This is an optimization exercise on Yosys and OpenROAD, whose aim is small area, a short achievable clock period and few clock cycles, not a production implementation.
Where RTL was checked, it was by simulation tests only, not by an equivalence proof against the original.
Some runs may be left out. An edit can pass the tests and still lose a function that they never use.
For run 2, only the layout was checked, not whether the RTL still works.

<file path="flow/constraint.sdc">
create_clock -name core_clock -period 17.0 [get_ports {clk}]
set_input_delay 3.4000 -clock core_clock [delete_from_list [all_inputs] [get_ports {clk}]]
set_output_delay 3.4000 -clock core_clock [all_outputs]
set_load 0.01 [all_outputs]
</file>
<file path="flow/run.sh">
#!/bin/bash
# synth_recipe.tcl (not shown) runs the flow's synth.tcl, then flattens the netlist and writes it again
# the make line also repeats each setting of config.mk as NAME=value (left out here)
make -C /OpenROAD-flow-scripts/flow DESIGN_CONFIG=/design/flow/config.mk WORK_HOME=/design/flow/orfs CLKGATE_MAP_FILE= SYNTH_SCRIPT=/design/flow/synth_recipe.tcl finish
</file>
<file path="flow/config.mk">
export PLATFORM = sky130hd
export DESIGN_NAME = cpu
export DESIGN_NICKNAME = cpu
export VERILOG_FILES = /design/flow/design.v
export SDC_FILE = /design/flow/constraint.sdc
export NUM_CORES = 4
export LEC_CHECK = 0
export CAP_MARGIN = 20
export CELL_PAD_IN_SITES_DETAIL_PLACEMENT = 1
export CELL_PAD_IN_SITES_GLOBAL_PLACEMENT = 2
export CORE_MARGIN = 2
export CORE_UTILIZATION = 30
export PLACE_DENSITY = 0.5
export SLEW_MARGIN = 20
</file>
<file path="flow/design.v">
module Banco_reg (Clk, Reset, RegWrite, ReadReg1, ReadReg2, WriteReg, WriteData, ReadData1, ReadData2);
	input wire Clk;
	input wire Reset;
	input wire RegWrite;
	input wire [4:0] ReadReg1;
	input wire [4:0] ReadReg2;
	input wire [4:0] WriteReg;
	input wire [31:0] WriteData;
	output wire [31:0] ReadData1;
	output wire [31:0] ReadData2;
	reg [31:0] Reg [0:31];
	integer i;
	assign ReadData1 = Reg[ReadReg1];
	assign ReadData2 = Reg[ReadReg2];
	always @(posedge Clk or posedge Reset) begin
		if (Reset) begin
			for (i = 0; i < 32; i = i + 1)
				Reg[i] <= 32'b0;
		end else if (RegWrite)
			Reg[WriteReg] <= WriteData;
	end
endmodule
module Instr_Reg (Clk, Reset, Load_ir, Entrada, Instr31_26, Instr25_21, Instr20_16, Instr15_0);
	input wire Clk;
	input wire Reset;
	input wire Load_ir;
	input wire [31:0] Entrada;
	output reg [5:0] Instr31_26;
	output reg [4:0] Instr25_21;
	output reg [4:0] Instr20_16;
	output reg [15:0] Instr15_0;
	always @(posedge Clk or posedge Reset) begin
		if (Reset) begin
			Instr31_26 <= 6'b0;
			Instr25_21 <= 5'b0;
			Instr20_16 <= 5'b0;
			Instr15_0 <= 16'b0;
		end else if (Load_ir) begin
			Instr31_26 <= Entrada[31:26];
			Instr25_21 <= Entrada[25:21];
			Instr20_16 <= Entrada[20:16];
			Instr15_0 <= Entrada[15:0];
		end
	end
endmodule
module RegDesloc (Clk, Reset, Shift, N, Entrada, Saida);
	input wire Clk;
	input wire Reset;
	input wire [2:0] Shift;
	input wire [4:0] N;
	input wire [31:0] Entrada;
	output wire [31:0] Saida;
	reg [31:0] temp;
	wire [63:0] rot = {temp, temp};
	assign Saida = temp;
	always @(posedge Clk or posedge Reset) begin
		if (Reset)
			temp <= 32'b0;
		else begin
			case (Shift)
				3'b001: temp <= Entrada;
				3'b010: temp <= temp << N;
				3'b011: temp <= temp >> N;
				3'b100: temp <= $signed(temp) >>> N;
				3'b101: temp <= rot >> N;
				3'b110: temp <= rot[63:32] << N | temp >> (6'd32 - {1'b0, N});
				default: temp <= temp;
			endcase
		end
	end
endmodule
module Registrador (Clk, Reset, Load, Entrada, Saida);
	input wire Clk;
	input wire Reset;
	input wire Load;
	input wire [31:0] Entrada;
	output reg [31:0] Saida;
	always @(posedge Clk or posedge Reset) begin
		if (Reset)
			Saida <= 32'b0;
		else if (Load)
			Saida <= Entrada;
	end
endmodule
module control(
	input clk,
	input reset,
	input [5:0] opCode,
	input [5:0] funct,
	input overFlow, 
	input divZero,
    input multend,
    input divend,
	output reg [2:0] iord,
	output reg memrw,
	output reg irwrite,
	output reg [1:0] regdest,
	output reg [2:0] memtoreg,
	output reg regwrite,
	output reg awrite,
	output reg bwrite,
	output reg [1:0] alusrca,
	output reg [2:0] alusrcb,
	output reg [2:0] aluop,
	output reg aluoutwrite,
	output reg [2:0] pcsrc,
	output reg pcwrite,
	output reg pcwritecond,
	output reg [1:0] dsrcontrol,
	output reg inccontrol,
	output reg mdrwrite,
	output reg mloadab,
	output reg mult,
	output reg dloadab,
	output reg div,
	output reg muxhigh,
	output reg muxlow,
	output reg highwrite,
	output reg lowwrite,
	output reg [1:0] dlrcontrol,
	output reg shamtcontrol,
	output reg shiftval,
	output reg [2:0] shiftcontrol,
	output reg epcwrite,
	output reg [1:0] alulogic,
    output reg [5:0]state
);
parameter RESET = 6'd0;
parameter FETCH = 6'd1;
parameter WAIT = 6'd2;
parameter DECODE = 6'd3;
parameter ADD = 6'd4;
parameter AND = 6'd5;
parameter SUB = 6'd6;
parameter WRITERD_ARIT = 6'd7;
parameter SHIFT_SHAMT = 6'd8;
parameter SLL = 6'd9;
parameter SRA = 6'd10;
parameter SRL = 6'd11;
parameter SHIFT_REG = 6'd12;
parameter SLLV = 6'd13;
parameter SRAV = 6'd14;
parameter WRITERD_SHIFT = 6'd15;
parameter MFHI = 6'd16;
parameter MFLO = 6'd17;
parameter SLT = 6'd18;
parameter JR = 6'd19;
parameter RTE = 6'd20;
parameter BREAK = 6'd21;
parameter MULT_LOAD = 6'd22;
parameter MULT_CALC = 6'd23;
parameter MULT_RESULT = 6'd24;
parameter DIV_LOAD = 6'd25;
parameter DIV_CALC = 6'd26;
parameter DIV_RESULT = 6'd27;
parameter JAL = 6'd28;
parameter RETURN_ADDRESS = 6'd29;
parameter J = 6'd30;
parameter INCDEC = 6'd31;
parameter INCDEC_WAIT = 6'd32;
parameter DEC_OP = 6'd33;
parameter INC_OP = 6'd34;
parameter INCDEC_ST = 6'd35;
parameter ADDIU = 6'd36;
parameter ADDI = 6'd37;
parameter REG_WRITE = 6'd38;
parameter BEQ = 6'd39;
parameter BNE = 6'd40;
parameter BLE = 6'd41;
parameter BGT = 6'd42;
parameter LUI = 6'd43;
parameter SLTI = 6'd44;
parameter LS_CALC = 6'd45;
parameter LS_START = 6'd46;
parameter LS_WAIT = 6'd47;
parameter SB_END = 6'd48;
parameter SH_END = 6'd49;
parameter SW_END = 6'd50;
parameter LB_END = 6'd51;
parameter LH_END = 6'd52;
parameter LW_END = 6'd53;
parameter OVERFLOW = 6'd54;
parameter DIVZERO = 6'd55;
parameter NOPCODE = 6'd56;
parameter EXP_WAIT = 6'd57;
parameter EXP_WRITE = 6'd58;
parameter WAIT_2 = 6'd59;
parameter INCDEC_WAIT_2 = 6'd60;
parameter LS_WAIT_2 = 6'd61;
parameter EXP_WAIT_2 = 6'd62;
reg [5:0]nextState;
always@(posedge clk or posedge reset) begin
	if (reset)
		state <= RESET;
	else
		state <= nextState;
end 
always@(*) begin
	iord = 0;
	memrw = 0;
	irwrite = 0;
	regdest = 0;
	memtoreg = 0;
	regwrite = 0;
	awrite = 0;
	bwrite = 0;
	alusrca = 0;
	alusrcb = 0;
	aluop = 0;
	aluoutwrite = 0;
	pcsrc = 0;
	pcwrite = 0;
	pcwritecond = 0;
	dsrcontrol = 0;
	inccontrol = 0;
	mdrwrite = 0;
	mloadab = 0;
	mult = 0;
	dloadab = 0;
	div = 0;
	muxhigh = 0;
	muxlow = 0;
	highwrite = 0;
	lowwrite = 0;
	dlrcontrol = 0;
	shamtcontrol = 0;
	shiftval = 0;
	shiftcontrol = 0;
	epcwrite = 0;
	alulogic = 0;
	nextState = FETCH;
	case (state)
		RESET: begin
			iord = 3'b000;
			memrw = 1'b0;
			irwrite = 1'b0;
			regdest = 2'b11;
			memtoreg = 3'b000;
			regwrite = 1'b1;
			awrite = 1'b0;
			bwrite = 1'b0;
			alusrca = 2'b00; 
			alusrcb = 3'b000;
			aluop = 3'b000;
			aluoutwrite = 1'b0;
			pcsrc = 3'b000;
			pcwrite = 1'b0;
			pcwritecond = 1'b0;
			dsrcontrol = 2'b00;
			inccontrol = 1'b0;
			mdrwrite = 1'b0;
			mloadab= 1'b0;
			mult = 1'b0;
			dloadab = 1'b0;
			div = 1'b0;
			muxhigh = 1'b0;
			muxlow = 1'b0;
			highwrite = 1'b0;
			lowwrite = 1'b0;
			dlrcontrol = 2'b00;
			shamtcontrol =  1'b0;
			shiftval = 1'b0;
			shiftcontrol = 3'b000;
			epcwrite = 1'b0;
			alulogic = 2'b00;
			nextState = FETCH;
		end
        FETCH: begin
            iord = 3'b000;
            memrw = 1'b0;
            irwrite = 1'b0;
            regdest = 2'b00;
            memtoreg = 3'b000;
            regwrite = 1'b0;
            awrite = 1'b0;
            bwrite = 1'b0;
            alusrca = 2'b00; 
            alusrcb = 3'b010;
            aluop = 3'b001;
            aluoutwrite = 1'b0;
            pcsrc = 3'b000;
            pcwrite = 1'b1;
            pcwritecond = 1'b0;
            dsrcontrol = 2'b00;
            inccontrol = 1'b0;
            mdrwrite = 1'b0;
            mloadab= 1'b0;
            mult = 1'b0;
            dloadab = 1'b0;
            div = 1'b0;
            muxhigh = 1'b0;
            muxlow = 1'b0;
            highwrite = 1'b0;
            lowwrite = 1'b0;
            dlrcontrol = 2'b00;
            shamtcontrol =  1'b0;
            shiftval = 1'b0;
            shiftcontrol = 3'b000;
            epcwrite = 1'b0;
            alulogic = 2'b00;
            nextState = WAIT;
        end
        WAIT: begin
            iord = 3'b000;
            memrw = 1'b0;
            irwrite = 1'b0;
            regdest = 2'b00;
            memtoreg = 3'b000;
            regwrite = 1'b0;
            awrite = 1'b0;
            bwrite = 1'b0;
            alusrca = 2'b00; 
            alusrcb = 3'b000;
            aluop = 3'b000;
            aluoutwrite = 1'b0;
            pcsrc = 3'b000;
            pcwrite = 1'b0;
            pcwritecond = 1'b0;
            dsrcontrol = 2'b00;
            inccontrol = 1'b0;
            mdrwrite = 1'b0;
            mloadab= 1'b0;
            mult = 1'b0;
            dloadab = 1'b0;
            div = 1'b0;
            muxhigh = 1'b0;
            muxlow = 1'b0;
            highwrite = 1'b0;
            lowwrite = 1'b0;
            dlrcontrol = 2'b00;
            shamtcontrol =  1'b0;
            shiftval = 1'b0;
            shiftcontrol = 3'b000;
            epcwrite = 1'b0;
            alulogic = 2'b00;
            nextState = WAIT_2;
        end
         WAIT_2: begin
            iord = 3'b000;
            memrw = 1'b0;
            irwrite = 1'b1;
            regdest = 2'b00;
            memtoreg = 3'b000;
            regwrite = 1'b0;
            awrite = 1'b0;
            bwrite = 1'b0;
            alusrca = 2'b00; 
            alusrcb = 3'b000;
            aluop = 3'b000;
            aluoutwrite = 1'b0;
            pcsrc = 3'b000;
            pcwrite = 1'b0;
            pcwritecond = 1'b0;
            dsrcontrol = 2'b00;
            inccontrol = 1'b0;
            mdrwrite = 1'b0;
            mloadab= 1'b0;
            mult = 1'b0;
            dloadab = 1'b0;
            div = 1'b0;
            muxhigh = 1'b0;
            muxlow = 1'b0;
            highwrite = 1'b0;
            lowwrite = 1'b0;
            dlrcontrol = 2'b00;
            shamtcontrol =  1'b0;
            shiftval = 1'b0;
            shiftcontrol = 3'b000;
            epcwrite = 1'b0;
            alulogic = 2'b00;
            nextState = DECODE;
        end
        DECODE: begin
            iord = 3'b000;
            memrw = 1'b0;
            irwrite = 1'b0;
            regdest = 2'b00;
            memtoreg = 3'b000;
            regwrite = 1'b0;
            awrite = 1'b1;
            bwrite = 1'b1;
            alusrca = 2'b00; 
            alusrcb = 3'b100;
            aluop = 3'b001;
            aluoutwrite = 1'b1;
            pcsrc = 3'b000;
            pcwrite = 1'b0;
            pcwritecond = 1'b0;
            dsrcontrol = 2'b00;
            inccontrol = 1'b0;
            mdrwrite = 1'b0;
            mloadab= 1'b0;
            mult = 1'b0;
            dloadab = 1'b0;
            div = 1'b0;
            muxhigh = 1'b0;
            muxlow = 1'b0;
            highwrite = 1'b0;
            lowwrite = 1'b0;
            dlrcontrol = 2'b00;
            shamtcontrol =  1'b0;
            shiftval = 1'b0;
            shiftcontrol = 3'b000;
            epcwrite = 1'b0;
            alulogic = 2'b00;
            case (opCode)
                6'h0: begin
                    case(funct)
                        6'h20: nextState = ADD;
                        6'h24: nextState = AND;
                        6'h22: nextState = SUB;
                        6'h0: nextState = SHIFT_SHAMT;
                        6'h2: nextState = SHIFT_SHAMT;
                        6'h3: nextState = SHIFT_SHAMT;
                        6'h4: nextState = SHIFT_REG;
                        6'h7: nextState = SHIFT_REG;
                        6'h10: nextState = MFHI;
                        6'h12: nextState = MFLO;
                        6'h2a: nextState = SLT;
                        6'h8: nextState = JR;
                        6'h13: nextState = RTE;
                        6'hd: nextState = BREAK;
                        6'h18: nextState = MULT_LOAD;
                        6'h1a: nextState = DIV_LOAD;
                        default: nextState = NOPCODE;
                    endcase
                end
                6'h3: nextState = JAL;
                6'h2: nextState = J;
                6'h10: nextState = INCDEC;
                6'h11: nextState = INCDEC;
                6'h8: nextState = ADDI;
                6'h9: nextState = ADDIU;
                6'h4: nextState = BEQ;
                6'h5: nextState = BNE;
                6'h6: nextState = BLE;
                6'h7: nextState = BGT;
                6'hf: nextState = LUI;
                6'ha: nextState = SLTI;
                6'h28: nextState = LS_CALC;
                6'h29: nextState = LS_CALC;
                6'h2b: nextState = LS_CALC;
                6'h20: nextState = LS_CALC;
                6'h21: nextState = LS_CALC;
                6'h23: nextState = LS_CALC;
                default: nextState = NOPCODE;
            endcase
        end
        ADD: begin
            iord = 3'b000;
            memrw = 1'b0;
            irwrite = 1'b0;
            regdest = 2'b00;
            memtoreg = 3'b000;
            regwrite = 1'b0;
            awrite = 1'b0;
            bwrite = 1'b0;
            alusrca = 2'b10; 
            alusrcb = 3'b000;
            aluop = 3'b001;
            aluoutwrite = 1'b1;
            pcsrc = 3'b000;
            pcwrite = 1'b0;
            pcwritecond = 1'b0;
            dsrcontrol = 2'b00;
            inccontrol = 1'b0;
            mdrwrite = 1'b0;
            mloadab= 1'b0;
            mult = 1'b0;
            dloadab = 1'b0;
            div = 1'b0;
            muxhigh = 1'b0;
            muxlow = 1'b0;
            highwrite = 1'b0;
            lowwrite = 1'b0;
            dlrcontrol = 2'b00;
            shamtcontrol =  1'b0;
            shiftval = 1'b0;
            shiftcontrol = 3'b000;
            epcwrite = 1'b0;
            alulogic = 2'b00;
            if (overFlow)
                nextState = OVERFLOW;
            else
                nextState = WRITERD_ARIT;
        end
        SUB: begin
            iord = 3'b000;
            memrw = 1'b0;
            irwrite = 1'b0;
            regdest = 2'b00;
            memtoreg = 3'b000;
            regwrite = 1'b0;
            awrite = 1'b0;
            bwrite = 1'b0;
            alusrca = 2'b10; 
            alusrcb = 3'b000;
            aluop = 3'b010;
            aluoutwrite = 1'b1;
            pcsrc = 3'b000;
            pcwrite = 1'b0;
            pcwritecond = 1'b0;
            dsrcontrol = 2'b00;
            inccontrol = 1'b0;
            mdrwrite = 1'b0;
            mloadab= 1'b0;
            mult = 1'b0;
            dloadab = 1'b0;
            div = 1'b0;
            muxhigh = 1'b0;
            muxlow = 1'b0;
            highwrite = 1'b0;
            lowwrite = 1'b0;
            dlrcontrol = 2'b00;
            shamtcontrol =  1'b0;
            shiftval = 1'b0;
            shiftcontrol = 3'b000;
            epcwrite = 1'b0;
            alulogic = 2'b00;
            if (overFlow)
                nextState = OVERFLOW;
            else
                nextState = WRITERD_ARIT;
        end
        AND: begin
            iord = 3'b000;
            memrw = 1'b0;
            irwrite = 1'b0;
            regdest = 2'b00;
            memtoreg = 3'b000;
            regwrite = 1'b0;
            awrite = 1'b0;
            bwrite = 1'b0;
            alusrca = 2'b10; 
            alusrcb = 3'b000;
            aluop = 3'b011;
            aluoutwrite = 1'b1;
            pcsrc = 3'b000;
            pcwrite = 1'b0;
            pcwritecond = 1'b0;
            dsrcontrol = 2'b00;
            inccontrol = 1'b0;
            mdrwrite = 1'b0;
            mloadab= 1'b0;
            mult = 1'b0;
            dloadab = 1'b0;
            div = 1'b0;
            muxhigh = 1'b0;
            muxlow = 1'b0;
            highwrite = 1'b0;
            lowwrite = 1'b0;
            dlrcontrol = 2'b00;
            shamtcontrol =  1'b0;
            shiftval = 1'b0;
            shiftcontrol = 3'b000;
            epcwrite = 1'b0;
            alulogic = 2'b00;
            nextState = WRITERD_ARIT;
        end
        WRITERD_ARIT: begin
            iord = 3'b000;
            memrw = 1'b0;
            irwrite = 1'b0;
            regdest = 2'b01;
            memtoreg = 3'b011;
            regwrite = 1'b1;
            awrite = 1'b0;
            bwrite = 1'b0;
            alusrca = 2'b00; 
            alusrcb = 3'b000;
            aluop = 3'b000;
            aluoutwrite = 1'b0;
            pcsrc = 3'b000;
            pcwrite = 1'b0;
            pcwritecond = 1'b0;
            dsrcontrol = 2'b00;
            inccontrol = 1'b0;
            mdrwrite = 1'b0;
            mloadab= 1'b0;
            mult = 1'b0;
            dloadab = 1'b0;
            div = 1'b0;
            muxhigh = 1'b0;
            muxlow = 1'b0;
            highwrite = 1'b0;
            lowwrite = 1'b0;
            dlrcontrol = 2'b00;
            shamtcontrol =  1'b0;
            shiftval = 1'b0;
            shiftcontrol = 3'b000;
            epcwrite = 1'b0;
            alulogic = 2'b00;
            nextState = FETCH;
        end
        SHIFT_SHAMT: begin
            iord = 3'b000;
            memrw = 1'b0;
            irwrite = 1'b0;
            regdest = 2'b00;
            memtoreg = 3'b000;
            regwrite = 1'b0;
            awrite = 1'b0;
            bwrite = 1'b0;
            alusrca = 2'b00; 
            alusrcb = 3'b000;
            aluop = 3'b000;
            aluoutwrite = 1'b0;
            pcsrc = 3'b000;
            pcwrite = 1'b0;
            pcwritecond = 1'b0;
            dsrcontrol = 2'b00;
            inccontrol = 1'b0;
            mdrwrite = 1'b0;
            mloadab= 1'b0;
            mult = 1'b0;
            dloadab = 1'b0;
            div = 1'b0;
            muxhigh = 1'b0;
            muxlow = 1'b0;
            highwrite = 1'b0;
            lowwrite = 1'b0;
            dlrcontrol = 2'b00;
            shamtcontrol =  1'b0;
            shiftval = 1'b0;
            shiftcontrol = 3'b001;
            epcwrite = 1'b0;
            alulogic = 2'b00;
            case (funct)
                6'h0: nextState = SLL;
                6'h3: nextState = SRA;
                6'h2: nextState = SRL;
            endcase
        end
        SLL: begin
            iord = 3'b000;
            memrw = 1'b0;
            irwrite = 1'b0;
            regdest = 2'b00;
            memtoreg = 3'b000;
            regwrite = 1'b0;
            awrite = 1'b0;
            bwrite = 1'b0;
            alusrca = 2'b00; 
            alusrcb = 3'b000;
            aluop = 3'b000;
            aluoutwrite = 1'b0;
            pcsrc = 3'b000;
            pcwrite = 1'b0;
            pcwritecond = 1'b0;
            dsrcontrol = 2'b00;
            inccontrol = 1'b0;
            mdrwrite = 1'b0;
            mloadab= 1'b0;
            mult = 1'b0;
            dloadab = 1'b0;
            div = 1'b0;
            muxhigh = 1'b0;
            muxlow = 1'b0;
            highwrite = 1'b0;
            lowwrite = 1'b0;
            dlrcontrol = 2'b00;
            shamtcontrol =  1'b0;
            shiftval = 1'b0;
            shiftcontrol = 3'b010;
            epcwrite = 1'b0;
            alulogic = 2'b00;
            nextState = WRITERD_SHIFT;
        end
        SRA: begin
            iord = 3'b000;
            memrw = 1'b0;
            irwrite = 1'b0;
            regdest = 2'b00;
            memtoreg = 3'b000;
            regwrite = 1'b0;
            awrite = 1'b0;
            bwrite = 1'b0;
            alusrca = 2'b00; 
            alusrcb = 3'b000;
            aluop = 3'b000;
            aluoutwrite = 1'b0;
            pcsrc = 3'b000;
            pcwrite = 1'b0;
            pcwritecond = 1'b0;
            dsrcontrol = 2'b00;
            inccontrol = 1'b0;
            mdrwrite = 1'b0;
            mloadab= 1'b0;
            mult = 1'b0;
            dloadab = 1'b0;
            div = 1'b0;
            muxhigh = 1'b0;
            muxlow = 1'b0;
            highwrite = 1'b0;
            lowwrite = 1'b0;
            dlrcontrol = 2'b00;
            shamtcontrol =  1'b0;
            shiftval = 1'b0;
            shiftcontrol = 3'b100;
            epcwrite = 1'b0;
            alulogic = 2'b00;
            nextState = WRITERD_SHIFT;
        end
        SRL: begin
            iord = 3'b000;
            memrw = 1'b0;
            irwrite = 1'b0;
            regdest = 2'b00;
            memtoreg = 3'b000;
            regwrite = 1'b0;
            awrite = 1'b0;
            bwrite = 1'b0;
            alusrca = 2'b00; 
            alusrcb = 3'b000;
            aluop = 3'b000;
            aluoutwrite = 1'b0;
            pcsrc = 3'b000;
            pcwrite = 1'b0;
            pcwritecond = 1'b0;
            dsrcontrol = 2'b00;
            inccontrol = 1'b0;
            mdrwrite = 1'b0;
            mloadab= 1'b0;
            mult = 1'b0;
            dloadab = 1'b0;
            div = 1'b0;
            muxhigh = 1'b0;
            muxlow = 1'b0;
            highwrite = 1'b0;
            lowwrite = 1'b0;
            dlrcontrol = 2'b00;
            shamtcontrol =  1'b0;
            shiftval = 1'b0;
            shiftcontrol = 3'b011;
            epcwrite = 1'b0;
            alulogic = 2'b00;
            nextState = WRITERD_SHIFT;
        end
        SHIFT_REG: begin
            iord = 3'b000;
            memrw = 1'b0;
            irwrite = 1'b0;
            regdest = 2'b00;
            memtoreg = 3'b000;
            regwrite = 1'b0;
            awrite = 1'b0;
            bwrite = 1'b0;
            alusrca = 2'b00; 
            alusrcb = 3'b000;
            aluop = 3'b000;
            aluoutwrite = 1'b0;
            pcsrc = 3'b000;
            pcwrite = 1'b0;
            pcwritecond = 1'b0;
            dsrcontrol = 2'b00;
            inccontrol = 1'b0;
            mdrwrite = 1'b0;
            mloadab= 1'b0;
            mult = 1'b0;
            dloadab = 1'b0;
            div = 1'b0;
            muxhigh = 1'b0;
            muxlow = 1'b0;
            highwrite = 1'b0;
            lowwrite = 1'b0;
            dlrcontrol = 2'b00;
            shamtcontrol =  1'b1;
            shiftval = 1'b1;
            shiftcontrol = 3'b001;
            epcwrite = 1'b0;
            alulogic = 2'b00;
            case (funct)
                6'h4: nextState = SLLV;
                6'h7: nextState = SRAV;
            endcase
        end
        SLLV: begin
            iord = 3'b000;
            memrw = 1'b0;
            irwrite = 1'b0;
            regdest = 2'b00;
            memtoreg = 3'b000;
            regwrite = 1'b0;
            awrite = 1'b0;
            bwrite = 1'b0;
            alusrca = 2'b00; 
            alusrcb = 3'b000;
            aluop = 3'b000;
            aluoutwrite = 1'b0;
            pcsrc = 3'b000;
            pcwrite = 1'b0;
            pcwritecond = 1'b0;
            dsrcontrol = 2'b00;
            inccontrol = 1'b0;
            mdrwrite = 1'b0;
            mloadab= 1'b0;
            mult = 1'b0;
            dloadab = 1'b0;
            div = 1'b0;
            muxhigh = 1'b0;
            muxlow = 1'b0;
            highwrite = 1'b0;
            lowwrite = 1'b0;
            dlrcontrol = 2'b00;
            shamtcontrol =  1'b1;
            shiftval = 1'b1;
            shiftcontrol = 3'b010;
            epcwrite = 1'b0;
            alulogic = 2'b00;
            nextState = WRITERD_SHIFT;
        end
        SRAV: begin
            iord = 3'b000;
            memrw = 1'b0;
            irwrite = 1'b0;
            regdest = 2'b00;
            memtoreg = 3'b000;
            regwrite = 1'b0;
            awrite = 1'b0;
            bwrite = 1'b0;
            alusrca = 2'b00; 
            alusrcb = 3'b000;
            aluop = 3'b000;
            aluoutwrite = 1'b0;
            pcsrc = 3'b000;
            pcwrite = 1'b0;
            pcwritecond = 1'b0;
            dsrcontrol = 2'b00;
            inccontrol = 1'b0;
            mdrwrite = 1'b0;
            mloadab= 1'b0;
            mult = 1'b0;
            dloadab = 1'b0;
            div = 1'b0;
            muxhigh = 1'b0;
            muxlow = 1'b0;
            highwrite = 1'b0;
            lowwrite = 1'b0;
            dlrcontrol = 2'b00;
            shamtcontrol =  1'b1;
            shiftval = 1'b1;
            shiftcontrol = 3'b100;
            epcwrite = 1'b0;
            alulogic = 2'b00;
            nextState = WRITERD_SHIFT;
        end
        WRITERD_SHIFT: begin
            iord = 3'b000;
            memrw = 1'b0;
            irwrite = 1'b0;
            regdest = 2'b01;
            memtoreg = 3'b100;
            regwrite = 1'b1;
            awrite = 1'b0;
            bwrite = 1'b0;
            alusrca = 2'b00; 
            alusrcb = 3'b000;
            aluop = 3'b000;
            aluoutwrite = 1'b0;
            pcsrc = 3'b000;
            pcwrite = 1'b0;
            pcwritecond = 1'b0;
            dsrcontrol = 2'b00;
            inccontrol = 1'b0;
            mdrwrite = 1'b0;
            mloadab= 1'b0;
            mult = 1'b0;
            dloadab = 1'b0;
            div = 1'b0;
            muxhigh = 1'b0;
            muxlow = 1'b0;
            highwrite = 1'b0;
            lowwrite = 1'b0;
            dlrcontrol = 2'b00;
            shamtcontrol =  1'b0;
            shiftval = 1'b0;
            shiftcontrol = 3'b000;
            epcwrite = 1'b0;
            alulogic = 2'b00;
            nextState = FETCH;
        end
        MFHI: begin
            iord = 3'b000;
            memrw = 1'b0;
            irwrite = 1'b0;
            regdest = 2'b01;
            memtoreg = 3'b110;
            regwrite = 1'b1;
            awrite = 1'b0;
            bwrite = 1'b0;
            alusrca = 2'b00; 
            alusrcb = 3'b000;
            aluop = 3'b000;
            aluoutwrite = 1'b0;
            pcsrc = 3'b000;
            pcwrite = 1'b0;
            pcwritecond = 1'b0;
            dsrcontrol = 2'b00;
            inccontrol = 1'b0;
            mdrwrite = 1'b0;
            mloadab= 1'b0;
            mult = 1'b0;
            dloadab = 1'b0;
            div = 1'b0;
            muxhigh = 1'b0;
            muxlow = 1'b0;
            highwrite = 1'b0;
            lowwrite = 1'b0;
            dlrcontrol = 2'b00;
            shamtcontrol =  1'b0;
            shiftval = 1'b0;
            shiftcontrol = 3'b000;
            epcwrite = 1'b0;
            alulogic = 2'b00;
            nextState = FETCH;
        end
        MFLO: begin
            iord = 3'b000;
            memrw = 1'b0;
            irwrite = 1'b0;
            regdest = 2'b01;
            memtoreg = 3'b101;
            regwrite = 1'b1;
            awrite = 1'b0;
            bwrite = 1'b0;
            alusrca = 2'b00; 
            alusrcb = 3'b000;
            aluop = 3'b000;
            aluoutwrite = 1'b0;
            pcsrc = 3'b000;
            pcwrite = 1'b0;
            pcwritecond = 1'b0;
            dsrcontrol = 2'b00;
            inccontrol = 1'b0;
            mdrwrite = 1'b0;
            mloadab= 1'b0;
            mult = 1'b0;
            dloadab = 1'b0;
            div = 1'b0;
            muxhigh = 1'b0;
            muxlow = 1'b0;
            highwrite = 1'b0;
            lowwrite = 1'b0;
            dlrcontrol = 2'b00;
            shamtcontrol =  1'b0;
            shiftval = 1'b0;
            shiftcontrol = 3'b000;
            epcwrite = 1'b0;
            alulogic = 2'b00;
            nextState = FETCH;
        end
        SLT: begin
            iord = 3'b000;
            memrw = 1'b0;
            irwrite = 1'b0;
            regdest = 2'b01;
            memtoreg = 3'b010;
            regwrite = 1'b1;
            awrite = 1'b0;
            bwrite = 1'b0;
            alusrca = 2'b10; 
            alusrcb = 3'b000;
            aluop = 3'b111;
            aluoutwrite = 1'b0;
            pcsrc = 3'b000;
            pcwrite = 1'b0;
            pcwritecond = 1'b0;
            dsrcontrol = 2'b00;
            inccontrol = 1'b0;
            mdrwrite = 1'b0;
            mloadab= 1'b0;
            mult = 1'b0;
            dloadab = 1'b0;
            div = 1'b0;
            muxhigh = 1'b0;
            muxlow = 1'b0;
            highwrite = 1'b0;
            lowwrite = 1'b0;
            dlrcontrol = 2'b00;
            shamtcontrol =  1'b0;
            shiftval = 1'b0;
            shiftcontrol = 3'b000;
            epcwrite = 1'b0;
            alulogic = 2'b00;
            nextState = FETCH;
        end
        JR: begin
            iord = 3'b000;
            memrw = 1'b0;
            irwrite = 1'b0;
            regdest = 2'b00;
            memtoreg = 3'b000;
            regwrite = 1'b0;
            awrite = 1'b0;
            bwrite = 1'b0;
            alusrca = 2'b00; 
            alusrcb = 3'b000;
            aluop = 3'b000;
            aluoutwrite = 1'b0;
            pcsrc = 3'b101;
            pcwrite = 1'b1;
            pcwritecond = 1'b0;
            dsrcontrol = 2'b00;
            inccontrol = 1'b0;
            mdrwrite = 1'b0;
            mloadab= 1'b0;
            mult = 1'b0;
            dloadab = 1'b0;
            div = 1'b0;
            muxhigh = 1'b0;
            muxlow = 1'b0;
            highwrite = 1'b0;
            lowwrite = 1'b0;
            dlrcontrol = 2'b00;
            shamtcontrol =  1'b0;
            shiftval = 1'b0;
            shiftcontrol = 3'b000;
            epcwrite = 1'b0;
            alulogic = 2'b00;
            nextState = FETCH;
        end
        RTE: begin
            iord = 3'b000;
            memrw = 1'b0;
            irwrite = 1'b0;
            regdest = 2'b00;
            memtoreg = 3'b000;
            regwrite = 1'b0;
            awrite = 1'b0;
            bwrite = 1'b0;
            alusrca = 2'b00; 
            alusrcb = 3'b000;
            aluop = 3'b000;
            aluoutwrite = 1'b0;
            pcsrc = 3'b001;
            pcwrite = 1'b1;
            pcwritecond = 1'b0;
            dsrcontrol = 2'b00;
            inccontrol = 1'b0;
            mdrwrite = 1'b0;
            mloadab= 1'b0;
            mult = 1'b0;
            dloadab = 1'b0;
            div = 1'b0;
            muxhigh = 1'b0;
            muxlow = 1'b0;
            highwrite = 1'b0;
            lowwrite = 1'b0;
            dlrcontrol = 2'b00;
            shamtcontrol =  1'b0;
            shiftval = 1'b0;
            shiftcontrol = 3'b000;
            epcwrite = 1'b0;
            alulogic = 2'b00;
            nextState = FETCH;
        end
        BREAK: begin
            iord = 3'b000;
            memrw = 1'b0;
            irwrite = 1'b0;
            regdest = 2'b00;
            memtoreg = 3'b000;
            regwrite = 1'b0;
            awrite = 1'b0;
            bwrite = 1'b0;
            alusrca = 2'b00; 
            alusrcb = 3'b010;
            aluop = 3'b010;
            aluoutwrite = 1'b0;
            pcsrc = 3'b000;
            pcwrite = 1'b1;
            pcwritecond = 1'b0;
            dsrcontrol = 2'b00;
            inccontrol = 1'b0;
            mdrwrite = 1'b0;
            mloadab= 1'b0;
            mult = 1'b0;
            dloadab = 1'b0;
            div = 1'b0;
            muxhigh = 1'b0;
            muxlow = 1'b0;
            highwrite = 1'b0;
            lowwrite = 1'b0;
            dlrcontrol = 2'b00;
            shamtcontrol =  1'b0;
            shiftval = 1'b0;
            shiftcontrol = 3'b000;
            epcwrite = 1'b0;
            alulogic = 2'b00;
            nextState = FETCH;
        end
        MULT_LOAD: begin
            iord = 3'b000;
            memrw = 1'b0;
            irwrite = 1'b0;
            regdest = 2'b00;
            memtoreg = 3'b000;
            regwrite = 1'b0;
            awrite = 1'b0;
            bwrite = 1'b0;
            alusrca = 2'b00; 
            alusrcb = 3'b000;
            aluop = 3'b000;
            aluoutwrite = 1'b0;
            pcsrc = 3'b000;
            pcwrite = 1'b0;
            pcwritecond = 1'b0;
            dsrcontrol = 2'b00;
            inccontrol = 1'b0;
            mdrwrite = 1'b0;
            mloadab= 1'b1;
            mult = 1'b0;
            dloadab = 1'b0;
            div = 1'b0;
            muxhigh = 1'b0;
            muxlow = 1'b0;
            highwrite = 1'b0;
            lowwrite = 1'b0;
            dlrcontrol = 2'b00;
            shamtcontrol =  1'b0;
            shiftval = 1'b0;
            shiftcontrol = 3'b000;
            epcwrite = 1'b0;
            alulogic = 2'b00;
            nextState = MULT_CALC;
        end
        MULT_CALC: begin  
            iord = 3'b000;
            memrw = 1'b0;
            irwrite = 1'b0;
            regdest = 2'b00;
            memtoreg = 3'b000;
            regwrite = 1'b0;
            awrite = 1'b0;
            bwrite = 1'b0;
            alusrca = 2'b00; 
            alusrcb = 3'b000;
            aluop = 3'b000;
            aluoutwrite = 1'b0;
            pcsrc = 3'b000;
            pcwrite = 1'b0;
            pcwritecond = 1'b0;
            dsrcontrol = 2'b00;
            inccontrol = 1'b0;
            mdrwrite = 1'b0;
            mloadab= 1'b0;
            mult = 1'b0;
            dloadab = 1'b0;
            div = 1'b0;
            muxhigh = 1'b0;
            muxlow = 1'b0;
            highwrite = 1'b0;
            lowwrite = 1'b0;
            dlrcontrol = 2'b00;
            shamtcontrol =  1'b0;
            shiftval = 1'b0;
            shiftcontrol = 3'b000;
            epcwrite = 1'b0;
            alulogic = 2'b00;
            if (multend) 
                nextState = MULT_RESULT;
            else
                nextState = MULT_CALC;
        end
        MULT_RESULT: begin
            iord = 3'b000;
            memrw = 1'b0;
            irwrite = 1'b0;
            regdest = 2'b00;
            memtoreg = 3'b000;
            regwrite = 1'b0;
            awrite = 1'b0;
            bwrite = 1'b0;
            alusrca = 2'b00; 
            alusrcb = 3'b000;
            aluop = 3'b000;
            aluoutwrite = 1'b0;
            pcsrc = 3'b000;
            pcwrite = 1'b0;
            pcwritecond = 1'b0;
            dsrcontrol = 2'b00;
            inccontrol = 1'b0;
            mdrwrite = 1'b0;
            mloadab= 1'b0;
            mult = 1'b0;
            dloadab = 1'b0;
            div = 1'b0;
            muxhigh = 1'b0;
            muxlow = 1'b0;
            highwrite = 1'b1;
            lowwrite = 1'b1;
            dlrcontrol = 2'b00;
            shamtcontrol =  1'b0;
            shiftval = 1'b0;
            shiftcontrol = 3'b000;
            epcwrite = 1'b0;
            alulogic = 2'b00;
            nextState = FETCH;
        end
        DIV_LOAD: begin
            iord = 3'b000;
            memrw = 1'b0;
            irwrite = 1'b0;
            regdest = 2'b00;
            memtoreg = 3'b000;
            regwrite = 1'b0;
            awrite = 1'b0;
            bwrite = 1'b0;
            alusrca = 2'b00; 
            alusrcb = 3'b000;
            aluop = 3'b000;
            aluoutwrite = 1'b0;
            pcsrc = 3'b000;
            pcwrite = 1'b0;
            pcwritecond = 1'b0;
            dsrcontrol = 2'b00;
            inccontrol = 1'b0;
            mdrwrite = 1'b0;
            mloadab= 1'b0;
            mult = 1'b0;
            dloadab = 1'b1;
            div = 1'b0;
            muxhigh = 1'b0;
            muxlow = 1'b0;
            highwrite = 1'b0;
            lowwrite = 1'b0;
            dlrcontrol = 2'b00;
            shamtcontrol =  1'b0;
            shiftval = 1'b0;
            shiftcontrol = 3'b000;
            epcwrite = 1'b0;
            alulogic = 2'b00;
            nextState = DIV_CALC;
        end
        DIV_CALC: begin  
            iord = 3'b000;
            memrw = 1'b0;
            irwrite = 1'b0;
            regdest = 2'b00;
            memtoreg = 3'b000;
            regwrite = 1'b0;
            awrite = 1'b0;
            bwrite = 1'b0;
            alusrca = 2'b00; 
            alusrcb = 3'b000;
            aluop = 3'b000;
            aluoutwrite = 1'b0;
            pcsrc = 3'b000;
            pcwrite = 1'b0;
            pcwritecond = 1'b0;
            dsrcontrol = 2'b00;
            inccontrol = 1'b0;
            mdrwrite = 1'b0;
            mloadab= 1'b0;
            mult = 1'b0;
            dloadab = 1'b0;
            div = 1'b0;
            muxhigh = 1'b0;
            muxlow = 1'b0;
            highwrite = 1'b0;
            lowwrite = 1'b0;
            dlrcontrol = 2'b00;
            shamtcontrol =  1'b0;
            shiftval = 1'b0;
            shiftcontrol = 3'b000;
            epcwrite = 1'b0;
            alulogic = 2'b00;
			if (divZero)
				nextState = DIVZERO;
			else begin
				if (divend)
					nextState = DIV_RESULT;
				else 
					nextState = DIV_CALC;
			end
        end
        DIV_RESULT: begin
            iord = 3'b000;
            memrw = 1'b0;
            irwrite = 1'b0;
            regdest = 2'b00;
            memtoreg = 3'b000;
            regwrite = 1'b0;
            awrite = 1'b0;
            bwrite = 1'b0;
            alusrca = 2'b00; 
            alusrcb = 3'b000;
            aluop = 3'b000;
            aluoutwrite = 1'b0;
            pcsrc = 3'b000;
            pcwrite = 1'b0;
            pcwritecond = 1'b0;
            dsrcontrol = 2'b00;
            inccontrol = 1'b0;
            mdrwrite = 1'b0;
            mloadab= 1'b0;
            mult = 1'b0;
            dloadab = 1'b0;
            div = 1'b0;
            muxhigh = 1'b1;
            muxlow = 1'b1;
            highwrite = 1'b1;
            lowwrite = 1'b1;
            dlrcontrol = 2'b00;
            shamtcontrol =  1'b0;
            shiftval = 1'b0;
            shiftcontrol = 3'b000;
            epcwrite = 1'b0;
            alulogic = 2'b00;
            nextState = FETCH;
        end
        JAL: begin
            iord = 3'b000;
            memrw = 1'b0;
            irwrite = 1'b0;
            regdest = 2'b00;
            memtoreg = 3'b000;
            regwrite = 1'b0;
            awrite = 1'b0;
            bwrite = 1'b0;
            alusrca = 2'b00; 
            alusrcb = 3'b000;
            aluop = 3'b000;
            aluoutwrite = 1'b1;
            pcsrc = 3'b011;
            pcwrite = 1'b1;
            pcwritecond = 1'b0;
            dsrcontrol = 2'b00;
            inccontrol = 1'b0;
            mdrwrite = 1'b0;
            mloadab= 1'b0;
            mult = 1'b0;
            dloadab = 1'b0;
            div = 1'b0;
            muxhigh = 1'b0;
            muxlow = 1'b0;
            highwrite = 1'b0;
            lowwrite = 1'b0;
            dlrcontrol = 2'b00;
            shamtcontrol =  1'b0;
            shiftval = 1'b0;
            shiftcontrol = 3'b000;
            epcwrite = 1'b0;
            alulogic = 2'b00;
            nextState = RETURN_ADDRESS;
        end
        RETURN_ADDRESS: begin
            iord = 3'b000;
            memrw = 1'b0;
            irwrite = 1'b0;
            regdest = 2'b10;
            memtoreg = 3'b011;
            regwrite = 1'b1;
            awrite = 1'b0;
            bwrite = 1'b0;
            alusrca = 2'b00; 
            alusrcb = 3'b000;
            aluop = 3'b000;
            aluoutwrite = 1'b0;
            pcsrc = 3'b000;
            pcwrite = 1'b0;
            pcwritecond = 1'b0;
            dsrcontrol = 2'b00;
            inccontrol = 1'b0;
            mdrwrite = 1'b0;
            mloadab= 1'b0;
            mult = 1'b0;
            dloadab = 1'b0;
            div = 1'b0;
            muxhigh = 1'b0;
            muxlow = 1'b0;
            highwrite = 1'b0;
            lowwrite = 1'b0;
            dlrcontrol = 2'b00;
            shamtcontrol =  1'b0;
            shiftval = 1'b0;
            shiftcontrol = 3'b000;
            epcwrite = 1'b0;
            alulogic = 2'b00;
            nextState = FETCH;
        end
        J: begin
            iord = 3'b000;
            memrw = 1'b0;
            irwrite = 1'b0;
            regdest = 2'b00;
            memtoreg = 3'b000;
            regwrite = 1'b0;
            awrite = 1'b0;
            bwrite = 1'b0;
            alusrca = 2'b00; 
            alusrcb = 3'b000;
            aluop = 3'b000;
            aluoutwrite = 1'b0;
            pcsrc = 3'b011; 
            pcwrite = 1'b1; 
            pcwritecond = 1'b0;
            dsrcontrol = 2'b00;
            inccontrol = 1'b0;
            mdrwrite = 1'b0;
            mloadab= 1'b0;
            mult = 1'b0;
            dloadab = 1'b0;
            div = 1'b0;
            muxhigh = 1'b0;
            muxlow = 1'b0;
            highwrite = 1'b0;
            lowwrite = 1'b0;
            dlrcontrol = 2'b00;
            shamtcontrol =  1'b0;
            shiftval = 1'b0;
            shiftcontrol = 3'b000;
            epcwrite = 1'b0;
            alulogic = 2'b00;
            nextState = FETCH;
        end
        INCDEC: begin
            iord = 3'b001; 
            memrw = 1'b0;
            irwrite = 1'b0;
            regdest = 2'b00;
            memtoreg = 3'b000;
            regwrite = 1'b0;
            awrite = 1'b0;
            bwrite = 1'b0;
            alusrca = 2'b00; 
            alusrcb = 3'b000;
            aluop = 3'b000;
            aluoutwrite = 1'b0;
            pcsrc = 3'b000;
            pcwrite = 1'b0;
            pcwritecond = 1'b0;
            dsrcontrol = 2'b00;
            inccontrol = 1'b0;
            mdrwrite = 1'b0;
            mloadab= 1'b0;
            mult = 1'b0;
            dloadab = 1'b0;
            div = 1'b0;
            muxhigh = 1'b0;
            muxlow = 1'b0;
            highwrite = 1'b0;
            lowwrite = 1'b0;
            dlrcontrol = 2'b00;
            shamtcontrol =  1'b0;
            shiftval = 1'b0;
            shiftcontrol = 3'b000;
            epcwrite = 1'b0;
            alulogic = 2'b00;
            nextState = INCDEC_WAIT;
        end
        INCDEC_WAIT: begin
            iord = 3'b000;
            memrw = 1'b0;
            irwrite = 1'b0;
            regdest = 2'b00;
            memtoreg = 3'b000;
            regwrite = 1'b0;
            awrite = 1'b0;
            bwrite = 1'b0;
            alusrca = 2'b00; 
            alusrcb = 3'b000;
            aluop = 3'b000;
            aluoutwrite = 1'b0;
            pcsrc = 3'b000;
            pcwrite = 1'b0;
            pcwritecond = 1'b0;
            dsrcontrol = 2'b00;
            inccontrol = 1'b0;
            mdrwrite = 1'b0;
            mloadab= 1'b0;
            mult = 1'b0;
            dloadab = 1'b0;
            div = 1'b0;
            muxhigh = 1'b0;
            muxlow = 1'b0;
            highwrite = 1'b0;
            lowwrite = 1'b0;
            dlrcontrol = 2'b00;
            shamtcontrol =  1'b0;
            shiftval = 1'b0;
            shiftcontrol = 3'b000;
            epcwrite = 1'b0;
            alulogic = 2'b00;
            nextState = INCDEC_WAIT_2;
        end
        INCDEC_WAIT_2: begin
            iord = 3'b000;
            memrw = 1'b0;
            irwrite = 1'b0;
            regdest = 2'b00;
            memtoreg = 3'b000;
            regwrite = 1'b0;
            awrite = 1'b0;
            bwrite = 1'b0;
            alusrca = 2'b00; 
            alusrcb = 3'b000;
            aluop = 3'b000;
            aluoutwrite = 1'b0;
            pcsrc = 3'b000;
            pcwrite = 1'b0;
            pcwritecond = 1'b0;
            dsrcontrol = 2'b00;
            inccontrol = 1'b0;
            mdrwrite = 1'b1;
            mloadab= 1'b0;
            mult = 1'b0;
            dloadab = 1'b0;
            div = 1'b0;
            muxhigh = 1'b0;
            muxlow = 1'b0;
            highwrite = 1'b0;
            lowwrite = 1'b0;
            dlrcontrol = 2'b00;
            shamtcontrol =  1'b0;
            shiftval = 1'b0;
            shiftcontrol = 3'b000;
            epcwrite = 1'b0;
            alulogic = 2'b00;
            case (opCode)
                6'h11: nextState = DEC_OP;
                6'h10: nextState = INC_OP;
            endcase
        end
        DEC_OP: begin
            iord = 3'b000;
            memrw = 1'b0;
            irwrite = 1'b0;
            regdest = 2'b00;
            memtoreg = 3'b000;
            regwrite = 1'b0;
            awrite = 1'b0;
            bwrite = 1'b0;
            alusrca = 2'b01; 
            alusrcb = 3'b001; 
            aluop = 3'b010; 
            aluoutwrite = 1'b1; 
            pcsrc = 3'b000;
            pcwrite = 1'b0;
            pcwritecond = 1'b0;
            dsrcontrol = 2'b00;
            inccontrol = 1'b0;
            mdrwrite = 1'b0;
            mloadab= 1'b0;
            mult = 1'b0;
            dloadab = 1'b0;
            div = 1'b0;
            muxhigh = 1'b0;
            muxlow = 1'b0;
            highwrite = 1'b0;
            lowwrite = 1'b0;
            dlrcontrol = 2'b00;
            shamtcontrol =  1'b0;
            shiftval = 1'b0;
            shiftcontrol = 3'b000;
            epcwrite = 1'b0;
            alulogic = 2'b00;
            if (overFlow)
                nextState = OVERFLOW;
            else
                nextState = INCDEC_ST;
        end
        INC_OP: begin
            iord = 3'b000;
            memrw = 1'b0;
            irwrite = 1'b0;
            regdest = 2'b00;
            memtoreg = 3'b000;
            regwrite = 1'b0;
            awrite = 1'b0;
            bwrite = 1'b0;
            alusrca = 2'b01; 
            alusrcb = 3'b001; 
            aluop = 3'b001; 
            aluoutwrite = 1'b1; 
            pcsrc = 3'b000;
            pcwrite = 1'b0;
            pcwritecond = 1'b0;
            dsrcontrol = 2'b00;
            inccontrol = 1'b0;
            mdrwrite = 1'b0;
            mloadab= 1'b0;
            mult = 1'b0;
            dloadab = 1'b0;
            div = 1'b0;
            muxhigh = 1'b0;
            muxlow = 1'b0;
            highwrite = 1'b0;
            lowwrite = 1'b0;
            dlrcontrol = 2'b00;
            shamtcontrol =  1'b0;
            shiftval = 1'b0;
            shiftcontrol = 3'b000;
            epcwrite = 1'b0;
            alulogic = 2'b00;
            if (overFlow)
                nextState = OVERFLOW;
            else
                nextState = INCDEC_ST;
        end
        INCDEC_ST: begin
            iord = 3'b001; 
            memrw = 1'b1; 
            irwrite = 1'b0;
            regdest = 2'b00;
            memtoreg = 3'b000;
            regwrite = 1'b0;
            awrite = 1'b0;
            bwrite = 1'b0;
            alusrca = 2'b00; 
            alusrcb = 3'b000;
            aluop = 3'b000;
            aluoutwrite = 1'b0;
            pcsrc = 3'b000;
            pcwrite = 1'b0;
            pcwritecond = 1'b0;
            dsrcontrol = 2'b00;
            inccontrol = 1'b0;
            mdrwrite = 1'b0;
            mloadab= 1'b0;
            mult = 1'b0;
            dloadab = 1'b0;
            div = 1'b0;
            muxhigh = 1'b0;
            muxlow = 1'b0;
            highwrite = 1'b0;
            lowwrite = 1'b0;
            dlrcontrol = 2'b00;
            shamtcontrol =  1'b0;
            shiftval = 1'b0;
            shiftcontrol = 3'b000;
            epcwrite = 1'b0;
            alulogic = 2'b00;
            nextState = FETCH;
        end
        ADDI: begin
            iord = 3'b000;
            memrw = 1'b0;
            irwrite = 1'b0;
            regdest = 2'b00;
            memtoreg = 3'b000;
            regwrite = 1'b0;
            awrite = 1'b0;
            bwrite = 1'b0;
            alusrca = 2'b10; 
            alusrcb = 3'b011; 
            aluop = 3'b001; 
            aluoutwrite = 1'b1; 
            pcsrc = 3'b000;
            pcwrite = 1'b0;
            pcwritecond = 1'b0;
            dsrcontrol = 2'b00;
            inccontrol = 1'b0;
            mdrwrite = 1'b0;
            mloadab= 1'b0;
            mult = 1'b0;
            dloadab = 1'b0;
            div = 1'b0;
            muxhigh = 1'b0;
            muxlow = 1'b0;
            highwrite = 1'b0;
            lowwrite = 1'b0;
            dlrcontrol = 2'b00;
            shamtcontrol =  1'b0;
            shiftval = 1'b0;
            shiftcontrol = 3'b000;
            epcwrite = 1'b0;
            alulogic = 2'b00;
            if (overFlow)
                nextState = OVERFLOW;
            else
                nextState = REG_WRITE;
        end
        ADDIU: begin
            iord = 3'b000;
            memrw = 1'b0;
            irwrite = 1'b0;
            regdest = 2'b00;
            memtoreg = 3'b000;
            regwrite = 1'b0;
            awrite = 1'b0;
            bwrite = 1'b0;
            alusrca = 2'b10; 
            alusrcb = 3'b011; 
            aluop = 3'b001; 
            aluoutwrite = 1'b1; 
            pcsrc = 3'b000;
            pcwrite = 1'b0;
            pcwritecond = 1'b0;
            dsrcontrol = 2'b00;
            inccontrol = 1'b0;
            mdrwrite = 1'b0;
            mloadab= 1'b0;
            mult = 1'b0;
            dloadab = 1'b0;
            div = 1'b0;
            muxhigh = 1'b0;
            muxlow = 1'b0;
            highwrite = 1'b0;
            lowwrite = 1'b0;
            dlrcontrol = 2'b00;
            shamtcontrol =  1'b0;
            shiftval = 1'b0;
            shiftcontrol = 3'b000;
            epcwrite = 1'b0;
            alulogic = 2'b00;
            nextState = REG_WRITE;
        end
        REG_WRITE: begin
            iord = 3'b000;
            memrw = 1'b0;
            irwrite = 1'b0;
            regdest = 2'b00;
            memtoreg = 3'b011; 
            regwrite = 1'b1; 
            awrite = 1'b0;
            bwrite = 1'b0;
            alusrca = 2'b00; 
            alusrcb = 3'b000;
            aluop = 3'b000;
            aluoutwrite = 1'b0;
            pcsrc = 3'b000;
            pcwrite = 1'b0;
            pcwritecond = 1'b0;
            dsrcontrol = 2'b00;
            inccontrol = 1'b0;
            mdrwrite = 1'b0;
            mloadab= 1'b0;
            mult = 1'b0;
            dloadab = 1'b0;
            div = 1'b0;
            muxhigh = 1'b0;
            muxlow = 1'b0;
            highwrite = 1'b0;
            lowwrite = 1'b0;
            dlrcontrol = 2'b00;
            shamtcontrol =  1'b0;
            shiftval = 1'b0;
            shiftcontrol = 3'b000;
            epcwrite = 1'b0;
            alulogic = 2'b00;
            nextState = FETCH;
        end
        BEQ: begin
            iord = 3'b000;
            memrw = 1'b0;
            irwrite = 1'b0;
            regdest = 2'b00;
            memtoreg = 3'b000;
            regwrite = 1'b0;
            awrite = 1'b0;
            bwrite = 1'b0;
            alusrca = 2'b10; 
            alusrcb = 3'b000;
            aluop = 3'b111; 
            aluoutwrite = 1'b0;
            pcsrc = 3'b100; 
            pcwrite = 1'b0;
            pcwritecond = 1'b1; 
            dsrcontrol = 2'b00;
            inccontrol = 1'b0;
            mdrwrite = 1'b0;
            mloadab= 1'b0;
            mult = 1'b0;
            dloadab = 1'b0;
            div = 1'b0;
            muxhigh = 1'b0;
            muxlow = 1'b0;
            highwrite = 1'b0;
            lowwrite = 1'b0;
            dlrcontrol = 2'b00;
            shamtcontrol =  1'b0;
            shiftval = 1'b0;
            shiftcontrol = 3'b000;
            epcwrite = 1'b0;
            alulogic = 2'b00;
            nextState = FETCH;
        end
        BNE: begin
            iord = 3'b000;
            memrw = 1'b0;
            irwrite = 1'b0;
            regdest = 2'b00;
            memtoreg = 3'b000;
            regwrite = 1'b0;
            awrite = 1'b0;
            bwrite = 1'b0;
            alusrca = 2'b10; 
            alusrcb = 3'b000;
            aluop = 3'b111; 
            aluoutwrite = 1'b0;
            pcsrc = 3'b100; 
            pcwrite = 1'b0;
            pcwritecond = 1'b1; 
            dsrcontrol = 2'b00;
            inccontrol = 1'b0;
            mdrwrite = 1'b0;
            mloadab= 1'b0;
            mult = 1'b0;
            dloadab = 1'b0;
            div = 1'b0;
            muxhigh = 1'b0;
            muxlow = 1'b0;
            highwrite = 1'b0;
            lowwrite = 1'b0;
            dlrcontrol = 2'b00;
            shamtcontrol =  1'b0;
            shiftval = 1'b0;
            shiftcontrol = 3'b000;
            epcwrite = 1'b0;
            alulogic = 2'b01; 
            nextState = FETCH;
        end
        BLE: begin
            iord = 3'b000;
            memrw = 1'b0;
            irwrite = 1'b0;
            regdest = 2'b00;
            memtoreg = 3'b000;
            regwrite = 1'b0;
            awrite = 1'b0;
            bwrite = 1'b0;
            alusrca = 2'b10; 
            alusrcb = 3'b000;
            aluop = 3'b111; 
            aluoutwrite = 1'b0;
            pcsrc = 3'b100; 
            pcwrite = 1'b0;
            pcwritecond = 1'b1; 
            dsrcontrol = 2'b00;
            inccontrol = 1'b0;
            mdrwrite = 1'b0;
            mloadab= 1'b0;
            mult = 1'b0;
            dloadab = 1'b0;
            div = 1'b0;
            muxhigh = 1'b0;
            muxlow = 1'b0;
            highwrite = 1'b0;
            lowwrite = 1'b0;
            dlrcontrol = 2'b00;
            shamtcontrol =  1'b0;
            shiftval = 1'b0;
            shiftcontrol = 3'b000;
            epcwrite = 1'b0;
            alulogic = 2'b11; 
            nextState = FETCH;
        end
        BGT: begin
            iord = 3'b000;
            memrw = 1'b0;
            irwrite = 1'b0;
            regdest = 2'b00;
            memtoreg = 3'b000;
            regwrite = 1'b0;
            awrite = 1'b0;
            bwrite = 1'b0;
            alusrca = 2'b10; 
            alusrcb = 3'b000;
            aluop = 3'b111; 
            aluoutwrite = 1'b0;
            pcsrc = 3'b100; 
            pcwrite = 1'b0;
            pcwritecond = 1'b1; 
            dsrcontrol = 2'b00;
            inccontrol = 1'b0;
            mdrwrite = 1'b0;
            mloadab= 1'b0;
            mult = 1'b0;
            dloadab = 1'b0;
            div = 1'b0;
            muxhigh = 1'b0;
            muxlow = 1'b0;
            highwrite = 1'b0;
            lowwrite = 1'b0;
            dlrcontrol = 2'b00;
            shamtcontrol =  1'b0;
            shiftval = 1'b0;
            shiftcontrol = 3'b000;
            epcwrite = 1'b0;
            alulogic = 2'b10; 
            nextState = FETCH;
        end
        LUI: begin
            iord = 3'b000;
            memrw = 1'b0;
            irwrite = 1'b0;
            regdest = 2'b00;
            memtoreg = 3'b001; 
            regwrite = 1'b1; 
            awrite = 1'b0;
            bwrite = 1'b0;
            alusrca = 2'b00; 
            alusrcb = 3'b000;
            aluop = 3'b000;
            aluoutwrite = 1'b0;
            pcsrc = 3'b000;
            pcwrite = 1'b0;
            pcwritecond = 1'b0;
            dsrcontrol = 2'b00;
            inccontrol = 1'b0;
            mdrwrite = 1'b0;
            mloadab= 1'b0;
            mult = 1'b0;
            dloadab = 1'b0;
            div = 1'b0;
            muxhigh = 1'b0;
            muxlow = 1'b0;
            highwrite = 1'b0;
            lowwrite = 1'b0;
            dlrcontrol = 2'b00;
            shamtcontrol =  1'b0;
            shiftval = 1'b0;
            shiftcontrol = 3'b000;
            epcwrite = 1'b0;
            alulogic = 2'b00;
            nextState = FETCH;
        end
        SLTI: begin
            iord = 3'b000;
            memrw = 1'b0;
            irwrite = 1'b0;
            regdest = 2'b00;
            memtoreg = 3'b010; 
            regwrite = 1'b1; 
            awrite = 1'b0;
            bwrite = 1'b0;
            alusrca = 2'b10; 
            alusrcb = 3'b011; 
            aluop = 3'b111; 
            aluoutwrite = 1'b0;
            pcsrc = 3'b000;
            pcwrite = 1'b0;
            pcwritecond = 1'b0;
            dsrcontrol = 2'b00;
            inccontrol = 1'b0;
            mdrwrite = 1'b0;
            mloadab= 1'b0;
            mult = 1'b0;
            dloadab = 1'b0;
            div = 1'b0;
            muxhigh = 1'b0;
            muxlow = 1'b0;
            highwrite = 1'b0;
            lowwrite = 1'b0;
            dlrcontrol = 2'b00;
            shamtcontrol =  1'b0;
            shiftval = 1'b0;
            shiftcontrol = 3'b000;
            epcwrite = 1'b0;
            alulogic = 2'b00;
            nextState = FETCH;
        end
        LS_CALC: begin
            iord = 3'b000;
            memrw = 1'b0;
            irwrite = 1'b0;
            regdest = 2'b00;
            memtoreg = 3'b000;
            regwrite = 1'b0;
            awrite = 1'b0;
            bwrite = 1'b0;
            alusrca = 2'b10; 
            alusrcb = 3'b011; 
            aluop = 3'b001; 
            aluoutwrite = 1'b1; 
            pcsrc = 3'b000;
            pcwrite = 1'b0;
            pcwritecond = 1'b0;
            dsrcontrol = 2'b00;
            inccontrol = 1'b0;
            mdrwrite = 1'b0;
            mloadab= 1'b0;
            mult = 1'b0;
            dloadab = 1'b0;
            div = 1'b0;
            muxhigh = 1'b0;
            muxlow = 1'b0;
            highwrite = 1'b0;
            lowwrite = 1'b0;
            dlrcontrol = 2'b00;
            shamtcontrol =  1'b0;
            shiftval = 1'b0;
            shiftcontrol = 3'b000;
            epcwrite = 1'b0;
            alulogic = 2'b00;
            nextState = LS_START;
        end
        LS_START: begin
            iord = 3'b101; 
            memrw = 1'b0;
            irwrite = 1'b0;
            regdest = 2'b00;
            memtoreg = 3'b000;
            regwrite = 1'b0;
            awrite = 1'b0;
            bwrite = 1'b0;
            alusrca = 2'b00; 
            alusrcb = 3'b000;
            aluop = 3'b000;
            aluoutwrite = 1'b0;
            pcsrc = 3'b000;
            pcwrite = 1'b0;
            pcwritecond = 1'b0;
            dsrcontrol = 2'b00;
            inccontrol = 1'b0;
            mdrwrite = 1'b0; 
            mloadab= 1'b0;
            mult = 1'b0;
            dloadab = 1'b0;
            div = 1'b0;
            muxhigh = 1'b0;
            muxlow = 1'b0;
            highwrite = 1'b0;
            lowwrite = 1'b0;
            dlrcontrol = 2'b00;
            shamtcontrol =  1'b0;
            shiftval = 1'b0;
            shiftcontrol = 3'b000;
            epcwrite = 1'b0;
            alulogic = 2'b00;
            nextState = LS_WAIT;
        end
        LS_WAIT: begin
            iord = 3'b101;
            memrw = 1'b0;
            irwrite = 1'b0;
            regdest = 2'b00;
            memtoreg = 3'b000;
            regwrite = 1'b0;
            awrite = 1'b0;
            bwrite = 1'b0;
            alusrca = 2'b00; 
            alusrcb = 3'b000;
            aluop = 3'b000;
            aluoutwrite = 1'b0;
            pcsrc = 3'b000;
            pcwrite = 1'b0;
            pcwritecond = 1'b0;
            dsrcontrol = 2'b00;
            inccontrol = 1'b0;
            mdrwrite = 1'b0; 
            mloadab= 1'b0;
            mult = 1'b0;
            dloadab = 1'b0;
            div = 1'b0;
            muxhigh = 1'b0;
            muxlow = 1'b0;
            highwrite = 1'b0;
            lowwrite = 1'b0;
            dlrcontrol = 2'b00;
            shamtcontrol =  1'b0;
            shiftval = 1'b0;
            shiftcontrol = 3'b000;
            epcwrite = 1'b0;
            alulogic = 2'b00;
            nextState = LS_WAIT_2;
        end
        LS_WAIT_2: begin
            iord = 3'b000;
            memrw = 1'b0;
            irwrite = 1'b0;
            regdest = 2'b00;
            memtoreg = 3'b000;
            regwrite = 1'b0;
            awrite = 1'b0;
            bwrite = 1'b0;
            alusrca = 2'b00; 
            alusrcb = 3'b000;
            aluop = 3'b000;
            aluoutwrite = 1'b0;
            pcsrc = 3'b000;
            pcwrite = 1'b0;
            pcwritecond = 1'b0;
            dsrcontrol = 2'b00;
            inccontrol = 1'b0;
            mdrwrite = 1'b1;
            mloadab= 1'b0;
            mult = 1'b0;
            dloadab = 1'b0;
            div = 1'b0;
            muxhigh = 1'b0;
            muxlow = 1'b0;
            highwrite = 1'b0;
            lowwrite = 1'b0;
            dlrcontrol = 2'b00;
            shamtcontrol =  1'b0;
            shiftval = 1'b0;
            shiftcontrol = 3'b000;
            epcwrite = 1'b0;
            alulogic = 2'b00;
            case (opCode)
                6'h28: nextState = SB_END;
                6'h29: nextState = SH_END;
                6'h2b: nextState = SW_END;
                6'h20: nextState = LB_END;
                6'h21: nextState = LH_END;
                6'h23: nextState = LW_END;
            endcase
        end
        SB_END: begin
            iord = 3'b101;
            memrw = 1'b1; 
            irwrite = 1'b0;
            regdest = 2'b00;
            memtoreg = 3'b000;
            regwrite = 1'b0;
            awrite = 1'b0;
            bwrite = 1'b0;
            alusrca = 2'b00; 
            alusrcb = 3'b000;
            aluop = 3'b000;
            aluoutwrite = 1'b0;
            pcsrc = 3'b000;
            pcwrite = 1'b0;
            pcwritecond = 1'b0;
            dsrcontrol = 2'b00;
            inccontrol = 1'b1; 
            mdrwrite = 1'b0;
            mloadab= 1'b0;
            mult = 1'b0;
            dloadab = 1'b0;
            div = 1'b0;
            muxhigh = 1'b0;
            muxlow = 1'b0;
            highwrite = 1'b0;
            lowwrite = 1'b0;
            dlrcontrol = 2'b00;
            shamtcontrol =  1'b0;
            shiftval = 1'b0;
            shiftcontrol = 3'b000;
            epcwrite = 1'b0;
            alulogic = 2'b00;
            nextState = FETCH;
        end
        SH_END: begin
            iord = 3'b101;
            memrw = 1'b1; 
            irwrite = 1'b0;
            regdest = 2'b00;
            memtoreg = 3'b000;
            regwrite = 1'b0;
            awrite = 1'b0;
            bwrite = 1'b0;
            alusrca = 2'b00; 
            alusrcb = 3'b000;
            aluop = 3'b000;
            aluoutwrite = 1'b0;
            pcsrc = 3'b000;
            pcwrite = 1'b0;
            pcwritecond = 1'b0;
            dsrcontrol = 2'b01; 
            inccontrol = 1'b1; 
            mdrwrite = 1'b0;
            mloadab= 1'b0;
            mult = 1'b0;
            dloadab = 1'b0;
            div = 1'b0;
            muxhigh = 1'b0;
            muxlow = 1'b0;
            highwrite = 1'b0;
            lowwrite = 1'b0;
            dlrcontrol = 2'b00;
            shamtcontrol =  1'b0;
            shiftval = 1'b0;
            shiftcontrol = 3'b000;
            epcwrite = 1'b0;
            alulogic = 2'b00;
            nextState = FETCH;
        end
        SW_END: begin
            iord = 3'b101;
            memrw = 1'b1; 
            irwrite = 1'b0;
            regdest = 2'b00;
            memtoreg = 3'b000;
            regwrite = 1'b0;
            awrite = 1'b0;
            bwrite = 1'b0;
            alusrca = 2'b00; 
            alusrcb = 3'b000;
            aluop = 3'b000;
            aluoutwrite = 1'b0;
            pcsrc = 3'b000;
            pcwrite = 1'b0;
            pcwritecond = 1'b0;
            dsrcontrol = 2'b10; 
            inccontrol = 1'b1; 
            mdrwrite = 1'b0;
            mloadab= 1'b0;
            mult = 1'b0;
            dloadab = 1'b0;
            div = 1'b0;
            muxhigh = 1'b0;
            muxlow = 1'b0;
            highwrite = 1'b0;
            lowwrite = 1'b0;
            dlrcontrol = 2'b00;
            shamtcontrol =  1'b0;
            shiftval = 1'b0;
            shiftcontrol = 3'b000;
            epcwrite = 1'b0;
            alulogic = 2'b00;
            nextState = FETCH;
        end
        LB_END: begin
            iord = 3'b101;
            memrw = 1'b0;
            irwrite = 1'b0;
            regdest = 2'b00;
            memtoreg = 3'b111; 
            regwrite = 1'b1; 
            awrite = 1'b0;
            bwrite = 1'b0;
            alusrca = 2'b00; 
            alusrcb = 3'b000;
            aluop = 3'b000;
            aluoutwrite = 1'b0;
            pcsrc = 3'b000;
            pcwrite = 1'b0;
            pcwritecond = 1'b0;
            dsrcontrol = 2'b00;
            inccontrol = 1'b0;
            mdrwrite = 1'b0;
            mloadab= 1'b0;
            mult = 1'b0;
            dloadab = 1'b0;
            div = 1'b0;
            muxhigh = 1'b0;
            muxlow = 1'b0;
            highwrite = 1'b0;
            lowwrite = 1'b0;
            dlrcontrol = 2'b00;
            shamtcontrol =  1'b0;
            shiftval = 1'b0;
            shiftcontrol = 3'b000;
            epcwrite = 1'b0;
            alulogic = 2'b00;
            nextState = FETCH;
        end
        LH_END: begin
            iord = 3'b101;
            memrw = 1'b0;
            irwrite = 1'b0;
            regdest = 2'b00;
            memtoreg = 3'b111; 
            regwrite = 1'b1; 
            awrite = 1'b0;
            bwrite = 1'b0;
            alusrca = 2'b00; 
            alusrcb = 3'b000;
            aluop = 3'b000;
            aluoutwrite = 1'b0;
            pcsrc = 3'b000;
            pcwrite = 1'b0;
            pcwritecond = 1'b0;
            dsrcontrol = 2'b00;
            inccontrol = 1'b0;
            mdrwrite = 1'b0;
            mloadab= 1'b0;
            mult = 1'b0;
            dloadab = 1'b0;
            div = 1'b0;
            muxhigh = 1'b0;
            muxlow = 1'b0;
            highwrite = 1'b0;
            lowwrite = 1'b0;
            dlrcontrol = 2'b01; 
            shamtcontrol =  1'b0;
            shiftval = 1'b0;
            shiftcontrol = 3'b000;
            epcwrite = 1'b0;
            alulogic = 2'b00;
            nextState = FETCH;
        end
        LW_END: begin
            iord = 3'b101;
            memrw = 1'b0;
            irwrite = 1'b0;
            regdest = 2'b00;
            memtoreg = 3'b111; 
            regwrite = 1'b1; 
            awrite = 1'b0;
            bwrite = 1'b0;
            alusrca = 2'b00; 
            alusrcb = 3'b000;
            aluop = 3'b000;
            aluoutwrite = 1'b0;
            pcsrc = 3'b000;
            pcwrite = 1'b0;
            pcwritecond = 1'b0;
            dsrcontrol = 2'b00;
            inccontrol = 1'b0;
            mdrwrite = 1'b0;
            mloadab= 1'b0;
            mult = 1'b0;
            dloadab = 1'b0;
            div = 1'b0;
            muxhigh = 1'b0;
            muxlow = 1'b0;
            highwrite = 1'b0;
            lowwrite = 1'b0;
            dlrcontrol = 2'b10; 
            shamtcontrol =  1'b0;
            shiftval = 1'b0;
            shiftcontrol = 3'b000;
            epcwrite = 1'b0;
            alulogic = 2'b00;
            nextState = FETCH;
        end
        OVERFLOW: begin
            iord = 3'b011; 
            memrw = 1'b0;
            irwrite = 1'b0;
            regdest = 2'b00;
            memtoreg = 3'b000;
            regwrite = 1'b0;
            awrite = 1'b0;
            bwrite = 1'b0;
            alusrca = 2'b00; 
            alusrcb = 3'b010; 
            aluop = 3'b010; 
            aluoutwrite = 1'b0;
            pcsrc = 3'b000;
            pcwrite = 1'b0;
            pcwritecond = 1'b0;
            dsrcontrol = 2'b00;
            inccontrol = 1'b0;
            mdrwrite = 1'b0;
            mloadab= 1'b0;
            mult = 1'b0;
            dloadab = 1'b0;
            div = 1'b0;
            muxhigh = 1'b0;
            muxlow = 1'b0;
            highwrite = 1'b0;
            lowwrite = 1'b0;
            dlrcontrol = 2'b00;
            shamtcontrol =  1'b0;
            shiftval = 1'b0;
            shiftcontrol = 3'b000;
            epcwrite = 1'b1; 
            alulogic = 2'b00;
            nextState = EXP_WAIT;
        end
        DIVZERO: begin
            iord = 3'b100; 
            memrw = 1'b0;
            irwrite = 1'b0;
            regdest = 2'b00;
            memtoreg = 3'b000;
            regwrite = 1'b0;
            awrite = 1'b0;
            bwrite = 1'b0;
            alusrca = 2'b00; 
            alusrcb = 3'b010; 
            aluop = 3'b010; 
            aluoutwrite = 1'b0;
            pcsrc = 3'b000;
            pcwrite = 1'b0;
            pcwritecond = 1'b0;
            dsrcontrol = 2'b00;
            inccontrol = 1'b0;
            mdrwrite = 1'b0;
            mloadab= 1'b0;
            mult = 1'b0;
            dloadab = 1'b0;
            div = 1'b0;
            muxhigh = 1'b0;
            muxlow = 1'b0;
            highwrite = 1'b0;
            lowwrite = 1'b0;
            dlrcontrol = 2'b00;
            shamtcontrol =  1'b0;
            shiftval = 1'b0;
            shiftcontrol = 3'b000;
            epcwrite = 1'b1; 
            alulogic = 2'b00;
            nextState = EXP_WAIT;
        end
       NOPCODE: begin
            iord = 3'b010; 
            memrw = 1'b0;
            irwrite = 1'b0;
            regdest = 2'b00;
            memtoreg = 3'b000;
            regwrite = 1'b0;
            awrite = 1'b0;
            bwrite = 1'b0;
            alusrca = 2'b00; 
            alusrcb = 3'b010; 
            aluop = 3'b010; 
            aluoutwrite = 1'b0;
            pcsrc = 3'b000;
            pcwrite = 1'b0;
            pcwritecond = 1'b0;
            dsrcontrol = 2'b00;
            inccontrol = 1'b0;
            mdrwrite = 1'b0;
            mloadab= 1'b0;
            mult = 1'b0;
            dloadab = 1'b0;
            div = 1'b0;
            muxhigh = 1'b0;
            muxlow = 1'b0;
            highwrite = 1'b0;
            lowwrite = 1'b0;
            dlrcontrol = 2'b00;
            shamtcontrol =  1'b0;
            shiftval = 1'b0;
            shiftcontrol = 3'b000;
            epcwrite = 1'b1; 
            alulogic = 2'b00;
            nextState = EXP_WAIT;
        end
        EXP_WAIT: begin
            iord = 3'b000;
            memrw = 1'b0;
            irwrite = 1'b0;
            regdest = 2'b00;
            memtoreg = 3'b000;
            regwrite = 1'b0;
            awrite = 1'b0;
            bwrite = 1'b0;
            alusrca = 2'b00; 
            alusrcb = 3'b000;
            aluop = 3'b000;
            aluoutwrite = 1'b0;
            pcsrc = 3'b000;
            pcwrite = 1'b0;
            pcwritecond = 1'b0;
            dsrcontrol = 2'b00;
            inccontrol = 1'b0;
            mdrwrite = 1'b0;
            mloadab= 1'b0;
            mult = 1'b0;
            dloadab = 1'b0;
            div = 1'b0;
            muxhigh = 1'b0;
            muxlow = 1'b0;
            highwrite = 1'b0;
            lowwrite = 1'b0;
            dlrcontrol = 2'b00;
            shamtcontrol =  1'b0;
            shiftval = 1'b0;
            shiftcontrol = 3'b000;
            epcwrite = 1'b0;
            alulogic = 2'b00;
            nextState = EXP_WAIT_2;
        end
        EXP_WAIT_2: begin
            iord = 3'b000;
            memrw = 1'b0;
            irwrite = 1'b0;
            regdest = 2'b00;
            memtoreg = 3'b000;
            regwrite = 1'b0;
            awrite = 1'b0;
            bwrite = 1'b0;
            alusrca = 2'b00; 
            alusrcb = 3'b000;
            aluop = 3'b000;
            aluoutwrite = 1'b0;
            pcsrc = 3'b000;
            pcwrite = 1'b0;
            pcwritecond = 1'b0;
            dsrcontrol = 2'b00;
            inccontrol = 1'b0;
            mdrwrite = 1'b1;
            mloadab= 1'b0;
            mult = 1'b0;
            dloadab = 1'b0;
            div = 1'b0;
            muxhigh = 1'b0;
            muxlow = 1'b0;
            highwrite = 1'b0;
            lowwrite = 1'b0;
            dlrcontrol = 2'b00;
            shamtcontrol =  1'b0;
            shiftval = 1'b0;
            shiftcontrol = 3'b000;
            epcwrite = 1'b0;
            alulogic = 2'b00;
            nextState = EXP_WRITE;
        end
        EXP_WRITE: begin
            iord = 3'b000;
            memrw = 1'b0;
            irwrite = 1'b0;
            regdest = 2'b00;
            memtoreg = 3'b000;
            regwrite = 1'b0;
            awrite = 1'b0;
            bwrite = 1'b0;
            alusrca = 2'b00; 
            alusrcb = 3'b000;
            aluop = 3'b000;
            aluoutwrite = 1'b0;
            pcsrc = 3'b010;
            pcwrite = 1'b1; 
            pcwritecond = 1'b0;
            dsrcontrol = 2'b00;
            inccontrol = 1'b0;
            mdrwrite = 1'b0;
            mloadab= 1'b0;
            mult = 1'b0;
            dloadab = 1'b0;
            div = 1'b0;
            muxhigh = 1'b0;
            muxlow = 1'b0;
            highwrite = 1'b0;
            lowwrite = 1'b0;
            dlrcontrol = 2'b00;
            shamtcontrol =  1'b0;
            shiftval = 1'b0;
            shiftcontrol = 3'b000;
            epcwrite = 1'b0;
            alulogic = 2'b00;
            nextState = FETCH;
        end
    endcase
end
endmodule
module div(clk, div, div_end, div_zero, a, b, high, low, reset);
    input wire clk;
    input wire div;
    input wire reset;
    input wire [31:0] a;
    input wire [31:0] b;
    output reg [31:0] high;
    output reg [31:0] low;
    output reg div_end;
    output reg div_zero;
    integer cont;
    reg flag;
    reg flagdiv;
    reg [31:0] auxa;
    reg [31:0] auxb;
    reg [31:0] remainder;
    reg [63:0] divisor;
    reg [63:0] dividend;
    reg [63:0] diff;
    reg [31:0] quotient;
    reg [31:0] n_high;
    reg [31:0] n_low;
    reg [0:0] n_div_end;
    reg [0:0] n_div_zero;
    always @(posedge clk) begin
        n_high = high;
        n_low = low;
        n_div_end = div_end;
        n_div_zero = div_zero;
		n_div_zero = 1'b0;
        if(reset == 1'b1) begin
            flag = 1'b0;
            flagdiv = 1'b0;
            auxa = 32'b0;
            auxb = 32'b0;
            remainder = 32'b0;
            divisor = 32'b0;
            dividend = 32'b0;
            diff = 32'b0;
            quotient = 32'b0;
            n_high = 32'b0;
            n_low = 32'b0;
            n_div_end = 1'b0;
            n_div_zero = 1'b0;
            cont = -1;
        end
		if (div == 1'b1) begin    
            if ((a[31] && b[31]) || (~a[31] && ~b[31]))
                flag = 1'b0;
            else
                flag = 1'b1;
            if (!a[31])
                flagdiv = 1'b0;
            else
                flagdiv = 1'b1;
            if (a[31]) 
                auxa = (~a + 1'b1);
            else 
                auxa = a;
            if (b[31])
                auxb = (~b + 1'b1);
            else
                auxb = b;
			n_div_end = 1'b0;
            quotient = 32'b0;
            dividend = {32'b0, auxa};
            divisor = {1'b0, auxb, 31'b0};
            if (b == 32'b0)
				n_div_zero = 1'b1;
			else
				cont = 32;
        end
        else begin
            diff = dividend - divisor;
            quotient = quotient << 1;
            if (!diff[63]) begin
                dividend = diff;
                quotient[0] = 1'b1;
            end
            divisor = divisor >> 1;
            cont = cont - 1;
            if (cont == 0) begin
                if (flag)
                    n_low = (~quotient + 1'b1);
                else
                    n_low = quotient;
                if (flagdiv)
                    n_high = (~dividend[31:0] + 1'b1);
                else
                    n_high = dividend[31:0];
                n_div_end = 1'b1;
                remainder = 31'b0;
                divisor = 64'b0;
                dividend = 64'b0;
                quotient = 32'b0;
                diff = 64'b0;
                flag = 1'b0;
                cont = -1;
            end
        end
        high <= n_high;
        low <= n_low;
        div_end <= n_div_end;
        div_zero <= n_div_zero;
    end
endmodule
module dlr (data, dlrcontrol, out);
    input wire [31:0] data;
    input wire [1:0] dlrcontrol;
    output wire [31:0] out;
    assign out = (dlrcontrol[1]) ? data : ((dlrcontrol[0]) ? {16'b0000000000000000, data[15:0]} : {24'b000000000000000000000000, data[7:0]});  
endmodule
module dsr (b, data, dsrcontrol, out);
    input wire [31:0] b;
    input wire [31:0] data;
    input wire [1:0] dsrcontrol;
    output wire [31:0] out;
    assign out = (dsrcontrol[1]) ? b : ((dsrcontrol[0]) ? {data[31:16], b[15:0]} : {data[31:8], b[7:0]});  
endmodule
module mult(clk, mult, mult_end, a, b, high, low, reset);
    input wire clk;
    input wire mult;
    input wire reset;
    input wire [31:0] a;
    input wire [31:0] b;
    output reg [31:0] high;
    output reg [31:0] low;
    output reg mult_end;
    integer cont;
    reg [64:0] add, sub, prod;
    reg [31:0] comp;
    reg [31:0] n_high;
    reg [31:0] n_low;
    reg [0:0] n_mult_end;
    always @(posedge clk) begin
        n_high = high;
        n_low = low;
        n_mult_end = mult_end;
        if(reset == 1'b1) begin
            n_high = 32'b0;
            n_low = 32'b0;
            n_mult_end = 1'b0;
            add = 65'b0;
            sub = 65'b0;
            prod = 65'b0;
            comp = 32'b0;
            cont = -1;
        end
        if(mult == 1'b1) begin
            add = {a, 33'b0};
            comp = (~a + 1'b1);
            sub = {comp, 33'b0};
            prod = {32'b0, b, 1'b0};
            cont = 32;
            n_mult_end = 1'b0;
        end
        case (prod[1:0])
            2'b01: prod = prod + add;
            2'b10: prod = prod + sub;
        endcase
        prod = prod >> 1;
        if(prod[63] == 1'b1) begin
            prod[64] = 1'b1;
        end
        if(cont > 0) begin
            cont = (cont - 1);
        end
        if(cont == 0) begin
            n_high = prod[64:33];
            n_low = prod[32:1];
            n_mult_end = 1'b1;
            add = 65'b0;
            sub = 65'b0;
            prod = 65'b0;
            cont = -1;
        end
        high <= n_high;
        low <= n_low;
        mult_end <= n_mult_end;
    end
endmodule
module mux1_4x1 (a, b, c, d, sel, out);
	input wire a;
	input wire b;
	input wire c;
	input wire d;
	input wire [1:0]sel;
	output wire out;
	assign out = (sel[1]) ? ((sel[0]) ? d : c) : ((sel[0]) ? b : a);
endmodule
module mux32_2x1 (a, b, sel, out);
	input wire [31:0]a;
	input wire [31:0]b;
	input wire sel;
	output wire [31:0]out;
	assign out = (sel) ? b : a;
endmodule 
module mux32_4x1 (a, b, c, d, sel, out);
	input wire [31:0]a;
	input wire [31:0]b;
	input wire [31:0]c;
	input wire [31:0]d;
	input wire [1:0]sel;
	output wire [31:0]out;
	assign out = (sel[1]) ? ((sel[0]) ? d : c) : ((sel[0]) ? b : a);
endmodule
module mux32_8x1 (a, b, c, d, e, f, g, h, sel, out);
	input wire [31:0]a;
	input wire [31:0]b;
	input wire [31:0]c;
	input wire [31:0]d;
	input wire [31:0]e;
	input wire [31:0]f;
	input wire [31:0]g;
	input wire [31:0]h;
	input wire [2:0]sel;
	output wire [31:0]out;
	assign out = (sel[2]) ? ((sel[1]) ? ((sel[0]) ? h : g) : ((sel[0]) ? f : e)) :
							((sel[1]) ? ((sel[0]) ? d : c) : ((sel[0]) ? b : a));
endmodule
module mux5_2x1 (a, b, sel, out);
	input wire [4:0]a;
	input wire [4:0]b;
	input wire sel;
	output wire [4:0]out;
	assign out = (sel) ? b : a;
endmodule 
module mux5_4x1 (a, b, c, d, sel, out);
	input wire [4:0]a;
	input wire [4:0]b;
	input wire [4:0]c;
	input wire [4:0]d;
	input wire [1:0]sel;
	output wire [4:0]out;
	assign out = (sel[1]) ? ((sel[0]) ? d : c) : ((sel[0]) ? b : a);
endmodule
module shiftleft16_16_32 (imediate, imediate_shifted);
    input wire [15:0]imediate;
    output wire [31:0]imediate_shifted;
    assign imediate_shifted = {imediate, 16'b0000000000000000};
endmodule
module shiftleft2_26_28 (instruction_26, instruction_28);
    input wire [25:0]instruction_26;
    output wire [27:0]instruction_28;
    assign instruction_28 = {instruction_26, 2'b00};
endmodule
module shiftleft2_32_32 (imediate, imediate_shifted);
    input wire [31:0]imediate;
    output wire [31:0]imediate_shifted;
    assign imediate_shifted = imediate <<< 2;  
endmodule
module signextend16_32 (in, out);
    input wire [15:0]in;
    output wire [31:0]out;
    assign out = (in[15]) ? {16'b1111111111111111, in[15:0]} : {16'b0000000000000000, in[15:0]};
endmodule
module signextend1_32 (lt, lt_32);
    input wire lt;
    output wire [31:0]lt_32;
    assign lt_32 = 32'd0 + lt;
endmodule
module ula32 (A, B, Seletor, S, Overflow, Negativo, z, Igual, Maior, Menor);
	input wire [31:0] A;
	input wire [31:0] B;
	input wire [2:0] Seletor;
	output reg [31:0] S;
	output wire Overflow;
	output wire Negativo;
	output wire z;
	output wire Igual;
	output wire Maior;
	output wire Menor;
	reg [31:0] novo_B;
	wire [31:0] soma_temp;
	wire [32:0] carry;
	always @(*) begin
		case (Seletor)
			3'b001: novo_B = B;
			3'b100: novo_B = 32'd1;
			default: novo_B = ~B;
		endcase
	end
	assign carry[0] = Seletor[1];
	genvar k;
	generate
		for (k = 0; k < 32; k = k + 1) begin : g_add
			assign soma_temp[k] = A[k] ^ novo_B[k] ^ carry[k];
			assign carry[k+1] = (carry[k] & (A[k] | novo_B[k])) | (A[k] & novo_B[k]);
		end
	endgenerate
	always @(*) begin
		case (Seletor)
			3'b000: S = A;
			3'b001: S = soma_temp;
			3'b010: S = soma_temp;
			3'b011: S = A & B;
			3'b110: S = A ^ B;
			3'b101: S = ~A;
			3'b100: S = soma_temp;
			default: S = 32'b0;
		endcase
	end
	assign Overflow = carry[32] ^ carry[31];
	assign Negativo = S[31];
	assign z = (S == 32'b0);
	assign Igual = (soma_temp == 32'b0) ? ~Overflow : 1'b0;
	assign Maior = ((~soma_temp[31] & ~Overflow) | (Overflow & ~A[31])) & ~Igual;
	assign Menor = (soma_temp[31] & ~Overflow) | (Overflow & A[31]);
endmodule
module unsignextend26_32 (instruction_26, instruction_32);
    input wire [25:0]instruction_26;
    output wire [31:0]instruction_32;
    assign instruction_32 = {6'b000000, instruction_26};
endmodule
module cpu (clk, reset, mem_rdata, mem_addr, mem_wr, mem_wdata);
	input wire clk;
	input wire reset;
	input wire [31:0]mem_rdata;
	output wire [31:0]mem_addr;
	output wire mem_wr;
	output wire [31:0]mem_wdata;
	wire [31:0]pc_out;
	wire [31:0]reg_alu_out;
	wire [31:0]mem_adress_in;
	wire [31:0]mdr_out;
	wire [31:0]dsr_out;
	wire [31:0]dlr_out;
	wire [5:0]opcode;
	wire [4:0]rs;
	wire [4:0]rt;
	wire [31:0]epc_out;
	wire [5:0]stateout;
	wire [15:0]imediate;
	wire [4:0]rd = imediate[15:11];
	parameter stack_pointer = 5'd29;  
	parameter stack_top = 32'd227;
	parameter return_adress = 5'd31;  
	parameter opcode_exp = 32'd253;  
	parameter over_exp = 32'd254;  
	parameter div_exp = 32'd255;  
	parameter alu_4 = 32'd4;
	parameter alu_1 = 32'd1;
	parameter undefined = 32'd0; 
	wire lt;
	wire gt;
	wire et;
	wire [31:0]lt_32;
	wire [31:0]pc_in;
	wire [31:0]branch;
	wire [4:0]shift_amt;
	wire [31:0]shift_in;
	wire [5:0]funct = imediate[5:0];
	wire [31:0]incdecadr;
	wire [25:0]instruction_26 = {rs, rt, imediate};
	wire [27:0]instruction_28;
	wire [31:0]jump_adr = {pc_out[31:28], instruction_28};
	wire [31:0]read_data_a;
	wire [31:0]read_data_b;
	wire [31:0]reg_out_a;
	wire [31:0]reg_out_b;
	wire [4:0]write_register;
	wire [31:0]write_data;
	wire [31:0]write_data_mem;
	wire [31:0]alu_in_a;
	wire [31:0]alu_in_b;
	wire [31:0]alu_result;
	wire [31:0]shift_out;
	wire [31:0]imediate_lui;
	wire [31:0]mult_high_out;
	wire [31:0]mult_low_out;
	wire [31:0]div_high_out;
	wire [31:0]div_low_out;
	wire [31:0]high_in;
	wire [31:0]low_in;
	wire [31:0]high_out;
	wire [31:0]low_out;
	wire [31:0]imediate_extend;
	wire [31:0]mem_out;
	wire multend;
	wire divend;
	wire alu_logic_out;
	wire pcwrite;
	wire pcwritecond;
	wire pcwritecondand = pcwritecond & alu_logic_out;
	wire pcwriteor = pcwrite | pcwritecondand;
	wire inccontrol;
	wire memrw;
	wire irwrite;
	wire mdrwrite;
	wire mloadab;
	wire dloadab;
	wire mult;
	wire div;
	wire divzero;
	wire muxhigh;
	wire muxlow;
	wire highwrite;
	wire lowwrite;
	wire regwrite;
	wire awrite;
	wire bwrite;
	wire aluoutwrite;
	wire epcwrite;
	wire shamtcontrol;
	wire shiftval;
	wire overflowalu;
	wire [1:0]alulogic;
	wire [1:0]alusrca;
	wire [2:0]alusrcb;
	wire [1:0]regdest;
	wire [1:0]dlrcontrol;
	wire [1:0]dsrcontrol;
	wire [2:0]iord;
	wire [2:0]memtoreg;
	wire [2:0]aluop;
	wire [2:0]shiftcontrol;
	wire [2:0]pcsrc;
	control ctrl (
		.clk(clk),
		.reset(reset),
		.opCode(opcode),
		.funct(funct),
		.overFlow(overflowalu), 
		.divZero(divzero),
		.multend(multend),
		.divend(divend),
		.iord(iord),
		.memrw(memrw),
		.irwrite(irwrite),
		.regdest(regdest),
		.memtoreg(memtoreg),
		.regwrite(regwrite),
		.awrite(awrite),
		.bwrite(bwrite),
		.alusrca(alusrca),
		.alusrcb(alusrcb),
		.aluop(aluop),
		.aluoutwrite(aluoutwrite),
		.pcsrc(pcsrc),
		.pcwrite(pcwrite),
		.pcwritecond(pcwritecond),
		.dsrcontrol(dsrcontrol),
		.inccontrol(inccontrol),
		.mdrwrite(mdrwrite),
		.mloadab(mloadab),
		.mult(mult),
		.dloadab(dloadab),
		.div(div),
		.muxhigh(muxhigh),
		.muxlow(muxlow),
		.highwrite(highwrite),
		.lowwrite(lowwrite),
		.dlrcontrol(dlrcontrol),
		.shamtcontrol(shamtcontrol),
		.shiftval(shiftval),
		.shiftcontrol(shiftcontrol),
		.epcwrite(epcwrite),
		.alulogic(alulogic),
		.state(stateout)
	);
	signextend16_32 extend16_32 (.in(imediate), .out(imediate_extend));
	shiftleft2_32_32 shift_extend32_32 (.imediate(imediate_extend), .imediate_shifted(branch));
	shiftleft2_26_28 shift_extend26_28 (.instruction_26(instruction_26), .instruction_28(instruction_28));
	shiftleft16_16_32 shift_extend16_32 (.imediate(imediate), .imediate_shifted(imediate_lui));
	signextend1_32 extend1_32 (.lt(lt), .lt_32(lt_32));
	unsignextend26_32 extend26_32 (.instruction_26(instruction_26), .instruction_32(incdecadr));
	Registrador pc (.Clk(clk), .Reset(reset), .Load(pcwriteor), .Entrada(pc_in), .Saida(pc_out));
	Registrador rega (.Clk(clk), .Reset(reset), .Load(awrite), .Entrada(read_data_a), .Saida(reg_out_a));
	Registrador regb (.Clk(clk), .Reset(reset), .Load(bwrite), .Entrada(read_data_b), .Saida(reg_out_b));
	Registrador aluout (.Clk(clk), .Reset(reset), .Load(aluoutwrite), .Entrada(alu_result), .Saida(reg_alu_out));
	Registrador epc (.Clk(clk), .Reset(reset), .Load(epcwrite), .Entrada(alu_result), .Saida(epc_out));
	Registrador high (.Clk(clk), .Reset(reset), .Load(highwrite), .Entrada(high_in), .Saida(high_out));
	Registrador low (.Clk(clk), .Reset(reset), .Load(lowwrite), .Entrada(low_in), .Saida(low_out));
	Registrador mdr (.Clk(clk), .Reset(reset), .Load(mdrwrite), .Entrada(mem_out), .Saida(mdr_out));
	Instr_Reg ir (.Clk(clk), .Reset(reset), .Load_ir(irwrite), .Entrada(mem_out), .Instr31_26(opcode), .Instr25_21(rs), .Instr20_16(rt), .Instr15_0(imediate));
	mux32_8x1 mux_iord (  
		.a(pc_out),
		.b(incdecadr),
		.c(opcode_exp),
		.d(over_exp),
		.e(div_exp),
		.f(reg_alu_out),
		.g(undefined),  
		.h(undefined),  
		.sel(iord),
		.out(mem_adress_in)
	);
	mux5_4x1 mux_regdest (  
		.a(rt), 
		.b(rd), 
		.c(return_adress), 
		.d(stack_pointer), 
		.sel(regdest), 
		.out(write_register)
	);
	mux32_8x1 mux_memtoreg (  
		.a(stack_top),
		.b(imediate_lui),
		.c(lt_32),
		.d(reg_alu_out),
		.e(shift_out),
		.f(low_out), 
		.g(high_out),
		.h(dlr_out), 
		.sel(memtoreg),
		.out(write_data)
	);
	mux32_4x1 mux_alusrca (  
		.a(pc_out),
		.b(mdr_out),
		.c(reg_out_a),
		.d(undefined),  
		.sel(alusrca),
		.out(alu_in_a)
	);
	mux32_8x1 mux_alusrcb (  
		.a(reg_out_b),
		.b(alu_1),
		.c(alu_4),
		.d(imediate_extend),
		.e(branch),
		.f(undefined),  
		.g(undefined),  
		.h(undefined),  
		.sel(alusrcb), 
		.out(alu_in_b)
	);
	mux32_8x1 mux_pcsrc (  
		.a(alu_result),
		.b(epc_out),
		.c(dlr_out),
		.d(jump_adr),
		.e(reg_alu_out),
		.f(reg_out_a),
		.g(undefined),  
		.h(undefined),  
		.sel(pcsrc),
		.out(pc_in)
	);
	mux5_2x1 mux_shamtcontrol (  
		.a(imediate[10:6]),
		.b(reg_out_b[4:0]),
		.sel(shamtcontrol),
		.out(shift_amt)
	);
	mux32_2x1 mux_shiftval (  
		.a(reg_out_b),
		.b(reg_out_a),
		.sel(shiftval),
		.out(shift_in)
	);
	mux32_2x1 mux_high (  
		.a(mult_high_out),
		.b(div_high_out),
		.sel(muxhigh),
		.out(high_in)
	);
	mux32_2x1 mux_low (  
		.a(mult_low_out),
		.b(div_low_out),
		.sel(muxlow),
		.out(low_in)
	);
	mux32_2x1 mux_inc (  
		.a(reg_alu_out),
		.b(dsr_out),
		.sel(inccontrol),
		.out(write_data_mem)
	);
	mux1_4x1 mux_alulogic (  
		.a(et),
		.b(~et),
		.c(gt),
		.d(~gt),
		.sel(alulogic),
		.out(alu_logic_out)
	);
	Banco_reg bancoreg (  
		.Clk(clk),
		.Reset(reset),
		.RegWrite(regwrite),
		.ReadReg1(rs),
		.ReadReg2(rt),
		.WriteReg(write_register),
		.WriteData(write_data),
		.ReadData1(read_data_a),
		.ReadData2(read_data_b)
	);
	RegDesloc shift_reg (  
		.Clk(clk),
		.Reset(reset),
		.Shift(shiftcontrol),
		.N(shift_amt),
		.Entrada(shift_in),
		.Saida(shift_out)
	);
	ula32 alu (  
		.A(alu_in_a),
		.B(alu_in_b),
		.Seletor(aluop),
		.S(alu_result),
		.Overflow(overflowalu),
		.Menor(lt),
		.Igual(et),
		.Maior(gt)
	);
	mult MULT (
		.clk(clk),
		.mult(mloadab),
		.reset(reset),
		.a(reg_out_a),
		.b(reg_out_b),
		.high(mult_high_out),
		.low(mult_low_out),
		.mult_end(multend)
	);
	div DIV (
		.clk(clk),
		.reset(reset),
		.div(dloadab),
		.div_end(divend),
		.div_zero(divzero),
		.a(reg_out_a),
		.b(reg_out_b),
		.high(div_high_out),
		.low(div_low_out)
	);
	assign mem_addr = mem_adress_in;
	assign mem_wr = memrw;
	assign mem_wdata = write_data_mem;
	assign mem_out = mem_rdata;
	dlr DLR (
		.data(mdr_out),
		.dlrcontrol(dlrcontrol),
		.out(dlr_out)
	);
	dsr DSR (
		.b(reg_out_b),
		.data(mdr_out),
		.dsrcontrol(dsrcontrol),
		.out(dsr_out)
	);
endmodule
</file>
Figure 1. Supply network (run 1).
Bar = 200 microns. Pins as bars on the die edge. Tap cells in gray.
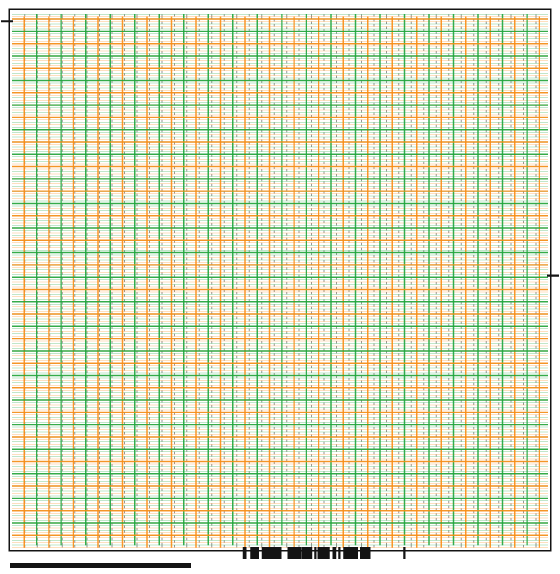
Key: VDD = green; VSS = orange
4599 tap cells. The core has 217 rows. 218 met1 rails follow the rows. 43 straps on met5. 99 signal pins sit on the boundary.
Die X: 597.6 microns
Core Region: 350000 sq um

Figure 2. Placed cells, one color a class (run 1).
Fill, decap, tap and diode cells in gray.
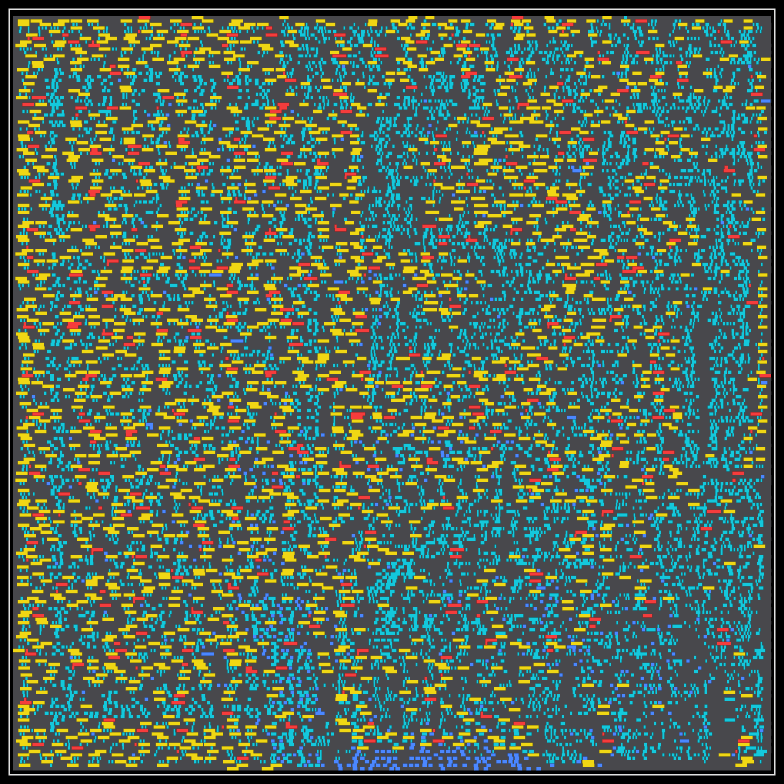
Key: all other logic = cyan [cells 9467, share of their area 50%]; other buffers and delay cells = blue [cells 564, share of their area 4.0%]; clock drivers and dummy loads = red [cells 441, share of their area 7.1%]; flip-flops = yellow [cells 1898, share of their area 39%]
Post-Route Utilization: 34.75%
post-route cell area: 121600 sq um

==> results.sh, run 1 <==
export IMPL_status="timing/DRC/antenna clean"
export IMPL_setup_viol=0
export IMPL_synth_top_flop_cell="dfrtp_1"
export IMPL_clockBufferDepth=4
export IMPL_post_cts_resized=0
export IMPL_final_antenna_net_count=0
export IMPL_hold_viol=0
export IMPL_synth_nets=12744
export IMPL_cts_hold_fix_buffers=0
export IMPL_place_congestion=0.9570
export IMPL_async_flop_share_pct=71.13
export IMPL_antenna_found_initial=56
export IMPL_slowest_delay_ps=670
export IMPL_overflow=0
export IMPL_die_area_sq_um=357100
export IMPL_synth_mux_area_share_pct=4.334
export IMPL_final_common_cell="nor2_1"
export IMPL_hp_class="flip-flop to flip-flop"
export IMPL_synth_cell_types=97
export IMPL_finalCriticalPeriod_ps=16290
export IMPL_cts_tree="done"
export IMPL_synth_top_area_share_pct=31.96
export IMPL_max_freq_mhz=61.37
export IMPL_wl_per_cell_microns=39.37
export IMPL_synth_top_family_by_area="compound AO/OA/AOI/OAI gates"
export IMPL_synth_edf_count=63
export IMPL_grt_pass1_vias=104771
export IMPL_crit_top_cell="fa_1"
export IMPL_start_util_pct=30.20
export IMPL_whs_ps=455.2
export IMPL_relSlewSlack_pct=12.75
export IMPL_rsz0062_at_grt="no"
Testbench counts for the RTL of run 1, summed over its fixed seeds: cycles 322,332.
Figure 3. Clock network drawn from the DEF (run 1).
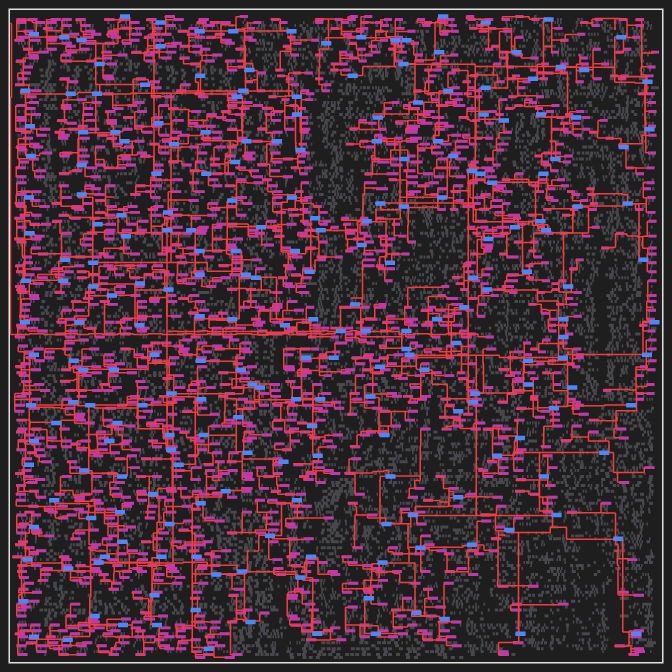
Key: cells driving clock nets = blue [count 236]; flip-flops = magenta [count 1898]; clock wires = red [length 33.5 mm]
Position of the flops: widely spread. There are 237 routed clock nets.
clock latency (worst-skew pair): 1010 ps
Setup Skew: 102.3 ps

run 1: layer usage:
| layer | share of wire (%) | global-route usage [%] | wire length (microns) |
|---|---|---|---|
| met1 | 42 | 46.81 | 278600 |
| met2 | 45 | 57.51 | 300500 |
| met3 | 6.7 | 6.466 | 44570 |
| met4 | 6.8 | 21.41 | 45600 |
| met5 | 0.019 | 0 | 124 |
run 1: worst paths after layout:
check | end | from | slack [ps]
hold reg to reg | DIV.divisor[10] | DIV.divisor[11] | 460
setup / recovery | pc.Saida[8] | ctrl.state[2] | 710
hold / removal | DIV.divisor[10] | DIV.divisor[11] | 460
max in group asynchronous | bancoreg.Reg[20][25] | reset | 8610
setup reg to reg | pc.Saida[8] | ctrl.state[2] | 710
min in group asynchronous | low.Saida[18] | reset | 3780
run 1: critical path, delay by kind of cell (launching register included):
kind                       cells  cell delay, ps
AOI/OAI and AO/OA              6            1490
xor gates and xnor gates       2             660
adders and majority gates     32           10560
buffers and inverters          6             840
DFF                            1             670
muxes                          3            1070
and+or+nand+nor                4             800
run 1: Yosys cell counts, types with 107 or more instances:
library cell / instances
nand3_1: 208
xor2_1: 131
a22oi_1: 339
o21ai_0: 771
nor3_1: 141
o22ai_1: 107
dfrtp_1: 1350
clkbuf_1: 1010
a21oi_1: 1539
a31oi_1: 118
inv_1: 115
nor2_1: 1784
mux2i_1: 299
ha_1: 173
a221oi_1: 401
nand2_1: 1237
and3_1: 161
dfxtp_1: 485
xnor2_1: 181
a22o_1: 342
nand4_1: 190
a21o_1: 110
run 1: area by class of cell:
| class | instances | area [sq um] | area share (%) |
|---|---|---|---|
| Multi-Input combinational cell | 9347 | 57080 | 46.93 |
| Sequential cell | 1898 | 45390 | 37.32 |
| Clock buffer | 343 | 6934 | 5.701 |
| Tap cell | 4599 | 5754 | 4.731 |
| Timing Repair Buffer | 564 | 4648 | 3.822 |
| Clock inverter | 98 | 1274 | 1.047 |
| Inverter | 120 | 457.9 | 0.3765 |
| Antenna cell | 35 | 87.58 | 0.07201 |
run 1: stage by stage:
step | util, % | cells | setup WS (ps)
2_1_floorplan | - | 12502 | 1192
3_3_place_gp | 32.33 | 16523 | 1077
3_5_place_dp | 32.35 | 16525 | 1007
4_1_cts | 34.70 | 16966 | 867.8
5_1_grt | 34.73 | 16970 | 255.7
6_report | 34.75 | 17004 | 705.8
Figure 4. Supply voltage drop heat map (run 1).
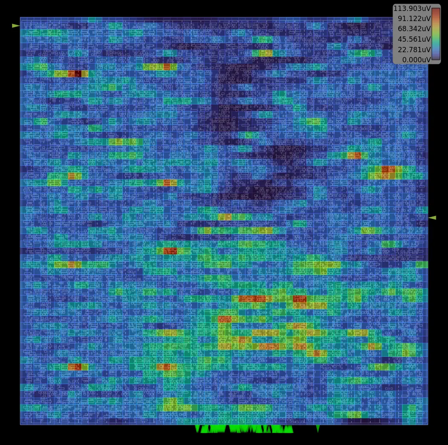

## Run 2: files that changed since run 1, shown whole
==> flow/design.v <==
module cpu (clk, reset, mem_rdata, mem_addr, mem_wr, mem_wdata);
	input wire clk;
	input wire reset;
	input wire [31:0] mem_rdata;
	output wire [31:0] mem_addr;
	output wire mem_wr;
	output wire [31:0] mem_wdata;
	reg [31:0] fpc, hpc;
	reg ft1, ft2, fen;
	reg [1:0] qn;
	reg [31:0] q0, q1, q2;
	reg bus_d, dwr;
	reg [31:0] daddr, wdata;
	reg [31:0] epc;
	reg ex_v;
	reg [2:0] es;
	reg exc;
	reg [31:0] ex_a, ex_b, x_pc, x_alt;
	reg [25:0] x_imm;
	reg [4:0] x_wa;
	reg x_wr, x_ovf, x_sub, x_useimm;
	reg r_sum, r_and, r_slt, r_sh, r_hi, r_lo, r_a;
	reg x_shv, x_shl, x_sha;
	reg x_br, x_pred;
	reg [1:0] x_brk;
	reg x_ld, x_sw, x_sbsh, x_incdec, x_mult, x_div, x_unk;
	reg [1:0] x_sz;
	localparam S_IDLE = 3'd0, S_RD1 = 3'd1, S_RD2 = 3'd2, S_RD3 = 3'd3, S_INC = 3'd4;
	assign mem_addr = bus_d ? daddr : fpc;
	assign mem_wr = dwr;
	assign mem_wdata = wdata;
	wire rf_we;
	wire [4:0] rf_wa;
	wire [31:0] rf_wd;
	wire [31:0] rf_r1, rf_r2;
	wire [5:0] op = q0[31:26];
	wire [4:0] rs = q0[25:21];
	wire [4:0] rt = q0[20:16];
	wire [4:0] rd = q0[15:11];
	wire [5:0] fn = q0[5:0];
	wire [15:0] imm = q0[15:0];
	regfile rf (.clk(clk), .reset(reset), .we(rf_we), .wa(rf_wa), .wd(rf_wd),
		.ra1(rs), .ra2(rt), .rd1(rf_r1), .rd2(rf_r2));
	wire md_busy;
	wire md_start_mult, md_start_div;
	wire [31:0] hi, lo;
	mdu md (.clk(clk), .reset(reset), .start_mult(md_start_mult), .start_div(md_start_div),
		.a(ex_a), .b(ex_b), .busy(md_busy), .hi(hi), .lo(lo));
	wire dv = (qn != 2'd0);
	wire rtype = (op == 6'h00);
	wire d_add  = rtype & (fn == 6'h20);
	wire d_sub  = rtype & (fn == 6'h22);
	wire d_and  = rtype & (fn == 6'h24);
	wire d_sll  = rtype & (fn == 6'h00);
	wire d_srl  = rtype & (fn == 6'h02);
	wire d_sra  = rtype & (fn == 6'h03);
	wire d_sllv = rtype & (fn == 6'h04);
	wire d_srav = rtype & (fn == 6'h07);
	wire d_slt  = rtype & (fn == 6'h2a);
	wire d_mfhi = rtype & (fn == 6'h10);
	wire d_mflo = rtype & (fn == 6'h12);
	wire d_mult = rtype & (fn == 6'h18);
	wire d_div  = rtype & (fn == 6'h1a);
	wire d_jr   = rtype & (fn == 6'h08);
	wire d_rte  = rtype & (fn == 6'h13);
	wire d_brk  = rtype & (fn == 6'h0d);
	wire d_j    = (op == 6'h02);
	wire d_jal  = (op == 6'h03);
	wire d_beq  = (op == 6'h04);
	wire d_bne  = (op == 6'h05);
	wire d_ble  = (op == 6'h06);
	wire d_bgt  = (op == 6'h07);
	wire d_addi = (op == 6'h08);
	wire d_addiu= (op == 6'h09);
	wire d_slti = (op == 6'h0a);
	wire d_lui  = (op == 6'h0f);
	wire d_inc  = (op == 6'h10);
	wire d_dec  = (op == 6'h11);
	wire d_lb   = (op == 6'h20);
	wire d_lh   = (op == 6'h21);
	wire d_lw   = (op == 6'h23);
	wire d_sb   = (op == 6'h28);
	wire d_sh   = (op == 6'h29);
	wire d_sw   = (op == 6'h2b);
	wire d_br   = d_beq | d_bne | d_ble | d_bgt;
	wire d_ld   = d_lb | d_lh | d_lw;
	wire d_known = d_add | d_sub | d_and | d_sll | d_srl | d_sra | d_sllv | d_srav | d_slt |
		d_mfhi | d_mflo | d_mult | d_div | d_jr | d_rte | d_brk | d_j | d_jal | d_br |
		d_addi | d_addiu | d_slti | d_lui | d_inc | d_dec | d_ld | d_sb | d_sh | d_sw;
	wire d_rwr  = d_add | d_sub | d_and | d_sll | d_srl | d_sra | d_sllv | d_srav | d_slt |
		d_mfhi | d_mflo;
	wire d_iwr  = d_addi | d_addiu | d_slti | d_lui;
	wire fwd_en;
	wire [31:0] rs_val = (fwd_en && rf_wa == rs) ? rf_wd : rf_r1;
	wire [31:0] rt_val = (fwd_en && rf_wa == rt) ? rf_wd : rf_r2;
	wire [31:0] hpc4 = hpc + 32'd4;
	wire [31:0] br_tgt = hpc4 + {{14{imm[15]}}, imm, 2'b00};
	wire d_pred = d_br & imm[15];
	wire d_redir = d_j | d_jal | d_jr | d_rte | d_brk | d_pred;
	wire [31:0] d_tgt = (d_j | d_jal) ? {hpc4[31:28], q0[25:0], 2'b00} :
		d_jr ? rs_val : d_rte ? epc : d_brk ? hpc : br_tgt;
	wire [31:0] y = x_useimm ? {{16{x_imm[15]}}, x_imm[15:0]} : ex_b;
	wire [31:0] yn = x_sub ? ~y : y;
	wire [31:0] sum = ex_a + yn + {31'b0, x_sub};
	wire ovf = (ex_a[31] == yn[31]) & (sum[31] != ex_a[31]);
	wire lt = sum[31] ^ ovf;
	wire eq = (ex_a == ex_b);
	wire gt = ~lt & ~eq;
	wire taken = (x_brk == 2'd0) ? eq : (x_brk == 2'd1) ? ~eq : (x_brk == 2'd2) ? ~gt : gt;
	wire [31:0] sh_val = x_shv ? ex_a : ex_b;
	wire [4:0] sh_amt = x_shv ? ex_b[4:0] : x_imm[10:6];
	wire [31:0] sh_l = sh_val << sh_amt;
	wire [31:0] sh_r = $signed({x_sha & sh_val[31], sh_val}) >>> sh_amt;
	wire [31:0] sh_res = x_shl ? sh_l : sh_r;
	wire [31:0] alu_res = ({32{r_sum}} & sum) | ({32{r_and}} & (ex_a & ex_b)) |
		({32{r_slt}} & {31'b0, lt}) | ({32{r_sh}} & sh_res) | ({32{r_hi}} & hi) |
		({32{r_lo}} & lo) | ({32{r_a}} & ex_a);
	wire idle = (es == S_IDLE);
	wire md_op = x_mult | x_div | r_hi | r_lo;
	wire md_wait = md_op & md_busy;
	wire mem_seq = x_ld | x_sbsh | x_incdec;
	wire exc_raise = ex_v & ((idle & ~md_wait & (x_unk | (x_ovf & ovf) | (x_div & (ex_b == 32'd0)))) |
		(es == S_INC & ovf));
	wire [1:0] exc_code = (idle & x_unk) ? 2'd1 : (idle & x_div) ? 2'd3 : 2'd2;
	wire mispred = ex_v & idle & x_br & (taken != x_pred);
	wire ex_flush = exc_raise | mispred;
	wire ex_accept = ~ex_v | (idle & ~mem_seq & ~md_wait) |
		(es == S_RD3 & (exc | x_ld | x_sbsh)) | (es == S_INC);
	assign md_start_mult = ex_v & idle & x_mult & ~md_busy;
	assign md_start_div = ex_v & idle & x_div & ~md_busy & (ex_b != 32'd0);
	wire [31:0] ld_data = (x_sz == 2'd0) ? {24'b0, mem_rdata[7:0]} :
		(x_sz == 2'd1) ? {16'b0, mem_rdata[15:0]} : mem_rdata;
	assign fwd_en = (ex_v & idle & x_wr) | (es == S_RD3 & x_ld & ~exc);
	assign rf_we = (ex_v & idle & x_wr & ~(x_ovf & ovf) & ~md_wait) | (es == S_RD3 & x_ld & ~exc);
	assign rf_wa = x_wa;
	assign rf_wd = (es == S_RD3) ? ld_data : alu_res;
	wire d_haz = d_jr & (es == S_RD3) & x_ld & (x_wa == rs);
	wire fire = dv & ex_accept & ~d_haz;      
	wire d_flush = fire & d_redir;
	wire [1:0] qn_pop = qn - {1'b0, fire};
	wire [2:0] qn_after = {1'b0, qn_pop} + {2'b0, ft2};
	wire issue = ~bus_d & fen & ((qn_after + {2'b0, ft1}) <= 3'd2);
	wire [31:0] s0 = fire ? q1 : q0;
	wire [31:0] s1 = fire ? q2 : q1;
	always @(posedge clk) begin
		q0 <= (ft2 && qn_pop == 2'd0) ? mem_rdata : s0;
		q1 <= (ft2 && qn_pop == 2'd1) ? mem_rdata : s1;
		q2 <= (ft2 && qn_pop == 2'd2) ? mem_rdata : q2;
	end
	always @(posedge clk or posedge reset) begin
		if (reset) begin
			fpc <= 32'd0;
			hpc <= 32'd0;
			ft1 <= 1'b0;
			ft2 <= 1'b0;
			fen <= 1'b1;
			qn <= 2'd0;
		end else begin
			if (es == S_RD3 && exc) begin
				fpc <= {24'b0, mem_rdata[7:0]};
				hpc <= {24'b0, mem_rdata[7:0]};
				fen <= 1'b1;
				ft1 <= 1'b0;
				ft2 <= 1'b0;
				qn <= 2'd0;
			end else if (mispred) begin
				fpc <= x_alt;
				hpc <= x_alt;
				ft1 <= 1'b0;
				ft2 <= 1'b0;
				qn <= 2'd0;
			end else if (exc_raise) begin
				fen <= 1'b0;
				ft1 <= 1'b0;
				ft2 <= 1'b0;
				qn <= 2'd0;
			end else if (d_flush) begin
				fpc <= d_tgt;
				hpc <= d_tgt;
				ft1 <= 1'b0;
				ft2 <= 1'b0;
				qn <= 2'd0;
			end else begin
				if (issue) fpc <= fpc + 32'd4;
				if (fire) hpc <= hpc4;
				ft1 <= issue;
				ft2 <= ft1;
				qn <= qn_after[1:0];
			end
		end
	end
	always @(posedge clk) begin
		if (fire & ex_accept) begin
			ex_a <= d_jal ? hpc4 : d_lui ? {imm, 16'b0} : rs_val;
			ex_b <= (d_inc | d_dec) ? 32'd1 : rt_val;
			x_pc <= hpc;
			x_alt <= d_pred ? hpc4 : br_tgt;
			x_imm <= q0[25:0];
			x_wa <= d_jal ? 5'd31 : rtype ? rd : rt;
			x_wr <= d_rwr | d_iwr | d_jal;
			x_ovf <= d_add | d_sub | d_addi;
			x_sub <= d_sub | d_slt | d_slti | d_br | d_dec;
			x_useimm <= d_addi | d_addiu | d_slti | d_ld | d_sb | d_sh | d_sw;
			r_sum <= d_add | d_sub | d_addi | d_addiu;
			r_and <= d_and;
			r_slt <= d_slt | d_slti;
			r_sh <= d_sll | d_srl | d_sra | d_sllv | d_srav;
			r_hi <= d_mfhi;
			r_lo <= d_mflo;
			r_a <= d_jal | d_lui;
			x_shv <= d_sllv | d_srav;
			x_shl <= d_sll | d_sllv;
			x_sha <= d_sra | d_srav;
			x_br <= d_br;
			x_pred <= d_pred;
			x_brk <= d_beq ? 2'd0 : d_bne ? 2'd1 : d_ble ? 2'd2 : 2'd3;
			x_ld <= d_ld;
			x_sz <= (d_lb | d_sb) ? 2'd0 : (d_lh | d_sh) ? 2'd1 : 2'd2;
			x_sw <= d_sw;
			x_sbsh <= d_sb | d_sh;
			x_incdec <= d_inc | d_dec;
			x_mult <= d_mult;
			x_div <= d_div;
			x_unk <= ~d_known;
		end else if (es == S_RD3 && x_incdec && !exc) begin
			ex_a <= mem_rdata;
		end
	end
	always @(posedge clk or posedge reset) begin
		if (reset) begin
			ex_v <= 1'b0;
			es <= S_IDLE;
			exc <= 1'b0;
			bus_d <= 1'b0;
			dwr <= 1'b0;
			epc <= 32'd0;
		end else begin
			bus_d <= 1'b0;
			dwr <= 1'b0;
			if (exc_raise) begin
				epc <= x_pc;
				exc <= 1'b1;
				es <= S_RD1;
				bus_d <= 1'b1;
				ex_v <= 1'b1;
			end else begin
				case (es)
				S_IDLE: begin
					if (ex_v & mem_seq & ~mispred) begin
						es <= S_RD1;
						bus_d <= 1'b1;
					end else if (ex_v & x_sw) begin
						bus_d <= 1'b1;
						dwr <= 1'b1;
					end
				end
				S_RD1: es <= S_RD2;
				S_RD2: es <= S_RD3;
				S_RD3: begin
					if (exc) begin
						es <= S_IDLE;
						exc <= 1'b0;
					end else if (x_incdec) begin
						es <= S_INC;
					end else begin
						es <= S_IDLE;
						if (x_sbsh) begin
							bus_d <= 1'b1;
							dwr <= 1'b1;
						end
					end
				end
				S_INC: begin
					es <= S_IDLE;
					bus_d <= 1'b1;
					dwr <= 1'b1;
				end
				default: es <= S_IDLE;
				endcase
				if (ex_accept & !(es == S_IDLE & ex_v & mem_seq))
					ex_v <= fire & ~mispred;
			end
		end
	end
	always @(posedge clk) begin
		if (exc_raise) begin
			daddr <= {30'b0, exc_code} + 32'd252;
		end else if (es == S_IDLE) begin
			daddr <= x_incdec ? {6'b0, x_imm} : sum;
			wdata <= ex_b;
		end else if (es == S_RD3) begin
			wdata <= (x_sz == 2'd0) ? {mem_rdata[31:8], ex_b[7:0]} : {mem_rdata[31:16], ex_b[15:0]};
		end else if (es == S_INC) begin
			wdata <= sum;
		end
	end
endmodule
module regfile (clk, reset, we, wa, wd, ra1, ra2, rd1, rd2);
	input wire clk, reset, we;
	input wire [4:0] wa, ra1, ra2;
	input wire [31:0] wd;
	output wire [31:0] rd1, rd2;
	reg [31:0] r [0:31];
	reg [31:0] v;
	integer i;
	always @(posedge clk)
		if (we) r[wa] <= wd;
	always @(posedge clk or posedge reset)
		if (reset) v <= 32'b0;
		else if (we) v[wa] <= 1'b1;
	wire [31:0] init1 = (ra1 == 5'd29) ? 32'd227 : 32'd0;
	wire [31:0] init2 = (ra2 == 5'd29) ? 32'd227 : 32'd0;
	assign rd1 = v[ra1] ? r[ra1] : init1;
	assign rd2 = v[ra2] ? r[ra2] : init2;
endmodule
module mdu (clk, reset, start_mult, start_div, a, b, busy, hi, lo);
	input wire clk, reset, start_mult, start_div;
	input wire [31:0] a, b;
	output reg busy;
	output reg [31:0] hi, lo;
	localparam P_MUL = 3'd0, P_NEGA = 3'd1, P_NEGB = 3'd2, P_DIV = 3'd3, P_FIXQ = 3'd4, P_FIXR = 3'd5;
	reg [2:0] ph;
	reg [5:0] cnt;
	reg [2:0] ext;
	reg [32:0] m;
	reg prev, sq, sr;
	wire [2:0] dig = {lo[1:0], prev};
	wire d_zero = (dig == 3'b000) | (dig == 3'b111);
	wire d_two = (dig == 3'b011) | (dig == 3'b100);
	wire d_neg = dig[2];
	wire [34:0] mm = d_two ? {m[32], m, 1'b0} : {{2{m[32]}}, m};
	reg [34:0] pa, pb;
	reg cin;
	always @(*) begin
		pa = 35'd0;
		pb = 35'd0;
		cin = 1'b0;
		case (ph)
		P_MUL: begin
			pa = {ext, hi};
			pb = d_zero ? 35'd0 : (d_neg ? ~mm : mm);
			cin = ~d_zero & d_neg;
		end
		P_NEGA: begin pb = ~{3'b0, lo}; cin = 1'b1; end
		P_NEGB: begin pb = ~{2'b0, m}; cin = 1'b1; end
		P_DIV: begin pa = {2'b0, hi, lo[31]}; pb = ~{3'b0, m[31:0]}; cin = 1'b1; end
		P_FIXQ: begin pb = ~{3'b0, lo}; cin = 1'b1; end
		default: begin pb = ~{3'b0, hi}; cin = 1'b1; end
		endcase
	end
	wire [34:0] s = pa + pb + {34'b0, cin};
	always @(posedge clk or posedge reset) begin
		if (reset) begin
			busy <= 1'b0;
			hi <= 32'd0;
			lo <= 32'd0;
			ph <= P_MUL;
			cnt <= 6'd0;
			ext <= 3'd0;
			m <= 33'd0;
			prev <= 1'b0;
			sq <= 1'b0;
			sr <= 1'b0;
		end else if (start_mult) begin
			busy <= 1'b1;
			ph <= P_MUL;
			cnt <= 6'd15;
			hi <= 32'd0;
			ext <= 3'd0;
			lo <= b;
			prev <= 1'b0;
			m <= {a[31] & (a[30:0] != 31'd0), a};
		end else if (start_div) begin
			busy <= 1'b1;
			ph <= a[31] ? P_NEGA : b[31] ? P_NEGB : P_DIV;
			cnt <= 6'd31;
			hi <= 32'd0;
			lo <= a;
			m <= {1'b0, b};
			sq <= a[31] ^ b[31];
			sr <= a[31];
		end else if (busy) begin
			case (ph)
			P_MUL: begin
				{ext, hi} <= {s[34], s[34], s[34:2]};
				lo <= {s[1:0], lo[31:2]};
				prev <= lo[1];
				cnt <= cnt - 6'd1;
				if (cnt == 6'd0) busy <= 1'b0;
			end
			P_NEGA: begin
				lo <= s[31:0];
				ph <= m[31] ? P_NEGB : P_DIV;
			end
			P_NEGB: begin
				m <= {1'b0, s[31:0]};
				ph <= P_DIV;
			end
			P_DIV: begin
				if (!s[34]) begin
					hi <= s[31:0];
					lo <= {lo[30:0], 1'b1};
				end else begin
					hi <= {hi[30:0], lo[31]};
					lo <= {lo[30:0], 1'b0};
				end
				cnt <= cnt - 6'd1;
				if (cnt == 6'd0) begin
					ph <= sq ? P_FIXQ : sr ? P_FIXR : P_MUL;
					if (!sq && !sr) busy <= 1'b0;
				end
			end
			P_FIXQ: begin
				lo <= s[31:0];
				ph <= sr ? P_FIXR : P_MUL;
				if (!sr) busy <= 1'b0;
			end
			default: begin
				hi <= s[31:0];
				ph <= P_MUL;
				busy <= 1'b0;
			end
			endcase
		end
	end
endmodule
Figure 5. Supply voltage drop heat map (run 2).
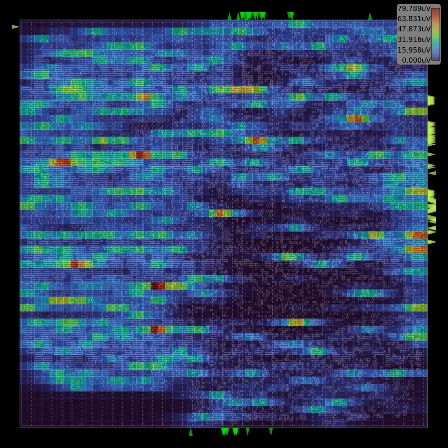

Figure 6. Clock network drawn from the DEF (run 2).
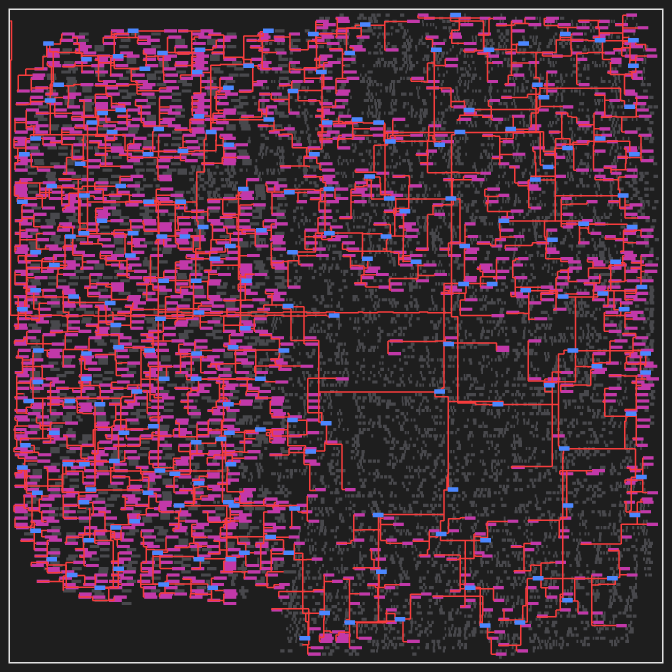
Key: flip-flops = magenta [count 1629]; cells driving clock nets = blue [count 203]; clock wires = red [length 27.2 mm]
There are 204 routed clock nets.
Setup Skew: 73.46 ps
clock latency (worst-skew pair): 920 ps

==> results.sh, run 2 <==
export IMPL_status="timing/DRC/antenna clean"
export IMPL_synth_top_area_share_pct=44.20
export IMPL_async_flop_share_pct=15.41
export IMPL_final_antenna_net_count=0
export IMPL_syn_area_sq_um=92940
export IMPL_rsz0062_at_grt="no"
export IMPL_wl_per_cell_microns=38.98
export IMPL_relSlewSlack_pct=18.33
export IMPL_synth_nets=7499
export IMPL_ys_top_cells_by_count="edfxtp_1 (1368), mux4_2 (630), nand2_1 (606), nor2_1 (557), a21oi_1 (497)"
export IMPL_die_area_sq_um=314300
export IMPL_synth_adder_area_share_pct=1.984
export IMPL_timing_critical_path_max_delay_family="simple AND/OR/NAND/NOR gates"
export IMPL_overflow=0
export IMPL_postCtsSetupBuffers=0
export IMPL_finalCriticalPeriod_ps=7704
export IMPL_slowest_delay_ps=800
export IMPL_dr_pass1_iters=5
export IMPL_place_congestion=0.9161
export IMPL_worstReg2RegStart="x_useimm"
export IMPL_endpoint="hpc[5]"
export IMPL_die_w_microns=560.6
export IMPL_hp_class="flip-flop to flip-flop"
export IMPL_final_common_cell="edfxtp_1"
export IMPL_dp_cells=11308
export IMPL_drive_gt1_share_pct=20.90
export IMPL_multi_input_area_sq_um=43550
export IMPL_cp_num_buf_inv=2
export IMPL_whs_ps=445.8
export IMPL_synth_mux_area_share_pct=19.82
export IMPL_dpl_cell_area_sq_um=100100
export IMPL_seqCellArea_sq_um=47600
export IMPL_fin_cells=11692
export IMPL_grt_pass1_vias=71716
export IMPL_hp_start="x_pc[23]"
export IMPL_io_buffers=98
export IMPL_hold_viol=0
export IMPL_crit_start="x_useimm"
export IMPL_hold_depth=2
export IMPL_synth_top_flop_cell="edfxtp_1"
export IMPL_ff2ff_setup_slack_ps=9300
export IMPL_cts_tree="done"
export IMPL_ys_warn_count=3
export IMPL_synth_edf_count=1368
export IMPL_finalInstanceArea_sq_um=106600
export IMPL_r2r_end="hpc[5]"
export IMPL_start_util_pct=30.12
export IMPL_cts_hold_fix_buffers=0
export IMPL_synth_top_family_by_area="multiplexers"
export IMPL_post_cts_resized=0
export IMPL_synth_cell_types=101
export IMPL_antenna_found_initial=39
export IMPL_cp_num_cells=22
export IMPL_cts_reportedPaths_clkPinSlew_ps=60
export IMPL_setup_viol=0
export IMPL_clockBufferDepth=4
export IMPL_max_freq_mhz=129.8
Figure 7. Supply network (run 2).
Bar = 200 microns. Pins as bars on the die edge. Tap cells in gray.
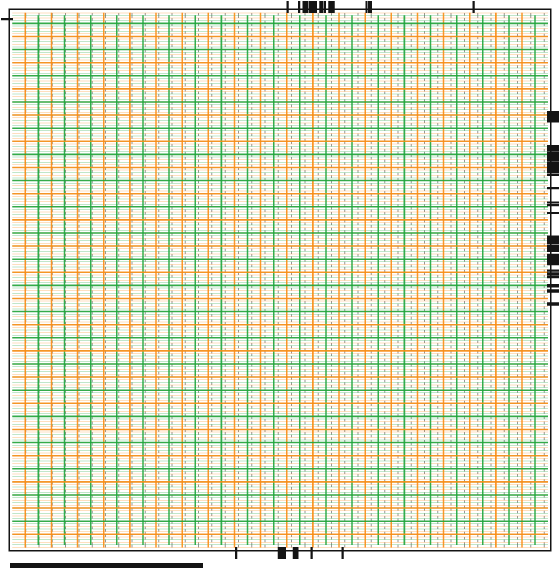
Key: VSS = orange; VDD = green
99 signal pins sit on the boundary. 205 met1 rails follow the rows. 40 straps on met5. 40 straps on met4.
Die Height: 560.6 microns
Core Region: 308600 sq um

==> run 2: cell count changes in the layout (fill, tap and decap cells not counted), moves of 187 or more <==
cell      before   now
a21oi_1     1519   490
a221oi_1     401    97
a22o_1       342    45
a22oi_1      324   137
dfrtp_1     1343   248
dfxtp_1      485     1
edfxtp_1      63  1368
mux4_2        21   630
nand2_1     1227   603
nor2_1      1685   511
o21ai_0      770   332
==> run 2: layer usage <==
| metal | global-route usage (%) | up-vias | wire length (microns) |
|---|---|---|---|
| met3 | 3.698 | 510 | 24640 |
| li1 | - | 29494 | - |
| met4 | 8.416 | 4 | 14440 |
| met5 | 0 | - | 20 |
| met2 | 45.51 | 2463 | 211900 |
| met1 | 40.17 | 38062 | 204700 |
==> run 2: how the worst min path moves through the flow <==
stage          slack [ps]  endpoint
2_1_floorplan         420   epc[12]
3_3_place_gp          420   epc[14]
3_5_place_dp          440    epc[5]
4_1_cts               450   epc[16]
5_1_grt               460   epc[24]
6_report              450   epc[23]
==> run 2: per-stage QoR <==
step / setup slack (ps) / util (%)
after floorplan: 6702 / -
after global placement: 9403 / 32.41
after detailed placement: 9384 / 32.43
after CTS: 9402 / 34.51
after global routing: 8953 / 34.52
final: 9296 / 34.53
==> run 2: cell type report <==
class / count / area share (%)
flip-flops and latches: 1629 / 44.66
multi-input cells: 5056 / 40.87
clock buffers: 264 / 5.154
well taps: 4120 / 4.837
repair buffers: 420 / 3.255
clock inverters: 103 / 0.8770
inverters: 84 / 0.3100
diodes: 16 / 0.03757
==> run 2: cell families after synthesis <==
kind of cell | Yosys count
DFF | 1629
and+or+nand+nor | 1871
xor gates and xnor gates | 192
adders and majority gates | 144
AOI/OAI and AO/OA | 1818
buffers and inverters | 637
muxes | 1031
Figure 8. Signal wires by layer (run 2).
Bar = 200 microns. Only two layers are drawn.
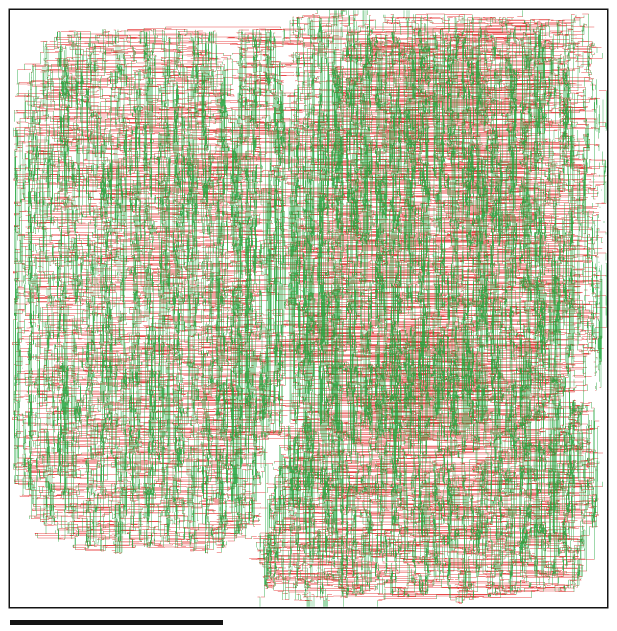

## Run 3: files that changed since run 2, shown whole
==> flow/design.v <==
module cpu (clk, reset, mem_rdata, mem_addr, mem_wr, mem_wdata);
	input wire clk;
	input wire reset;
	input wire [31:0] mem_rdata;
	output wire [31:0] mem_addr;
	output wire mem_wr;
	output wire [31:0] mem_wdata;
	localparam K_LD = 2'd0, K_SBSH = 2'd1, K_INC = 2'd2, K_EXC = 2'd3;
	localparam S_IDLE = 2'd0, S_WAIT = 2'd1, S_INC = 2'd2, S_XQ = 2'd3;
	reg [31:0] fpc, hpc;
	reg ft1, ft2, fp1, fp2, fen;
	reg [1:0] qn;
	reg [31:0] q0, q1, q2;
	reg qp0, qp1, qp2;
	reg btb_v;
	reg [31:0] btb_pc, btb_tgt;
	reg bus_d, dwr;
	reg [31:0] daddr, wdata;
	reg t1_v, t2_v, t3_v;
	reg [1:0] t1_k, t2_k, t3_k, t1_sz, t2_sz, t3_sz;
	reg [4:0] t1_wa, t2_wa, t3_wa;
	reg [31:0] epc;
	reg ex_v;
	reg [1:0] es;
	reg [31:0] ex_a, ex_b, x_pc, x_alt;
	reg [25:0] x_imm;
	reg [4:0] x_wa;
	reg x_wr, x_ovf, x_sub, x_useimm;
	reg r_sum, r_and, r_slt, r_sh, r_hi, r_lo, r_a;
	reg x_shv, x_shl, x_sha;
	reg x_br, x_pred;
	reg [1:0] x_brk;
	reg x_ld, x_sw, x_sbsh, x_incdec, x_mult, x_div, x_unk;
	reg [1:0] x_sz;
	reg wb_v;
	reg [4:0] wb_wa;
	reg [31:0] wb_wd;
	assign mem_addr = bus_d ? daddr : fpc;
	assign mem_wr = dwr;
	assign mem_wdata = wdata;
	wire [31:0] rf_r1, rf_r2;
	wire [5:0] op = q0[31:26];
	wire [4:0] rs = q0[25:21];
	wire [4:0] rt = q0[20:16];
	wire [4:0] rd = q0[15:11];
	wire [5:0] fn = q0[5:0];
	wire [15:0] imm = q0[15:0];
	regfile rf (.clk(clk), .reset(reset), .we(wb_v), .wa(wb_wa), .wd(wb_wd),
		.ra1(rs), .ra2(rt), .rd1(rf_r1), .rd2(rf_r2));
	wire md_busy;
	wire md_start_mult, md_start_div;
	wire [31:0] hi, lo;
	mdu md (.clk(clk), .reset(reset), .start_mult(md_start_mult), .start_div(md_start_div),
		.a(ex_a), .b(ex_b), .busy(md_busy), .hi(hi), .lo(lo));
	wire dv = (qn != 2'd0);
	wire rtype = (op == 6'h00);
	wire d_add  = rtype & (fn == 6'h20);
	wire d_sub  = rtype & (fn == 6'h22);
	wire d_and  = rtype & (fn == 6'h24);
	wire d_sll  = rtype & (fn == 6'h00);
	wire d_srl  = rtype & (fn == 6'h02);
	wire d_sra  = rtype & (fn == 6'h03);
	wire d_sllv = rtype & (fn == 6'h04);
	wire d_srav = rtype & (fn == 6'h07);
	wire d_slt  = rtype & (fn == 6'h2a);
	wire d_mfhi = rtype & (fn == 6'h10);
	wire d_mflo = rtype & (fn == 6'h12);
	wire d_mult = rtype & (fn == 6'h18);
	wire d_div  = rtype & (fn == 6'h1a);
	wire d_jr   = rtype & (fn == 6'h08);
	wire d_rte  = rtype & (fn == 6'h13);
	wire d_brk  = rtype & (fn == 6'h0d);
	wire d_j    = (op == 6'h02);
	wire d_jal  = (op == 6'h03);
	wire d_beq  = (op == 6'h04);
	wire d_bne  = (op == 6'h05);
	wire d_ble  = (op == 6'h06);
	wire d_bgt  = (op == 6'h07);
	wire d_addi = (op == 6'h08);
	wire d_addiu= (op == 6'h09);
	wire d_slti = (op == 6'h0a);
	wire d_lui  = (op == 6'h0f);
	wire d_inc  = (op == 6'h10);
	wire d_dec  = (op == 6'h11);
	wire d_lb   = (op == 6'h20);
	wire d_lh   = (op == 6'h21);
	wire d_lw   = (op == 6'h23);
	wire d_sb   = (op == 6'h28);
	wire d_sh   = (op == 6'h29);
	wire d_sw   = (op == 6'h2b);
	wire d_br   = d_beq | d_bne | d_ble | d_bgt;
	wire d_ld   = d_lb | d_lh | d_lw;
	wire d_known = d_add | d_sub | d_and | d_sll | d_srl | d_sra | d_sllv | d_srav | d_slt |
		d_mfhi | d_mflo | d_mult | d_div | d_jr | d_rte | d_brk | d_j | d_jal | d_br |
		d_addi | d_addiu | d_slti | d_lui | d_inc | d_dec | d_ld | d_sb | d_sh | d_sw;
	wire d_rwr  = d_add | d_sub | d_and | d_sll | d_srl | d_sra | d_sllv | d_srav | d_slt |
		d_mfhi | d_mflo;
	wire d_iwr  = d_addi | d_addiu | d_slti | d_lui;
	wire ex_fw;
	wire [31:0] alu_res;
	wire [31:0] rs_val = (ex_fw && x_wa == rs) ? alu_res : (wb_v && wb_wa == rs) ? wb_wd : rf_r1;
	wire [31:0] rt_val = (ex_fw && x_wa == rt) ? alu_res : (wb_v && wb_wa == rt) ? wb_wd : rf_r2;
	wire ex_ldp = ex_v & (es == S_IDLE) & x_ld;
	function pend;
		input [4:0] r;
		pend = (ex_ldp && x_wa == r) || (t1_v && t1_k == K_LD && t1_wa == r) ||
			(t2_v && t2_k == K_LD && t2_wa == r) || (t3_v && t3_k == K_LD && t3_wa == r);
	endfunction
	wire d_haz = pend(rs) | pend(rt) | (d_rwr & pend(rd)) | (d_jal & pend(5'd31)) |
		(d_jr & ex_fw & (x_wa == rs));
	wire [31:0] hpc4 = hpc + 32'd4;
	wire [31:0] br_tgt = hpc4 + {{14{imm[15]}}, imm, 2'b00};
	wire d_pred = d_br & imm[15];
	wire d_redir = d_j | d_jal | d_jr | d_rte | d_brk | d_pred;
	wire [31:0] d_tgt = (d_j | d_jal) ? {hpc4[31:28], q0[25:0], 2'b00} :
		d_jr ? rs_val : d_rte ? epc : d_brk ? hpc : br_tgt;
	wire [31:0] d_newpc = d_redir ? d_tgt : hpc4;
	wire [31:0] y = x_useimm ? {{16{x_imm[15]}}, x_imm[15:0]} : ex_b;
	wire [31:0] yn = x_sub ? ~y : y;
	wire [32:0] sum1 = {ex_a, 1'b1} + {yn, x_sub};
	wire [31:0] sum = sum1[32:1];
	wire ovf = (ex_a[31] == yn[31]) & (sum[31] != ex_a[31]);
	wire lt = sum[31] ^ ovf;
	wire eq = (ex_a == ex_b);
	wire gt = ~lt & ~eq;
	wire taken = (x_brk == 2'd0) ? eq : (x_brk == 2'd1) ? ~eq : (x_brk == 2'd2) ? ~gt : gt;
	wire [31:0] sh_val = x_shv ? ex_a : ex_b;
	wire [4:0] sh_amt = x_shv ? ex_b[4:0] : x_imm[10:6];
	wire [31:0] sh_l = sh_val << sh_amt;
	wire [31:0] sh_r = $signed({x_sha & sh_val[31], sh_val}) >>> sh_amt;
	wire [31:0] sh_res = x_shl ? sh_l : sh_r;
	assign alu_res = ({32{r_sum}} & sum) | ({32{r_and}} & (ex_a & ex_b)) |
		({32{r_slt}} & {31'b0, lt}) | ({32{r_sh}} & sh_res) | ({32{r_hi}} & hi) |
		({32{r_lo}} & lo) | ({32{r_a}} & ex_a);
	wire idle = (es == S_IDLE);
	wire t3_ld = t3_v & (t3_k == K_LD);
	wire t3_sbsh = t3_v & (t3_k == K_SBSH);
	wire t3_inc = t3_v & (t3_k == K_INC);
	wire t3_exc = t3_v & (t3_k == K_EXC);
	wire sbsh_pend = (t1_v & (t1_k == K_SBSH)) | (t2_v & (t2_k == K_SBSH)) | t3_sbsh;
	wire md_op = x_mult | x_div | r_hi | r_lo;
	wire md_wait = md_op & md_busy;
	wire x_mem = x_ld | x_sw | x_sbsh | x_incdec;
	wire mem_wait = x_mem & sbsh_pend;
	wire ex_hold = x_wr & t3_ld;           
	wire ex_go = ex_v & idle & ~md_wait & ~mem_wait & ~ex_hold;
	assign ex_fw = ex_v & idle & x_wr & ~ex_hold;
	wire exc_raise = (ex_go & (x_unk | (x_ovf & ovf) | (x_div & (ex_b == 32'd0)))) |
		(ex_v & (es == S_INC) & ovf);
	wire [1:0] exc_code = (idle & x_unk) ? 2'd1 : (idle & x_div) ? 2'd3 : 2'd2;
	wire mispred = ex_go & x_br & (taken != x_pred);
	wire ex_accept = ~ex_v | (ex_go & ~x_incdec) | (es == S_INC);
	assign md_start_mult = ex_go & x_mult;
	assign md_start_div = ex_go & x_div & (ex_b != 32'd0);
	wire [31:0] ld_data = (t3_sz == 2'd0) ? {24'b0, mem_rdata[7:0]} :
		(t3_sz == 2'd1) ? {16'b0, mem_rdata[15:0]} : mem_rdata;
	wire fire = dv & ex_accept & ~d_haz;      
	wire d_flush = fire & (qp0 ? ~d_pred : d_redir);
	wire [1:0] qn_pop = qn - {1'b0, fire};
	wire [2:0] qn_after = {1'b0, qn_pop} + {2'b0, ft2};
	wire issue = ~bus_d & fen & ((qn_after + {2'b0, ft1}) <= 3'd2);
	wire btb_hit = btb_v & (fpc == btb_pc);
	always @(posedge clk) begin
		q0 <= (ft2 && qn_pop == 2'd0) ? mem_rdata : fire ? q1 : q0;
		q1 <= (ft2 && qn_pop == 2'd1) ? mem_rdata : fire ? q2 : q1;
		q2 <= (ft2 && qn_pop == 2'd2) ? mem_rdata : q2;
		qp0 <= (ft2 && qn_pop == 2'd0) ? fp2 : fire ? qp1 : qp0;
		qp1 <= (ft2 && qn_pop == 2'd1) ? fp2 : fire ? qp2 : qp1;
		qp2 <= (ft2 && qn_pop == 2'd2) ? fp2 : qp2;
	end
	always @(posedge clk or posedge reset) begin
		if (reset) begin
			fpc <= 32'd0;
			hpc <= 32'd0;
			ft1 <= 1'b0;
			ft2 <= 1'b0;
			fp1 <= 1'b0;
			fp2 <= 1'b0;
			fen <= 1'b1;
			qn <= 2'd0;
			btb_v <= 1'b0;
			btb_pc <= 32'd0;
			btb_tgt <= 32'd0;
		end else begin
			fp1 <= issue & btb_hit;
			fp2 <= fp1;
			if (t3_exc) begin
				fpc <= {24'b0, mem_rdata[7:0]};
				hpc <= {24'b0, mem_rdata[7:0]};
				fen <= 1'b1;
				ft1 <= 1'b0;
				ft2 <= 1'b0;
				qn <= 2'd0;
			end else if (mispred) begin
				fpc <= x_alt;
				hpc <= x_alt;
				ft1 <= 1'b0;
				ft2 <= 1'b0;
				qn <= 2'd0;
			end else if (exc_raise) begin
				fen <= 1'b0;
				ft1 <= 1'b0;
				ft2 <= 1'b0;
				qn <= 2'd0;
			end else if (d_flush) begin
				fpc <= d_newpc;
				hpc <= d_newpc;
				ft1 <= 1'b0;
				ft2 <= 1'b0;
				qn <= 2'd0;
				if (d_pred) begin
					btb_v <= 1'b1;
					btb_pc <= hpc;
					btb_tgt <= br_tgt;
				end
			end else begin
				if (issue) fpc <= btb_hit ? btb_tgt : fpc + 32'd4;
				if (fire) hpc <= d_newpc;
				ft1 <= issue;
				ft2 <= ft1;
				qn <= qn_after[1:0];
			end
		end
	end
	always @(posedge clk) begin
		if (fire) begin
			ex_a <= d_jal ? hpc4 : d_lui ? {imm, 16'b0} : rs_val;
			ex_b <= (d_inc | d_dec) ? 32'd1 : rt_val;
			x_pc <= hpc;
			x_alt <= d_pred ? hpc4 : br_tgt;
			x_imm <= q0[25:0];
			x_wa <= d_jal ? 5'd31 : rtype ? rd : rt;
			x_wr <= d_rwr | d_iwr | d_jal;
			x_ovf <= d_add | d_sub | d_addi;
			x_sub <= d_sub | d_slt | d_slti | d_br | d_dec;
			x_useimm <= d_addi | d_addiu | d_slti | d_ld | d_sb | d_sh | d_sw;
			r_sum <= d_add | d_sub | d_addi | d_addiu;
			r_and <= d_and;
			r_slt <= d_slt | d_slti;
			r_sh <= d_sll | d_srl | d_sra | d_sllv | d_srav;
			r_hi <= d_mfhi;
			r_lo <= d_mflo;
			r_a <= d_jal | d_lui;
			x_shv <= d_sllv | d_srav;
			x_shl <= d_sll | d_sllv;
			x_sha <= d_sra | d_srav;
			x_br <= d_br;
			x_pred <= d_pred;
			x_brk <= d_beq ? 2'd0 : d_bne ? 2'd1 : d_ble ? 2'd2 : 2'd3;
			x_ld <= d_ld;
			x_sz <= (d_lb | d_sb) ? 2'd0 : (d_lh | d_sh) ? 2'd1 : 2'd2;
			x_sw <= d_sw;
			x_sbsh <= d_sb | d_sh;
			x_incdec <= d_inc | d_dec;
			x_mult <= d_mult;
			x_div <= d_div;
			x_unk <= ~d_known;
		end else if (t3_inc) begin
			ex_a <= mem_rdata;
		end
	end
	always @(posedge clk or posedge reset) begin
		if (reset) begin
			wb_v <= 1'b0;
		end else begin
			wb_v <= t3_ld | (ex_go & x_wr & ~(x_ovf & ovf));
		end
	end
	always @(posedge clk) begin
		wb_wa <= t3_ld ? t3_wa : x_wa;
		wb_wd <= t3_ld ? ld_data : alu_res;
	end
	reg [1:0] xcode;
	wire sched_exc = exc_raise & ~sbsh_pend;
	wire sched_xq = (es == S_XQ) & ~sbsh_pend;
	wire sched_mem = ex_go & x_mem;
	always @(posedge clk or posedge reset) begin
		if (reset) begin
			ex_v <= 1'b0;
			es <= S_IDLE;
			bus_d <= 1'b0;
			dwr <= 1'b0;
			epc <= 32'd0;
			xcode <= 2'd0;
			t1_v <= 1'b0;
			t2_v <= 1'b0;
			t3_v <= 1'b0;
		end else begin
			bus_d <= 1'b0;
			dwr <= 1'b0;
			t1_v <= 1'b0;
			t2_v <= t1_v;
			t3_v <= t2_v;
			if (t3_sbsh) begin
				bus_d <= 1'b1;
				dwr <= 1'b1;
			end
			if (exc_raise) begin
				epc <= x_pc;
				ex_v <= 1'b1;
				xcode <= exc_code;
				if (sched_exc) begin
					es <= S_WAIT;
					bus_d <= 1'b1;
					t1_v <= 1'b1;
				end else begin
					es <= S_XQ;
				end
			end else begin
				case (es)
				S_IDLE: begin
					if (sched_mem) begin
						bus_d <= 1'b1;
						if (x_sw) dwr <= 1'b1;
						else t1_v <= 1'b1;
						if (x_incdec) es <= S_WAIT;
					end
				end
				S_XQ: begin
					if (sched_xq) begin
						es <= S_WAIT;
						bus_d <= 1'b1;
						t1_v <= 1'b1;
					end
				end
				S_WAIT: begin
					if (t3_inc) es <= S_INC;
					if (t3_exc) begin
						es <= S_IDLE;
						ex_v <= 1'b0;
					end
				end
				default: begin   
					es <= S_IDLE;
					bus_d <= 1'b1;
					dwr <= 1'b1;
				end
				endcase
				if (ex_accept)
					ex_v <= fire & ~mispred;
			end
		end
	end
	always @(posedge clk) begin
		t2_k <= t1_k; t2_wa <= t1_wa; t2_sz <= t1_sz;
		t3_k <= t2_k; t3_wa <= t2_wa; t3_sz <= t2_sz;
		if (sched_exc) begin
			daddr <= {30'b0, exc_code} + 32'd252;
			t1_k <= K_EXC;
		end else if (sched_xq) begin
			daddr <= {30'b0, xcode} + 32'd252;
			t1_k <= K_EXC;
		end else if (sched_mem) begin
			daddr <= x_incdec ? {6'b0, x_imm} : sum;
			t1_k <= x_ld ? K_LD : x_sbsh ? K_SBSH : K_INC;
			t1_wa <= x_wa;
			t1_sz <= x_sz;
		end
		if (t3_sbsh)
			wdata <= (t3_sz == 2'd0) ? {mem_rdata[31:8], wdata[7:0]} : {mem_rdata[31:16], wdata[15:0]};
		else if (sched_mem)
			wdata <= ex_b;
		else if (es == S_INC)
			wdata <= sum;
	end
endmodule
module regfile (clk, reset, we, wa, wd, ra1, ra2, rd1, rd2);
	input wire clk, reset, we;
	input wire [4:0] wa, ra1, ra2;
	input wire [31:0] wd;
	output wire [31:0] rd1, rd2;
	reg [31:0] r [0:31];
	reg [31:0] v;
	always @(posedge clk)
		if (we) r[wa] <= wd;
	always @(posedge clk or posedge reset)
		if (reset) v <= 32'b0;
		else if (we) v[wa] <= 1'b1;
	wire [31:0] init1 = (ra1 == 5'd29) ? 32'd227 : 32'd0;
	wire [31:0] init2 = (ra2 == 5'd29) ? 32'd227 : 32'd0;
	assign rd1 = v[ra1] ? r[ra1] : init1;
	assign rd2 = v[ra2] ? r[ra2] : init2;
endmodule
module mdu (clk, reset, start_mult, start_div, a, b, busy, hi, lo);
	input wire clk, reset, start_mult, start_div;
	input wire [31:0] a, b;
	output reg busy;
	output reg [31:0] hi, lo;
	localparam P_MUL = 3'd0, P_NEGA = 3'd1, P_NEGB = 3'd2, P_DIV = 3'd3, P_FIXQ = 3'd4, P_FIXR = 3'd5;
	reg [2:0] ph;
	reg [5:0] cnt;
	reg [4:0] ext;
	reg [32:0] m;
	reg prev, sq, sr;
	wire [2:0] dg0 = {lo[1:0], prev};
	wire [2:0] dg1 = lo[3:1];
	wire z0 = (dg0 == 3'b000) | (dg0 == 3'b111);
	wire w0 = (dg0 == 3'b011) | (dg0 == 3'b100);
	wire n0 = dg0[2] & ~z0;
	wire z1 = (dg1 == 3'b000) | (dg1 == 3'b111);
	wire w1 = (dg1 == 3'b011) | (dg1 == 3'b100);
	wire n1 = dg1[2] & ~z1;
	wire [36:0] mm0 = z0 ? 37'd0 : w0 ? {{3{m[32]}}, m, 1'b0} : {{4{m[32]}}, m};
	wire [36:0] mm1 = z1 ? 37'd0 : w1 ? {{1{m[32]}}, m, 3'b0} : {{2{m[32]}}, m, 2'b0};
	wire [36:0] pp0 = n0 ? ~mm0 : mm0;
	wire [36:0] pp1 = n1 ? ~mm1 : mm1;
	wire [36:0] msum = {ext, hi} + pp0 + pp1 + {35'd0, n0 & n1, n0 ^ n1};
	reg [34:0] pa, pb;
	always @(*) begin
		pa = 35'd0;
		pb = 35'd0;
		case (ph)
		P_NEGA: pb = ~{3'b0, lo};
		P_NEGB: pb = ~{2'b0, m};
		P_DIV: begin pa = {2'b0, hi, lo[31]}; pb = ~{3'b0, m[31:0]}; end
		P_FIXQ: pb = ~{3'b0, lo};
		default: pb = ~{3'b0, hi};
		endcase
	end
	wire [35:0] s1 = {pa, 1'b1} + {pb, 1'b1};
	wire [34:0] s = s1[35:1];
	wire skip = (hi == 32'd0) & (lo[31:28] == 4'd0) & (cnt >= 6'd4);
	always @(posedge clk or posedge reset) begin
		if (reset) begin
			busy <= 1'b0;
			hi <= 32'd0;
			lo <= 32'd0;
			ph <= P_MUL;
			cnt <= 6'd0;
			ext <= 5'd0;
			m <= 33'd0;
			prev <= 1'b0;
			sq <= 1'b0;
			sr <= 1'b0;
		end else if (start_mult) begin
			busy <= 1'b1;
			ph <= P_MUL;
			cnt <= 6'd7;
			hi <= 32'd0;
			ext <= 5'd0;
			lo <= b;
			prev <= 1'b0;
			m <= {a[31] & (a[30:0] != 31'd0), a};
		end else if (start_div) begin
			busy <= 1'b1;
			ph <= a[31] ? P_NEGA : b[31] ? P_NEGB : P_DIV;
			cnt <= 6'd32;
			hi <= 32'd0;
			lo <= a;
			m <= {1'b0, b};
			sq <= a[31] ^ b[31];
			sr <= a[31];
		end else if (busy) begin
			case (ph)
			P_MUL: begin
				{ext, hi} <= {{4{msum[36]}}, msum[36:4]};
				lo <= {msum[3:0], lo[31:4]};
				prev <= lo[3];
				cnt <= cnt - 6'd1;
				if (cnt == 6'd0) busy <= 1'b0;
			end
			P_NEGA: begin
				lo <= s[31:0];
				ph <= m[31] ? P_NEGB : P_DIV;
			end
			P_NEGB: begin
				m <= {1'b0, s[31:0]};
				ph <= P_DIV;
			end
			P_DIV: begin
				if (skip) begin
					lo <= {lo[27:0], 4'b0};
					cnt <= cnt - 6'd4;
				end else begin
					if (!s[34]) begin
						hi <= s[31:0];
						lo <= {lo[30:0], 1'b1};
					end else begin
						hi <= {hi[30:0], lo[31]};
						lo <= {lo[30:0], 1'b0};
					end
					cnt <= cnt - 6'd1;
				end
				if (cnt == 6'd1 || (skip && cnt == 6'd4)) begin
					ph <= sq ? P_FIXQ : sr ? P_FIXR : P_MUL;
					if (!sq && !sr) busy <= 1'b0;
				end
			end
			P_FIXQ: begin
				lo <= s[31:0];
				ph <= sr ? P_FIXR : P_MUL;
				if (!sr) busy <= 1'b0;
			end
			default: begin
				hi <= s[31:0];
				ph <= P_MUL;
				busy <= 1'b0;
			end
			endcase
		end
	end
endmodule
Figure 9. Signal wires by layer (run 3).
Bar = 200 microns. Only two layers are drawn.
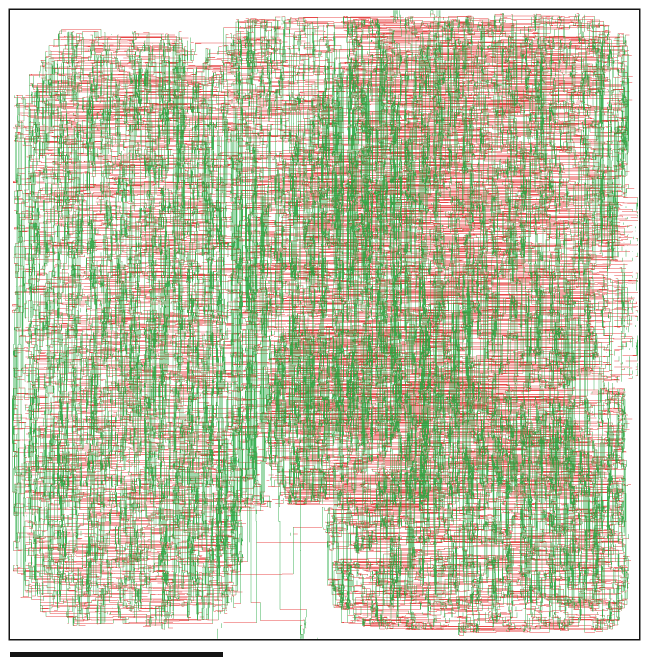
Key: met1 = red [wire length 237 mm]; met2 = green [wire length 237 mm]
Total Wirelength: 521.7 mm
DR vias: 79500
Avg WL per Cell: 39.72 microns

Figure 10. Clock network drawn from the DEF (run 3).
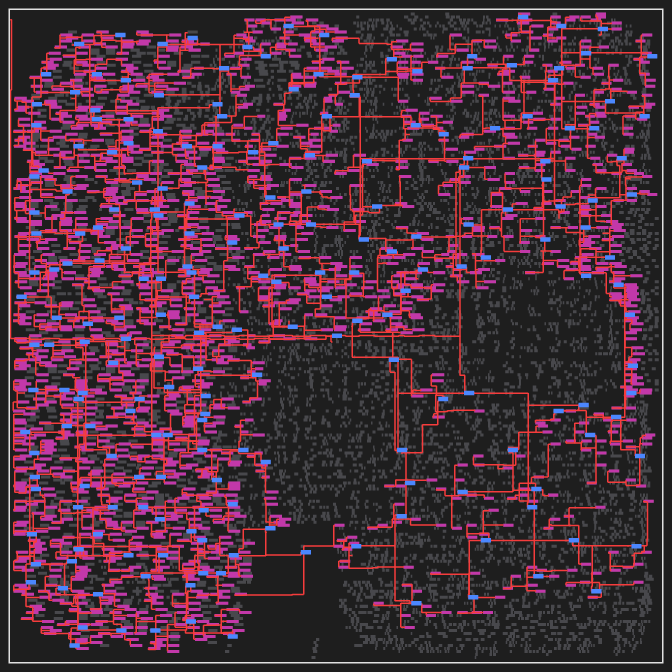
Key: cells driving clock nets = blue [count 219]; flip-flops = magenta [count 1765]; clock wires = red [length 29.0 mm]
There are 220 routed clock nets.
clock latency (worst-skew pair): 950 ps

Figure 11. Supply voltage drop heat map (run 3).
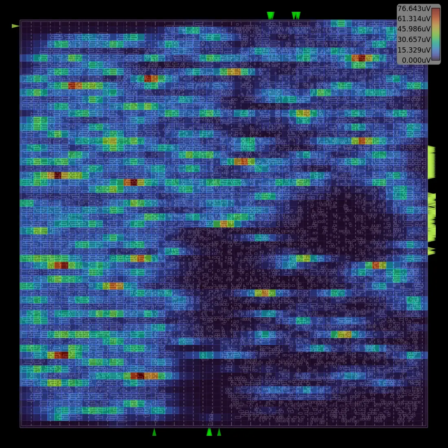

==> results.sh, run 3 <==
export IMPL_cts_reportedPaths_clkPinSlew_ps=60
export IMPL_fin_ws_ps=9132
export IMPL_hold_viol=0
export IMPL_die_area_sq_um=347900
export IMPL_io_buffers=98
export IMPL_dr_pass1_iters=6
export IMPL_clockBufferDepth=4
export IMPL_fp_dieH_microns=589.8
export IMPL_final_antenna_net_count=0
export IMPL_postLayoutCoreUtil_pct=34.36
export IMPL_multi_input_area_sq_um=49830
export IMPL_synth_top_flop_cell="edfxtp_1"
export IMPL_coreArea_sq_um=342200
export IMPL_syn_area_sq_um=103000
export IMPL_hold_depth=0
export IMPL_ys_warn_count=3
export IMPL_hp_start="t2_sz[1]"
export IMPL_antenna_found_initial=48
export IMPL_cts_tree="done"
export IMPL_max_freq_mhz=127.1
export IMPL_whs_ps=338.0
export IMPL_status="timing/DRC/antenna clean"
export IMPL_finalCriticalPeriod_ps=7868
export IMPL_dpl_cell_area_sq_um=110500
Testbench counts for the RTL of run 3, summed over its fixed seeds: cycles 76,140.
run 3: changes by cell type in the layout (fill, tap and decap cells not counted), sizes merged, moves of 52 or more:
cell / change
a211oi: +60
a22oi: +52
dfrtp: +69
dfxtp: +57
ha: +80
nand2: +95
o21ai: +101
xor2: +135
run 3: cell families after synthesis:
family                     synth area share (%)
adders and majority gates                 3.415
buffers and inverters                     2.916
DFF                                       49.27
xor gates and xnor gates                  3.182
muxes                                     18.47
AOI/OAI and AO/OA                         13.00
and+or+nand+nor                           9.747
run 3: worst max path at each step:
stage	start	to	slack (ps)	cells after the start
2_1_floorplan	reset	btb_pc[10]	4750	1
3_3_place_gp	es[0]	fpc[31]	9420	20
3_5_place_dp	es[0]	fpc[31]	9290	20
4_1_cts	es[0]	fpc[31]	9270	20
5_1_grt	es[0]	fpc[28]	8780	20
6_report	es[0]	fpc[31]	9130	20
run 3: layout make-up:
type | instances | area share (%)
clock inverter | 110 | 0.8120
antenna | 18 | 0.03831
timing repair buffer | 469 | 3.300
inverter | 98 | 0.3193
clock buffer | 292 | 5.095
tap | 4557 | 4.849
sequential | 1765 | 43.20
multi-input combinational | 5826 | 42.38
run 3: metal layers:
metal | vias to the layer above | part of all wire, % | track usage, %
met1 | 42931 | 45 | 41.97
met5 | - | 0.011 | 0
met3 | 646 | 5.8 | 4.150
met2 | 2861 | 45 | 46.33
li1 | 33054 | - | -
met4 | 8 | 3.3 | 8.896
run 3: worst max-delay path, stage by stage (launching register included):
cell and delay [ps]:
dfrtp_1 410, inv_1 120, ha_1 430, nand4_1 550
nor3_4 310, buf_4 540, nand2_1 390, nand4_1 760
nor2_4 270, ha_1 410, inv_1 80, ha_1 290
ha_1 210, fa_1 480, a211oi_1 230, nand2_1 190
nor2_1 600, a211o_1 700, nand2_1 340, nor3_1 310
a21oi_1 90
Figure 12. Supply network (run 3).
Bar = 200 microns. Pins as bars on the die edge. Tap cells in gray.
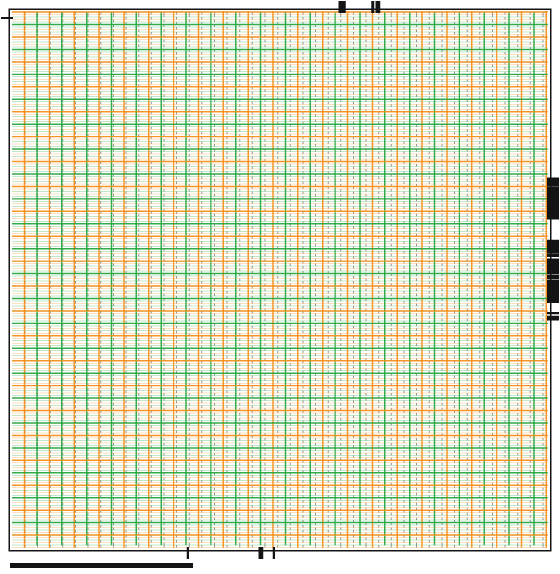

--- run 4 (changed files replaced; the others as in run 3) ---
removed: flow/run.sh
==> flow/design.v <==
module cpu (clk, reset, mem_rdata, mem_addr, mem_wr, mem_wdata);
	input wire clk;
	input wire reset;
	input wire [31:0] mem_rdata;
	output wire [31:0] mem_addr;
	output wire mem_wr;
	output wire [31:0] mem_wdata;
	localparam K_LD = 2'd0, K_SBSH = 2'd1, K_INC = 2'd2, K_EXC = 2'd3;
	localparam S_IDLE = 2'd0, S_WAIT = 2'd1, S_INC = 2'd2, S_XQ = 2'd3;
	reg [31:0] fpc, hpc, maddr;
	reg ft1, ft2, fp1, fp2, fen;
	reg [2:0] qn;
	reg [31:0] q0, q1, q2, q3;
	reg qp0, qp1, qp2, qp3;
	reg btb_v;
	reg [31:0] btb_pc, btb_tgt;
	reg bus_d, dwr;
	reg [31:0] daddr, wdata;
	reg t1_v, t2_v, t3_v;
	reg [1:0] t1_k, t2_k, t3_k, t1_sz, t2_sz, t3_sz;
	reg [4:0] t1_wa, t2_wa, t3_wa;
	reg [31:0] epc;
	reg [1:0] xcode;
	reg ex_v;
	reg [1:0] es;
	reg [31:0] ex_a, ex_b;
	reg [31:0] x_pc;     
	reg [25:0] x_imm;
	reg [4:0] x_wa;
	reg x_wr, x_ovf, x_sub, x_useimm;
	reg r_sum, r_and, r_slt, r_sh, r_hi, r_lo, r_a;
	reg x_shv, x_shl, x_sha;
	reg x_br, x_pred;
	reg [1:0] x_brk;
	reg x_ld, x_sw, x_sbsh, x_incdec, x_mult, x_div, x_unk;
	reg [1:0] x_sz;
	reg wb_v;
	reg [4:0] wb_wa;
	reg [31:0] wb_wd;
	assign mem_addr = maddr;
	assign mem_wr = dwr;
	assign mem_wdata = wdata;
	wire [31:0] rf_r1, rf_r2;
	wire [5:0] op = q0[31:26];
	wire [4:0] rs = q0[25:21];
	wire [4:0] rt = q0[20:16];
	wire [4:0] rd = q0[15:11];
	wire [5:0] fn = q0[5:0];
	wire [15:0] imm = q0[15:0];
	regfile rf (.clk(clk), .reset(reset), .we(wb_v), .wa(wb_wa), .wd(wb_wd),
		.ra1_n(q0_n[25:21]), .ra2_n(q0_n[20:16]), .rd1(rf_r1), .rd2(rf_r2));
	wire md_busy;
	wire md_start_mult, md_start_div;
	wire [31:0] hi, lo;
	mdu md (.clk(clk), .reset(reset), .start_mult(md_start_mult), .start_div(md_start_div),
		.a(ex_a), .b(ex_b), .busy(md_busy), .hi(hi), .lo(lo));
	wire dv = (qn != 3'd0);
	wire rtype = (op == 6'h00);
	wire d_add  = rtype & (fn == 6'h20);
	wire d_sub  = rtype & (fn == 6'h22);
	wire d_and  = rtype & (fn == 6'h24);
	wire d_sll  = rtype & (fn == 6'h00);
	wire d_srl  = rtype & (fn == 6'h02);
	wire d_sra  = rtype & (fn == 6'h03);
	wire d_sllv = rtype & (fn == 6'h04);
	wire d_srav = rtype & (fn == 6'h07);
	wire d_slt  = rtype & (fn == 6'h2a);
	wire d_mfhi = rtype & (fn == 6'h10);
	wire d_mflo = rtype & (fn == 6'h12);
	wire d_mult = rtype & (fn == 6'h18);
	wire d_div  = rtype & (fn == 6'h1a);
	wire d_jr   = rtype & (fn == 6'h08);
	wire d_rte  = rtype & (fn == 6'h13);
	wire d_brk  = rtype & (fn == 6'h0d);
	wire d_j    = (op == 6'h02);
	wire d_jal  = (op == 6'h03);
	wire d_beq  = (op == 6'h04);
	wire d_bne  = (op == 6'h05);
	wire d_ble  = (op == 6'h06);
	wire d_bgt  = (op == 6'h07);
	wire d_addi = (op == 6'h08);
	wire d_addiu= (op == 6'h09);
	wire d_slti = (op == 6'h0a);
	wire d_lui  = (op == 6'h0f);
	wire d_inc  = (op == 6'h10);
	wire d_dec  = (op == 6'h11);
	wire d_lb   = (op == 6'h20);
	wire d_lh   = (op == 6'h21);
	wire d_lw   = (op == 6'h23);
	wire d_sb   = (op == 6'h28);
	wire d_sh   = (op == 6'h29);
	wire d_sw   = (op == 6'h2b);
	wire d_br   = d_beq | d_bne | d_ble | d_bgt;
	wire d_ld   = d_lb | d_lh | d_lw;
	wire d_known = d_add | d_sub | d_and | d_sll | d_srl | d_sra | d_sllv | d_srav | d_slt |
		d_mfhi | d_mflo | d_mult | d_div | d_jr | d_rte | d_brk | d_j | d_jal | d_br |
		d_addi | d_addiu | d_slti | d_lui | d_inc | d_dec | d_ld | d_sb | d_sh | d_sw;
	wire d_rwr  = d_add | d_sub | d_and | d_sll | d_srl | d_sra | d_sllv | d_srav | d_slt |
		d_mfhi | d_mflo;
	wire d_iwr  = d_addi | d_addiu | d_slti | d_lui;
	wire ex_fw;
	wire [31:0] alu_res;
	wire [31:0] rs_val = (ex_fw && x_wa == rs) ? alu_res : (wb_v && wb_wa == rs) ? wb_wd : rf_r1;
	wire [31:0] rt_val = (ex_fw && x_wa == rt) ? alu_res : (wb_v && wb_wa == rt) ? wb_wd : rf_r2;
	wire ex_ldp = ex_v & (es == S_IDLE) & x_ld;
	function pend;
		input [4:0] r;
		pend = (ex_ldp && x_wa == r) || (t1_v && t1_k == K_LD && t1_wa == r) ||
			(t2_v && t2_k == K_LD && t2_wa == r) || (t3_v && t3_k == K_LD && t3_wa == r);
	endfunction
	wire d_haz = pend(rs) | pend(rt) | (d_rwr & pend(rd)) | (d_jal & pend(5'd31)) |
		(d_jr & ex_fw & (x_wa == rs));
	wire [31:0] hpc4 = hpc + 32'd4;
	wire [31:0] br_tgt = hpc4 + {{14{imm[15]}}, imm, 2'b00};
	wire d_pred = d_br & imm[15];
	wire d_redir = d_j | d_jal | d_jr | d_rte | d_brk | d_pred;
	wire [31:0] d_tgt = (d_j | d_jal) ? {hpc4[31:28], q0[25:0], 2'b00} :
		d_jr ? rs_val : d_rte ? epc : d_brk ? hpc : br_tgt;
	wire [31:0] d_newpc = d_redir ? d_tgt : hpc4;
	wire [31:0] y = x_useimm ? {{16{x_imm[15]}}, x_imm[15:0]} : ex_b;
	wire [31:0] yn = x_sub ? ~y : y;
	wire [32:0] sum1 = {ex_a, 1'b1} + {yn, x_sub};
	wire [31:0] sum = sum1[32:1];
	wire ovf = (ex_a[31] == yn[31]) & (sum[31] != ex_a[31]);
	wire lt = sum[31] ^ ovf;
	wire eq = (ex_a == ex_b);
	wire gt = ~lt & ~eq;
	wire taken = (x_brk == 2'd0) ? eq : (x_brk == 2'd1) ? ~eq : (x_brk == 2'd2) ? ~gt : gt;
	wire [31:0] sh_val = x_shv ? ex_a : ex_b;
	wire [4:0] sh_amt = x_shv ? ex_b[4:0] : x_imm[10:6];
	function [31:0] rev;
		input [31:0] x;
		integer k;
		for (k = 0; k < 32; k = k + 1) rev[k] = x[31 - k];
	endfunction
	wire [31:0] sh_in = x_shl ? rev(sh_val) : sh_val;
	wire [31:0] sh_r = $signed({x_sha & sh_in[31], sh_in}) >>> sh_amt;
	wire [31:0] sh_res = x_shl ? rev(sh_r) : sh_r;
	assign alu_res = ({32{r_sum}} & sum) | ({32{r_and}} & (ex_a & ex_b)) |
		({32{r_slt}} & {31'b0, lt}) | ({32{r_sh}} & sh_res) | ({32{r_hi}} & hi) |
		({32{r_lo}} & lo) | ({32{r_a}} & ex_a);
	wire idle = (es == S_IDLE);
	wire t3_ld = t3_v & (t3_k == K_LD);
	wire t3_sbsh = t3_v & (t3_k == K_SBSH);
	wire t3_inc = t3_v & (t3_k == K_INC);
	wire t3_exc = t3_v & (t3_k == K_EXC);
	wire sbsh_pend = (t1_v & (t1_k == K_SBSH)) | (t2_v & (t2_k == K_SBSH)) | t3_sbsh;
	wire md_op = x_mult | x_div | r_hi | r_lo;
	wire md_wait = md_op & md_busy;
	wire x_mem = x_ld | x_sw | x_sbsh | x_incdec;
	wire mem_wait = x_mem & sbsh_pend;
	wire ex_hold = x_wr & t3_ld;           
	wire ex_go = ex_v & idle & ~md_wait & ~mem_wait & ~ex_hold;
	assign ex_fw = ex_v & idle & x_wr & ~ex_hold;
	reg inc_ovf;    
	wire exc_raise = (ex_go & (x_unk | (x_ovf & ovf) | (x_div & (ex_b == 32'd0)))) |
		(ex_v & (es == S_INC) & inc_ovf);
	wire [1:0] exc_code = (idle & x_unk) ? 2'd1 : (idle & x_div) ? 2'd3 : 2'd2;
	wire mispred = ex_go & x_br & (taken != x_pred);
	wire ex_accept = ~ex_v | (ex_go & ~x_incdec) | (es == S_INC);
	assign md_start_mult = ex_go & x_mult;
	assign md_start_div = ex_go & x_div & (ex_b != 32'd0);
	wire [31:0] ld_data = (t3_sz == 2'd0) ? {24'b0, mem_rdata[7:0]} :
		(t3_sz == 2'd1) ? {16'b0, mem_rdata[15:0]} : mem_rdata;
	wire fire = dv & ex_accept & ~d_haz;      
	wire d_flush = fire & (qp0 ? ~d_pred : d_redir);
	wire [2:0] qn_pop = qn - {2'b0, fire};
	wire [31:0] q0_n;
	wire [2:0] occ = qn + {2'b0, ft1} + {2'b0, ft2};
	wire issue = ~bus_d & fen & (occ <= 3'd3);
	wire btb_hit = btb_v & (fpc == btb_pc);
	assign q0_n = (ft2 && qn_pop == 3'd0) ? mem_rdata : fire ? q1 : q0;
	always @(posedge clk) begin
		q0 <= q0_n;
		q1 <= (ft2 && qn_pop == 3'd1) ? mem_rdata : fire ? q2 : q1;
		q2 <= (ft2 && qn_pop == 3'd2) ? mem_rdata : fire ? q3 : q2;
		q3 <= (ft2 && qn_pop == 3'd3) ? mem_rdata : q3;
		qp0 <= (ft2 && qn_pop == 3'd0) ? fp2 : fire ? qp1 : qp0;
		qp1 <= (ft2 && qn_pop == 3'd1) ? fp2 : fire ? qp2 : qp1;
		qp2 <= (ft2 && qn_pop == 3'd2) ? fp2 : fire ? qp3 : qp2;
		qp3 <= (ft2 && qn_pop == 3'd3) ? fp2 : qp3;
	end
	reg [31:0] fpc_n;
	reg flush_q;
	always @(*) begin
		fpc_n = fpc;
		flush_q = 1'b1;
		if (t3_exc) fpc_n = {24'b0, mem_rdata[7:0]};
		else if (mispred) fpc_n = x_pc;
		else if (d_flush) fpc_n = d_newpc;
		else if (issue) fpc_n = btb_hit ? btb_tgt : fpc + 32'd4;
		if (!t3_exc && !mispred && !exc_raise && !d_flush) flush_q = 1'b0;
	end
	always @(posedge clk or posedge reset) begin
		if (reset) begin
			fpc <= 32'd0;
			hpc <= 32'd0;
			ft1 <= 1'b0;
			ft2 <= 1'b0;
			fp1 <= 1'b0;
			fp2 <= 1'b0;
			fen <= 1'b1;
			qn <= 3'd0;
			btb_v <= 1'b0;
			btb_pc <= 32'd0;
			btb_tgt <= 32'd0;
		end else begin
			fpc <= fpc_n;
			fp1 <= issue & btb_hit;
			fp2 <= fp1;
			if (flush_q) begin
				ft1 <= 1'b0;
				ft2 <= 1'b0;
				qn <= 3'd0;
			end else begin
				ft1 <= issue;
				ft2 <= ft1;
				qn <= qn_pop + {2'b0, ft2};
			end
			if (t3_exc) fen <= 1'b1;
			else if (exc_raise) fen <= 1'b0;
			if (t3_exc) hpc <= {24'b0, mem_rdata[7:0]};
			else if (mispred) hpc <= x_pc;
			else if (fire) hpc <= d_newpc;
			if (fire && !qp0 && d_pred) begin
				btb_v <= 1'b1;
				btb_pc <= hpc;
				btb_tgt <= br_tgt;
			end
		end
	end
	always @(posedge clk) begin
		if (ex_accept) begin
			ex_a <= d_jal ? hpc4 : d_lui ? {imm, 16'b0} : rs_val;
			ex_b <= (d_inc | d_dec) ? 32'd1 : rt_val;
			x_pc <= ~d_br ? hpc : d_pred ? hpc4 : br_tgt;
			x_imm <= q0[25:0];
			x_wa <= d_jal ? 5'd31 : rtype ? rd : rt;
			x_wr <= d_rwr | d_iwr | d_jal;
			x_ovf <= d_add | d_sub | d_addi;
			x_sub <= d_sub | d_slt | d_slti | d_br | d_dec;
			x_useimm <= d_addi | d_addiu | d_slti | d_ld | d_sb | d_sh | d_sw;
			r_sum <= d_add | d_sub | d_addi | d_addiu;
			r_and <= d_and;
			r_slt <= d_slt | d_slti;
			r_sh <= d_sll | d_srl | d_sra | d_sllv | d_srav;
			r_hi <= d_mfhi;
			r_lo <= d_mflo;
			r_a <= d_jal | d_lui;
			x_shv <= d_sllv | d_srav;
			x_shl <= d_sll | d_sllv;
			x_sha <= d_sra | d_srav;
			x_br <= d_br;
			x_pred <= d_pred;
			x_brk <= d_beq ? 2'd0 : d_bne ? 2'd1 : d_ble ? 2'd2 : 2'd3;
			x_ld <= d_ld;
			x_sz <= (d_lb | d_sb) ? 2'd0 : (d_lh | d_sh) ? 2'd1 : 2'd2;
			x_sw <= d_sw;
			x_sbsh <= d_sb | d_sh;
			x_incdec <= d_inc | d_dec;
			x_mult <= d_mult;
			x_div <= d_div;
			x_unk <= ~d_known;
		end else if (t3_inc) begin
			ex_a <= mem_rdata;
		end
		if (t3_inc)
			inc_ovf <= (mem_rdata == (x_sub ? 32'h80000000 : 32'h7fffffff));
	end
	always @(posedge clk or posedge reset) begin
		if (reset) begin
			wb_v <= 1'b0;
		end else begin
			wb_v <= t3_ld | (ex_go & x_wr & ~(x_ovf & ovf));
		end
	end
	always @(posedge clk) begin
		wb_wa <= t3_ld ? t3_wa : x_wa;
		wb_wd <= t3_ld ? ld_data : alu_res;
	end
	wire sched_xq = (es == S_XQ) & ~sbsh_pend;
	wire sched_mem = ex_go & x_mem;
	reg [1:0] es_n;
	reg ex_v_n, bus_d_n, dwr_n, t1_n;
	reg [31:0] daddr_n;
	always @(*) begin
		es_n = es;
		ex_v_n = ex_v;
		bus_d_n = 1'b0;
		dwr_n = 1'b0;
		t1_n = 1'b0;
		daddr_n = daddr;
		if (t3_sbsh) begin
			bus_d_n = 1'b1;
			dwr_n = 1'b1;
		end
		if (sched_mem) begin
			bus_d_n = 1'b1;
			dwr_n = x_sw;
			t1_n = ~x_sw;
			daddr_n = x_incdec ? {6'b0, x_imm} : sum;
		end
		if (sched_xq) begin
			bus_d_n = 1'b1;
			t1_n = 1'b1;
			daddr_n = {30'b0, xcode} + 32'd252;
		end
		if (es == S_INC && !inc_ovf) begin
			bus_d_n = 1'b1;
			dwr_n = 1'b1;
		end
		if (exc_raise) begin
			ex_v_n = 1'b1;
			es_n = S_XQ;
		end else begin
			case (es)
			S_IDLE: if (sched_mem && x_incdec) es_n = S_WAIT;
			S_XQ: if (sched_xq) es_n = S_WAIT;
			S_WAIT: begin
				if (t3_inc) es_n = S_INC;
				if (t3_exc) begin
					es_n = S_IDLE;
					ex_v_n = 1'b0;
				end
			end
			default: es_n = S_IDLE;
			endcase
			if (ex_accept)
				ex_v_n = fire & ~mispred;
		end
	end
	always @(posedge clk or posedge reset) begin
		if (reset) begin
			ex_v <= 1'b0;
			es <= S_IDLE;
			bus_d <= 1'b0;
			dwr <= 1'b0;
			maddr <= 32'd0;
			epc <= 32'd0;
			xcode <= 2'd0;
			t1_v <= 1'b0;
			t2_v <= 1'b0;
			t3_v <= 1'b0;
		end else begin
			ex_v <= ex_v_n;
			es <= es_n;
			bus_d <= bus_d_n;
			dwr <= dwr_n;
			maddr <= bus_d_n ? daddr_n : fpc_n;
			t1_v <= t1_n;
			t2_v <= t1_v;
			t3_v <= t2_v;
			if (exc_raise) begin
				epc <= x_pc;
				xcode <= exc_code;
			end
		end
	end
	always @(posedge clk) begin
		daddr <= daddr_n;
		t2_k <= t1_k; t2_wa <= t1_wa; t2_sz <= t1_sz;
		t3_k <= t2_k; t3_wa <= t2_wa; t3_sz <= t2_sz;
		if (sched_xq) begin
			t1_k <= K_EXC;
		end else if (sched_mem) begin
			t1_k <= x_ld ? K_LD : x_sbsh ? K_SBSH : K_INC;
			t1_wa <= x_wa;
			t1_sz <= x_sz;
		end
		if (t3_sbsh)
			wdata <= (t3_sz == 2'd0) ? {mem_rdata[31:8], wdata[7:0]} : {mem_rdata[31:16], wdata[15:0]};
		else if (sched_mem)
			wdata <= ex_b;
		else if (es == S_INC)
			wdata <= sum;
	end
endmodule
module regfile (clk, reset, we, wa, wd, ra1_n, ra2_n, rd1, rd2);
	input wire clk, reset, we;
	input wire [4:0] wa, ra1_n, ra2_n;
	input wire [31:0] wd;
	output reg [31:0] rd1, rd2;
	reg [31:0] r [0:31];
	reg [31:0] v;
	reg [31:0] s1, s2;
	reg i1, i2;
	integer i;
	wire [31:0] wsel = we ? (32'd1 << wa) : 32'd0;
	wire [31:0] v_n = v | wsel;
	always @(posedge clk)
		if (we) r[wa] <= wd;
	always @(posedge clk or posedge reset)
		if (reset) v <= 32'b0;
		else v <= v_n;
	always @(posedge clk) begin
		s1 <= (32'd1 << ra1_n) & v_n;
		s2 <= (32'd1 << ra2_n) & v_n;
		i1 <= (ra1_n == 5'd29) & ~v_n[29];
		i2 <= (ra2_n == 5'd29) & ~v_n[29];
	end
	always @(*) begin
		rd1 = i1 ? 32'd227 : 32'd0;
		rd2 = i2 ? 32'd227 : 32'd0;
		for (i = 0; i < 32; i = i + 1) begin
			rd1 = rd1 | ({32{s1[i]}} & r[i]);
			rd2 = rd2 | ({32{s2[i]}} & r[i]);
		end
	end
endmodule
module mdu (clk, reset, start_mult, start_div, a, b, busy, hi, lo);
	input wire clk, reset, start_mult, start_div;
	input wire [31:0] a, b;
	output reg busy;
	output reg [31:0] hi, lo;
	reg p_mul, p_nega, p_negb, p_div, p_fixq, p_fixr;
	reg [5:0] cnt;
	reg [4:0] ext;
	reg [32:0] m;
	reg prev, sq, sr;
	wire [2:0] dg0 = {lo[1:0], prev};
	wire [2:0] dg1 = lo[3:1];
	wire z0 = (dg0 == 3'b000) | (dg0 == 3'b111);
	wire w0 = (dg0 == 3'b011) | (dg0 == 3'b100);
	wire n0 = dg0[2] & ~z0;
	wire z1 = (dg1 == 3'b000) | (dg1 == 3'b111);
	wire w1 = (dg1 == 3'b011) | (dg1 == 3'b100);
	wire n1 = dg1[2] & ~z1;
	wire [36:0] mm0 = z0 ? 37'd0 : w0 ? {{3{m[32]}}, m, 1'b0} : {{4{m[32]}}, m};
	wire [36:0] mm1 = z1 ? 37'd0 : w1 ? {{1{m[32]}}, m, 3'b0} : {{2{m[32]}}, m, 2'b0};
	wire [36:0] pp0 = n0 ? ~mm0 : mm0;
	wire [36:0] pp1 = n1 ? ~mm1 : mm1;
	wire [31:0] nx = p_negb ? m[31:0] : p_fixr ? hi : lo;
	wire [36:0] pa = p_mul ? {ext, hi} : p_div ? {4'b0, hi, lo[31]} : 37'd0;
	wire [36:0] pb = p_mul ? pp0 : p_div ? ~{5'b0, m[31:0]} : ~{5'b0, nx};
	wire [36:0] pc = p_mul ? pp1 : 37'd0;
	wire [1:0] cc = p_mul ? {n0 & n1, n0 ^ n1} : 2'b01;
	wire [36:0] msum = pa + pb + pc + {35'd0, cc};
	wire [34:0] s = msum[34:0];
	wire skip = (hi == 32'd0) & (lo[31:28] == 4'd0) & (cnt >= 6'd4);
	always @(posedge clk or posedge reset) begin
		if (reset) begin
			busy <= 1'b0;
			hi <= 32'd0;
			lo <= 32'd0;
			p_mul <= 1'b0;
			p_nega <= 1'b0;
			p_negb <= 1'b0;
			p_div <= 1'b0;
			p_fixq <= 1'b0;
			p_fixr <= 1'b0;
			cnt <= 6'd0;
			ext <= 5'd0;
			m <= 33'd0;
			prev <= 1'b0;
			sq <= 1'b0;
			sr <= 1'b0;
		end else if (start_mult) begin
			busy <= 1'b1;
			p_mul <= 1'b1;
			cnt <= 6'd7;
			hi <= 32'd0;
			ext <= 5'd0;
			lo <= b;
			prev <= 1'b0;
			m <= {a[31] & (a[30:0] != 31'd0), a};
		end else if (start_div) begin
			busy <= 1'b1;
			p_nega <= a[31];
			p_negb <= ~a[31] & b[31];
			p_div <= ~a[31] & ~b[31];
			cnt <= 6'd32;
			hi <= 32'd0;
			lo <= a;
			m <= {1'b0, b};
			sq <= a[31] ^ b[31];
			sr <= a[31];
		end else begin
			if (p_mul) begin
				{ext, hi} <= {{4{msum[36]}}, msum[36:4]};
				lo <= {msum[3:0], lo[31:4]};
				prev <= lo[3];
				cnt <= cnt - 6'd1;
				if (cnt == 6'd0) begin
					busy <= 1'b0;
					p_mul <= 1'b0;
				end
			end
			if (p_nega) begin
				lo <= s[31:0];
				p_nega <= 1'b0;
				p_negb <= m[31];
				p_div <= ~m[31];
			end
			if (p_negb) begin
				m <= {1'b0, s[31:0]};
				p_negb <= 1'b0;
				p_div <= 1'b1;
			end
			if (p_div) begin
				if (skip) begin
					lo <= {lo[27:0], 4'b0};
					cnt <= cnt - 6'd4;
				end else begin
					if (!s[34]) begin
						hi <= s[31:0];
						lo <= {lo[30:0], 1'b1};
					end else begin
						hi <= {hi[30:0], lo[31]};
						lo <= {lo[30:0], 1'b0};
					end
					cnt <= cnt - 6'd1;
				end
				if (cnt == 6'd1 || (skip && cnt == 6'd4)) begin
					p_div <= 1'b0;
					p_fixq <= sq;
					p_fixr <= ~sq & sr;
					if (!sq && !sr) busy <= 1'b0;
				end
			end
			if (p_fixq) begin
				lo <= s[31:0];
				p_fixq <= 1'b0;
				p_fixr <= sr;
				if (!sr) busy <= 1'b0;
			end
			if (p_fixr) begin
				hi <= s[31:0];
				p_fixr <= 1'b0;
				busy <= 1'b0;
			end
		end
	end
endmodule
==> flow/flow/run.sh <==
#!/bin/bash
# The standard layout (standard.sh, unchanged synthesis and steps), with
# ORFS's timing repair asked to leave a setup margin below the 17 ns clock.
# The clock period and the constraints are the design's.
export SETUP_SLACK_MARGIN=12.5
bash standard.sh > standard_flow.log 2>&1
==> flow/standard.sh <==
#!/bin/bash
# synth_recipe.tcl (not shown) runs the flow's synth.tcl, then flattens the netlist and writes it again
# the make line also repeats each setting of config.mk as NAME=value (left out here)
make -C /OpenROAD-flow-scripts/flow DESIGN_CONFIG=/design/flow/config.mk WORK_HOME=/design/flow/orfs CLKGATE_MAP_FILE= SYNTH_SCRIPT=/design/flow/synth_recipe.tcl "${@:-finish}"
==> flow/config.mk <==
export PLATFORM = sky130hd
export DESIGN_NAME = cpu
export DESIGN_NICKNAME = cpu
export VERILOG_FILES = /design/flow/design.v
export SDC_FILE = /design/flow/constraint.sdc
export NUM_CORES = 4
export LEC_CHECK = 0
export CAP_MARGIN = 60
export CELL_PAD_IN_SITES_DETAIL_PLACEMENT = 1
export CELL_PAD_IN_SITES_GLOBAL_PLACEMENT = 2
export CORE_MARGIN = 2
export CORE_UTILIZATION = 45
export PLACE_DENSITY = 0.6
export SLEW_MARGIN = 60
Figure 13. Supply network (run 4).
Bar = 100 microns. Pins as bars on the die edge. Tap cells in gray.
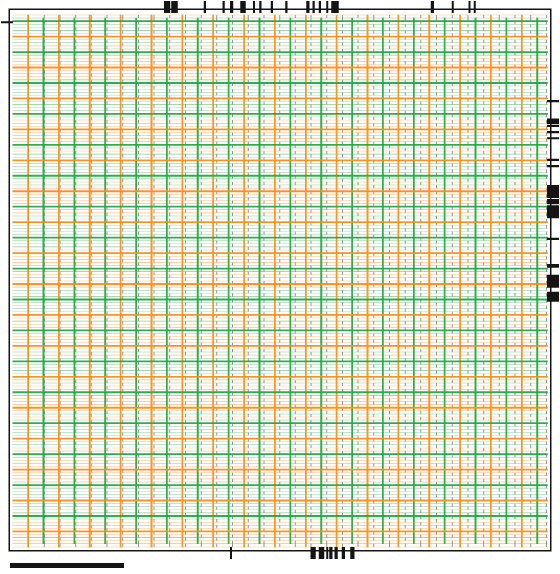
Key: VDD = green; VSS = orange
173 met1 rails follow the rows. The core has 172 rows. 99 signal pins sit on the boundary.
Core Region: 220200 sq um
Die Height: 474.9 microns
Die X: 474.9 microns

Figure 14. Clock network drawn from the DEF (run 4).
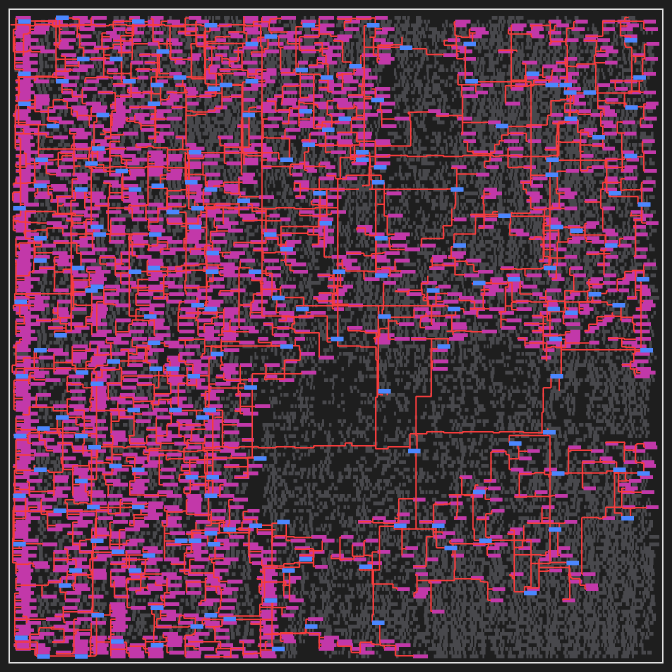
Key: flip-flops = magenta [count 1861]; cells driving clock nets = blue [count 201]; clock wires = red [length 25.9 mm]
There are 202 routed clock nets. Position of the flops: widely spread.
clock latency (worst-skew pair): 920 ps

==> results.sh, run 4 <==
export IMPL_cts_tree="done"
export IMPL_crit_path_cell_trace="clkbuf_16, or3b_4, nor2_4, a221oi_4, a21oi_2, fa_1, fa_2, ha_4, a21o_1, a21o_1, a211oi_2, or2_4, a31o_4, o21ai_4, buf_6, buf_6, o211ai_1, o211ai_1, buf_4, buf_4, buf_6, a221oi_4"
export IMPL_fin_cells=13190
export IMPL_ys_warn_count=3
export IMPL_async_flop_share_pct=19.13
export IMPL_start_util_pct=45.32
export IMPL_postLayoutCoreUtil_pct=58.30
export IMPL_synth_top_family_by_area="compound AO/OA/AOI/OAI gates"
export IMPL_ys_top_cells_by_count="edfxtp_1 (1340), a22oi_1 (850), nand2_1 (703), nor2_1 (692), clkbuf_1 (615)"
export IMPL_synth_compound_area_share_pct=21.96
export IMPL_cts_reportedPaths_clkPinSlew_ps=60
export IMPL_setup_viol=0
export IMPL_dp_cells=12168
export IMPL_yosysMostFrequentCell="edfxtp_1"
export IMPL_cp_slowest_cell="or3b_4"
export IMPL_relSlewSlack_pct=46.08
export IMPL_clockBufferDepth=3
export IMPL_place_congestion=1.059
export IMPL_max_freq_mhz=179.7
export IMPL_synth_mux_area_share_pct=3.949
export IMPL_yosys_area_share_simple_pct=11.98
export IMPL_num_rows=172
export IMPL_cap_viol_max_count=0
export IMPL_crit_top_cell="buf_6"
export IMPL_dr_pass1_iters=10
export IMPL_via_count=102094
export IMPL_hp_class="flip-flop to flip-flop"
export IMPL_synth_top_flop_cell="edfxtp_1"
export IMPL_finalCriticalPeriod_ps=5566
export IMPL_syn_area_sq_um=99780
export IMPL_synth_cell_types=97
export IMPL_wl_mm=610.8
export IMPL_io_buffers=98
export IMPL_io_pin_count=99
export IMPL_overflow=0
export IMPL_hold_viol=0
export IMPL_grt_pass1_vias=97543
export IMPL_status="timing/DRC/antenna clean"
export IMPL_whs_ps=332.0
export IMPL_synth_nets=9613
export IMPL_synth_adder_area_share_pct=3.105
export IMPL_finalInstanceArea_sq_um=128300
export IMPL_synth_edf_count=1340
export IMPL_final_antenna_net_count=0
export IMPL_drive_gt1_share_pct=27.84
export IMPL_die_area_sq_um=225500
export IMPL_cp_num_buf_inv=6
export IMPL_skew_ps=78.46
export IMPL_synth_xor_area_share_pct=2.818
export IMPL_final_cell_mix="edfxtp_1 (1340), a22oi_1 (843), nand2_1 (650)"
export IMPL_final_common_cell="edfxtp_1"
export IMPL_synth_top_area_share_pct=40.33
export IMPL_rsz0062_at_grt="yes"
Testbench counts for the RTL of run 4, summed over its fixed seeds: cycles 76,101.
Figure 15. Supply voltage drop heat map (run 4).
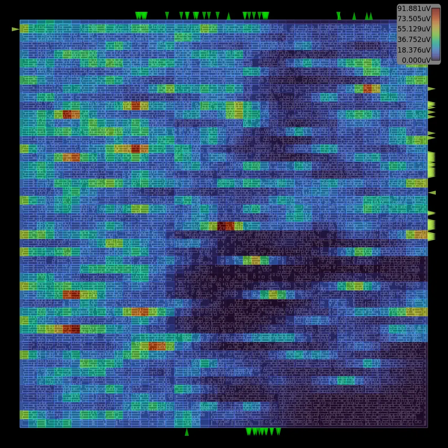

[run 4: cell types whose count changed in the layout (fill, tap and decap cells not counted), moves of 98 or more]
cell,delta
a22oi_1,+655
mux4_2,-642
buf_4,+287
buf_6,+206
a22o_1,+149
o21ai_0,-132
nand4_1,+121
a221oi_1,+111
nor2_1,+106
ha_1,-98
[run 4: cell families (layout without fill, tap and decap cells)]
family	Yosys count	count (layout)
buffers and inverters	947	1770
other	0	44
adders and majority gates	223	223
DFF	1861	1861
AOI/OAI and AO/OA	3116	3119
muxes	368	368
and+or+nand+nor	2520	2526
xor gates and xnor gates	321	321
[run 4: per-layer routing]
layer  track usage (%)  vias up  routed length [microns]
met2             73.11     9964                   249200
met4             42.27       52                    64660
met3             19.30     3413                    89950
li1                  -    37940                        -
met1             62.58    50725                   206600
met5            0.1514        -                      409
[run 4: path summary, 6_finish.rpt]
path	startpoint	end	slack, ps	cells past startpoint
max	md.lo[1]	md.hi[3]	11430	22
min	t2_sz[1]	t3_sz[1]	330	0
max reg2reg	md.lo[1]	md.hi[3]	11430	22
min reg2reg	t2_sz[1]	t3_sz[1]	330	0
max in group asynchronous	reset	md.lo[2]	12630	6
min in group asynchronous	reset	rf.v[12]	3110	3
[run 4: repair_timing]
action / CTS / global route
pin swaps: 306 / 279
endpoints found under the setup margin: 852 / 483
gates resized for setup: 1122 / 523
hold buffers: 0 / 0
endpoints found under the hold margin: 0 / 0
gates cloned: 46 / 8
buffers inserted: 333 / 200
[run 4: stage by stage]
| step | worst slack [ps] |
|---|---|
| after global placement | 9994 |
| after CTS | 11810 |
| after global routing | 11370 |
| final | 11430 |
| after floorplan | 8830 |
| after detailed placement | 10450 |
[run 4: area by class of cell]
cell class              count  area [sq um]  area share, %
clock inverters           102          1336          1.041
multi-input cells        6557         51290          39.96
repair buffers           1195         12610          9.826
diodes                     44         110.1        0.08579
well taps                2958          3701          2.884
flip-flops and latches   1861         52710          41.07
inverters                 195         824.5         0.6424
repair inverters            5         81.33        0.06337
clock buffers             273          5685          4.430
Figure 16. Signal wires by layer (run 4).
Bar = 100 microns. Only two layers are drawn.
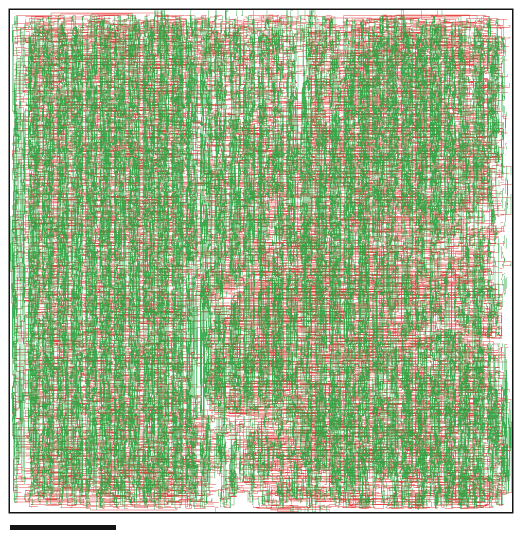

## Run 5: what changed since run 4
--- a/flow/design.v
+++ b/flow/design.v
@@ -9,6 +9,7 @@
 	localparam S_IDLE = 2'd0, S_WAIT = 2'd1, S_INC = 2'd2, S_XQ = 2'd3;
 	reg [31:0] fpc, hpc, maddr;
 	reg ft1, ft2, fp1, fp2, fen;
+	reg [3:0] fh1, fh2;    
 	reg [2:0] qn;
 	reg [31:0] q0, q1, q2, q3;
 	reg qp0, qp1, qp2, qp3;
@@ -163,7 +164,7 @@
 	wire [31:0] ld_data = (t3_sz == 2'd0) ? {24'b0, mem_rdata[7:0]} :
 		(t3_sz == 2'd1) ? {16'b0, mem_rdata[15:0]} : mem_rdata;
 	wire fire = dv & ex_accept & ~d_haz;      
-	wire d_flush = fire & (qp0 ? ~d_pred : d_redir);
+	wire d_flush = fire & (qp0 ? ~(d_pred | d_j | d_jal) : d_redir);
 	wire [2:0] qn_pop = qn - {2'b0, fire};
 	wire [31:0] q0_n;
 	wire [2:0] occ = qn + {2'b0, ft1} + {2'b0, ft2};
@@ -175,11 +176,13 @@
 		q1 <= (ft2 && qn_pop == 3'd1) ? mem_rdata : fire ? q2 : q1;
 		q2 <= (ft2 && qn_pop == 3'd2) ? mem_rdata : fire ? q3 : q2;
 		q3 <= (ft2 && qn_pop == 3'd3) ? mem_rdata : q3;
-		qp0 <= (ft2 && qn_pop == 3'd0) ? fp2 : fire ? qp1 : qp0;
-		qp1 <= (ft2 && qn_pop == 3'd1) ? fp2 : fire ? qp2 : qp1;
-		qp2 <= (ft2 && qn_pop == 3'd2) ? fp2 : fire ? qp3 : qp2;
-		qp3 <= (ft2 && qn_pop == 3'd3) ? fp2 : qp3;
+		qp0 <= (ft2 && qn_pop == 3'd0) ? (fp2 | early_j) : fire ? qp1 : qp0;
+		qp1 <= (ft2 && qn_pop == 3'd1) ? (fp2 | early_j) : fire ? qp2 : qp1;
+		qp2 <= (ft2 && qn_pop == 3'd2) ? (fp2 | early_j) : fire ? qp3 : qp2;
+		qp3 <= (ft2 && qn_pop == 3'd3) ? (fp2 | early_j) : qp3;
 	end
+	wire early_j = ft2 & ~fp2 & (mem_rdata[31:27] == 5'b00001);
+	wire [31:0] fpc4 = fpc + 32'd4;
 	reg [31:0] fpc_n;
 	reg flush_q;
 	always @(*) begin
@@ -188,7 +191,8 @@
 		if (t3_exc) fpc_n = {24'b0, mem_rdata[7:0]};
 		else if (mispred) fpc_n = x_pc;
 		else if (d_flush) fpc_n = d_newpc;
-		else if (issue) fpc_n = btb_hit ? btb_tgt : fpc + 32'd4;
+		else if (early_j) fpc_n = {fh2, mem_rdata[25:0], 2'b00};
+		else if (issue) fpc_n = btb_hit ? btb_tgt : fpc4;
 		if (!t3_exc && !mispred && !exc_raise && !d_flush) flush_q = 1'b0;
 	end
 	always @(posedge clk or posedge reset) begin
@@ -199,6 +203,8 @@
 			ft2 <= 1'b0;
 			fp1 <= 1'b0;
 			fp2 <= 1'b0;
+			fh1 <= 4'd0;
+			fh2 <= 4'd0;
 			fen <= 1'b1;
 			qn <= 3'd0;
 			btb_v <= 1'b0;
@@ -208,13 +214,15 @@
 			fpc <= fpc_n;
 			fp1 <= issue & btb_hit;
 			fp2 <= fp1;
+			fh1 <= fpc4[31:28];
+			fh2 <= fh1;
 			if (flush_q) begin
 				ft1 <= 1'b0;
 				ft2 <= 1'b0;
 				qn <= 3'd0;
 			end else begin
-				ft1 <= issue;
-				ft2 <= ft1;
+				ft1 <= issue & ~early_j;
+				ft2 <= ft1 & ~early_j;
 				qn <= qn_pop + {2'b0, ft2};
 			end
 			if (t3_exc) fen <= 1'b1;
@@ -412,7 +420,7 @@
 	input wire [31:0] a, b;
 	output reg busy;
 	output reg [31:0] hi, lo;
-	reg p_mul, p_nega, p_negb, p_div, p_fixq, p_fixr;
+	reg p_mul, p_nega, p_negb, p_div, p_corr, p_fixq, p_fixr;
 	reg [5:0] cnt;
 	reg [4:0] ext;
 	reg [32:0] m;
@@ -429,14 +437,15 @@
 	wire [36:0] mm1 = z1 ? 37'd0 : w1 ? {{1{m[32]}}, m, 3'b0} : {{2{m[32]}}, m, 2'b0};
 	wire [36:0] pp0 = n0 ? ~mm0 : mm0;
 	wire [36:0] pp1 = n1 ? ~mm1 : mm1;
+	wire [36:0] msum = {ext, hi} + pp0 + pp1 + {35'd0, n0 & n1, n0 ^ n1};
+	wire rneg = ext[1];
 	wire [31:0] nx = p_negb ? m[31:0] : p_fixr ? hi : lo;
-	wire [36:0] pa = p_mul ? {ext, hi} : p_div ? {4'b0, hi, lo[31]} : 37'd0;
-	wire [36:0] pb = p_mul ? pp0 : p_div ? ~{5'b0, m[31:0]} : ~{5'b0, nx};
-	wire [36:0] pc = p_mul ? pp1 : 37'd0;
-	wire [1:0] cc = p_mul ? {n0 & n1, n0 ^ n1} : 2'b01;
-	wire [36:0] msum = pa + pb + pc + {35'd0, cc};
-	wire [34:0] s = msum[34:0];
-	wire skip = (hi == 32'd0) & (lo[31:28] == 4'd0) & (cnt >= 6'd4);
+	wire [33:0] dx = p_div ? {ext[0], hi, lo[31]} : p_corr ? {ext[1:0], hi} : 34'd0;
+	wire [33:0] dy = (p_div | p_corr) ? {2'b0, m[31:0]} : {2'b0, nx};
+	wire dsub = p_div ? ~rneg : ~p_corr;
+	wire [34:0] ds1 = {dx, 1'b1} + {dsub ? ~dy : dy, dsub};
+	wire [33:0] ds = ds1[34:1];
+	wire skip = ({ext[1:0], hi} == 34'd0) & (lo[31:28] == 4'd0) & (cnt >= 6'd4);
 	always @(posedge clk or posedge reset) begin
 		if (reset) begin
 			busy <= 1'b0;
@@ -446,11 +455,11 @@
 			p_nega <= 1'b0;
 			p_negb <= 1'b0;
 			p_div <= 1'b0;
+			p_corr <= 1'b0;
 			p_fixq <= 1'b0;
 			p_fixr <= 1'b0;
 			cnt <= 6'd0;
 			ext <= 5'd0;
-			m <= 33'd0;
 			prev <= 1'b0;
 			sq <= 1'b0;
 			sr <= 1'b0;
@@ -462,7 +471,6 @@
 			ext <= 5'd0;
 			lo <= b;
 			prev <= 1'b0;
-			m <= {a[31] & (a[30:0] != 31'd0), a};
 		end else if (start_div) begin
 			busy <= 1'b1;
 			p_nega <= a[31];
@@ -470,8 +478,8 @@
 			p_div <= ~a[31] & ~b[31];
 			cnt <= 6'd32;
 			hi <= 32'd0;
+			ext <= 5'd0;
 			lo <= a;
-			m <= {1'b0, b};
 			sq <= a[31] ^ b[31];
 			sr <= a[31];
 		end else begin
@@ -486,13 +494,12 @@
 				end
 			end
 			if (p_nega) begin
-				lo <= s[31:0];
+				lo <= ds[31:0];
 				p_nega <= 1'b0;
 				p_negb <= m[31];
 				p_div <= ~m[31];
 			end
 			if (p_negb) begin
-				m <= {1'b0, s[31:0]};
 				p_negb <= 1'b0;
 				p_div <= 1'b1;
 			end
@@ -501,33 +508,44 @@
 					lo <= {lo[27:0], 4'b0};
 					cnt <= cnt - 6'd4;
 				end else begin
-					if (!s[34]) begin
-						hi <= s[31:0];
-						lo <= {lo[30:0], 1'b1};
-					end else begin
-						hi <= {hi[30:0], lo[31]};
-						lo <= {lo[30:0], 1'b0};
-					end
+					{ext[1:0], hi} <= ds;
+					lo <= {lo[30:0], ~ds[33]};
 					cnt <= cnt - 6'd1;
 				end
 				if (cnt == 6'd1 || (skip && cnt == 6'd4)) begin
 					p_div <= 1'b0;
-					p_fixq <= sq;
-					p_fixr <= ~sq & sr;
-					if (!sq && !sr) busy <= 1'b0;
+					if (!skip && ds[33]) begin
+						p_corr <= 1'b1;
+					end else begin
+						p_fixq <= sq;
+						p_fixr <= ~sq & sr;
+						if (!sq && !sr) busy <= 1'b0;
+					end
 				end
 			end
+			if (p_corr) begin
+				if (rneg) {ext[1:0], hi} <= ds;
+				p_corr <= 1'b0;
+				p_fixq <= sq;
+				p_fixr <= ~sq & sr;
+				if (!sq && !sr) busy <= 1'b0;
+			end
 			if (p_fixq) begin
-				lo <= s[31:0];
+				lo <= ds[31:0];
 				p_fixq <= 1'b0;
 				p_fixr <= sr;
 				if (!sr) busy <= 1'b0;
 			end
 			if (p_fixr) begin
-				hi <= s[31:0];
+				hi <= ds[31:0];
 				p_fixr <= 1'b0;
 				busy <= 1'b0;
 			end
 		end
 	end
+	always @(posedge clk) begin
+		if (start_mult) m <= {a[31] & (a[30:0] != 31'd0), a};
+		else if (start_div) m <= {1'b0, b};
+		else if (p_negb) m[31:0] <= ds[31:0];
+	end
 endmodule
Figure 17. Signal wires by layer (run 5).
Bar = 100 microns. Only two layers are drawn.
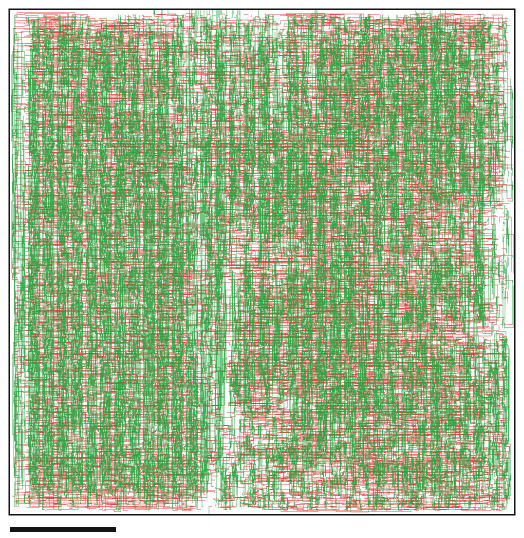
Key: met1 = red [wire length 205 mm]; met2 = green [wire length 242 mm]
Avg WL per Cell: 44.59 microns
Total Wirelength: 580.8 mm
GRT Resource Usage Total: 49.13%
DR vias: 98216

Figure 18. Supply network (run 5).
Bar = 100 microns. Pins as bars on the die edge. Tap cells in gray.
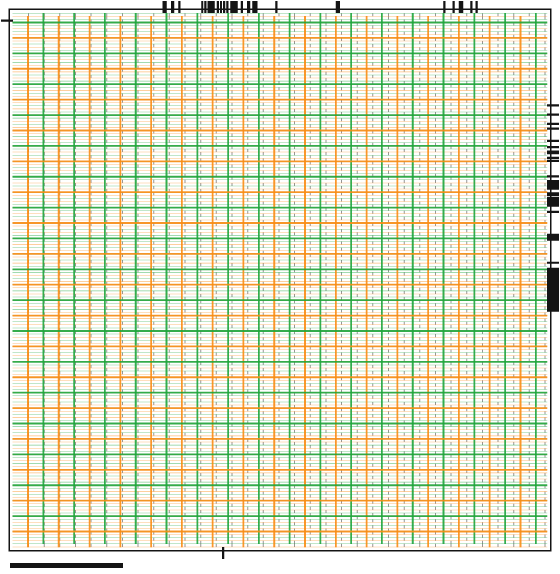
Key: VSS = orange; VDD = green
2975 tap cells. 99 signal pins sit on the boundary. The core has 173 rows. 34 straps on met4.
Die Height: 476.2 microns
Core Region: 221900 sq um

==> results.sh, run 5 <==
export IMPL_hold_viol=0
export IMPL_skew_ps=103.4
export IMPL_io_pin_count=99
export IMPL_clockBufferDepth=3
export IMPL_crit_top_cell="buf_6"
export IMPL_cts_hold_fix_buffers=0
export IMPL_multi_input_area_sq_um=50870
export IMPL_synth_edf_count=1373
export IMPL_cts_reportedPaths_clkPinSlew_ps=60
export IMPL_crit_path_cell_trace="buf_6, buf_6, mux2i_4, xnor2_2, ha_4, nand2_1, mux2_4, a21oi_4, o211ai_1, a211oi_2, o21ai_1, a211o_1, o21bai_2, a21oi_2, fa_2, or3_4, a21boi_2, a211oi_2, o21ai_4, buf_12, buf_12, buf_6, buf_16, mux2_4"
export IMPL_start_util_pct=45.21
export IMPL_io_buffers=98
export IMPL_final_antenna_net_count=0
export IMPL_dr_pass1_iters=7
export IMPL_cts_tree="done"
export IMPL_synth_cell_types=103
export IMPL_hp_class="flip-flop to flip-flop"
export IMPL_seqCellArea_sq_um=53150
export IMPL_postCtsSetupBuffers=304
export IMPL_status="timing/DRC/antenna clean"
export IMPL_synth_xor_area_share_pct=3.370
export IMPL_cp_num_buf_inv=6
export IMPL_cap_viol_max_count=0
export IMPL_cp_slowest_cell="fa_2"
export IMPL_grt_busiest_layer="met2"
export IMPL_synth_nets=9533
export IMPL_synth_top_area_share_pct=41.10
export IMPL_yosysMostFrequentCell="edfxtp_1"
export IMPL_antenna_found_initial=50
export IMPL_final_cell_mix="edfxtp_1 (1373), a22oi_1 (859), buf_4 (617)"
export IMPL_synth_adder_area_share_pct=3.485
export IMPL_met1_usage_pct=61.74
export IMPL_overflow=0
export IMPL_grt_pass1_vias=94273
export IMPL_ys_warn_count=3
export IMPL_grt_use_met2_pct=70.50
export IMPL_slowest_delay_ps=510
export IMPL_synth_mux_area_share_pct=4.353
export IMPL_drive_gt1_share_pct=27.11
export IMPL_async_flop_share_pct=17.84
export IMPL_synth_top_family_by_area="compound AO/OA/AOI/OAI gates"
export IMPL_setup_viol=0
export IMPL_die_area_sq_um=226700
export IMPL_syn_area_sq_um=100300
export IMPL_yosys_area_share_simple_pct=11.22
export IMPL_dpl_cell_area_sq_um=109200
export IMPL_ys_top_cells_by_count="edfxtp_1 (1373), a22oi_1 (884), nor2_1 (702), nand2_1 (614), clkbuf_1 (575)"
export IMPL_met3_usage_pct=16.54
Testbench counts for the RTL of run 5, summed over its fixed seeds: cycles 74,838.
Figure 19. Placed cells, one color a class (run 5).
Fill, decap, tap and diode cells in gray.
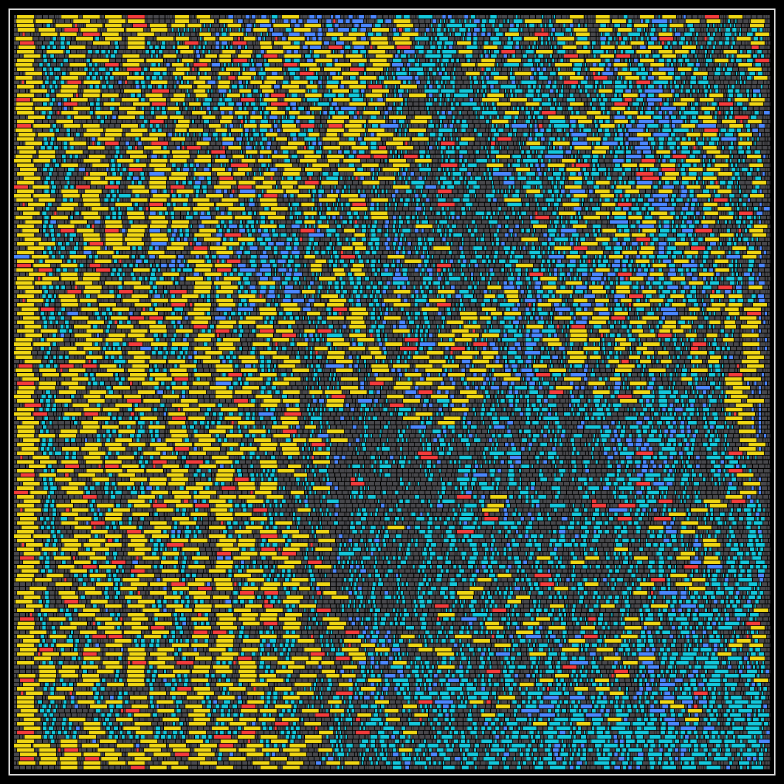
Key: all other logic = cyan [cells 6634, share of their area 42%]; flip-flops = yellow [cells 1872, share of their area 43%]; clock drivers and dummy loads = red [cells 386, share of their area 5.6%]; other buffers and delay cells = blue [cells 1121, share of their area 9.5%]
sequential cell area share: 41.85%
row cnt: 173
post-route cell area: 127000 sq um

[run 5: cell types whose count changed after synthesis, moves of 23 or more]
cell / before / now
ha_1: 182 / 217
nor4_1: 156 / 118
a22o_1: 170 / 202
inv_1: 187 / 123
edfxtp_1: 1340 / 1373
a31oi_1: 75 / 98
clkbuf_2: 0 / 28
xor2_1: 138 / 190
o211ai_1: 127 / 99
a221oi_1: 237 / 190
a22oi_1: 850 / 884
nand2_1: 703 / 614
clkbuf_1: 615 / 575
[run 5: stage by stage]
stage | util (%) | setup WS [ps] | hold slack (ps) | instances
after global placement | 47.80 | 9774 | 313.8 | 11963
final | 57.24 | 11690 | 330.3 | 13026
after global routing | 57.20 | 11610 | 341.9 | 12990
after floorplan | - | 9138 | 309.6 | 9243
after CTS | 55.51 | 11820 | 328.4 | 12827
after detailed placement | 49.24 | 10400 | 314.3 | 12091
[run 5: logic make-up (layout without fill, tap and decap cells)]
group | count (synthesis) | after routing
buffers and inverters | 872 | 1638
DFF | 1872 | 1872
other | 0 | 38
adders and majority gates | 256 | 256
xor gates and xnor gates | 386 | 386
and+or+nand+nor | 2378 | 2381
muxes | 398 | 399
AOI/OAI and AO/OA | 3081 | 3081
[run 5: per-layer routing]
metal	up-vias	wire (microns)	share of wire [%]
met5	-	272	0.047
met4	34	52790	9.1
met3	2757	81380	14
met2	8883	241800	42
met1	49121	204600	35
li1	37421	-	-
[run 5: path summary, 6_finish.rpt]
path / start / to / slack [ps] / depth (start not counted)
worst max-delay path: x_useimm / epc[20] / 11690 / 24
worst min-delay path: t2_sz[1] / t3_sz[1] / 330 / 0
worst max register to register: x_useimm / epc[20] / 11690 / 24
worst min register to register: t2_sz[1] / t3_sz[1] / 330 / 0
max in group asynchronous: reset / fpc[12] / 12620 / 7
min in group asynchronous: reset / md.p_corr / 2960 / 3
[run 5: layout make-up]
class,instances,area share (%)
inverters,130,0.4118
repair buffers,1121,9.228
multi-input cells,6503,40.06
repair inverters,1,0.006896
clock buffers,265,4.339
well taps,2975,2.931
diodes,38,0.07487
clock inverters,121,1.099
flip-flops and latches,1872,41.85
Figure 20. Supply voltage drop heat map (run 5).
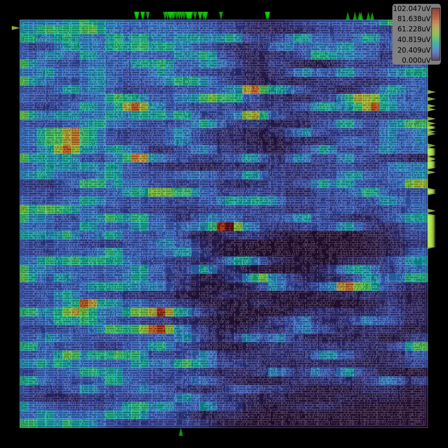

## Run 6: what changed since run 5
--- a/flow/design.v
+++ b/flow/design.v
@@ -26,9 +26,9 @@
 	reg [1:0] es;
 	reg [31:0] ex_a, ex_b;
 	reg [31:0] x_pc;     
-	reg [25:0] x_imm;
 	reg [4:0] x_wa;
-	reg x_wr, x_ovf, x_sub, x_useimm;
+	reg [31:0] ex_y;     
+	reg x_wr, x_ovf, x_sub;
 	reg r_sum, r_and, r_slt, r_sh, r_hi, r_lo, r_a;
 	reg x_shv, x_shl, x_sha;
 	reg x_br, x_pred;
@@ -118,17 +118,18 @@
 	wire [31:0] d_tgt = (d_j | d_jal) ? {hpc4[31:28], q0[25:0], 2'b00} :
 		d_jr ? rs_val : d_rte ? epc : d_brk ? hpc : br_tgt;
 	wire [31:0] d_newpc = d_redir ? d_tgt : hpc4;
-	wire [31:0] y = x_useimm ? {{16{x_imm[15]}}, x_imm[15:0]} : ex_b;
-	wire [31:0] yn = x_sub ? ~y : y;
+	wire [31:0] yn = x_sub ? ~ex_y : ex_y;
 	wire [32:0] sum1 = {ex_a, 1'b1} + {yn, x_sub};
 	wire [31:0] sum = sum1[32:1];
 	wire ovf = (ex_a[31] == yn[31]) & (sum[31] != ex_a[31]);
 	wire lt = sum[31] ^ ovf;
 	wire eq = (ex_a == ex_b);
 	wire gt = ~lt & ~eq;
-	wire taken = (x_brk == 2'd0) ? eq : (x_brk == 2'd1) ? ~eq : (x_brk == 2'd2) ? ~gt : gt;
+	reg bc_rdy, bc_gt;
+	wire br_wait = x_br & x_brk[1] & ~bc_rdy;
+	wire taken = (x_brk == 2'd0) ? eq : (x_brk == 2'd1) ? ~eq : (x_brk == 2'd2) ? ~bc_gt : bc_gt;
 	wire [31:0] sh_val = x_shv ? ex_a : ex_b;
-	wire [4:0] sh_amt = x_shv ? ex_b[4:0] : x_imm[10:6];
+	wire [4:0] sh_amt = ex_y[4:0];    
 	function [31:0] rev;
 		input [31:0] x;
 		integer k;
@@ -151,12 +152,15 @@
 	wire x_mem = x_ld | x_sw | x_sbsh | x_incdec;
 	wire mem_wait = x_mem & sbsh_pend;
 	wire ex_hold = x_wr & t3_ld;           
-	wire ex_go = ex_v & idle & ~md_wait & ~mem_wait & ~ex_hold;
+	reg xpend;      
+	wire ex_go = ex_v & idle & ~md_wait & ~mem_wait & ~ex_hold & ~br_wait & ~xpend;
 	assign ex_fw = ex_v & idle & x_wr & ~ex_hold;
 	reg inc_ovf;    
-	wire exc_raise = (ex_go & (x_unk | (x_ovf & ovf) | (x_div & (ex_b == 32'd0)))) |
+	wire exc_det = (ex_go & (x_unk | (x_ovf & ovf) | (x_div & (ex_b == 32'd0)))) |
 		(ex_v & (es == S_INC) & inc_ovf);
-	wire [1:0] exc_code = (idle & x_unk) ? 2'd1 : (idle & x_div) ? 2'd3 : 2'd2;
+	wire exc_raise = xpend;
+	wire exc_cand = (ex_go & (x_unk | x_ovf | x_div)) | (ex_v & (es == S_INC));
+	reg [31:0] epc_c;
 	wire mispred = ex_go & x_br & (taken != x_pred);
 	wire ex_accept = ~ex_v | (ex_go & ~x_incdec) | (es == S_INC);
 	assign md_start_mult = ex_go & x_mult;
@@ -239,15 +243,16 @@
 	end
 	always @(posedge clk) begin
 		if (ex_accept) begin
-			ex_a <= d_jal ? hpc4 : d_lui ? {imm, 16'b0} : rs_val;
-			ex_b <= (d_inc | d_dec) ? 32'd1 : rt_val;
+			ex_a <= d_jal ? hpc4 : d_lui ? {imm, 16'b0} : (d_inc | d_dec) ? {6'b0, q0[25:0]} : rs_val;
+			ex_b <= rt_val;
+			ex_y <= (d_inc | d_dec) ? 32'd1 :
+				(d_addi | d_addiu | d_slti | d_ld | d_sb | d_sh | d_sw) ? {{16{imm[15]}}, imm} :
+				(d_sll | d_srl | d_sra) ? {27'b0, q0[10:6]} : rt_val;
 			x_pc <= ~d_br ? hpc : d_pred ? hpc4 : br_tgt;
-			x_imm <= q0[25:0];
 			x_wa <= d_jal ? 5'd31 : rtype ? rd : rt;
 			x_wr <= d_rwr | d_iwr | d_jal;
 			x_ovf <= d_add | d_sub | d_addi;
 			x_sub <= d_sub | d_slt | d_slti | d_br | d_dec;
-			x_useimm <= d_addi | d_addiu | d_slti | d_ld | d_sb | d_sh | d_sw;
 			r_sum <= d_add | d_sub | d_addi | d_addiu;
 			r_and <= d_and;
 			r_slt <= d_slt | d_slti;
@@ -275,6 +280,11 @@
 		if (t3_inc)
 			inc_ovf <= (mem_rdata == (x_sub ? 32'h80000000 : 32'h7fffffff));
 	end
+	always @(posedge clk) bc_gt <= gt;
+	always @(posedge clk or posedge reset) begin
+		if (reset) bc_rdy <= 1'b0;
+		else bc_rdy <= ex_v & idle & br_wait;
+	end
 	always @(posedge clk or posedge reset) begin
 		if (reset) begin
 			wb_v <= 1'b0;
@@ -306,7 +316,7 @@
 			bus_d_n = 1'b1;
 			dwr_n = x_sw;
 			t1_n = ~x_sw;
-			daddr_n = x_incdec ? {6'b0, x_imm} : sum;
+			daddr_n = x_incdec ? ex_a : sum;    
 		end
 		if (sched_xq) begin
 			bus_d_n = 1'b1;
@@ -345,7 +355,9 @@
 			dwr <= 1'b0;
 			maddr <= 32'd0;
 			epc <= 32'd0;
+			epc_c <= 32'd0;
 			xcode <= 2'd0;
+			xpend <= 1'b0;
 			t1_v <= 1'b0;
 			t2_v <= 1'b0;
 			t3_v <= 1'b0;
@@ -358,10 +370,13 @@
 			t1_v <= t1_n;
 			t2_v <= t1_v;
 			t3_v <= t2_v;
-			if (exc_raise) begin
-				epc <= x_pc;
-				xcode <= exc_code;
+			xpend <= exc_det;
+			if (exc_cand) begin
+				epc_c <= x_pc;
+				xcode <= (idle & x_unk) ? 2'd1 : (idle & x_div) ? 2'd3 : 2'd2;
 			end
+			if (exc_raise)
+				epc <= epc_c;
 		end
 	end
 	always @(posedge clk) begin
==> flow/flow/run.sh (replaced) <==
#!/bin/bash
# The standard layout (standard.sh, unchanged synthesis and steps), with
# ORFS's timing repair asked to leave a setup margin below the 17 ns clock.
# The clock period and the constraints are the design's.
export SETUP_SLACK_MARGIN=12.0
bash standard.sh > standard_flow.log 2>&1
Figure 21. Supply voltage drop heat map (run 6).
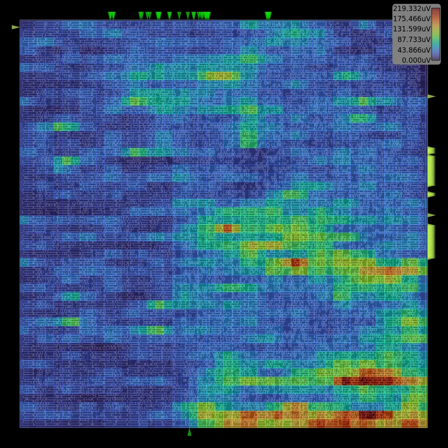

Figure 22. Signal wires by layer (run 6).
Bar = 100 microns. Only two layers are drawn.
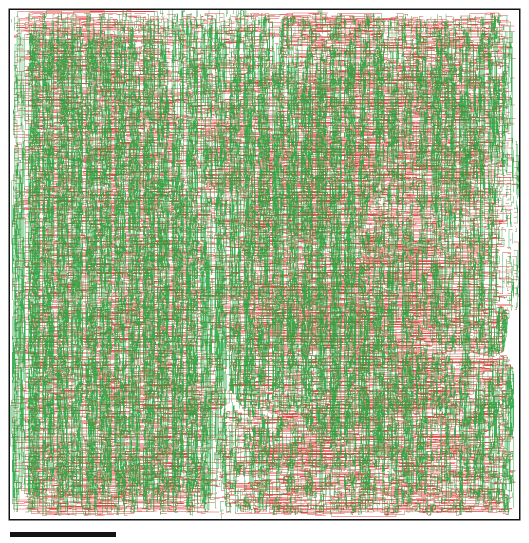
Key: met1 = red [wire length 207 mm]; met2 = green [wire length 238 mm]
Total Wirelength: 575.4 mm
DR vias: 97136

==> results.sh, run 6 <==
export IMPL_status="timing/DRC/antenna clean"
export IMPL_wl_per_cell_microns=44.82
export IMPL_final_common_cell="edfxtp_1"
export IMPL_synth_compound_area_share_pct=20.69
export IMPL_fin_cells=12838
export IMPL_cts_hold_fix_buffers=0
export IMPL_cap_viol_max_count=0
export IMPL_crit_start="x_sub"
export IMPL_highest_layer="met5"
export IMPL_avgSynthCellArea_sq_um=10.86
export IMPL_finalInstanceArea_sq_um=121300
export IMPL_wl_met3_mm=80.77
export IMPL_grt_pass1_vias=93256
export IMPL_cts_tree="done"
export IMPL_dr_pass1_iters=7
export IMPL_clockBufferDepth=3
export IMPL_fin_ws_ps=11890
export IMPL_antenna_found_initial=44
export IMPL_multi_input_area_sq_um=48460
export IMPL_die_area_sq_um=231200
export IMPL_synth_edf_count=1378
export IMPL_seqCellArea_sq_um=54160
export IMPL_overflow=0
export IMPL_ys_warn_count=3
export IMPL_whs_ps=328.9
export IMPL_synth_top_flop_cell="edfxtp_1"
export IMPL_yosys_area_share_simple_pct=11.38
export IMPL_hold_viol=0
export IMPL_start_util_pct=45.15
export IMPL_clkLatencyLatePin_ps=930
export IMPL_synth_cell_types=101
export IMPL_track_usage_pct=48.33
export IMPL_syn_area_sq_um=102300
export IMPL_max_freq_mhz=195.6
export IMPL_worstReg2RegStart="x_sub"
export IMPL_final_cell_mix="edfxtp_1 (1378), a22oi_1 (860), nand2_1 (777)"
export IMPL_setup_viol=0
export IMPL_hp_start="t2_sz[0]"
export IMPL_dpl_cell_area_sq_um=110600
export IMPL_skew_ps=93.65
export IMPL_rsz0062_at_grt="yes"
export IMPL_async_flop_share_pct=19.25
export IMPL_place_congestion=1.017
export IMPL_synth_top_area_share_pct=40.45
export IMPL_synth_adder_area_share_pct=3.405
export IMPL_cts_reportedPaths_clkPinSlew_ps=60
export IMPL_wl_met1_mm=207.3
export IMPL_hp_class="flip-flop to flip-flop"
export IMPL_synth_top_family_by_area="compound AO/OA/AOI/OAI gates"
export IMPL_drive_gt1_share_pct=20.22
export IMPL_final_antenna_net_count=0
export IMPL_synth_mux_area_share_pct=5.046
export IMPL_largest_reg_flops=1024
export IMPL_num_rows=175
export IMPL_post_place_ws_ps=10600
export IMPL_postLayoutCoreUtil_pct=53.53
export IMPL_ys_top_cells_by_count="edfxtp_1 (1378), a22oi_1 (864), nand2_1 (807), nor2_1 (653), clkbuf_1 (623)"
export IMPL_dp_cells=12261
Testbench counts for the RTL of run 6, summed over its fixed seeds: cycles 75,289.
Figure 23. Supply network (run 6).
Bar = 100 microns. Pins as bars on the die edge. Tap cells in gray.
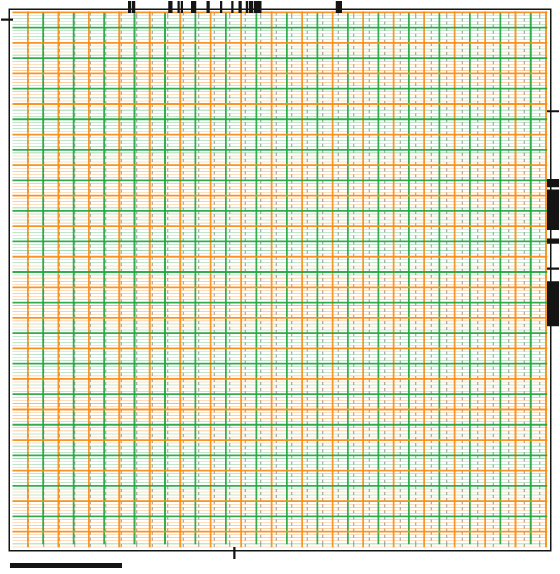
Key: VDD = green; VSS = orange
3009 tap cells. 176 met1 rails follow the rows. 99 signal pins sit on the boundary. The core has 175 rows.
Die X: 480.8 microns
Core Region: 226600 sq um

## run 6: cell types whose count changed after synthesis, moves of 47 or more
| cell | previous run | this run |
|---|---|---|
| nor2_1 | 702 | 653 |
| clkbuf_1 | 575 | 623 |
| mux4_2 | 13 | 74 |
| mux2i_1 | 209 | 134 |
| nor3_1 | 219 | 172 |
| nand2_1 | 614 | 807 |
## run 6: path summary, 6_finish.rpt
kind	endpoint	slack [ps]	cells after the start
min	t3_sz[0]	330	0
max	ex_y[26]	11890	16
min reg2reg	t3_sz[0]	330	0
max in group asynchronous	rf.v[27]	12260	6
max reg2reg	ex_y[26]	11890	16
min in group asynchronous	md.ext[3]	2740	2
## run 6: layout make-up
type / count / share of cell area (%)
inverters: 126 / 0.4167
repair buffers: 757 / 5.938
repair inverters: 2 / 0.01444
multi-input cells: 6614 / 39.94
well taps: 3009 / 3.104
diodes: 25 / 0.05157
clock buffers: 274 / 4.654
clock inverters: 119 / 1.225
flip-flops and latches: 1912 / 44.65
## run 6: critical path, stage by stage (launching register included)
cell      delay (ps)
edfxtp_1         430
buf_12           180
buf_12           150
buf_8            150
xor2_1           180
ha_2             480
nand4_1          240
buf_4            220
nor3_1           360
nor3_4           130
a21oi_1          300
mux2i_1          120
nor2_1           410
a21o_1           580
mux2_2           370
nand2_1           80
a21oi_1          420
## run 6: repair_timing
item                                    4_1_cts  5_1_grt
gates cloned                                 18        2
pin swaps                                    55       66
resized for setup                           299      165
buffers inserted                             75       47
endpoints found under the setup margin      541      197
## run 6: kinds of logic (layout without fill, tap and decap cells)
kind of cell / after synthesis / in the layout
AOI/OAI and AO/OA: 3064 / 3064
xor gates and xnor gates: 390 / 390
buffers and inverters: 898 / 1278
muxes: 399 / 399
DFF: 1912 / 1912
and+or+nand+nor: 2500 / 2506
other: 0 / 25
adders and majority gates: 255 / 255
## run 6: metal layers
layer / vias up / global-route usage, %
li1: 37064 / -
met1: 48857 / 61.82
met2: 8628 / 69.01
met3: 2553 / 16.65
met4: 34 / 32.34
met5: - / 0.04143
Figure 24. Placed cells, one color a class (run 6).
Fill, decap, tap and diode cells in gray.
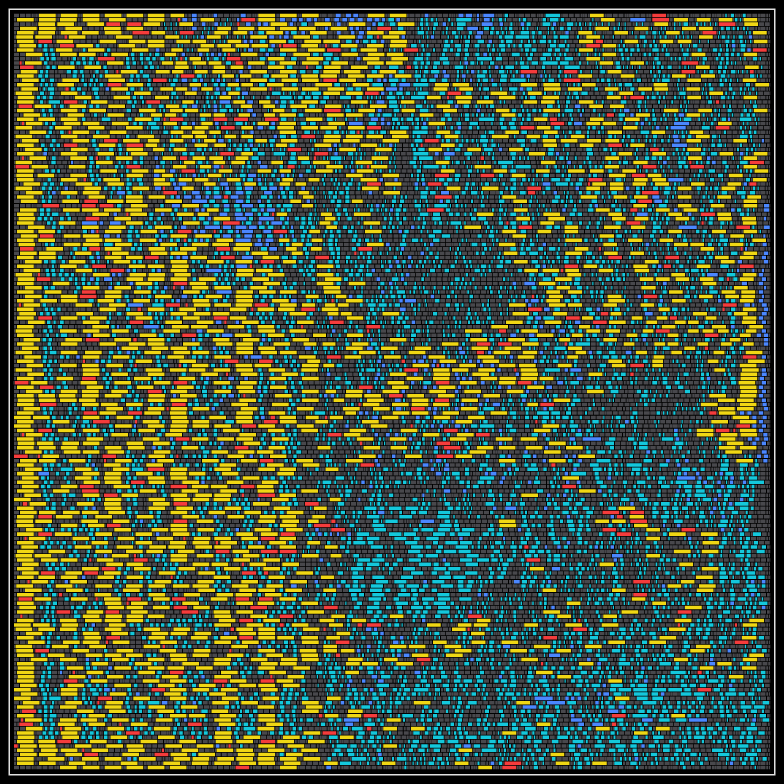

## Run 7: what changed since run 6
--- a/flow/design.v
+++ b/flow/design.v
@@ -101,16 +101,20 @@
 	wire d_iwr  = d_addi | d_addiu | d_slti | d_lui;
 	wire ex_fw;
 	wire [31:0] alu_res;
-	wire [31:0] rs_val = (ex_fw && x_wa == rs) ? alu_res : (wb_v && wb_wa == rs) ? wb_wd : rf_r1;
-	wire [31:0] rt_val = (ex_fw && x_wa == rt) ? alu_res : (wb_v && wb_wa == rt) ? wb_wd : rf_r2;
+	wire [31:0] ld_data;
+	wire t3_ld;
+	wire [31:0] rs_val = (ex_fw && x_wa == rs) ? alu_res : (t3_ld && t3_wa == rs) ? ld_data :
+		(wb_v && wb_wa == rs) ? wb_wd : rf_r1;
+	wire [31:0] rt_val = (ex_fw && x_wa == rt) ? alu_res : (t3_ld && t3_wa == rt) ? ld_data :
+		(wb_v && wb_wa == rt) ? wb_wd : rf_r2;
 	wire ex_ldp = ex_v & (es == S_IDLE) & x_ld;
 	function pend;
 		input [4:0] r;
 		pend = (ex_ldp && x_wa == r) || (t1_v && t1_k == K_LD && t1_wa == r) ||
-			(t2_v && t2_k == K_LD && t2_wa == r) || (t3_v && t3_k == K_LD && t3_wa == r);
+			(t2_v && t2_k == K_LD && t2_wa == r);
 	endfunction
 	wire d_haz = pend(rs) | pend(rt) | (d_rwr & pend(rd)) | (d_jal & pend(5'd31)) |
-		(d_jr & ex_fw & (x_wa == rs));
+		(d_jr & ex_fw & (x_wa == rs)) | (d_jr & t3_ld & (t3_wa == rs));
 	wire [31:0] hpc4 = hpc + 32'd4;
 	wire [31:0] br_tgt = hpc4 + {{14{imm[15]}}, imm, 2'b00};
 	wire d_pred = d_br & imm[15];
@@ -142,7 +146,7 @@
 		({32{r_slt}} & {31'b0, lt}) | ({32{r_sh}} & sh_res) | ({32{r_hi}} & hi) |
 		({32{r_lo}} & lo) | ({32{r_a}} & ex_a);
 	wire idle = (es == S_IDLE);
-	wire t3_ld = t3_v & (t3_k == K_LD);
+	assign t3_ld = t3_v & (t3_k == K_LD);
 	wire t3_sbsh = t3_v & (t3_k == K_SBSH);
 	wire t3_inc = t3_v & (t3_k == K_INC);
 	wire t3_exc = t3_v & (t3_k == K_EXC);
@@ -165,7 +169,7 @@
 	wire ex_accept = ~ex_v | (ex_go & ~x_incdec) | (es == S_INC);
 	assign md_start_mult = ex_go & x_mult;
 	assign md_start_div = ex_go & x_div & (ex_b != 32'd0);
-	wire [31:0] ld_data = (t3_sz == 2'd0) ? {24'b0, mem_rdata[7:0]} :
+	assign ld_data = (t3_sz == 2'd0) ? {24'b0, mem_rdata[7:0]} :
 		(t3_sz == 2'd1) ? {16'b0, mem_rdata[15:0]} : mem_rdata;
 	wire fire = dv & ex_accept & ~d_haz;      
 	wire d_flush = fire & (qp0 ? ~(d_pred | d_j | d_jal) : d_redir);
Figure 25. Placed cells, one color a class (run 7).
Fill, decap, tap and diode cells in gray.
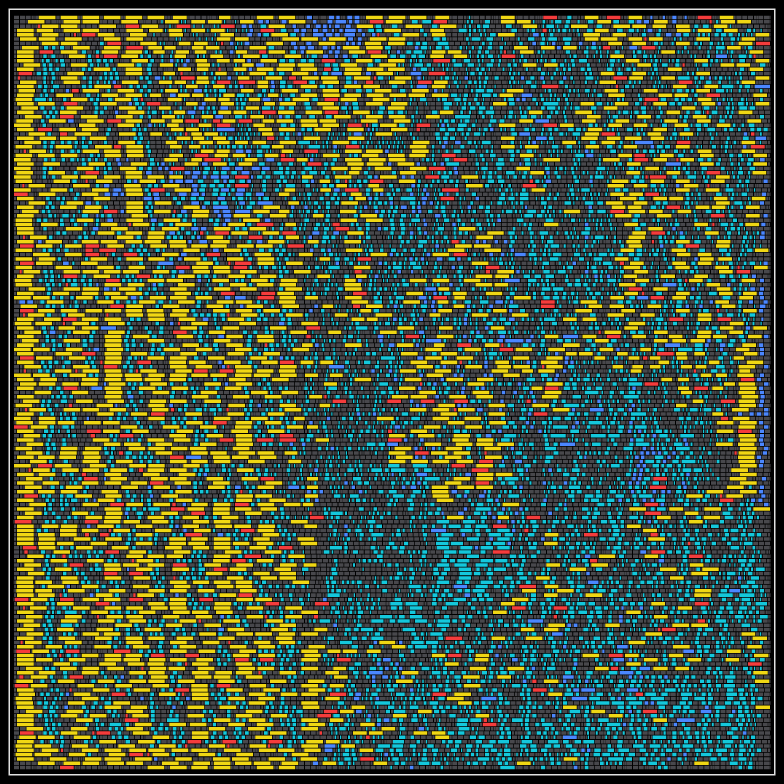
Key: all other logic = cyan [cells 6791, share of their area 42%]; flip-flops = yellow [cells 1912, share of their area 46%]; clock drivers and dummy loads = red [cells 390, share of their area 6.0%]; other buffers and delay cells = blue [cells 737, share of their area 6.1%]
Post-Route Utilization: 53.59%
sequential cell area share: 44.49%
row cnt: 175

Figure 26. Supply network (run 7).
Bar = 100 microns. Pins as bars on the die edge. Tap cells in gray.
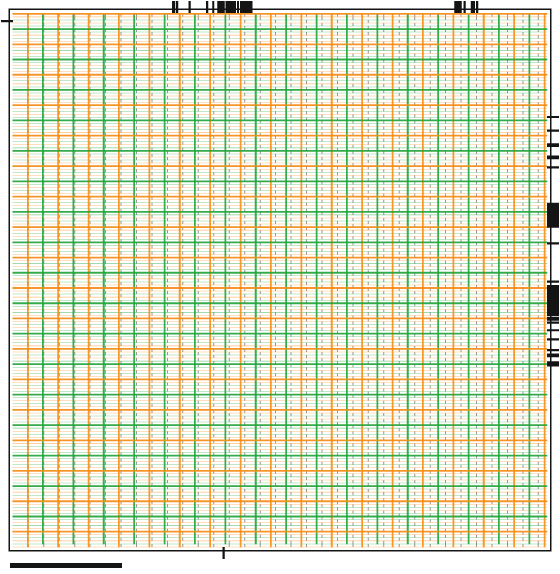
Key: VDD = green; VSS = orange
The core has 175 rows. 176 met1 rails follow the rows. 35 straps on met4. 35 straps on met5. 3009 tap cells.
Die X: 482.1 microns
Core Region: 227300 sq um
Die Height: 482.1 microns

Figure 27. Signal wires by layer (run 7).
Bar = 100 microns. Only two layers are drawn.
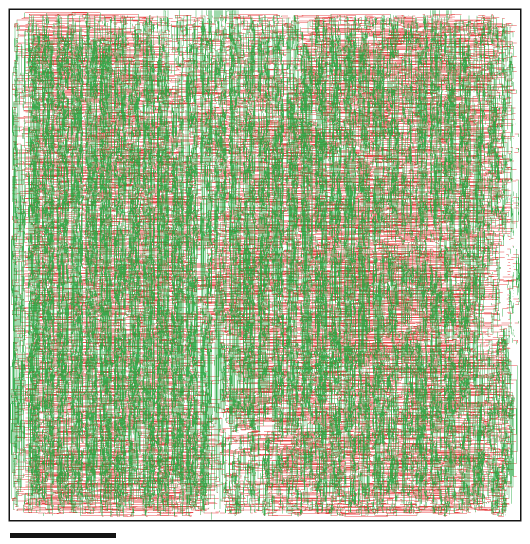
Key: met2 = green [wire length 235 mm]; met1 = red [wire length 205 mm]
Total Wirelength: 559.4 mm
DR vias: 95544
Avg WL per Cell: 43.53 microns

==> results.sh, run 7 <==
export IMPL_max_freq_mhz=191.6
export IMPL_io_pin_count=99
export IMPL_syn_area_sq_um=102900
export IMPL_synth_nets=9747
export IMPL_seqCellArea_sq_um=54190
export IMPL_relSlewSlack_pct=51.95
export IMPL_final_common_cell="edfxtp_1"
export IMPL_drive_gt1_share_pct=19.50
export IMPL_synth_top_area_share_pct=40.22
export IMPL_io_buffers=98
export IMPL_cts_hold_fix_buffers=0
export IMPL_num_tap_cells=3009
export IMPL_yosysMostFrequentCell="edfxtp_1"
export IMPL_hold_viol=0
export IMPL_cts_reportedPaths_clkPinSlew_ps=70
export IMPL_die_area_sq_um=232400
export IMPL_start_util_pct=45.26
export IMPL_multi_input_area_sq_um=48830
export IMPL_clockBufferDepth=3
export IMPL_post_place_ws_ps=10470
export IMPL_synth_top_flop_cell="edfxtp_1"
export IMPL_setup_viol=0
export IMPL_fin_ws_ps=11780
export IMPL_dr_pass1_iters=9
export IMPL_inv_count=158
export IMPL_async_flop_share_pct=19.25
export IMPL_track_usage_pct=46.65
export IMPL_cts_tree="done"
export IMPL_synth_edf_count=1378
export IMPL_grt_pass1_vias=92363
export IMPL_seq_cells=1912
export IMPL_ys_top_cells_by_count="edfxtp_1 (1378), a22oi_1 (873), nand2_1 (696), nor2_1 (654), clkbuf_1 (607)"
export IMPL_finalCriticalPeriod_ps=5218
export IMPL_buf_share_pct=5.928
export IMPL_buffers=737
export IMPL_status="timing/DRC/antenna clean"
export IMPL_layout_comb_gates_multi_input=6633
export IMPL_ys_warn_count=3
export IMPL_clkbuf_count=271
export IMPL_overflow=0
export IMPL_multi_input_area_share_pct=40.09
export IMPL_place_congestion=1.001
Testbench counts for the RTL of run 7, summed over its fixed seeds: cycles 75,027.
## run 7: worst max-delay path, cell delays in order, from the launching register on
cell,delay [ps]
edfxtp_1,390
buf_8,170
buf_12,160
xor2_1,170
ha_1,330
o21a_1,190
o21ai_2,90
nand3b_1,190
nand3_2,120
o211a_4,270
o21ai_4,180
a41oi_4,130
o21bai_1,190
a21oi_2,90
fa_2,450
a222oi_1,560
o211a_2,440
nand3_4,120
a31oi_4,270
a221oi_2,100
a21o_1,180
mux2_2,260
## run 7: worst paths after layout
path / start / to / slack, ps / cells after the start
setup / recovery: x_sub / maddr[0] / 11780 / 21
hold / removal: t2_sz[0] / t3_sz[0] / 330 / 0
setup reg to reg: x_sub / maddr[0] / 11780 / 21
hold reg to reg: t2_sz[0] / t3_sz[0] / 330 / 0
max in group asynchronous: reset / hpc[20] / 12180 / 9
min in group asynchronous: reset / md.cnt[3] / 2950 / 3
## run 7: timing repair
action,CTS,global route
buffers inserted,65,67
pin swaps,43,72
endpoints found under the hold margin,0,0
resized for setup,269,191
gates cloned,9,9
setup endpoints to repair,592,265
## run 7: metrics by stage
step	area, sq um	utilization [%]	hold WS (ps)	std cells
2_1_floorplan	103100	-	309.6	9458
3_3_place_gp	108000	47.51	314.6	12148
3_5_place_dp	111200	48.93	321.7	12284
4_1_cts	119800	52.70	336.0	12748
5_1_grt	121800	53.58	352.8	12842
6_report	121800	53.59	332.4	12851
## run 7: cell families (layout without fill, tap and decap cells)
group | Yosys count | count (layout) | synth area share [%]
compound gates | 3147 | 3147 | 21.21
xor+xnor | 376 | 376 | 3.201
fa+ha+maj | 255 | 255 | 3.386
buf+inv | 915 | 1285 | 3.423
flops | 1912 | 1912 | 52.41
mux | 450 | 450 | 5.374
other cells | 0 | 12 | 0
simple gates | 2403 | 2405 | 11.00
## run 7: per-layer routing
metal | track usage (%) | wire length [microns] | up-vias
li1 | - | - | 37237
met5 | 0.2859 | 249 | -
met4 | 31.13 | 45890 | 22
met1 | 60.14 | 204600 | 48201
met3 | 14.14 | 73980 | 2254
met2 | 67.61 | 234600 | 7830
Figure 28. Supply voltage drop heat map (run 7).
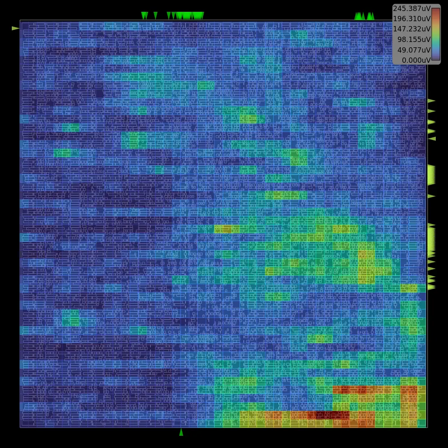

## Run 8: what changed since run 7
--- a/flow/config.mk
+++ b/flow/config.mk
@@ -5,10 +5,10 @@
 export SDC_FILE = /design/flow/constraint.sdc
 export NUM_CORES = 4
 export LEC_CHECK = 0
-export CAP_MARGIN = 60
+export CAP_MARGIN = 20
 export CELL_PAD_IN_SITES_DETAIL_PLACEMENT = 1
 export CELL_PAD_IN_SITES_GLOBAL_PLACEMENT = 2
 export CORE_MARGIN = 2
 export CORE_UTILIZATION = 45
 export PLACE_DENSITY = 0.6
-export SLEW_MARGIN = 60
+export SLEW_MARGIN = 20
Figure 29. Supply voltage drop heat map (run 8).
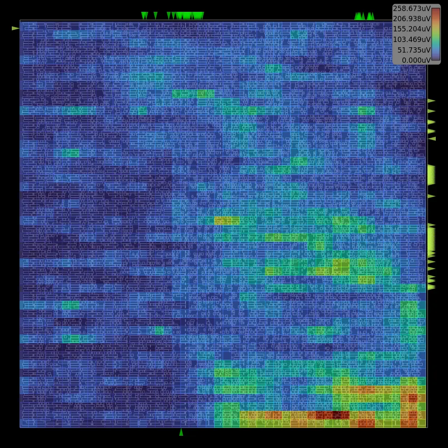

Figure 30. Clock network drawn from the DEF (run 8).
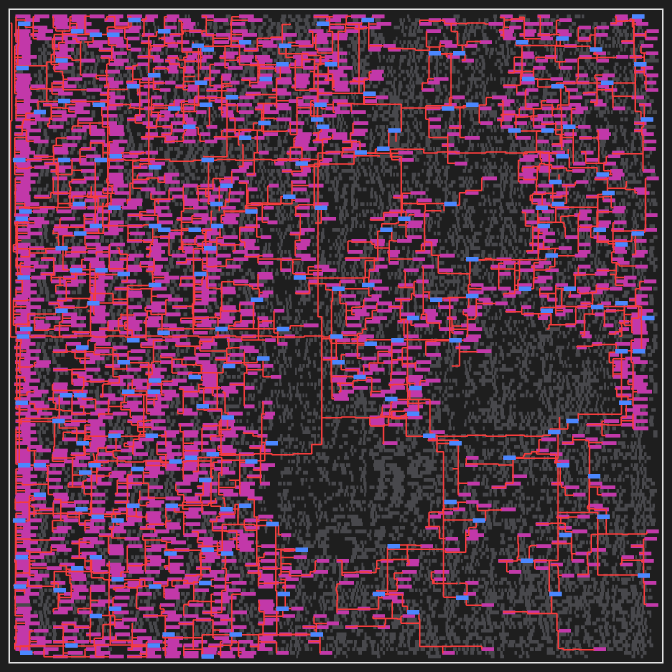
Key: flip-flops = magenta [count 1912]; clock wires = red [length 25.8 mm]; cells driving clock nets = blue [count 209]
There are 210 routed clock nets. Position of the flops: widely spread.
Setup Skew: 106.8 ps

Figure 31. Signal wires by layer (run 8).
Bar = 100 microns. Only two layers are drawn.
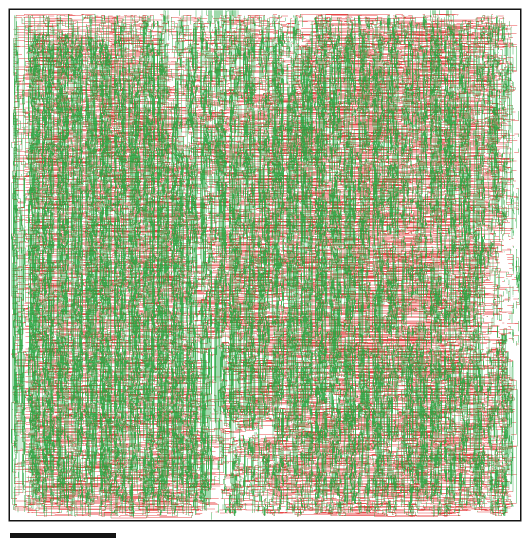
Key: met2 = green [wire length 235 mm]; met1 = red [wire length 204 mm]
Avg WL per Cell: 43.84 microns
Total Wirelength: 558.2 mm
DR vias: 95117
GRT Resource Usage Total: 46.64%

==> results.sh, run 8 <==
export IMPL_final_cell_mix="edfxtp_1 (1378), a22oi_1 (871), nand2_1 (683)"
export IMPL_fin_ws_ps=11710
export IMPL_async_flop_share_pct=19.25
export IMPL_start_util_pct=45.26
export IMPL_overflow=0
export IMPL_synth_edf_count=1378
export IMPL_io_pin_count=99
export IMPL_hp_class="flip-flop to flip-flop"
export IMPL_post_place_ws_ps=9812
export IMPL_syn_area_sq_um=102900
export IMPL_relSlewSlack_pct=11.43
export IMPL_grt_pass1_vias=92070
export IMPL_coreArea_sq_um=227300
export IMPL_antenna_found_initial=34
export IMPL_num_rows=175
export IMPL_yosysMostFrequentCell="edfxtp_1"
export IMPL_final_common_cell="edfxtp_1"
export IMPL_dp_cells=12150
export IMPL_whs_ps=339.8
export IMPL_clkLatencyLatePin_ps=940
export IMPL_cap_viol_max_count=0
export IMPL_ff2ff_setup_slack_ps=11710
export IMPL_timing_critical_path_max_delay_family="compound AO/OA/AOI/OAI gates"
export IMPL_synth_top_flop_cell="edfxtp_1"
export IMPL_hold_viol=0
export IMPL_slowest_delay_ps=540
export IMPL_dr_pass1_iters=9
export IMPL_postLayoutCoreUtil_pct=52.29
export IMPL_cts_hold_fix_buffers=0
export IMPL_die_area_sq_um=232400
export IMPL_synth_nets=9747
export IMPL_ys_warn_count=3
export IMPL_seqCellArea_sq_um=54050
export IMPL_die_w_microns=482.1
export IMPL_drive_gt1_share_pct=16.65
export IMPL_status="timing/DRC/antenna clean"
export IMPL_cp_num_buf_inv=3
export IMPL_synth_cell_types=102
export IMPL_ys_top_cells_by_count="edfxtp_1 (1378), a22oi_1 (873), nand2_1 (696), nor2_1 (654), clkbuf_1 (607)"
export IMPL_finalInstanceArea_sq_um=118800
export IMPL_rsz0062_at_grt="yes"
export IMPL_clockBufferDepth=3
export IMPL_fp_dieH_microns=482.1
export IMPL_largest_reg_flops=1024
export IMPL_finalCriticalPeriod_ps=5286
export IMPL_io_buffers=98
export IMPL_max_freq_mhz=189.2
export IMPL_grt_pass1_wl_mm=758.6
export IMPL_dpl_cell_area_sq_um=108000
export IMPL_crit_path_cell_trace="buf_8, buf_12, xor2_2, ha_4, o21a_1, o211ai_1, inv_1, nand3_2, o211a_4, o21ai_4, a41oi_2, o21bai_1, a21oi_2, fa_2, a222oi_1, o211a_2, nand3_4, a31oi_4, a221oi_2, a21o_1, mux2_4"
export IMPL_final_antenna_net_count=0
export IMPL_multi_input_area_sq_um=47730
export IMPL_place_congestion=1.001
export IMPL_cts_reportedPaths_clkPinSlew_ps=60
[run 8: path summary, 6_finish.rpt]
check | start | endpoint | cells past startpoint
hold / removal | t2_sz[1] | t3_sz[1] | 0
hold reg to reg | t2_sz[1] | t3_sz[1] | 0
setup / recovery | x_sub | maddr[0] | 21
max in group asynchronous | reset | maddr[25] | 6
setup reg to reg | x_sub | maddr[0] | 21
min in group asynchronous | reset | md.cnt[1] | 3
[run 8: final cells by class]
type | instances | share of cell area (%)
Antenna cell | 26 | 0.05475
Clock buffer | 269 | 4.787
Clock inverter | 128 | 1.338
Inverter | 157 | 0.5191
Multi-Input combinational cell | 6636 | 40.16
Sequential cell | 1912 | 45.49
Tap cell | 3009 | 3.168
Timing Repair Buffer | 594 | 4.478
Timing Repair inverter | 1 | 0.007370
[run 8: routing by layer]
metal / up-vias / GRT usage [%] / part of all wire [%]
met4: 34 / 30.29 / 8.0
met2: 7812 / 67.95 / 42
met3: 2289 / 14.60 / 13
li1: 36979 / - / -
met1: 48003 / 59.86 / 37
met5: - / 0 / 0.041
[run 8: logic make-up after synthesis]
family                     synth area share [%]
DFF                                       52.41
buffers and inverters                     3.423
muxes                                     5.374
and+or+nand+nor                           11.00
AOI/OAI and AO/OA                         21.21
adders and majority gates                 3.386
xor gates and xnor gates                  3.201
[run 8: repair_timing]
| item | in CTS | in global routing |
|---|---|---|
| endpoints found under the setup margin | 894 | 375 |
| pin swaps | 41 | 88 |
| setup buffers | 61 | 77 |
| gates cloned | 13 | 7 |
| gates resized for setup | 330 | 192 |
Figure 32. Placed cells, one color a class (run 8).
Fill, decap, tap and diode cells in gray.
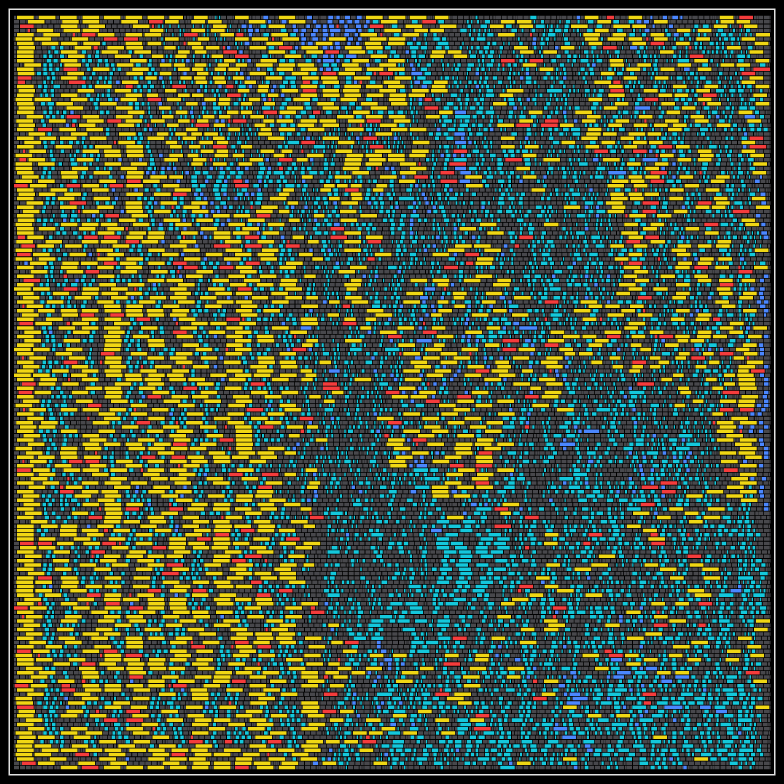

## Run 9: what changed since run 8
--- a/flow/design.v
+++ b/flow/design.v
@@ -11,8 +11,8 @@
 	reg ft1, ft2, fp1, fp2, fen;
 	reg [3:0] fh1, fh2;    
 	reg [2:0] qn;
-	reg [31:0] q0, q1, q2, q3;
-	reg qp0, qp1, qp2, qp3;
+	reg [31:0] q0, q1, q2;
+	reg qp0, qp1, qp2;
 	reg btb_v;
 	reg [31:0] btb_pc, btb_tgt;
 	reg bus_d, dwr;
@@ -176,18 +176,16 @@
 	wire [2:0] qn_pop = qn - {2'b0, fire};
 	wire [31:0] q0_n;
 	wire [2:0] occ = qn + {2'b0, ft1} + {2'b0, ft2};
-	wire issue = ~bus_d & fen & (occ <= 3'd3);
+	wire issue = ~bus_d & fen & ((occ <= 3'd2) | (fire & (occ == 3'd3)));
 	wire btb_hit = btb_v & (fpc == btb_pc);
 	assign q0_n = (ft2 && qn_pop == 3'd0) ? mem_rdata : fire ? q1 : q0;
 	always @(posedge clk) begin
 		q0 <= q0_n;
 		q1 <= (ft2 && qn_pop == 3'd1) ? mem_rdata : fire ? q2 : q1;
-		q2 <= (ft2 && qn_pop == 3'd2) ? mem_rdata : fire ? q3 : q2;
-		q3 <= (ft2 && qn_pop == 3'd3) ? mem_rdata : q3;
+		q2 <= (ft2 && qn_pop == 3'd2) ? mem_rdata : q2;
 		qp0 <= (ft2 && qn_pop == 3'd0) ? (fp2 | early_j) : fire ? qp1 : qp0;
 		qp1 <= (ft2 && qn_pop == 3'd1) ? (fp2 | early_j) : fire ? qp2 : qp1;
-		qp2 <= (ft2 && qn_pop == 3'd2) ? (fp2 | early_j) : fire ? qp3 : qp2;
-		qp3 <= (ft2 && qn_pop == 3'd3) ? (fp2 | early_j) : qp3;
+		qp2 <= (ft2 && qn_pop == 3'd2) ? (fp2 | early_j) : qp2;
 	end
 	wire early_j = ft2 & ~fp2 & (mem_rdata[31:27] == 5'b00001);
 	wire [31:0] fpc4 = fpc + 32'd4;
@@ -444,14 +442,12 @@
 	reg [4:0] ext;
 	reg [32:0] m;
 	reg prev, sq, sr;
-	wire [2:0] dg0 = {lo[1:0], prev};
-	wire [2:0] dg1 = lo[3:1];
-	wire z0 = (dg0 == 3'b000) | (dg0 == 3'b111);
-	wire w0 = (dg0 == 3'b011) | (dg0 == 3'b100);
-	wire n0 = dg0[2] & ~z0;
-	wire z1 = (dg1 == 3'b000) | (dg1 == 3'b111);
-	wire w1 = (dg1 == 3'b011) | (dg1 == 3'b100);
-	wire n1 = dg1[2] & ~z1;
+	function [2:0] booth;
+		input [2:0] d;
+		booth = {(d == 3'b000) | (d == 3'b111), (d == 3'b011) | (d == 3'b100),
+			d[2] & ~((d == 3'b000) | (d == 3'b111))};
+	endfunction
+	reg z0, w0, n0, z1, w1, n1;
 	wire [36:0] mm0 = z0 ? 37'd0 : w0 ? {{3{m[32]}}, m, 1'b0} : {{4{m[32]}}, m};
 	wire [36:0] mm1 = z1 ? 37'd0 : w1 ? {{1{m[32]}}, m, 3'b0} : {{2{m[32]}}, m, 2'b0};
 	wire [36:0] pp0 = n0 ? ~mm0 : mm0;
@@ -563,6 +559,15 @@
 		end
 	end
 	always @(posedge clk) begin
+		if (start_mult) begin
+			{z0, w0, n0} <= booth({b[1:0], 1'b0});
+			{z1, w1, n1} <= booth(b[3:1]);
+		end else begin
+			{z0, w0, n0} <= booth(lo[5:3]);
+			{z1, w1, n1} <= booth(lo[7:5]);
+		end
+	end
+	always @(posedge clk) begin
 		if (start_mult) m <= {a[31] & (a[30:0] != 31'd0), a};
 		else if (start_div) m <= {1'b0, b};
 		else if (p_negb) m[31:0] <= ds[31:0];
--- a/flow/config.mk
+++ b/flow/config.mk
@@ -5,10 +5,10 @@
 export SDC_FILE = /design/flow/constraint.sdc
 export NUM_CORES = 4
 export LEC_CHECK = 0
-export CAP_MARGIN = 20
+export CAP_MARGIN = 60
 export CELL_PAD_IN_SITES_DETAIL_PLACEMENT = 1
 export CELL_PAD_IN_SITES_GLOBAL_PLACEMENT = 2
 export CORE_MARGIN = 2
 export CORE_UTILIZATION = 45
 export PLACE_DENSITY = 0.6
-export SLEW_MARGIN = 20
+export SLEW_MARGIN = 60
Figure 33. Placed cells, one color a class (run 9).
Fill, decap, tap and diode cells in gray.
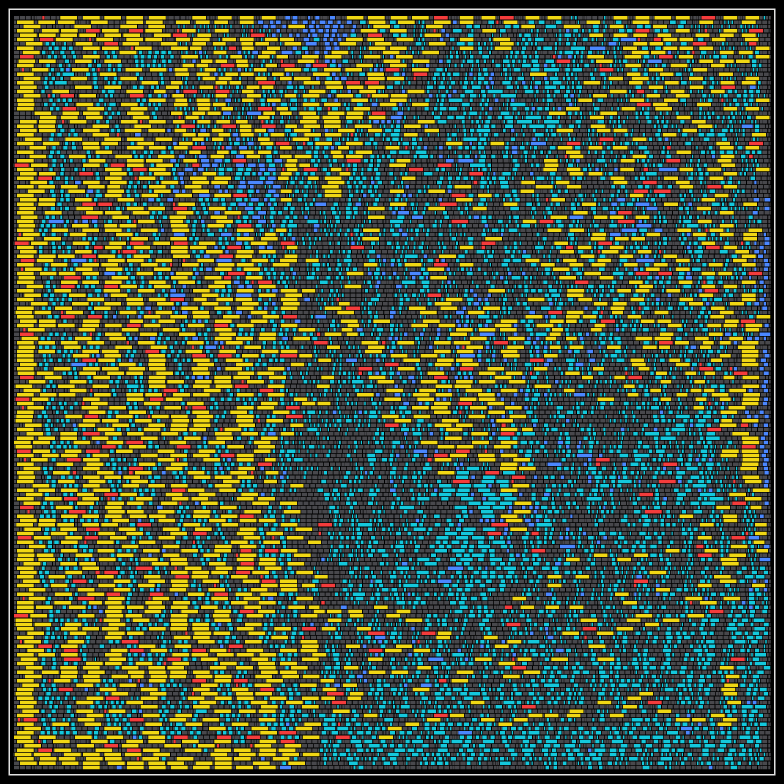
Key: all other logic = cyan [cells 6862, share of their area 42%]; flip-flops = yellow [cells 1884, share of their area 46%]; clock drivers and dummy loads = red [cells 384, share of their area 5.8%]; other buffers and delay cells = blue [cells 688, share of their area 5.8%]
row cnt: 174
post-route cell area: 119500 sq um
Core Region: 224900 sq um
Post-Route Utilization: 53.14%
sequential cell area share: 44.62%

Figure 34. Supply voltage drop heat map (run 9).
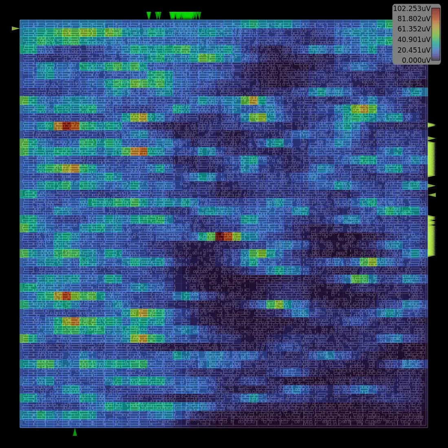

Figure 35. Clock network drawn from the DEF (run 9).
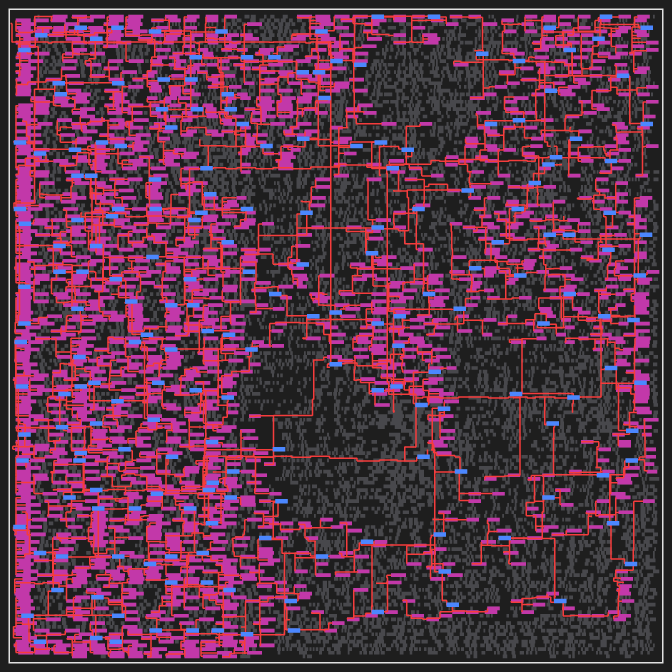
Key: clock wires = red [length 25.3 mm]; cells driving clock nets = blue [count 204]; flip-flops = magenta [count 1884]
Position of the flops: widely spread. There are 205 routed clock nets.
Setup Skew: 92.04 ps
clock latency (worst-skew pair): 930 ps

==> results.sh, run 9 <==
export IMPL_synth_compound_area_share_pct=20.97
export IMPL_dr_pass1_iters=8
export IMPL_io_pin_count=99
export IMPL_async_flop_share_pct=19.48
export IMPL_wl_mm=569.7
export IMPL_hp_class="flip-flop to flip-flop"
export IMPL_io_buffers=98
export IMPL_fp_dieH_microns=479.6
export IMPL_final_common_cell="edfxtp_1"
export IMPL_ys_warn_count=3
export IMPL_timing_critical_path_max_delay_family="simple AND/OR/NAND/NOR gates"
export IMPL_yosys_area_share_simple_pct=11.90
export IMPL_multi_input_area_sq_um=48410
export IMPL_synth_top_area_share_pct=39.69
export IMPL_die_area_sq_um=230000
export IMPL_synth_xor_area_share_pct=3.322
export IMPL_setup_viol=0
export IMPL_synth_top_family_by_area="compound AO/OA/AOI/OAI gates"
export IMPL_cp_slowest_cell="edfxtp_1"
export IMPL_r2r_end="maddr[27]"
export IMPL_status="timing/DRC/antenna clean"
export IMPL_r2r_cells=15
export IMPL_cp_num_buf_inv=4
export IMPL_grt_pass1_wl_mm=769.8
export IMPL_crit_path_cell_trace="nor2_1, nand3b_1, buf_6, inv_4, nand2_1, inv_2, or2_2, nor3_4, o21ai_1, and3_1, buf_4, nand2_1, a211oi_2, a221o_1, o2bb2ai_1"
export IMPL_avgSynthCellArea_sq_um=10.72
export IMPL_seqCellArea_sq_um=53320
export IMPL_max_freq_mhz=194.2
export IMPL_ys_top_cells_by_count="edfxtp_1 (1345), nand2_1 (857), a22oi_1 (734), nor2_1 (695), clkbuf_1 (617)"
export IMPL_antenna_found_initial=48
export IMPL_relSlewSlack_pct=51.13
export IMPL_cts_tree="done"
export IMPL_clockBufferDepth=3
export IMPL_slowest_delay_ps=550
export IMPL_synth_nets=9778
export IMPL_synth_top_flop_cell="edfxtp_1"
export IMPL_finalCriticalPeriod_ps=5149
export IMPL_hold_viol=0
export IMPL_fin_ws_ps=11850
export IMPL_start_util_pct=45.25
export IMPL_hold_depth=0
export IMPL_rsz0062_at_grt="yes"
export IMPL_syn_area_sq_um=101800
export IMPL_synth_adder_area_share_pct=3.423
export IMPL_post_place_ws_ps=10410
export IMPL_via_count=96959
export IMPL_track_usage_pct=47.90
export IMPL_grt_pass1_vias=92953
export IMPL_die_w_microns=479.6
export IMPL_final_cell_mix="edfxtp_1 (1345), nand2_1 (832), a22oi_1 (733)"
export IMPL_ff2ff_setup_slack_ps=11850
export IMPL_yosysMostFrequentCell="edfxtp_1"
export IMPL_cap_viol_max_count=0
Testbench counts for the RTL of run 9, summed over its fixed seeds: cycles 75,195.
-- run 9: area by class of cell --
| type | instances | area share, % |
|---|---|---|
| multi-input cells | 6729 | 40.51 |
| repair inverters | 1 | 0.007328 |
| inverters | 132 | 0.4418 |
| flip-flops and latches | 1884 | 44.62 |
| repair buffers | 688 | 5.595 |
| diodes | 41 | 0.08585 |
| clock buffers | 266 | 4.584 |
| clock inverters | 118 | 1.030 |
| well taps | 2992 | 3.132 |
-- run 9: metal layers --
| metal | wire length, microns | track usage, % | part of all wire (%) |
|---|---|---|---|
| met5 | 483 | 0.6628 | 0.085 |
| met4 | 49340 | 33.39 | 8.7 |
| met3 | 81200 | 16.80 | 14 |
| met2 | 235600 | 68.72 | 41 |
| met1 | 203000 | 60.26 | 36 |
-- run 9: how the worst max path moves through the flow --
stage           start   endpoint  slack [ps]
6_report       q0[30]  maddr[27]       11850
5_1_grt        hpc[3]  maddr[30]       11880
4_1_cts        hpc[3]  maddr[30]       12000
3_5_place_dp    reset        fen       10410
3_3_place_gp    reset    rf.v[0]        9950
2_1_floorplan   reset     bc_rdy        8680
-- run 9: cells by family (layout without fill, tap and decap cells) --
logic type,count (synthesis),after routing
simple gates,2619,2619
compound gates,3047,3047
fa+ha+maj,255,255
mux,421,422
flops,1884,1884
buf+inv,877,1205
xor+xnor,386,386
other cells,0,41
-- run 9: timing repair --
item	4_1_cts	5_1_grt
cloned	3	10
endpoints found under the setup margin	593	222
setup buffers	42	51
gates resized for setup	289	152
pin swaps	20	54
hold buffers	0	0
-- run 9: metrics by stage --
step | hold WS [ps] | cells | utilization [%] | cell area [sq um]
2_1_floorplan | 309.6 | 9489 | - | 102000
3_3_place_gp | 314.4 | 12183 | 47.56 | 107000
3_5_place_dp | 316.0 | 12301 | 48.78 | 109700
4_1_cts | 328.7 | 12730 | 52.21 | 117400
5_1_grt | 340.2 | 12823 | 53.11 | 119400
6_report | 329.7 | 12851 | 53.14 | 119500

==> layout pictures side by side <==
Clock network drawn from the DEF.
panel A
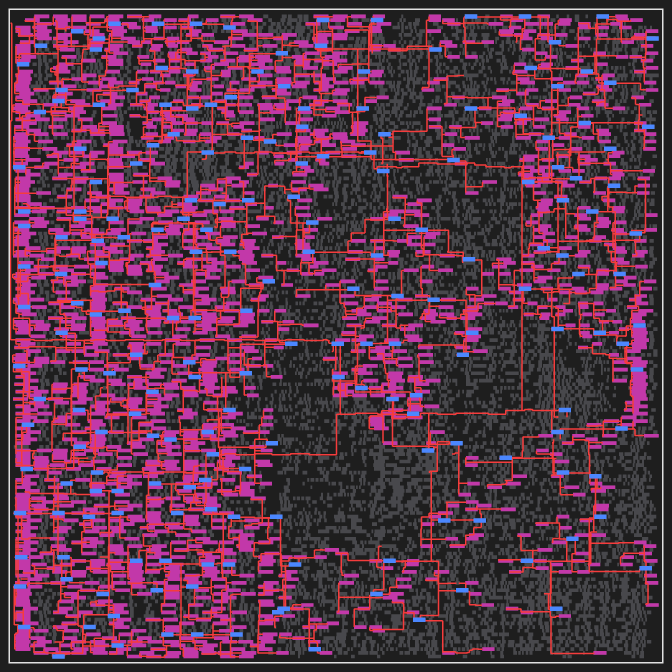
panel B
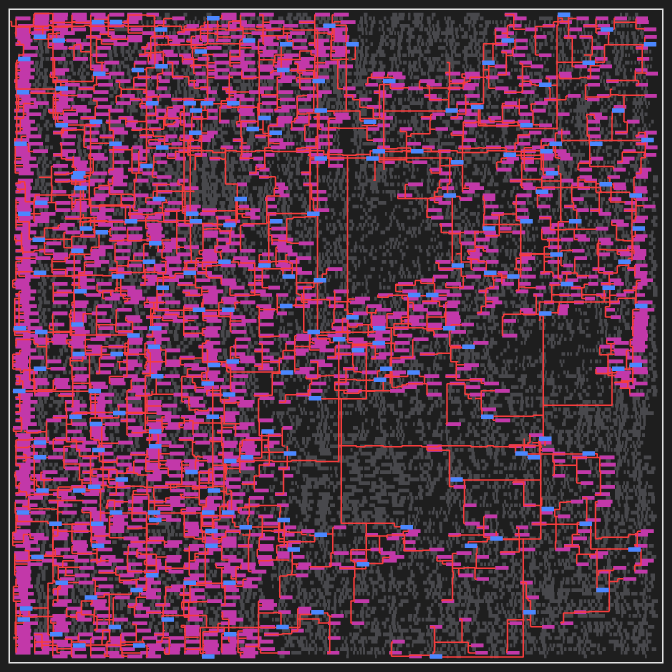
panel A -> run 7
panel B -> run 6

Key to panel B:
Key: clock wires = red [length 26.2 mm]; cells driving clock nets = blue [count 208]; flip-flops = magenta [count 1912]
Position of the flops: widely spread.

re-timing with driven ports:
In the flow no input, the clock included, has a driving cell. The finished layouts below were timed again as built, in two steps. Step 1: set_driving_cell puts a clkbuf_16 on clk and a buf_2 on each other input, an assumption about the parent block. Step 2 times the ports against the registers' clock, not the clock port: input delays grow and output delays shrink by t, the midpoint of the rising clock arrivals with the driver on. Slacks: ideal / step 1 / step 2; pairs: ideal / step 1.
| run | t (ns) | slack for setup (ns) | worst setup path at the end | clock arrival spread, ns |
|---|---|---|---|---|
| run 1 | 1.067 | 0.706 / 0.706 / 0.706 | register to register | 0.105 / 0.105 |
| run 2 | 0.973 | 9.296 / 9.296 / 9.296 | register to register | 0.075 / 0.074 |
| run 3 | 0.995 | 9.132 / 9.132 / 9.132 | register to register | 0.118 / 0.118 |
| run 4 | 1.000 | 11.434 / 11.434 / 11.434 | register to register | 0.084 / 0.084 |
| run 5 | 0.998 | 11.691 / 11.691 / 11.041 | input to register | 0.106 / 0.105 |
| run 6 | 0.991 | 11.887 / 11.887 / 11.109 | input to register | 0.097 / 0.096 |
| run 7 | 0.996 | 11.782 / 11.782 / 10.968 | input to register | 0.110 / 0.110 |
| run 8 | 0.990 | 11.714 / 11.714 / 10.846 | input to register | 0.114 / 0.113 |
| run 9 | 1.000 | 11.851 / 11.851 / 11.036 | input to register | 0.093 / 0.093 |
After both steps setup and hold are still met in every run listed. For run 8, which loses most, drivers alone change the setup slack by 0.000 ns; drivers and shift together by -0.868 ns.
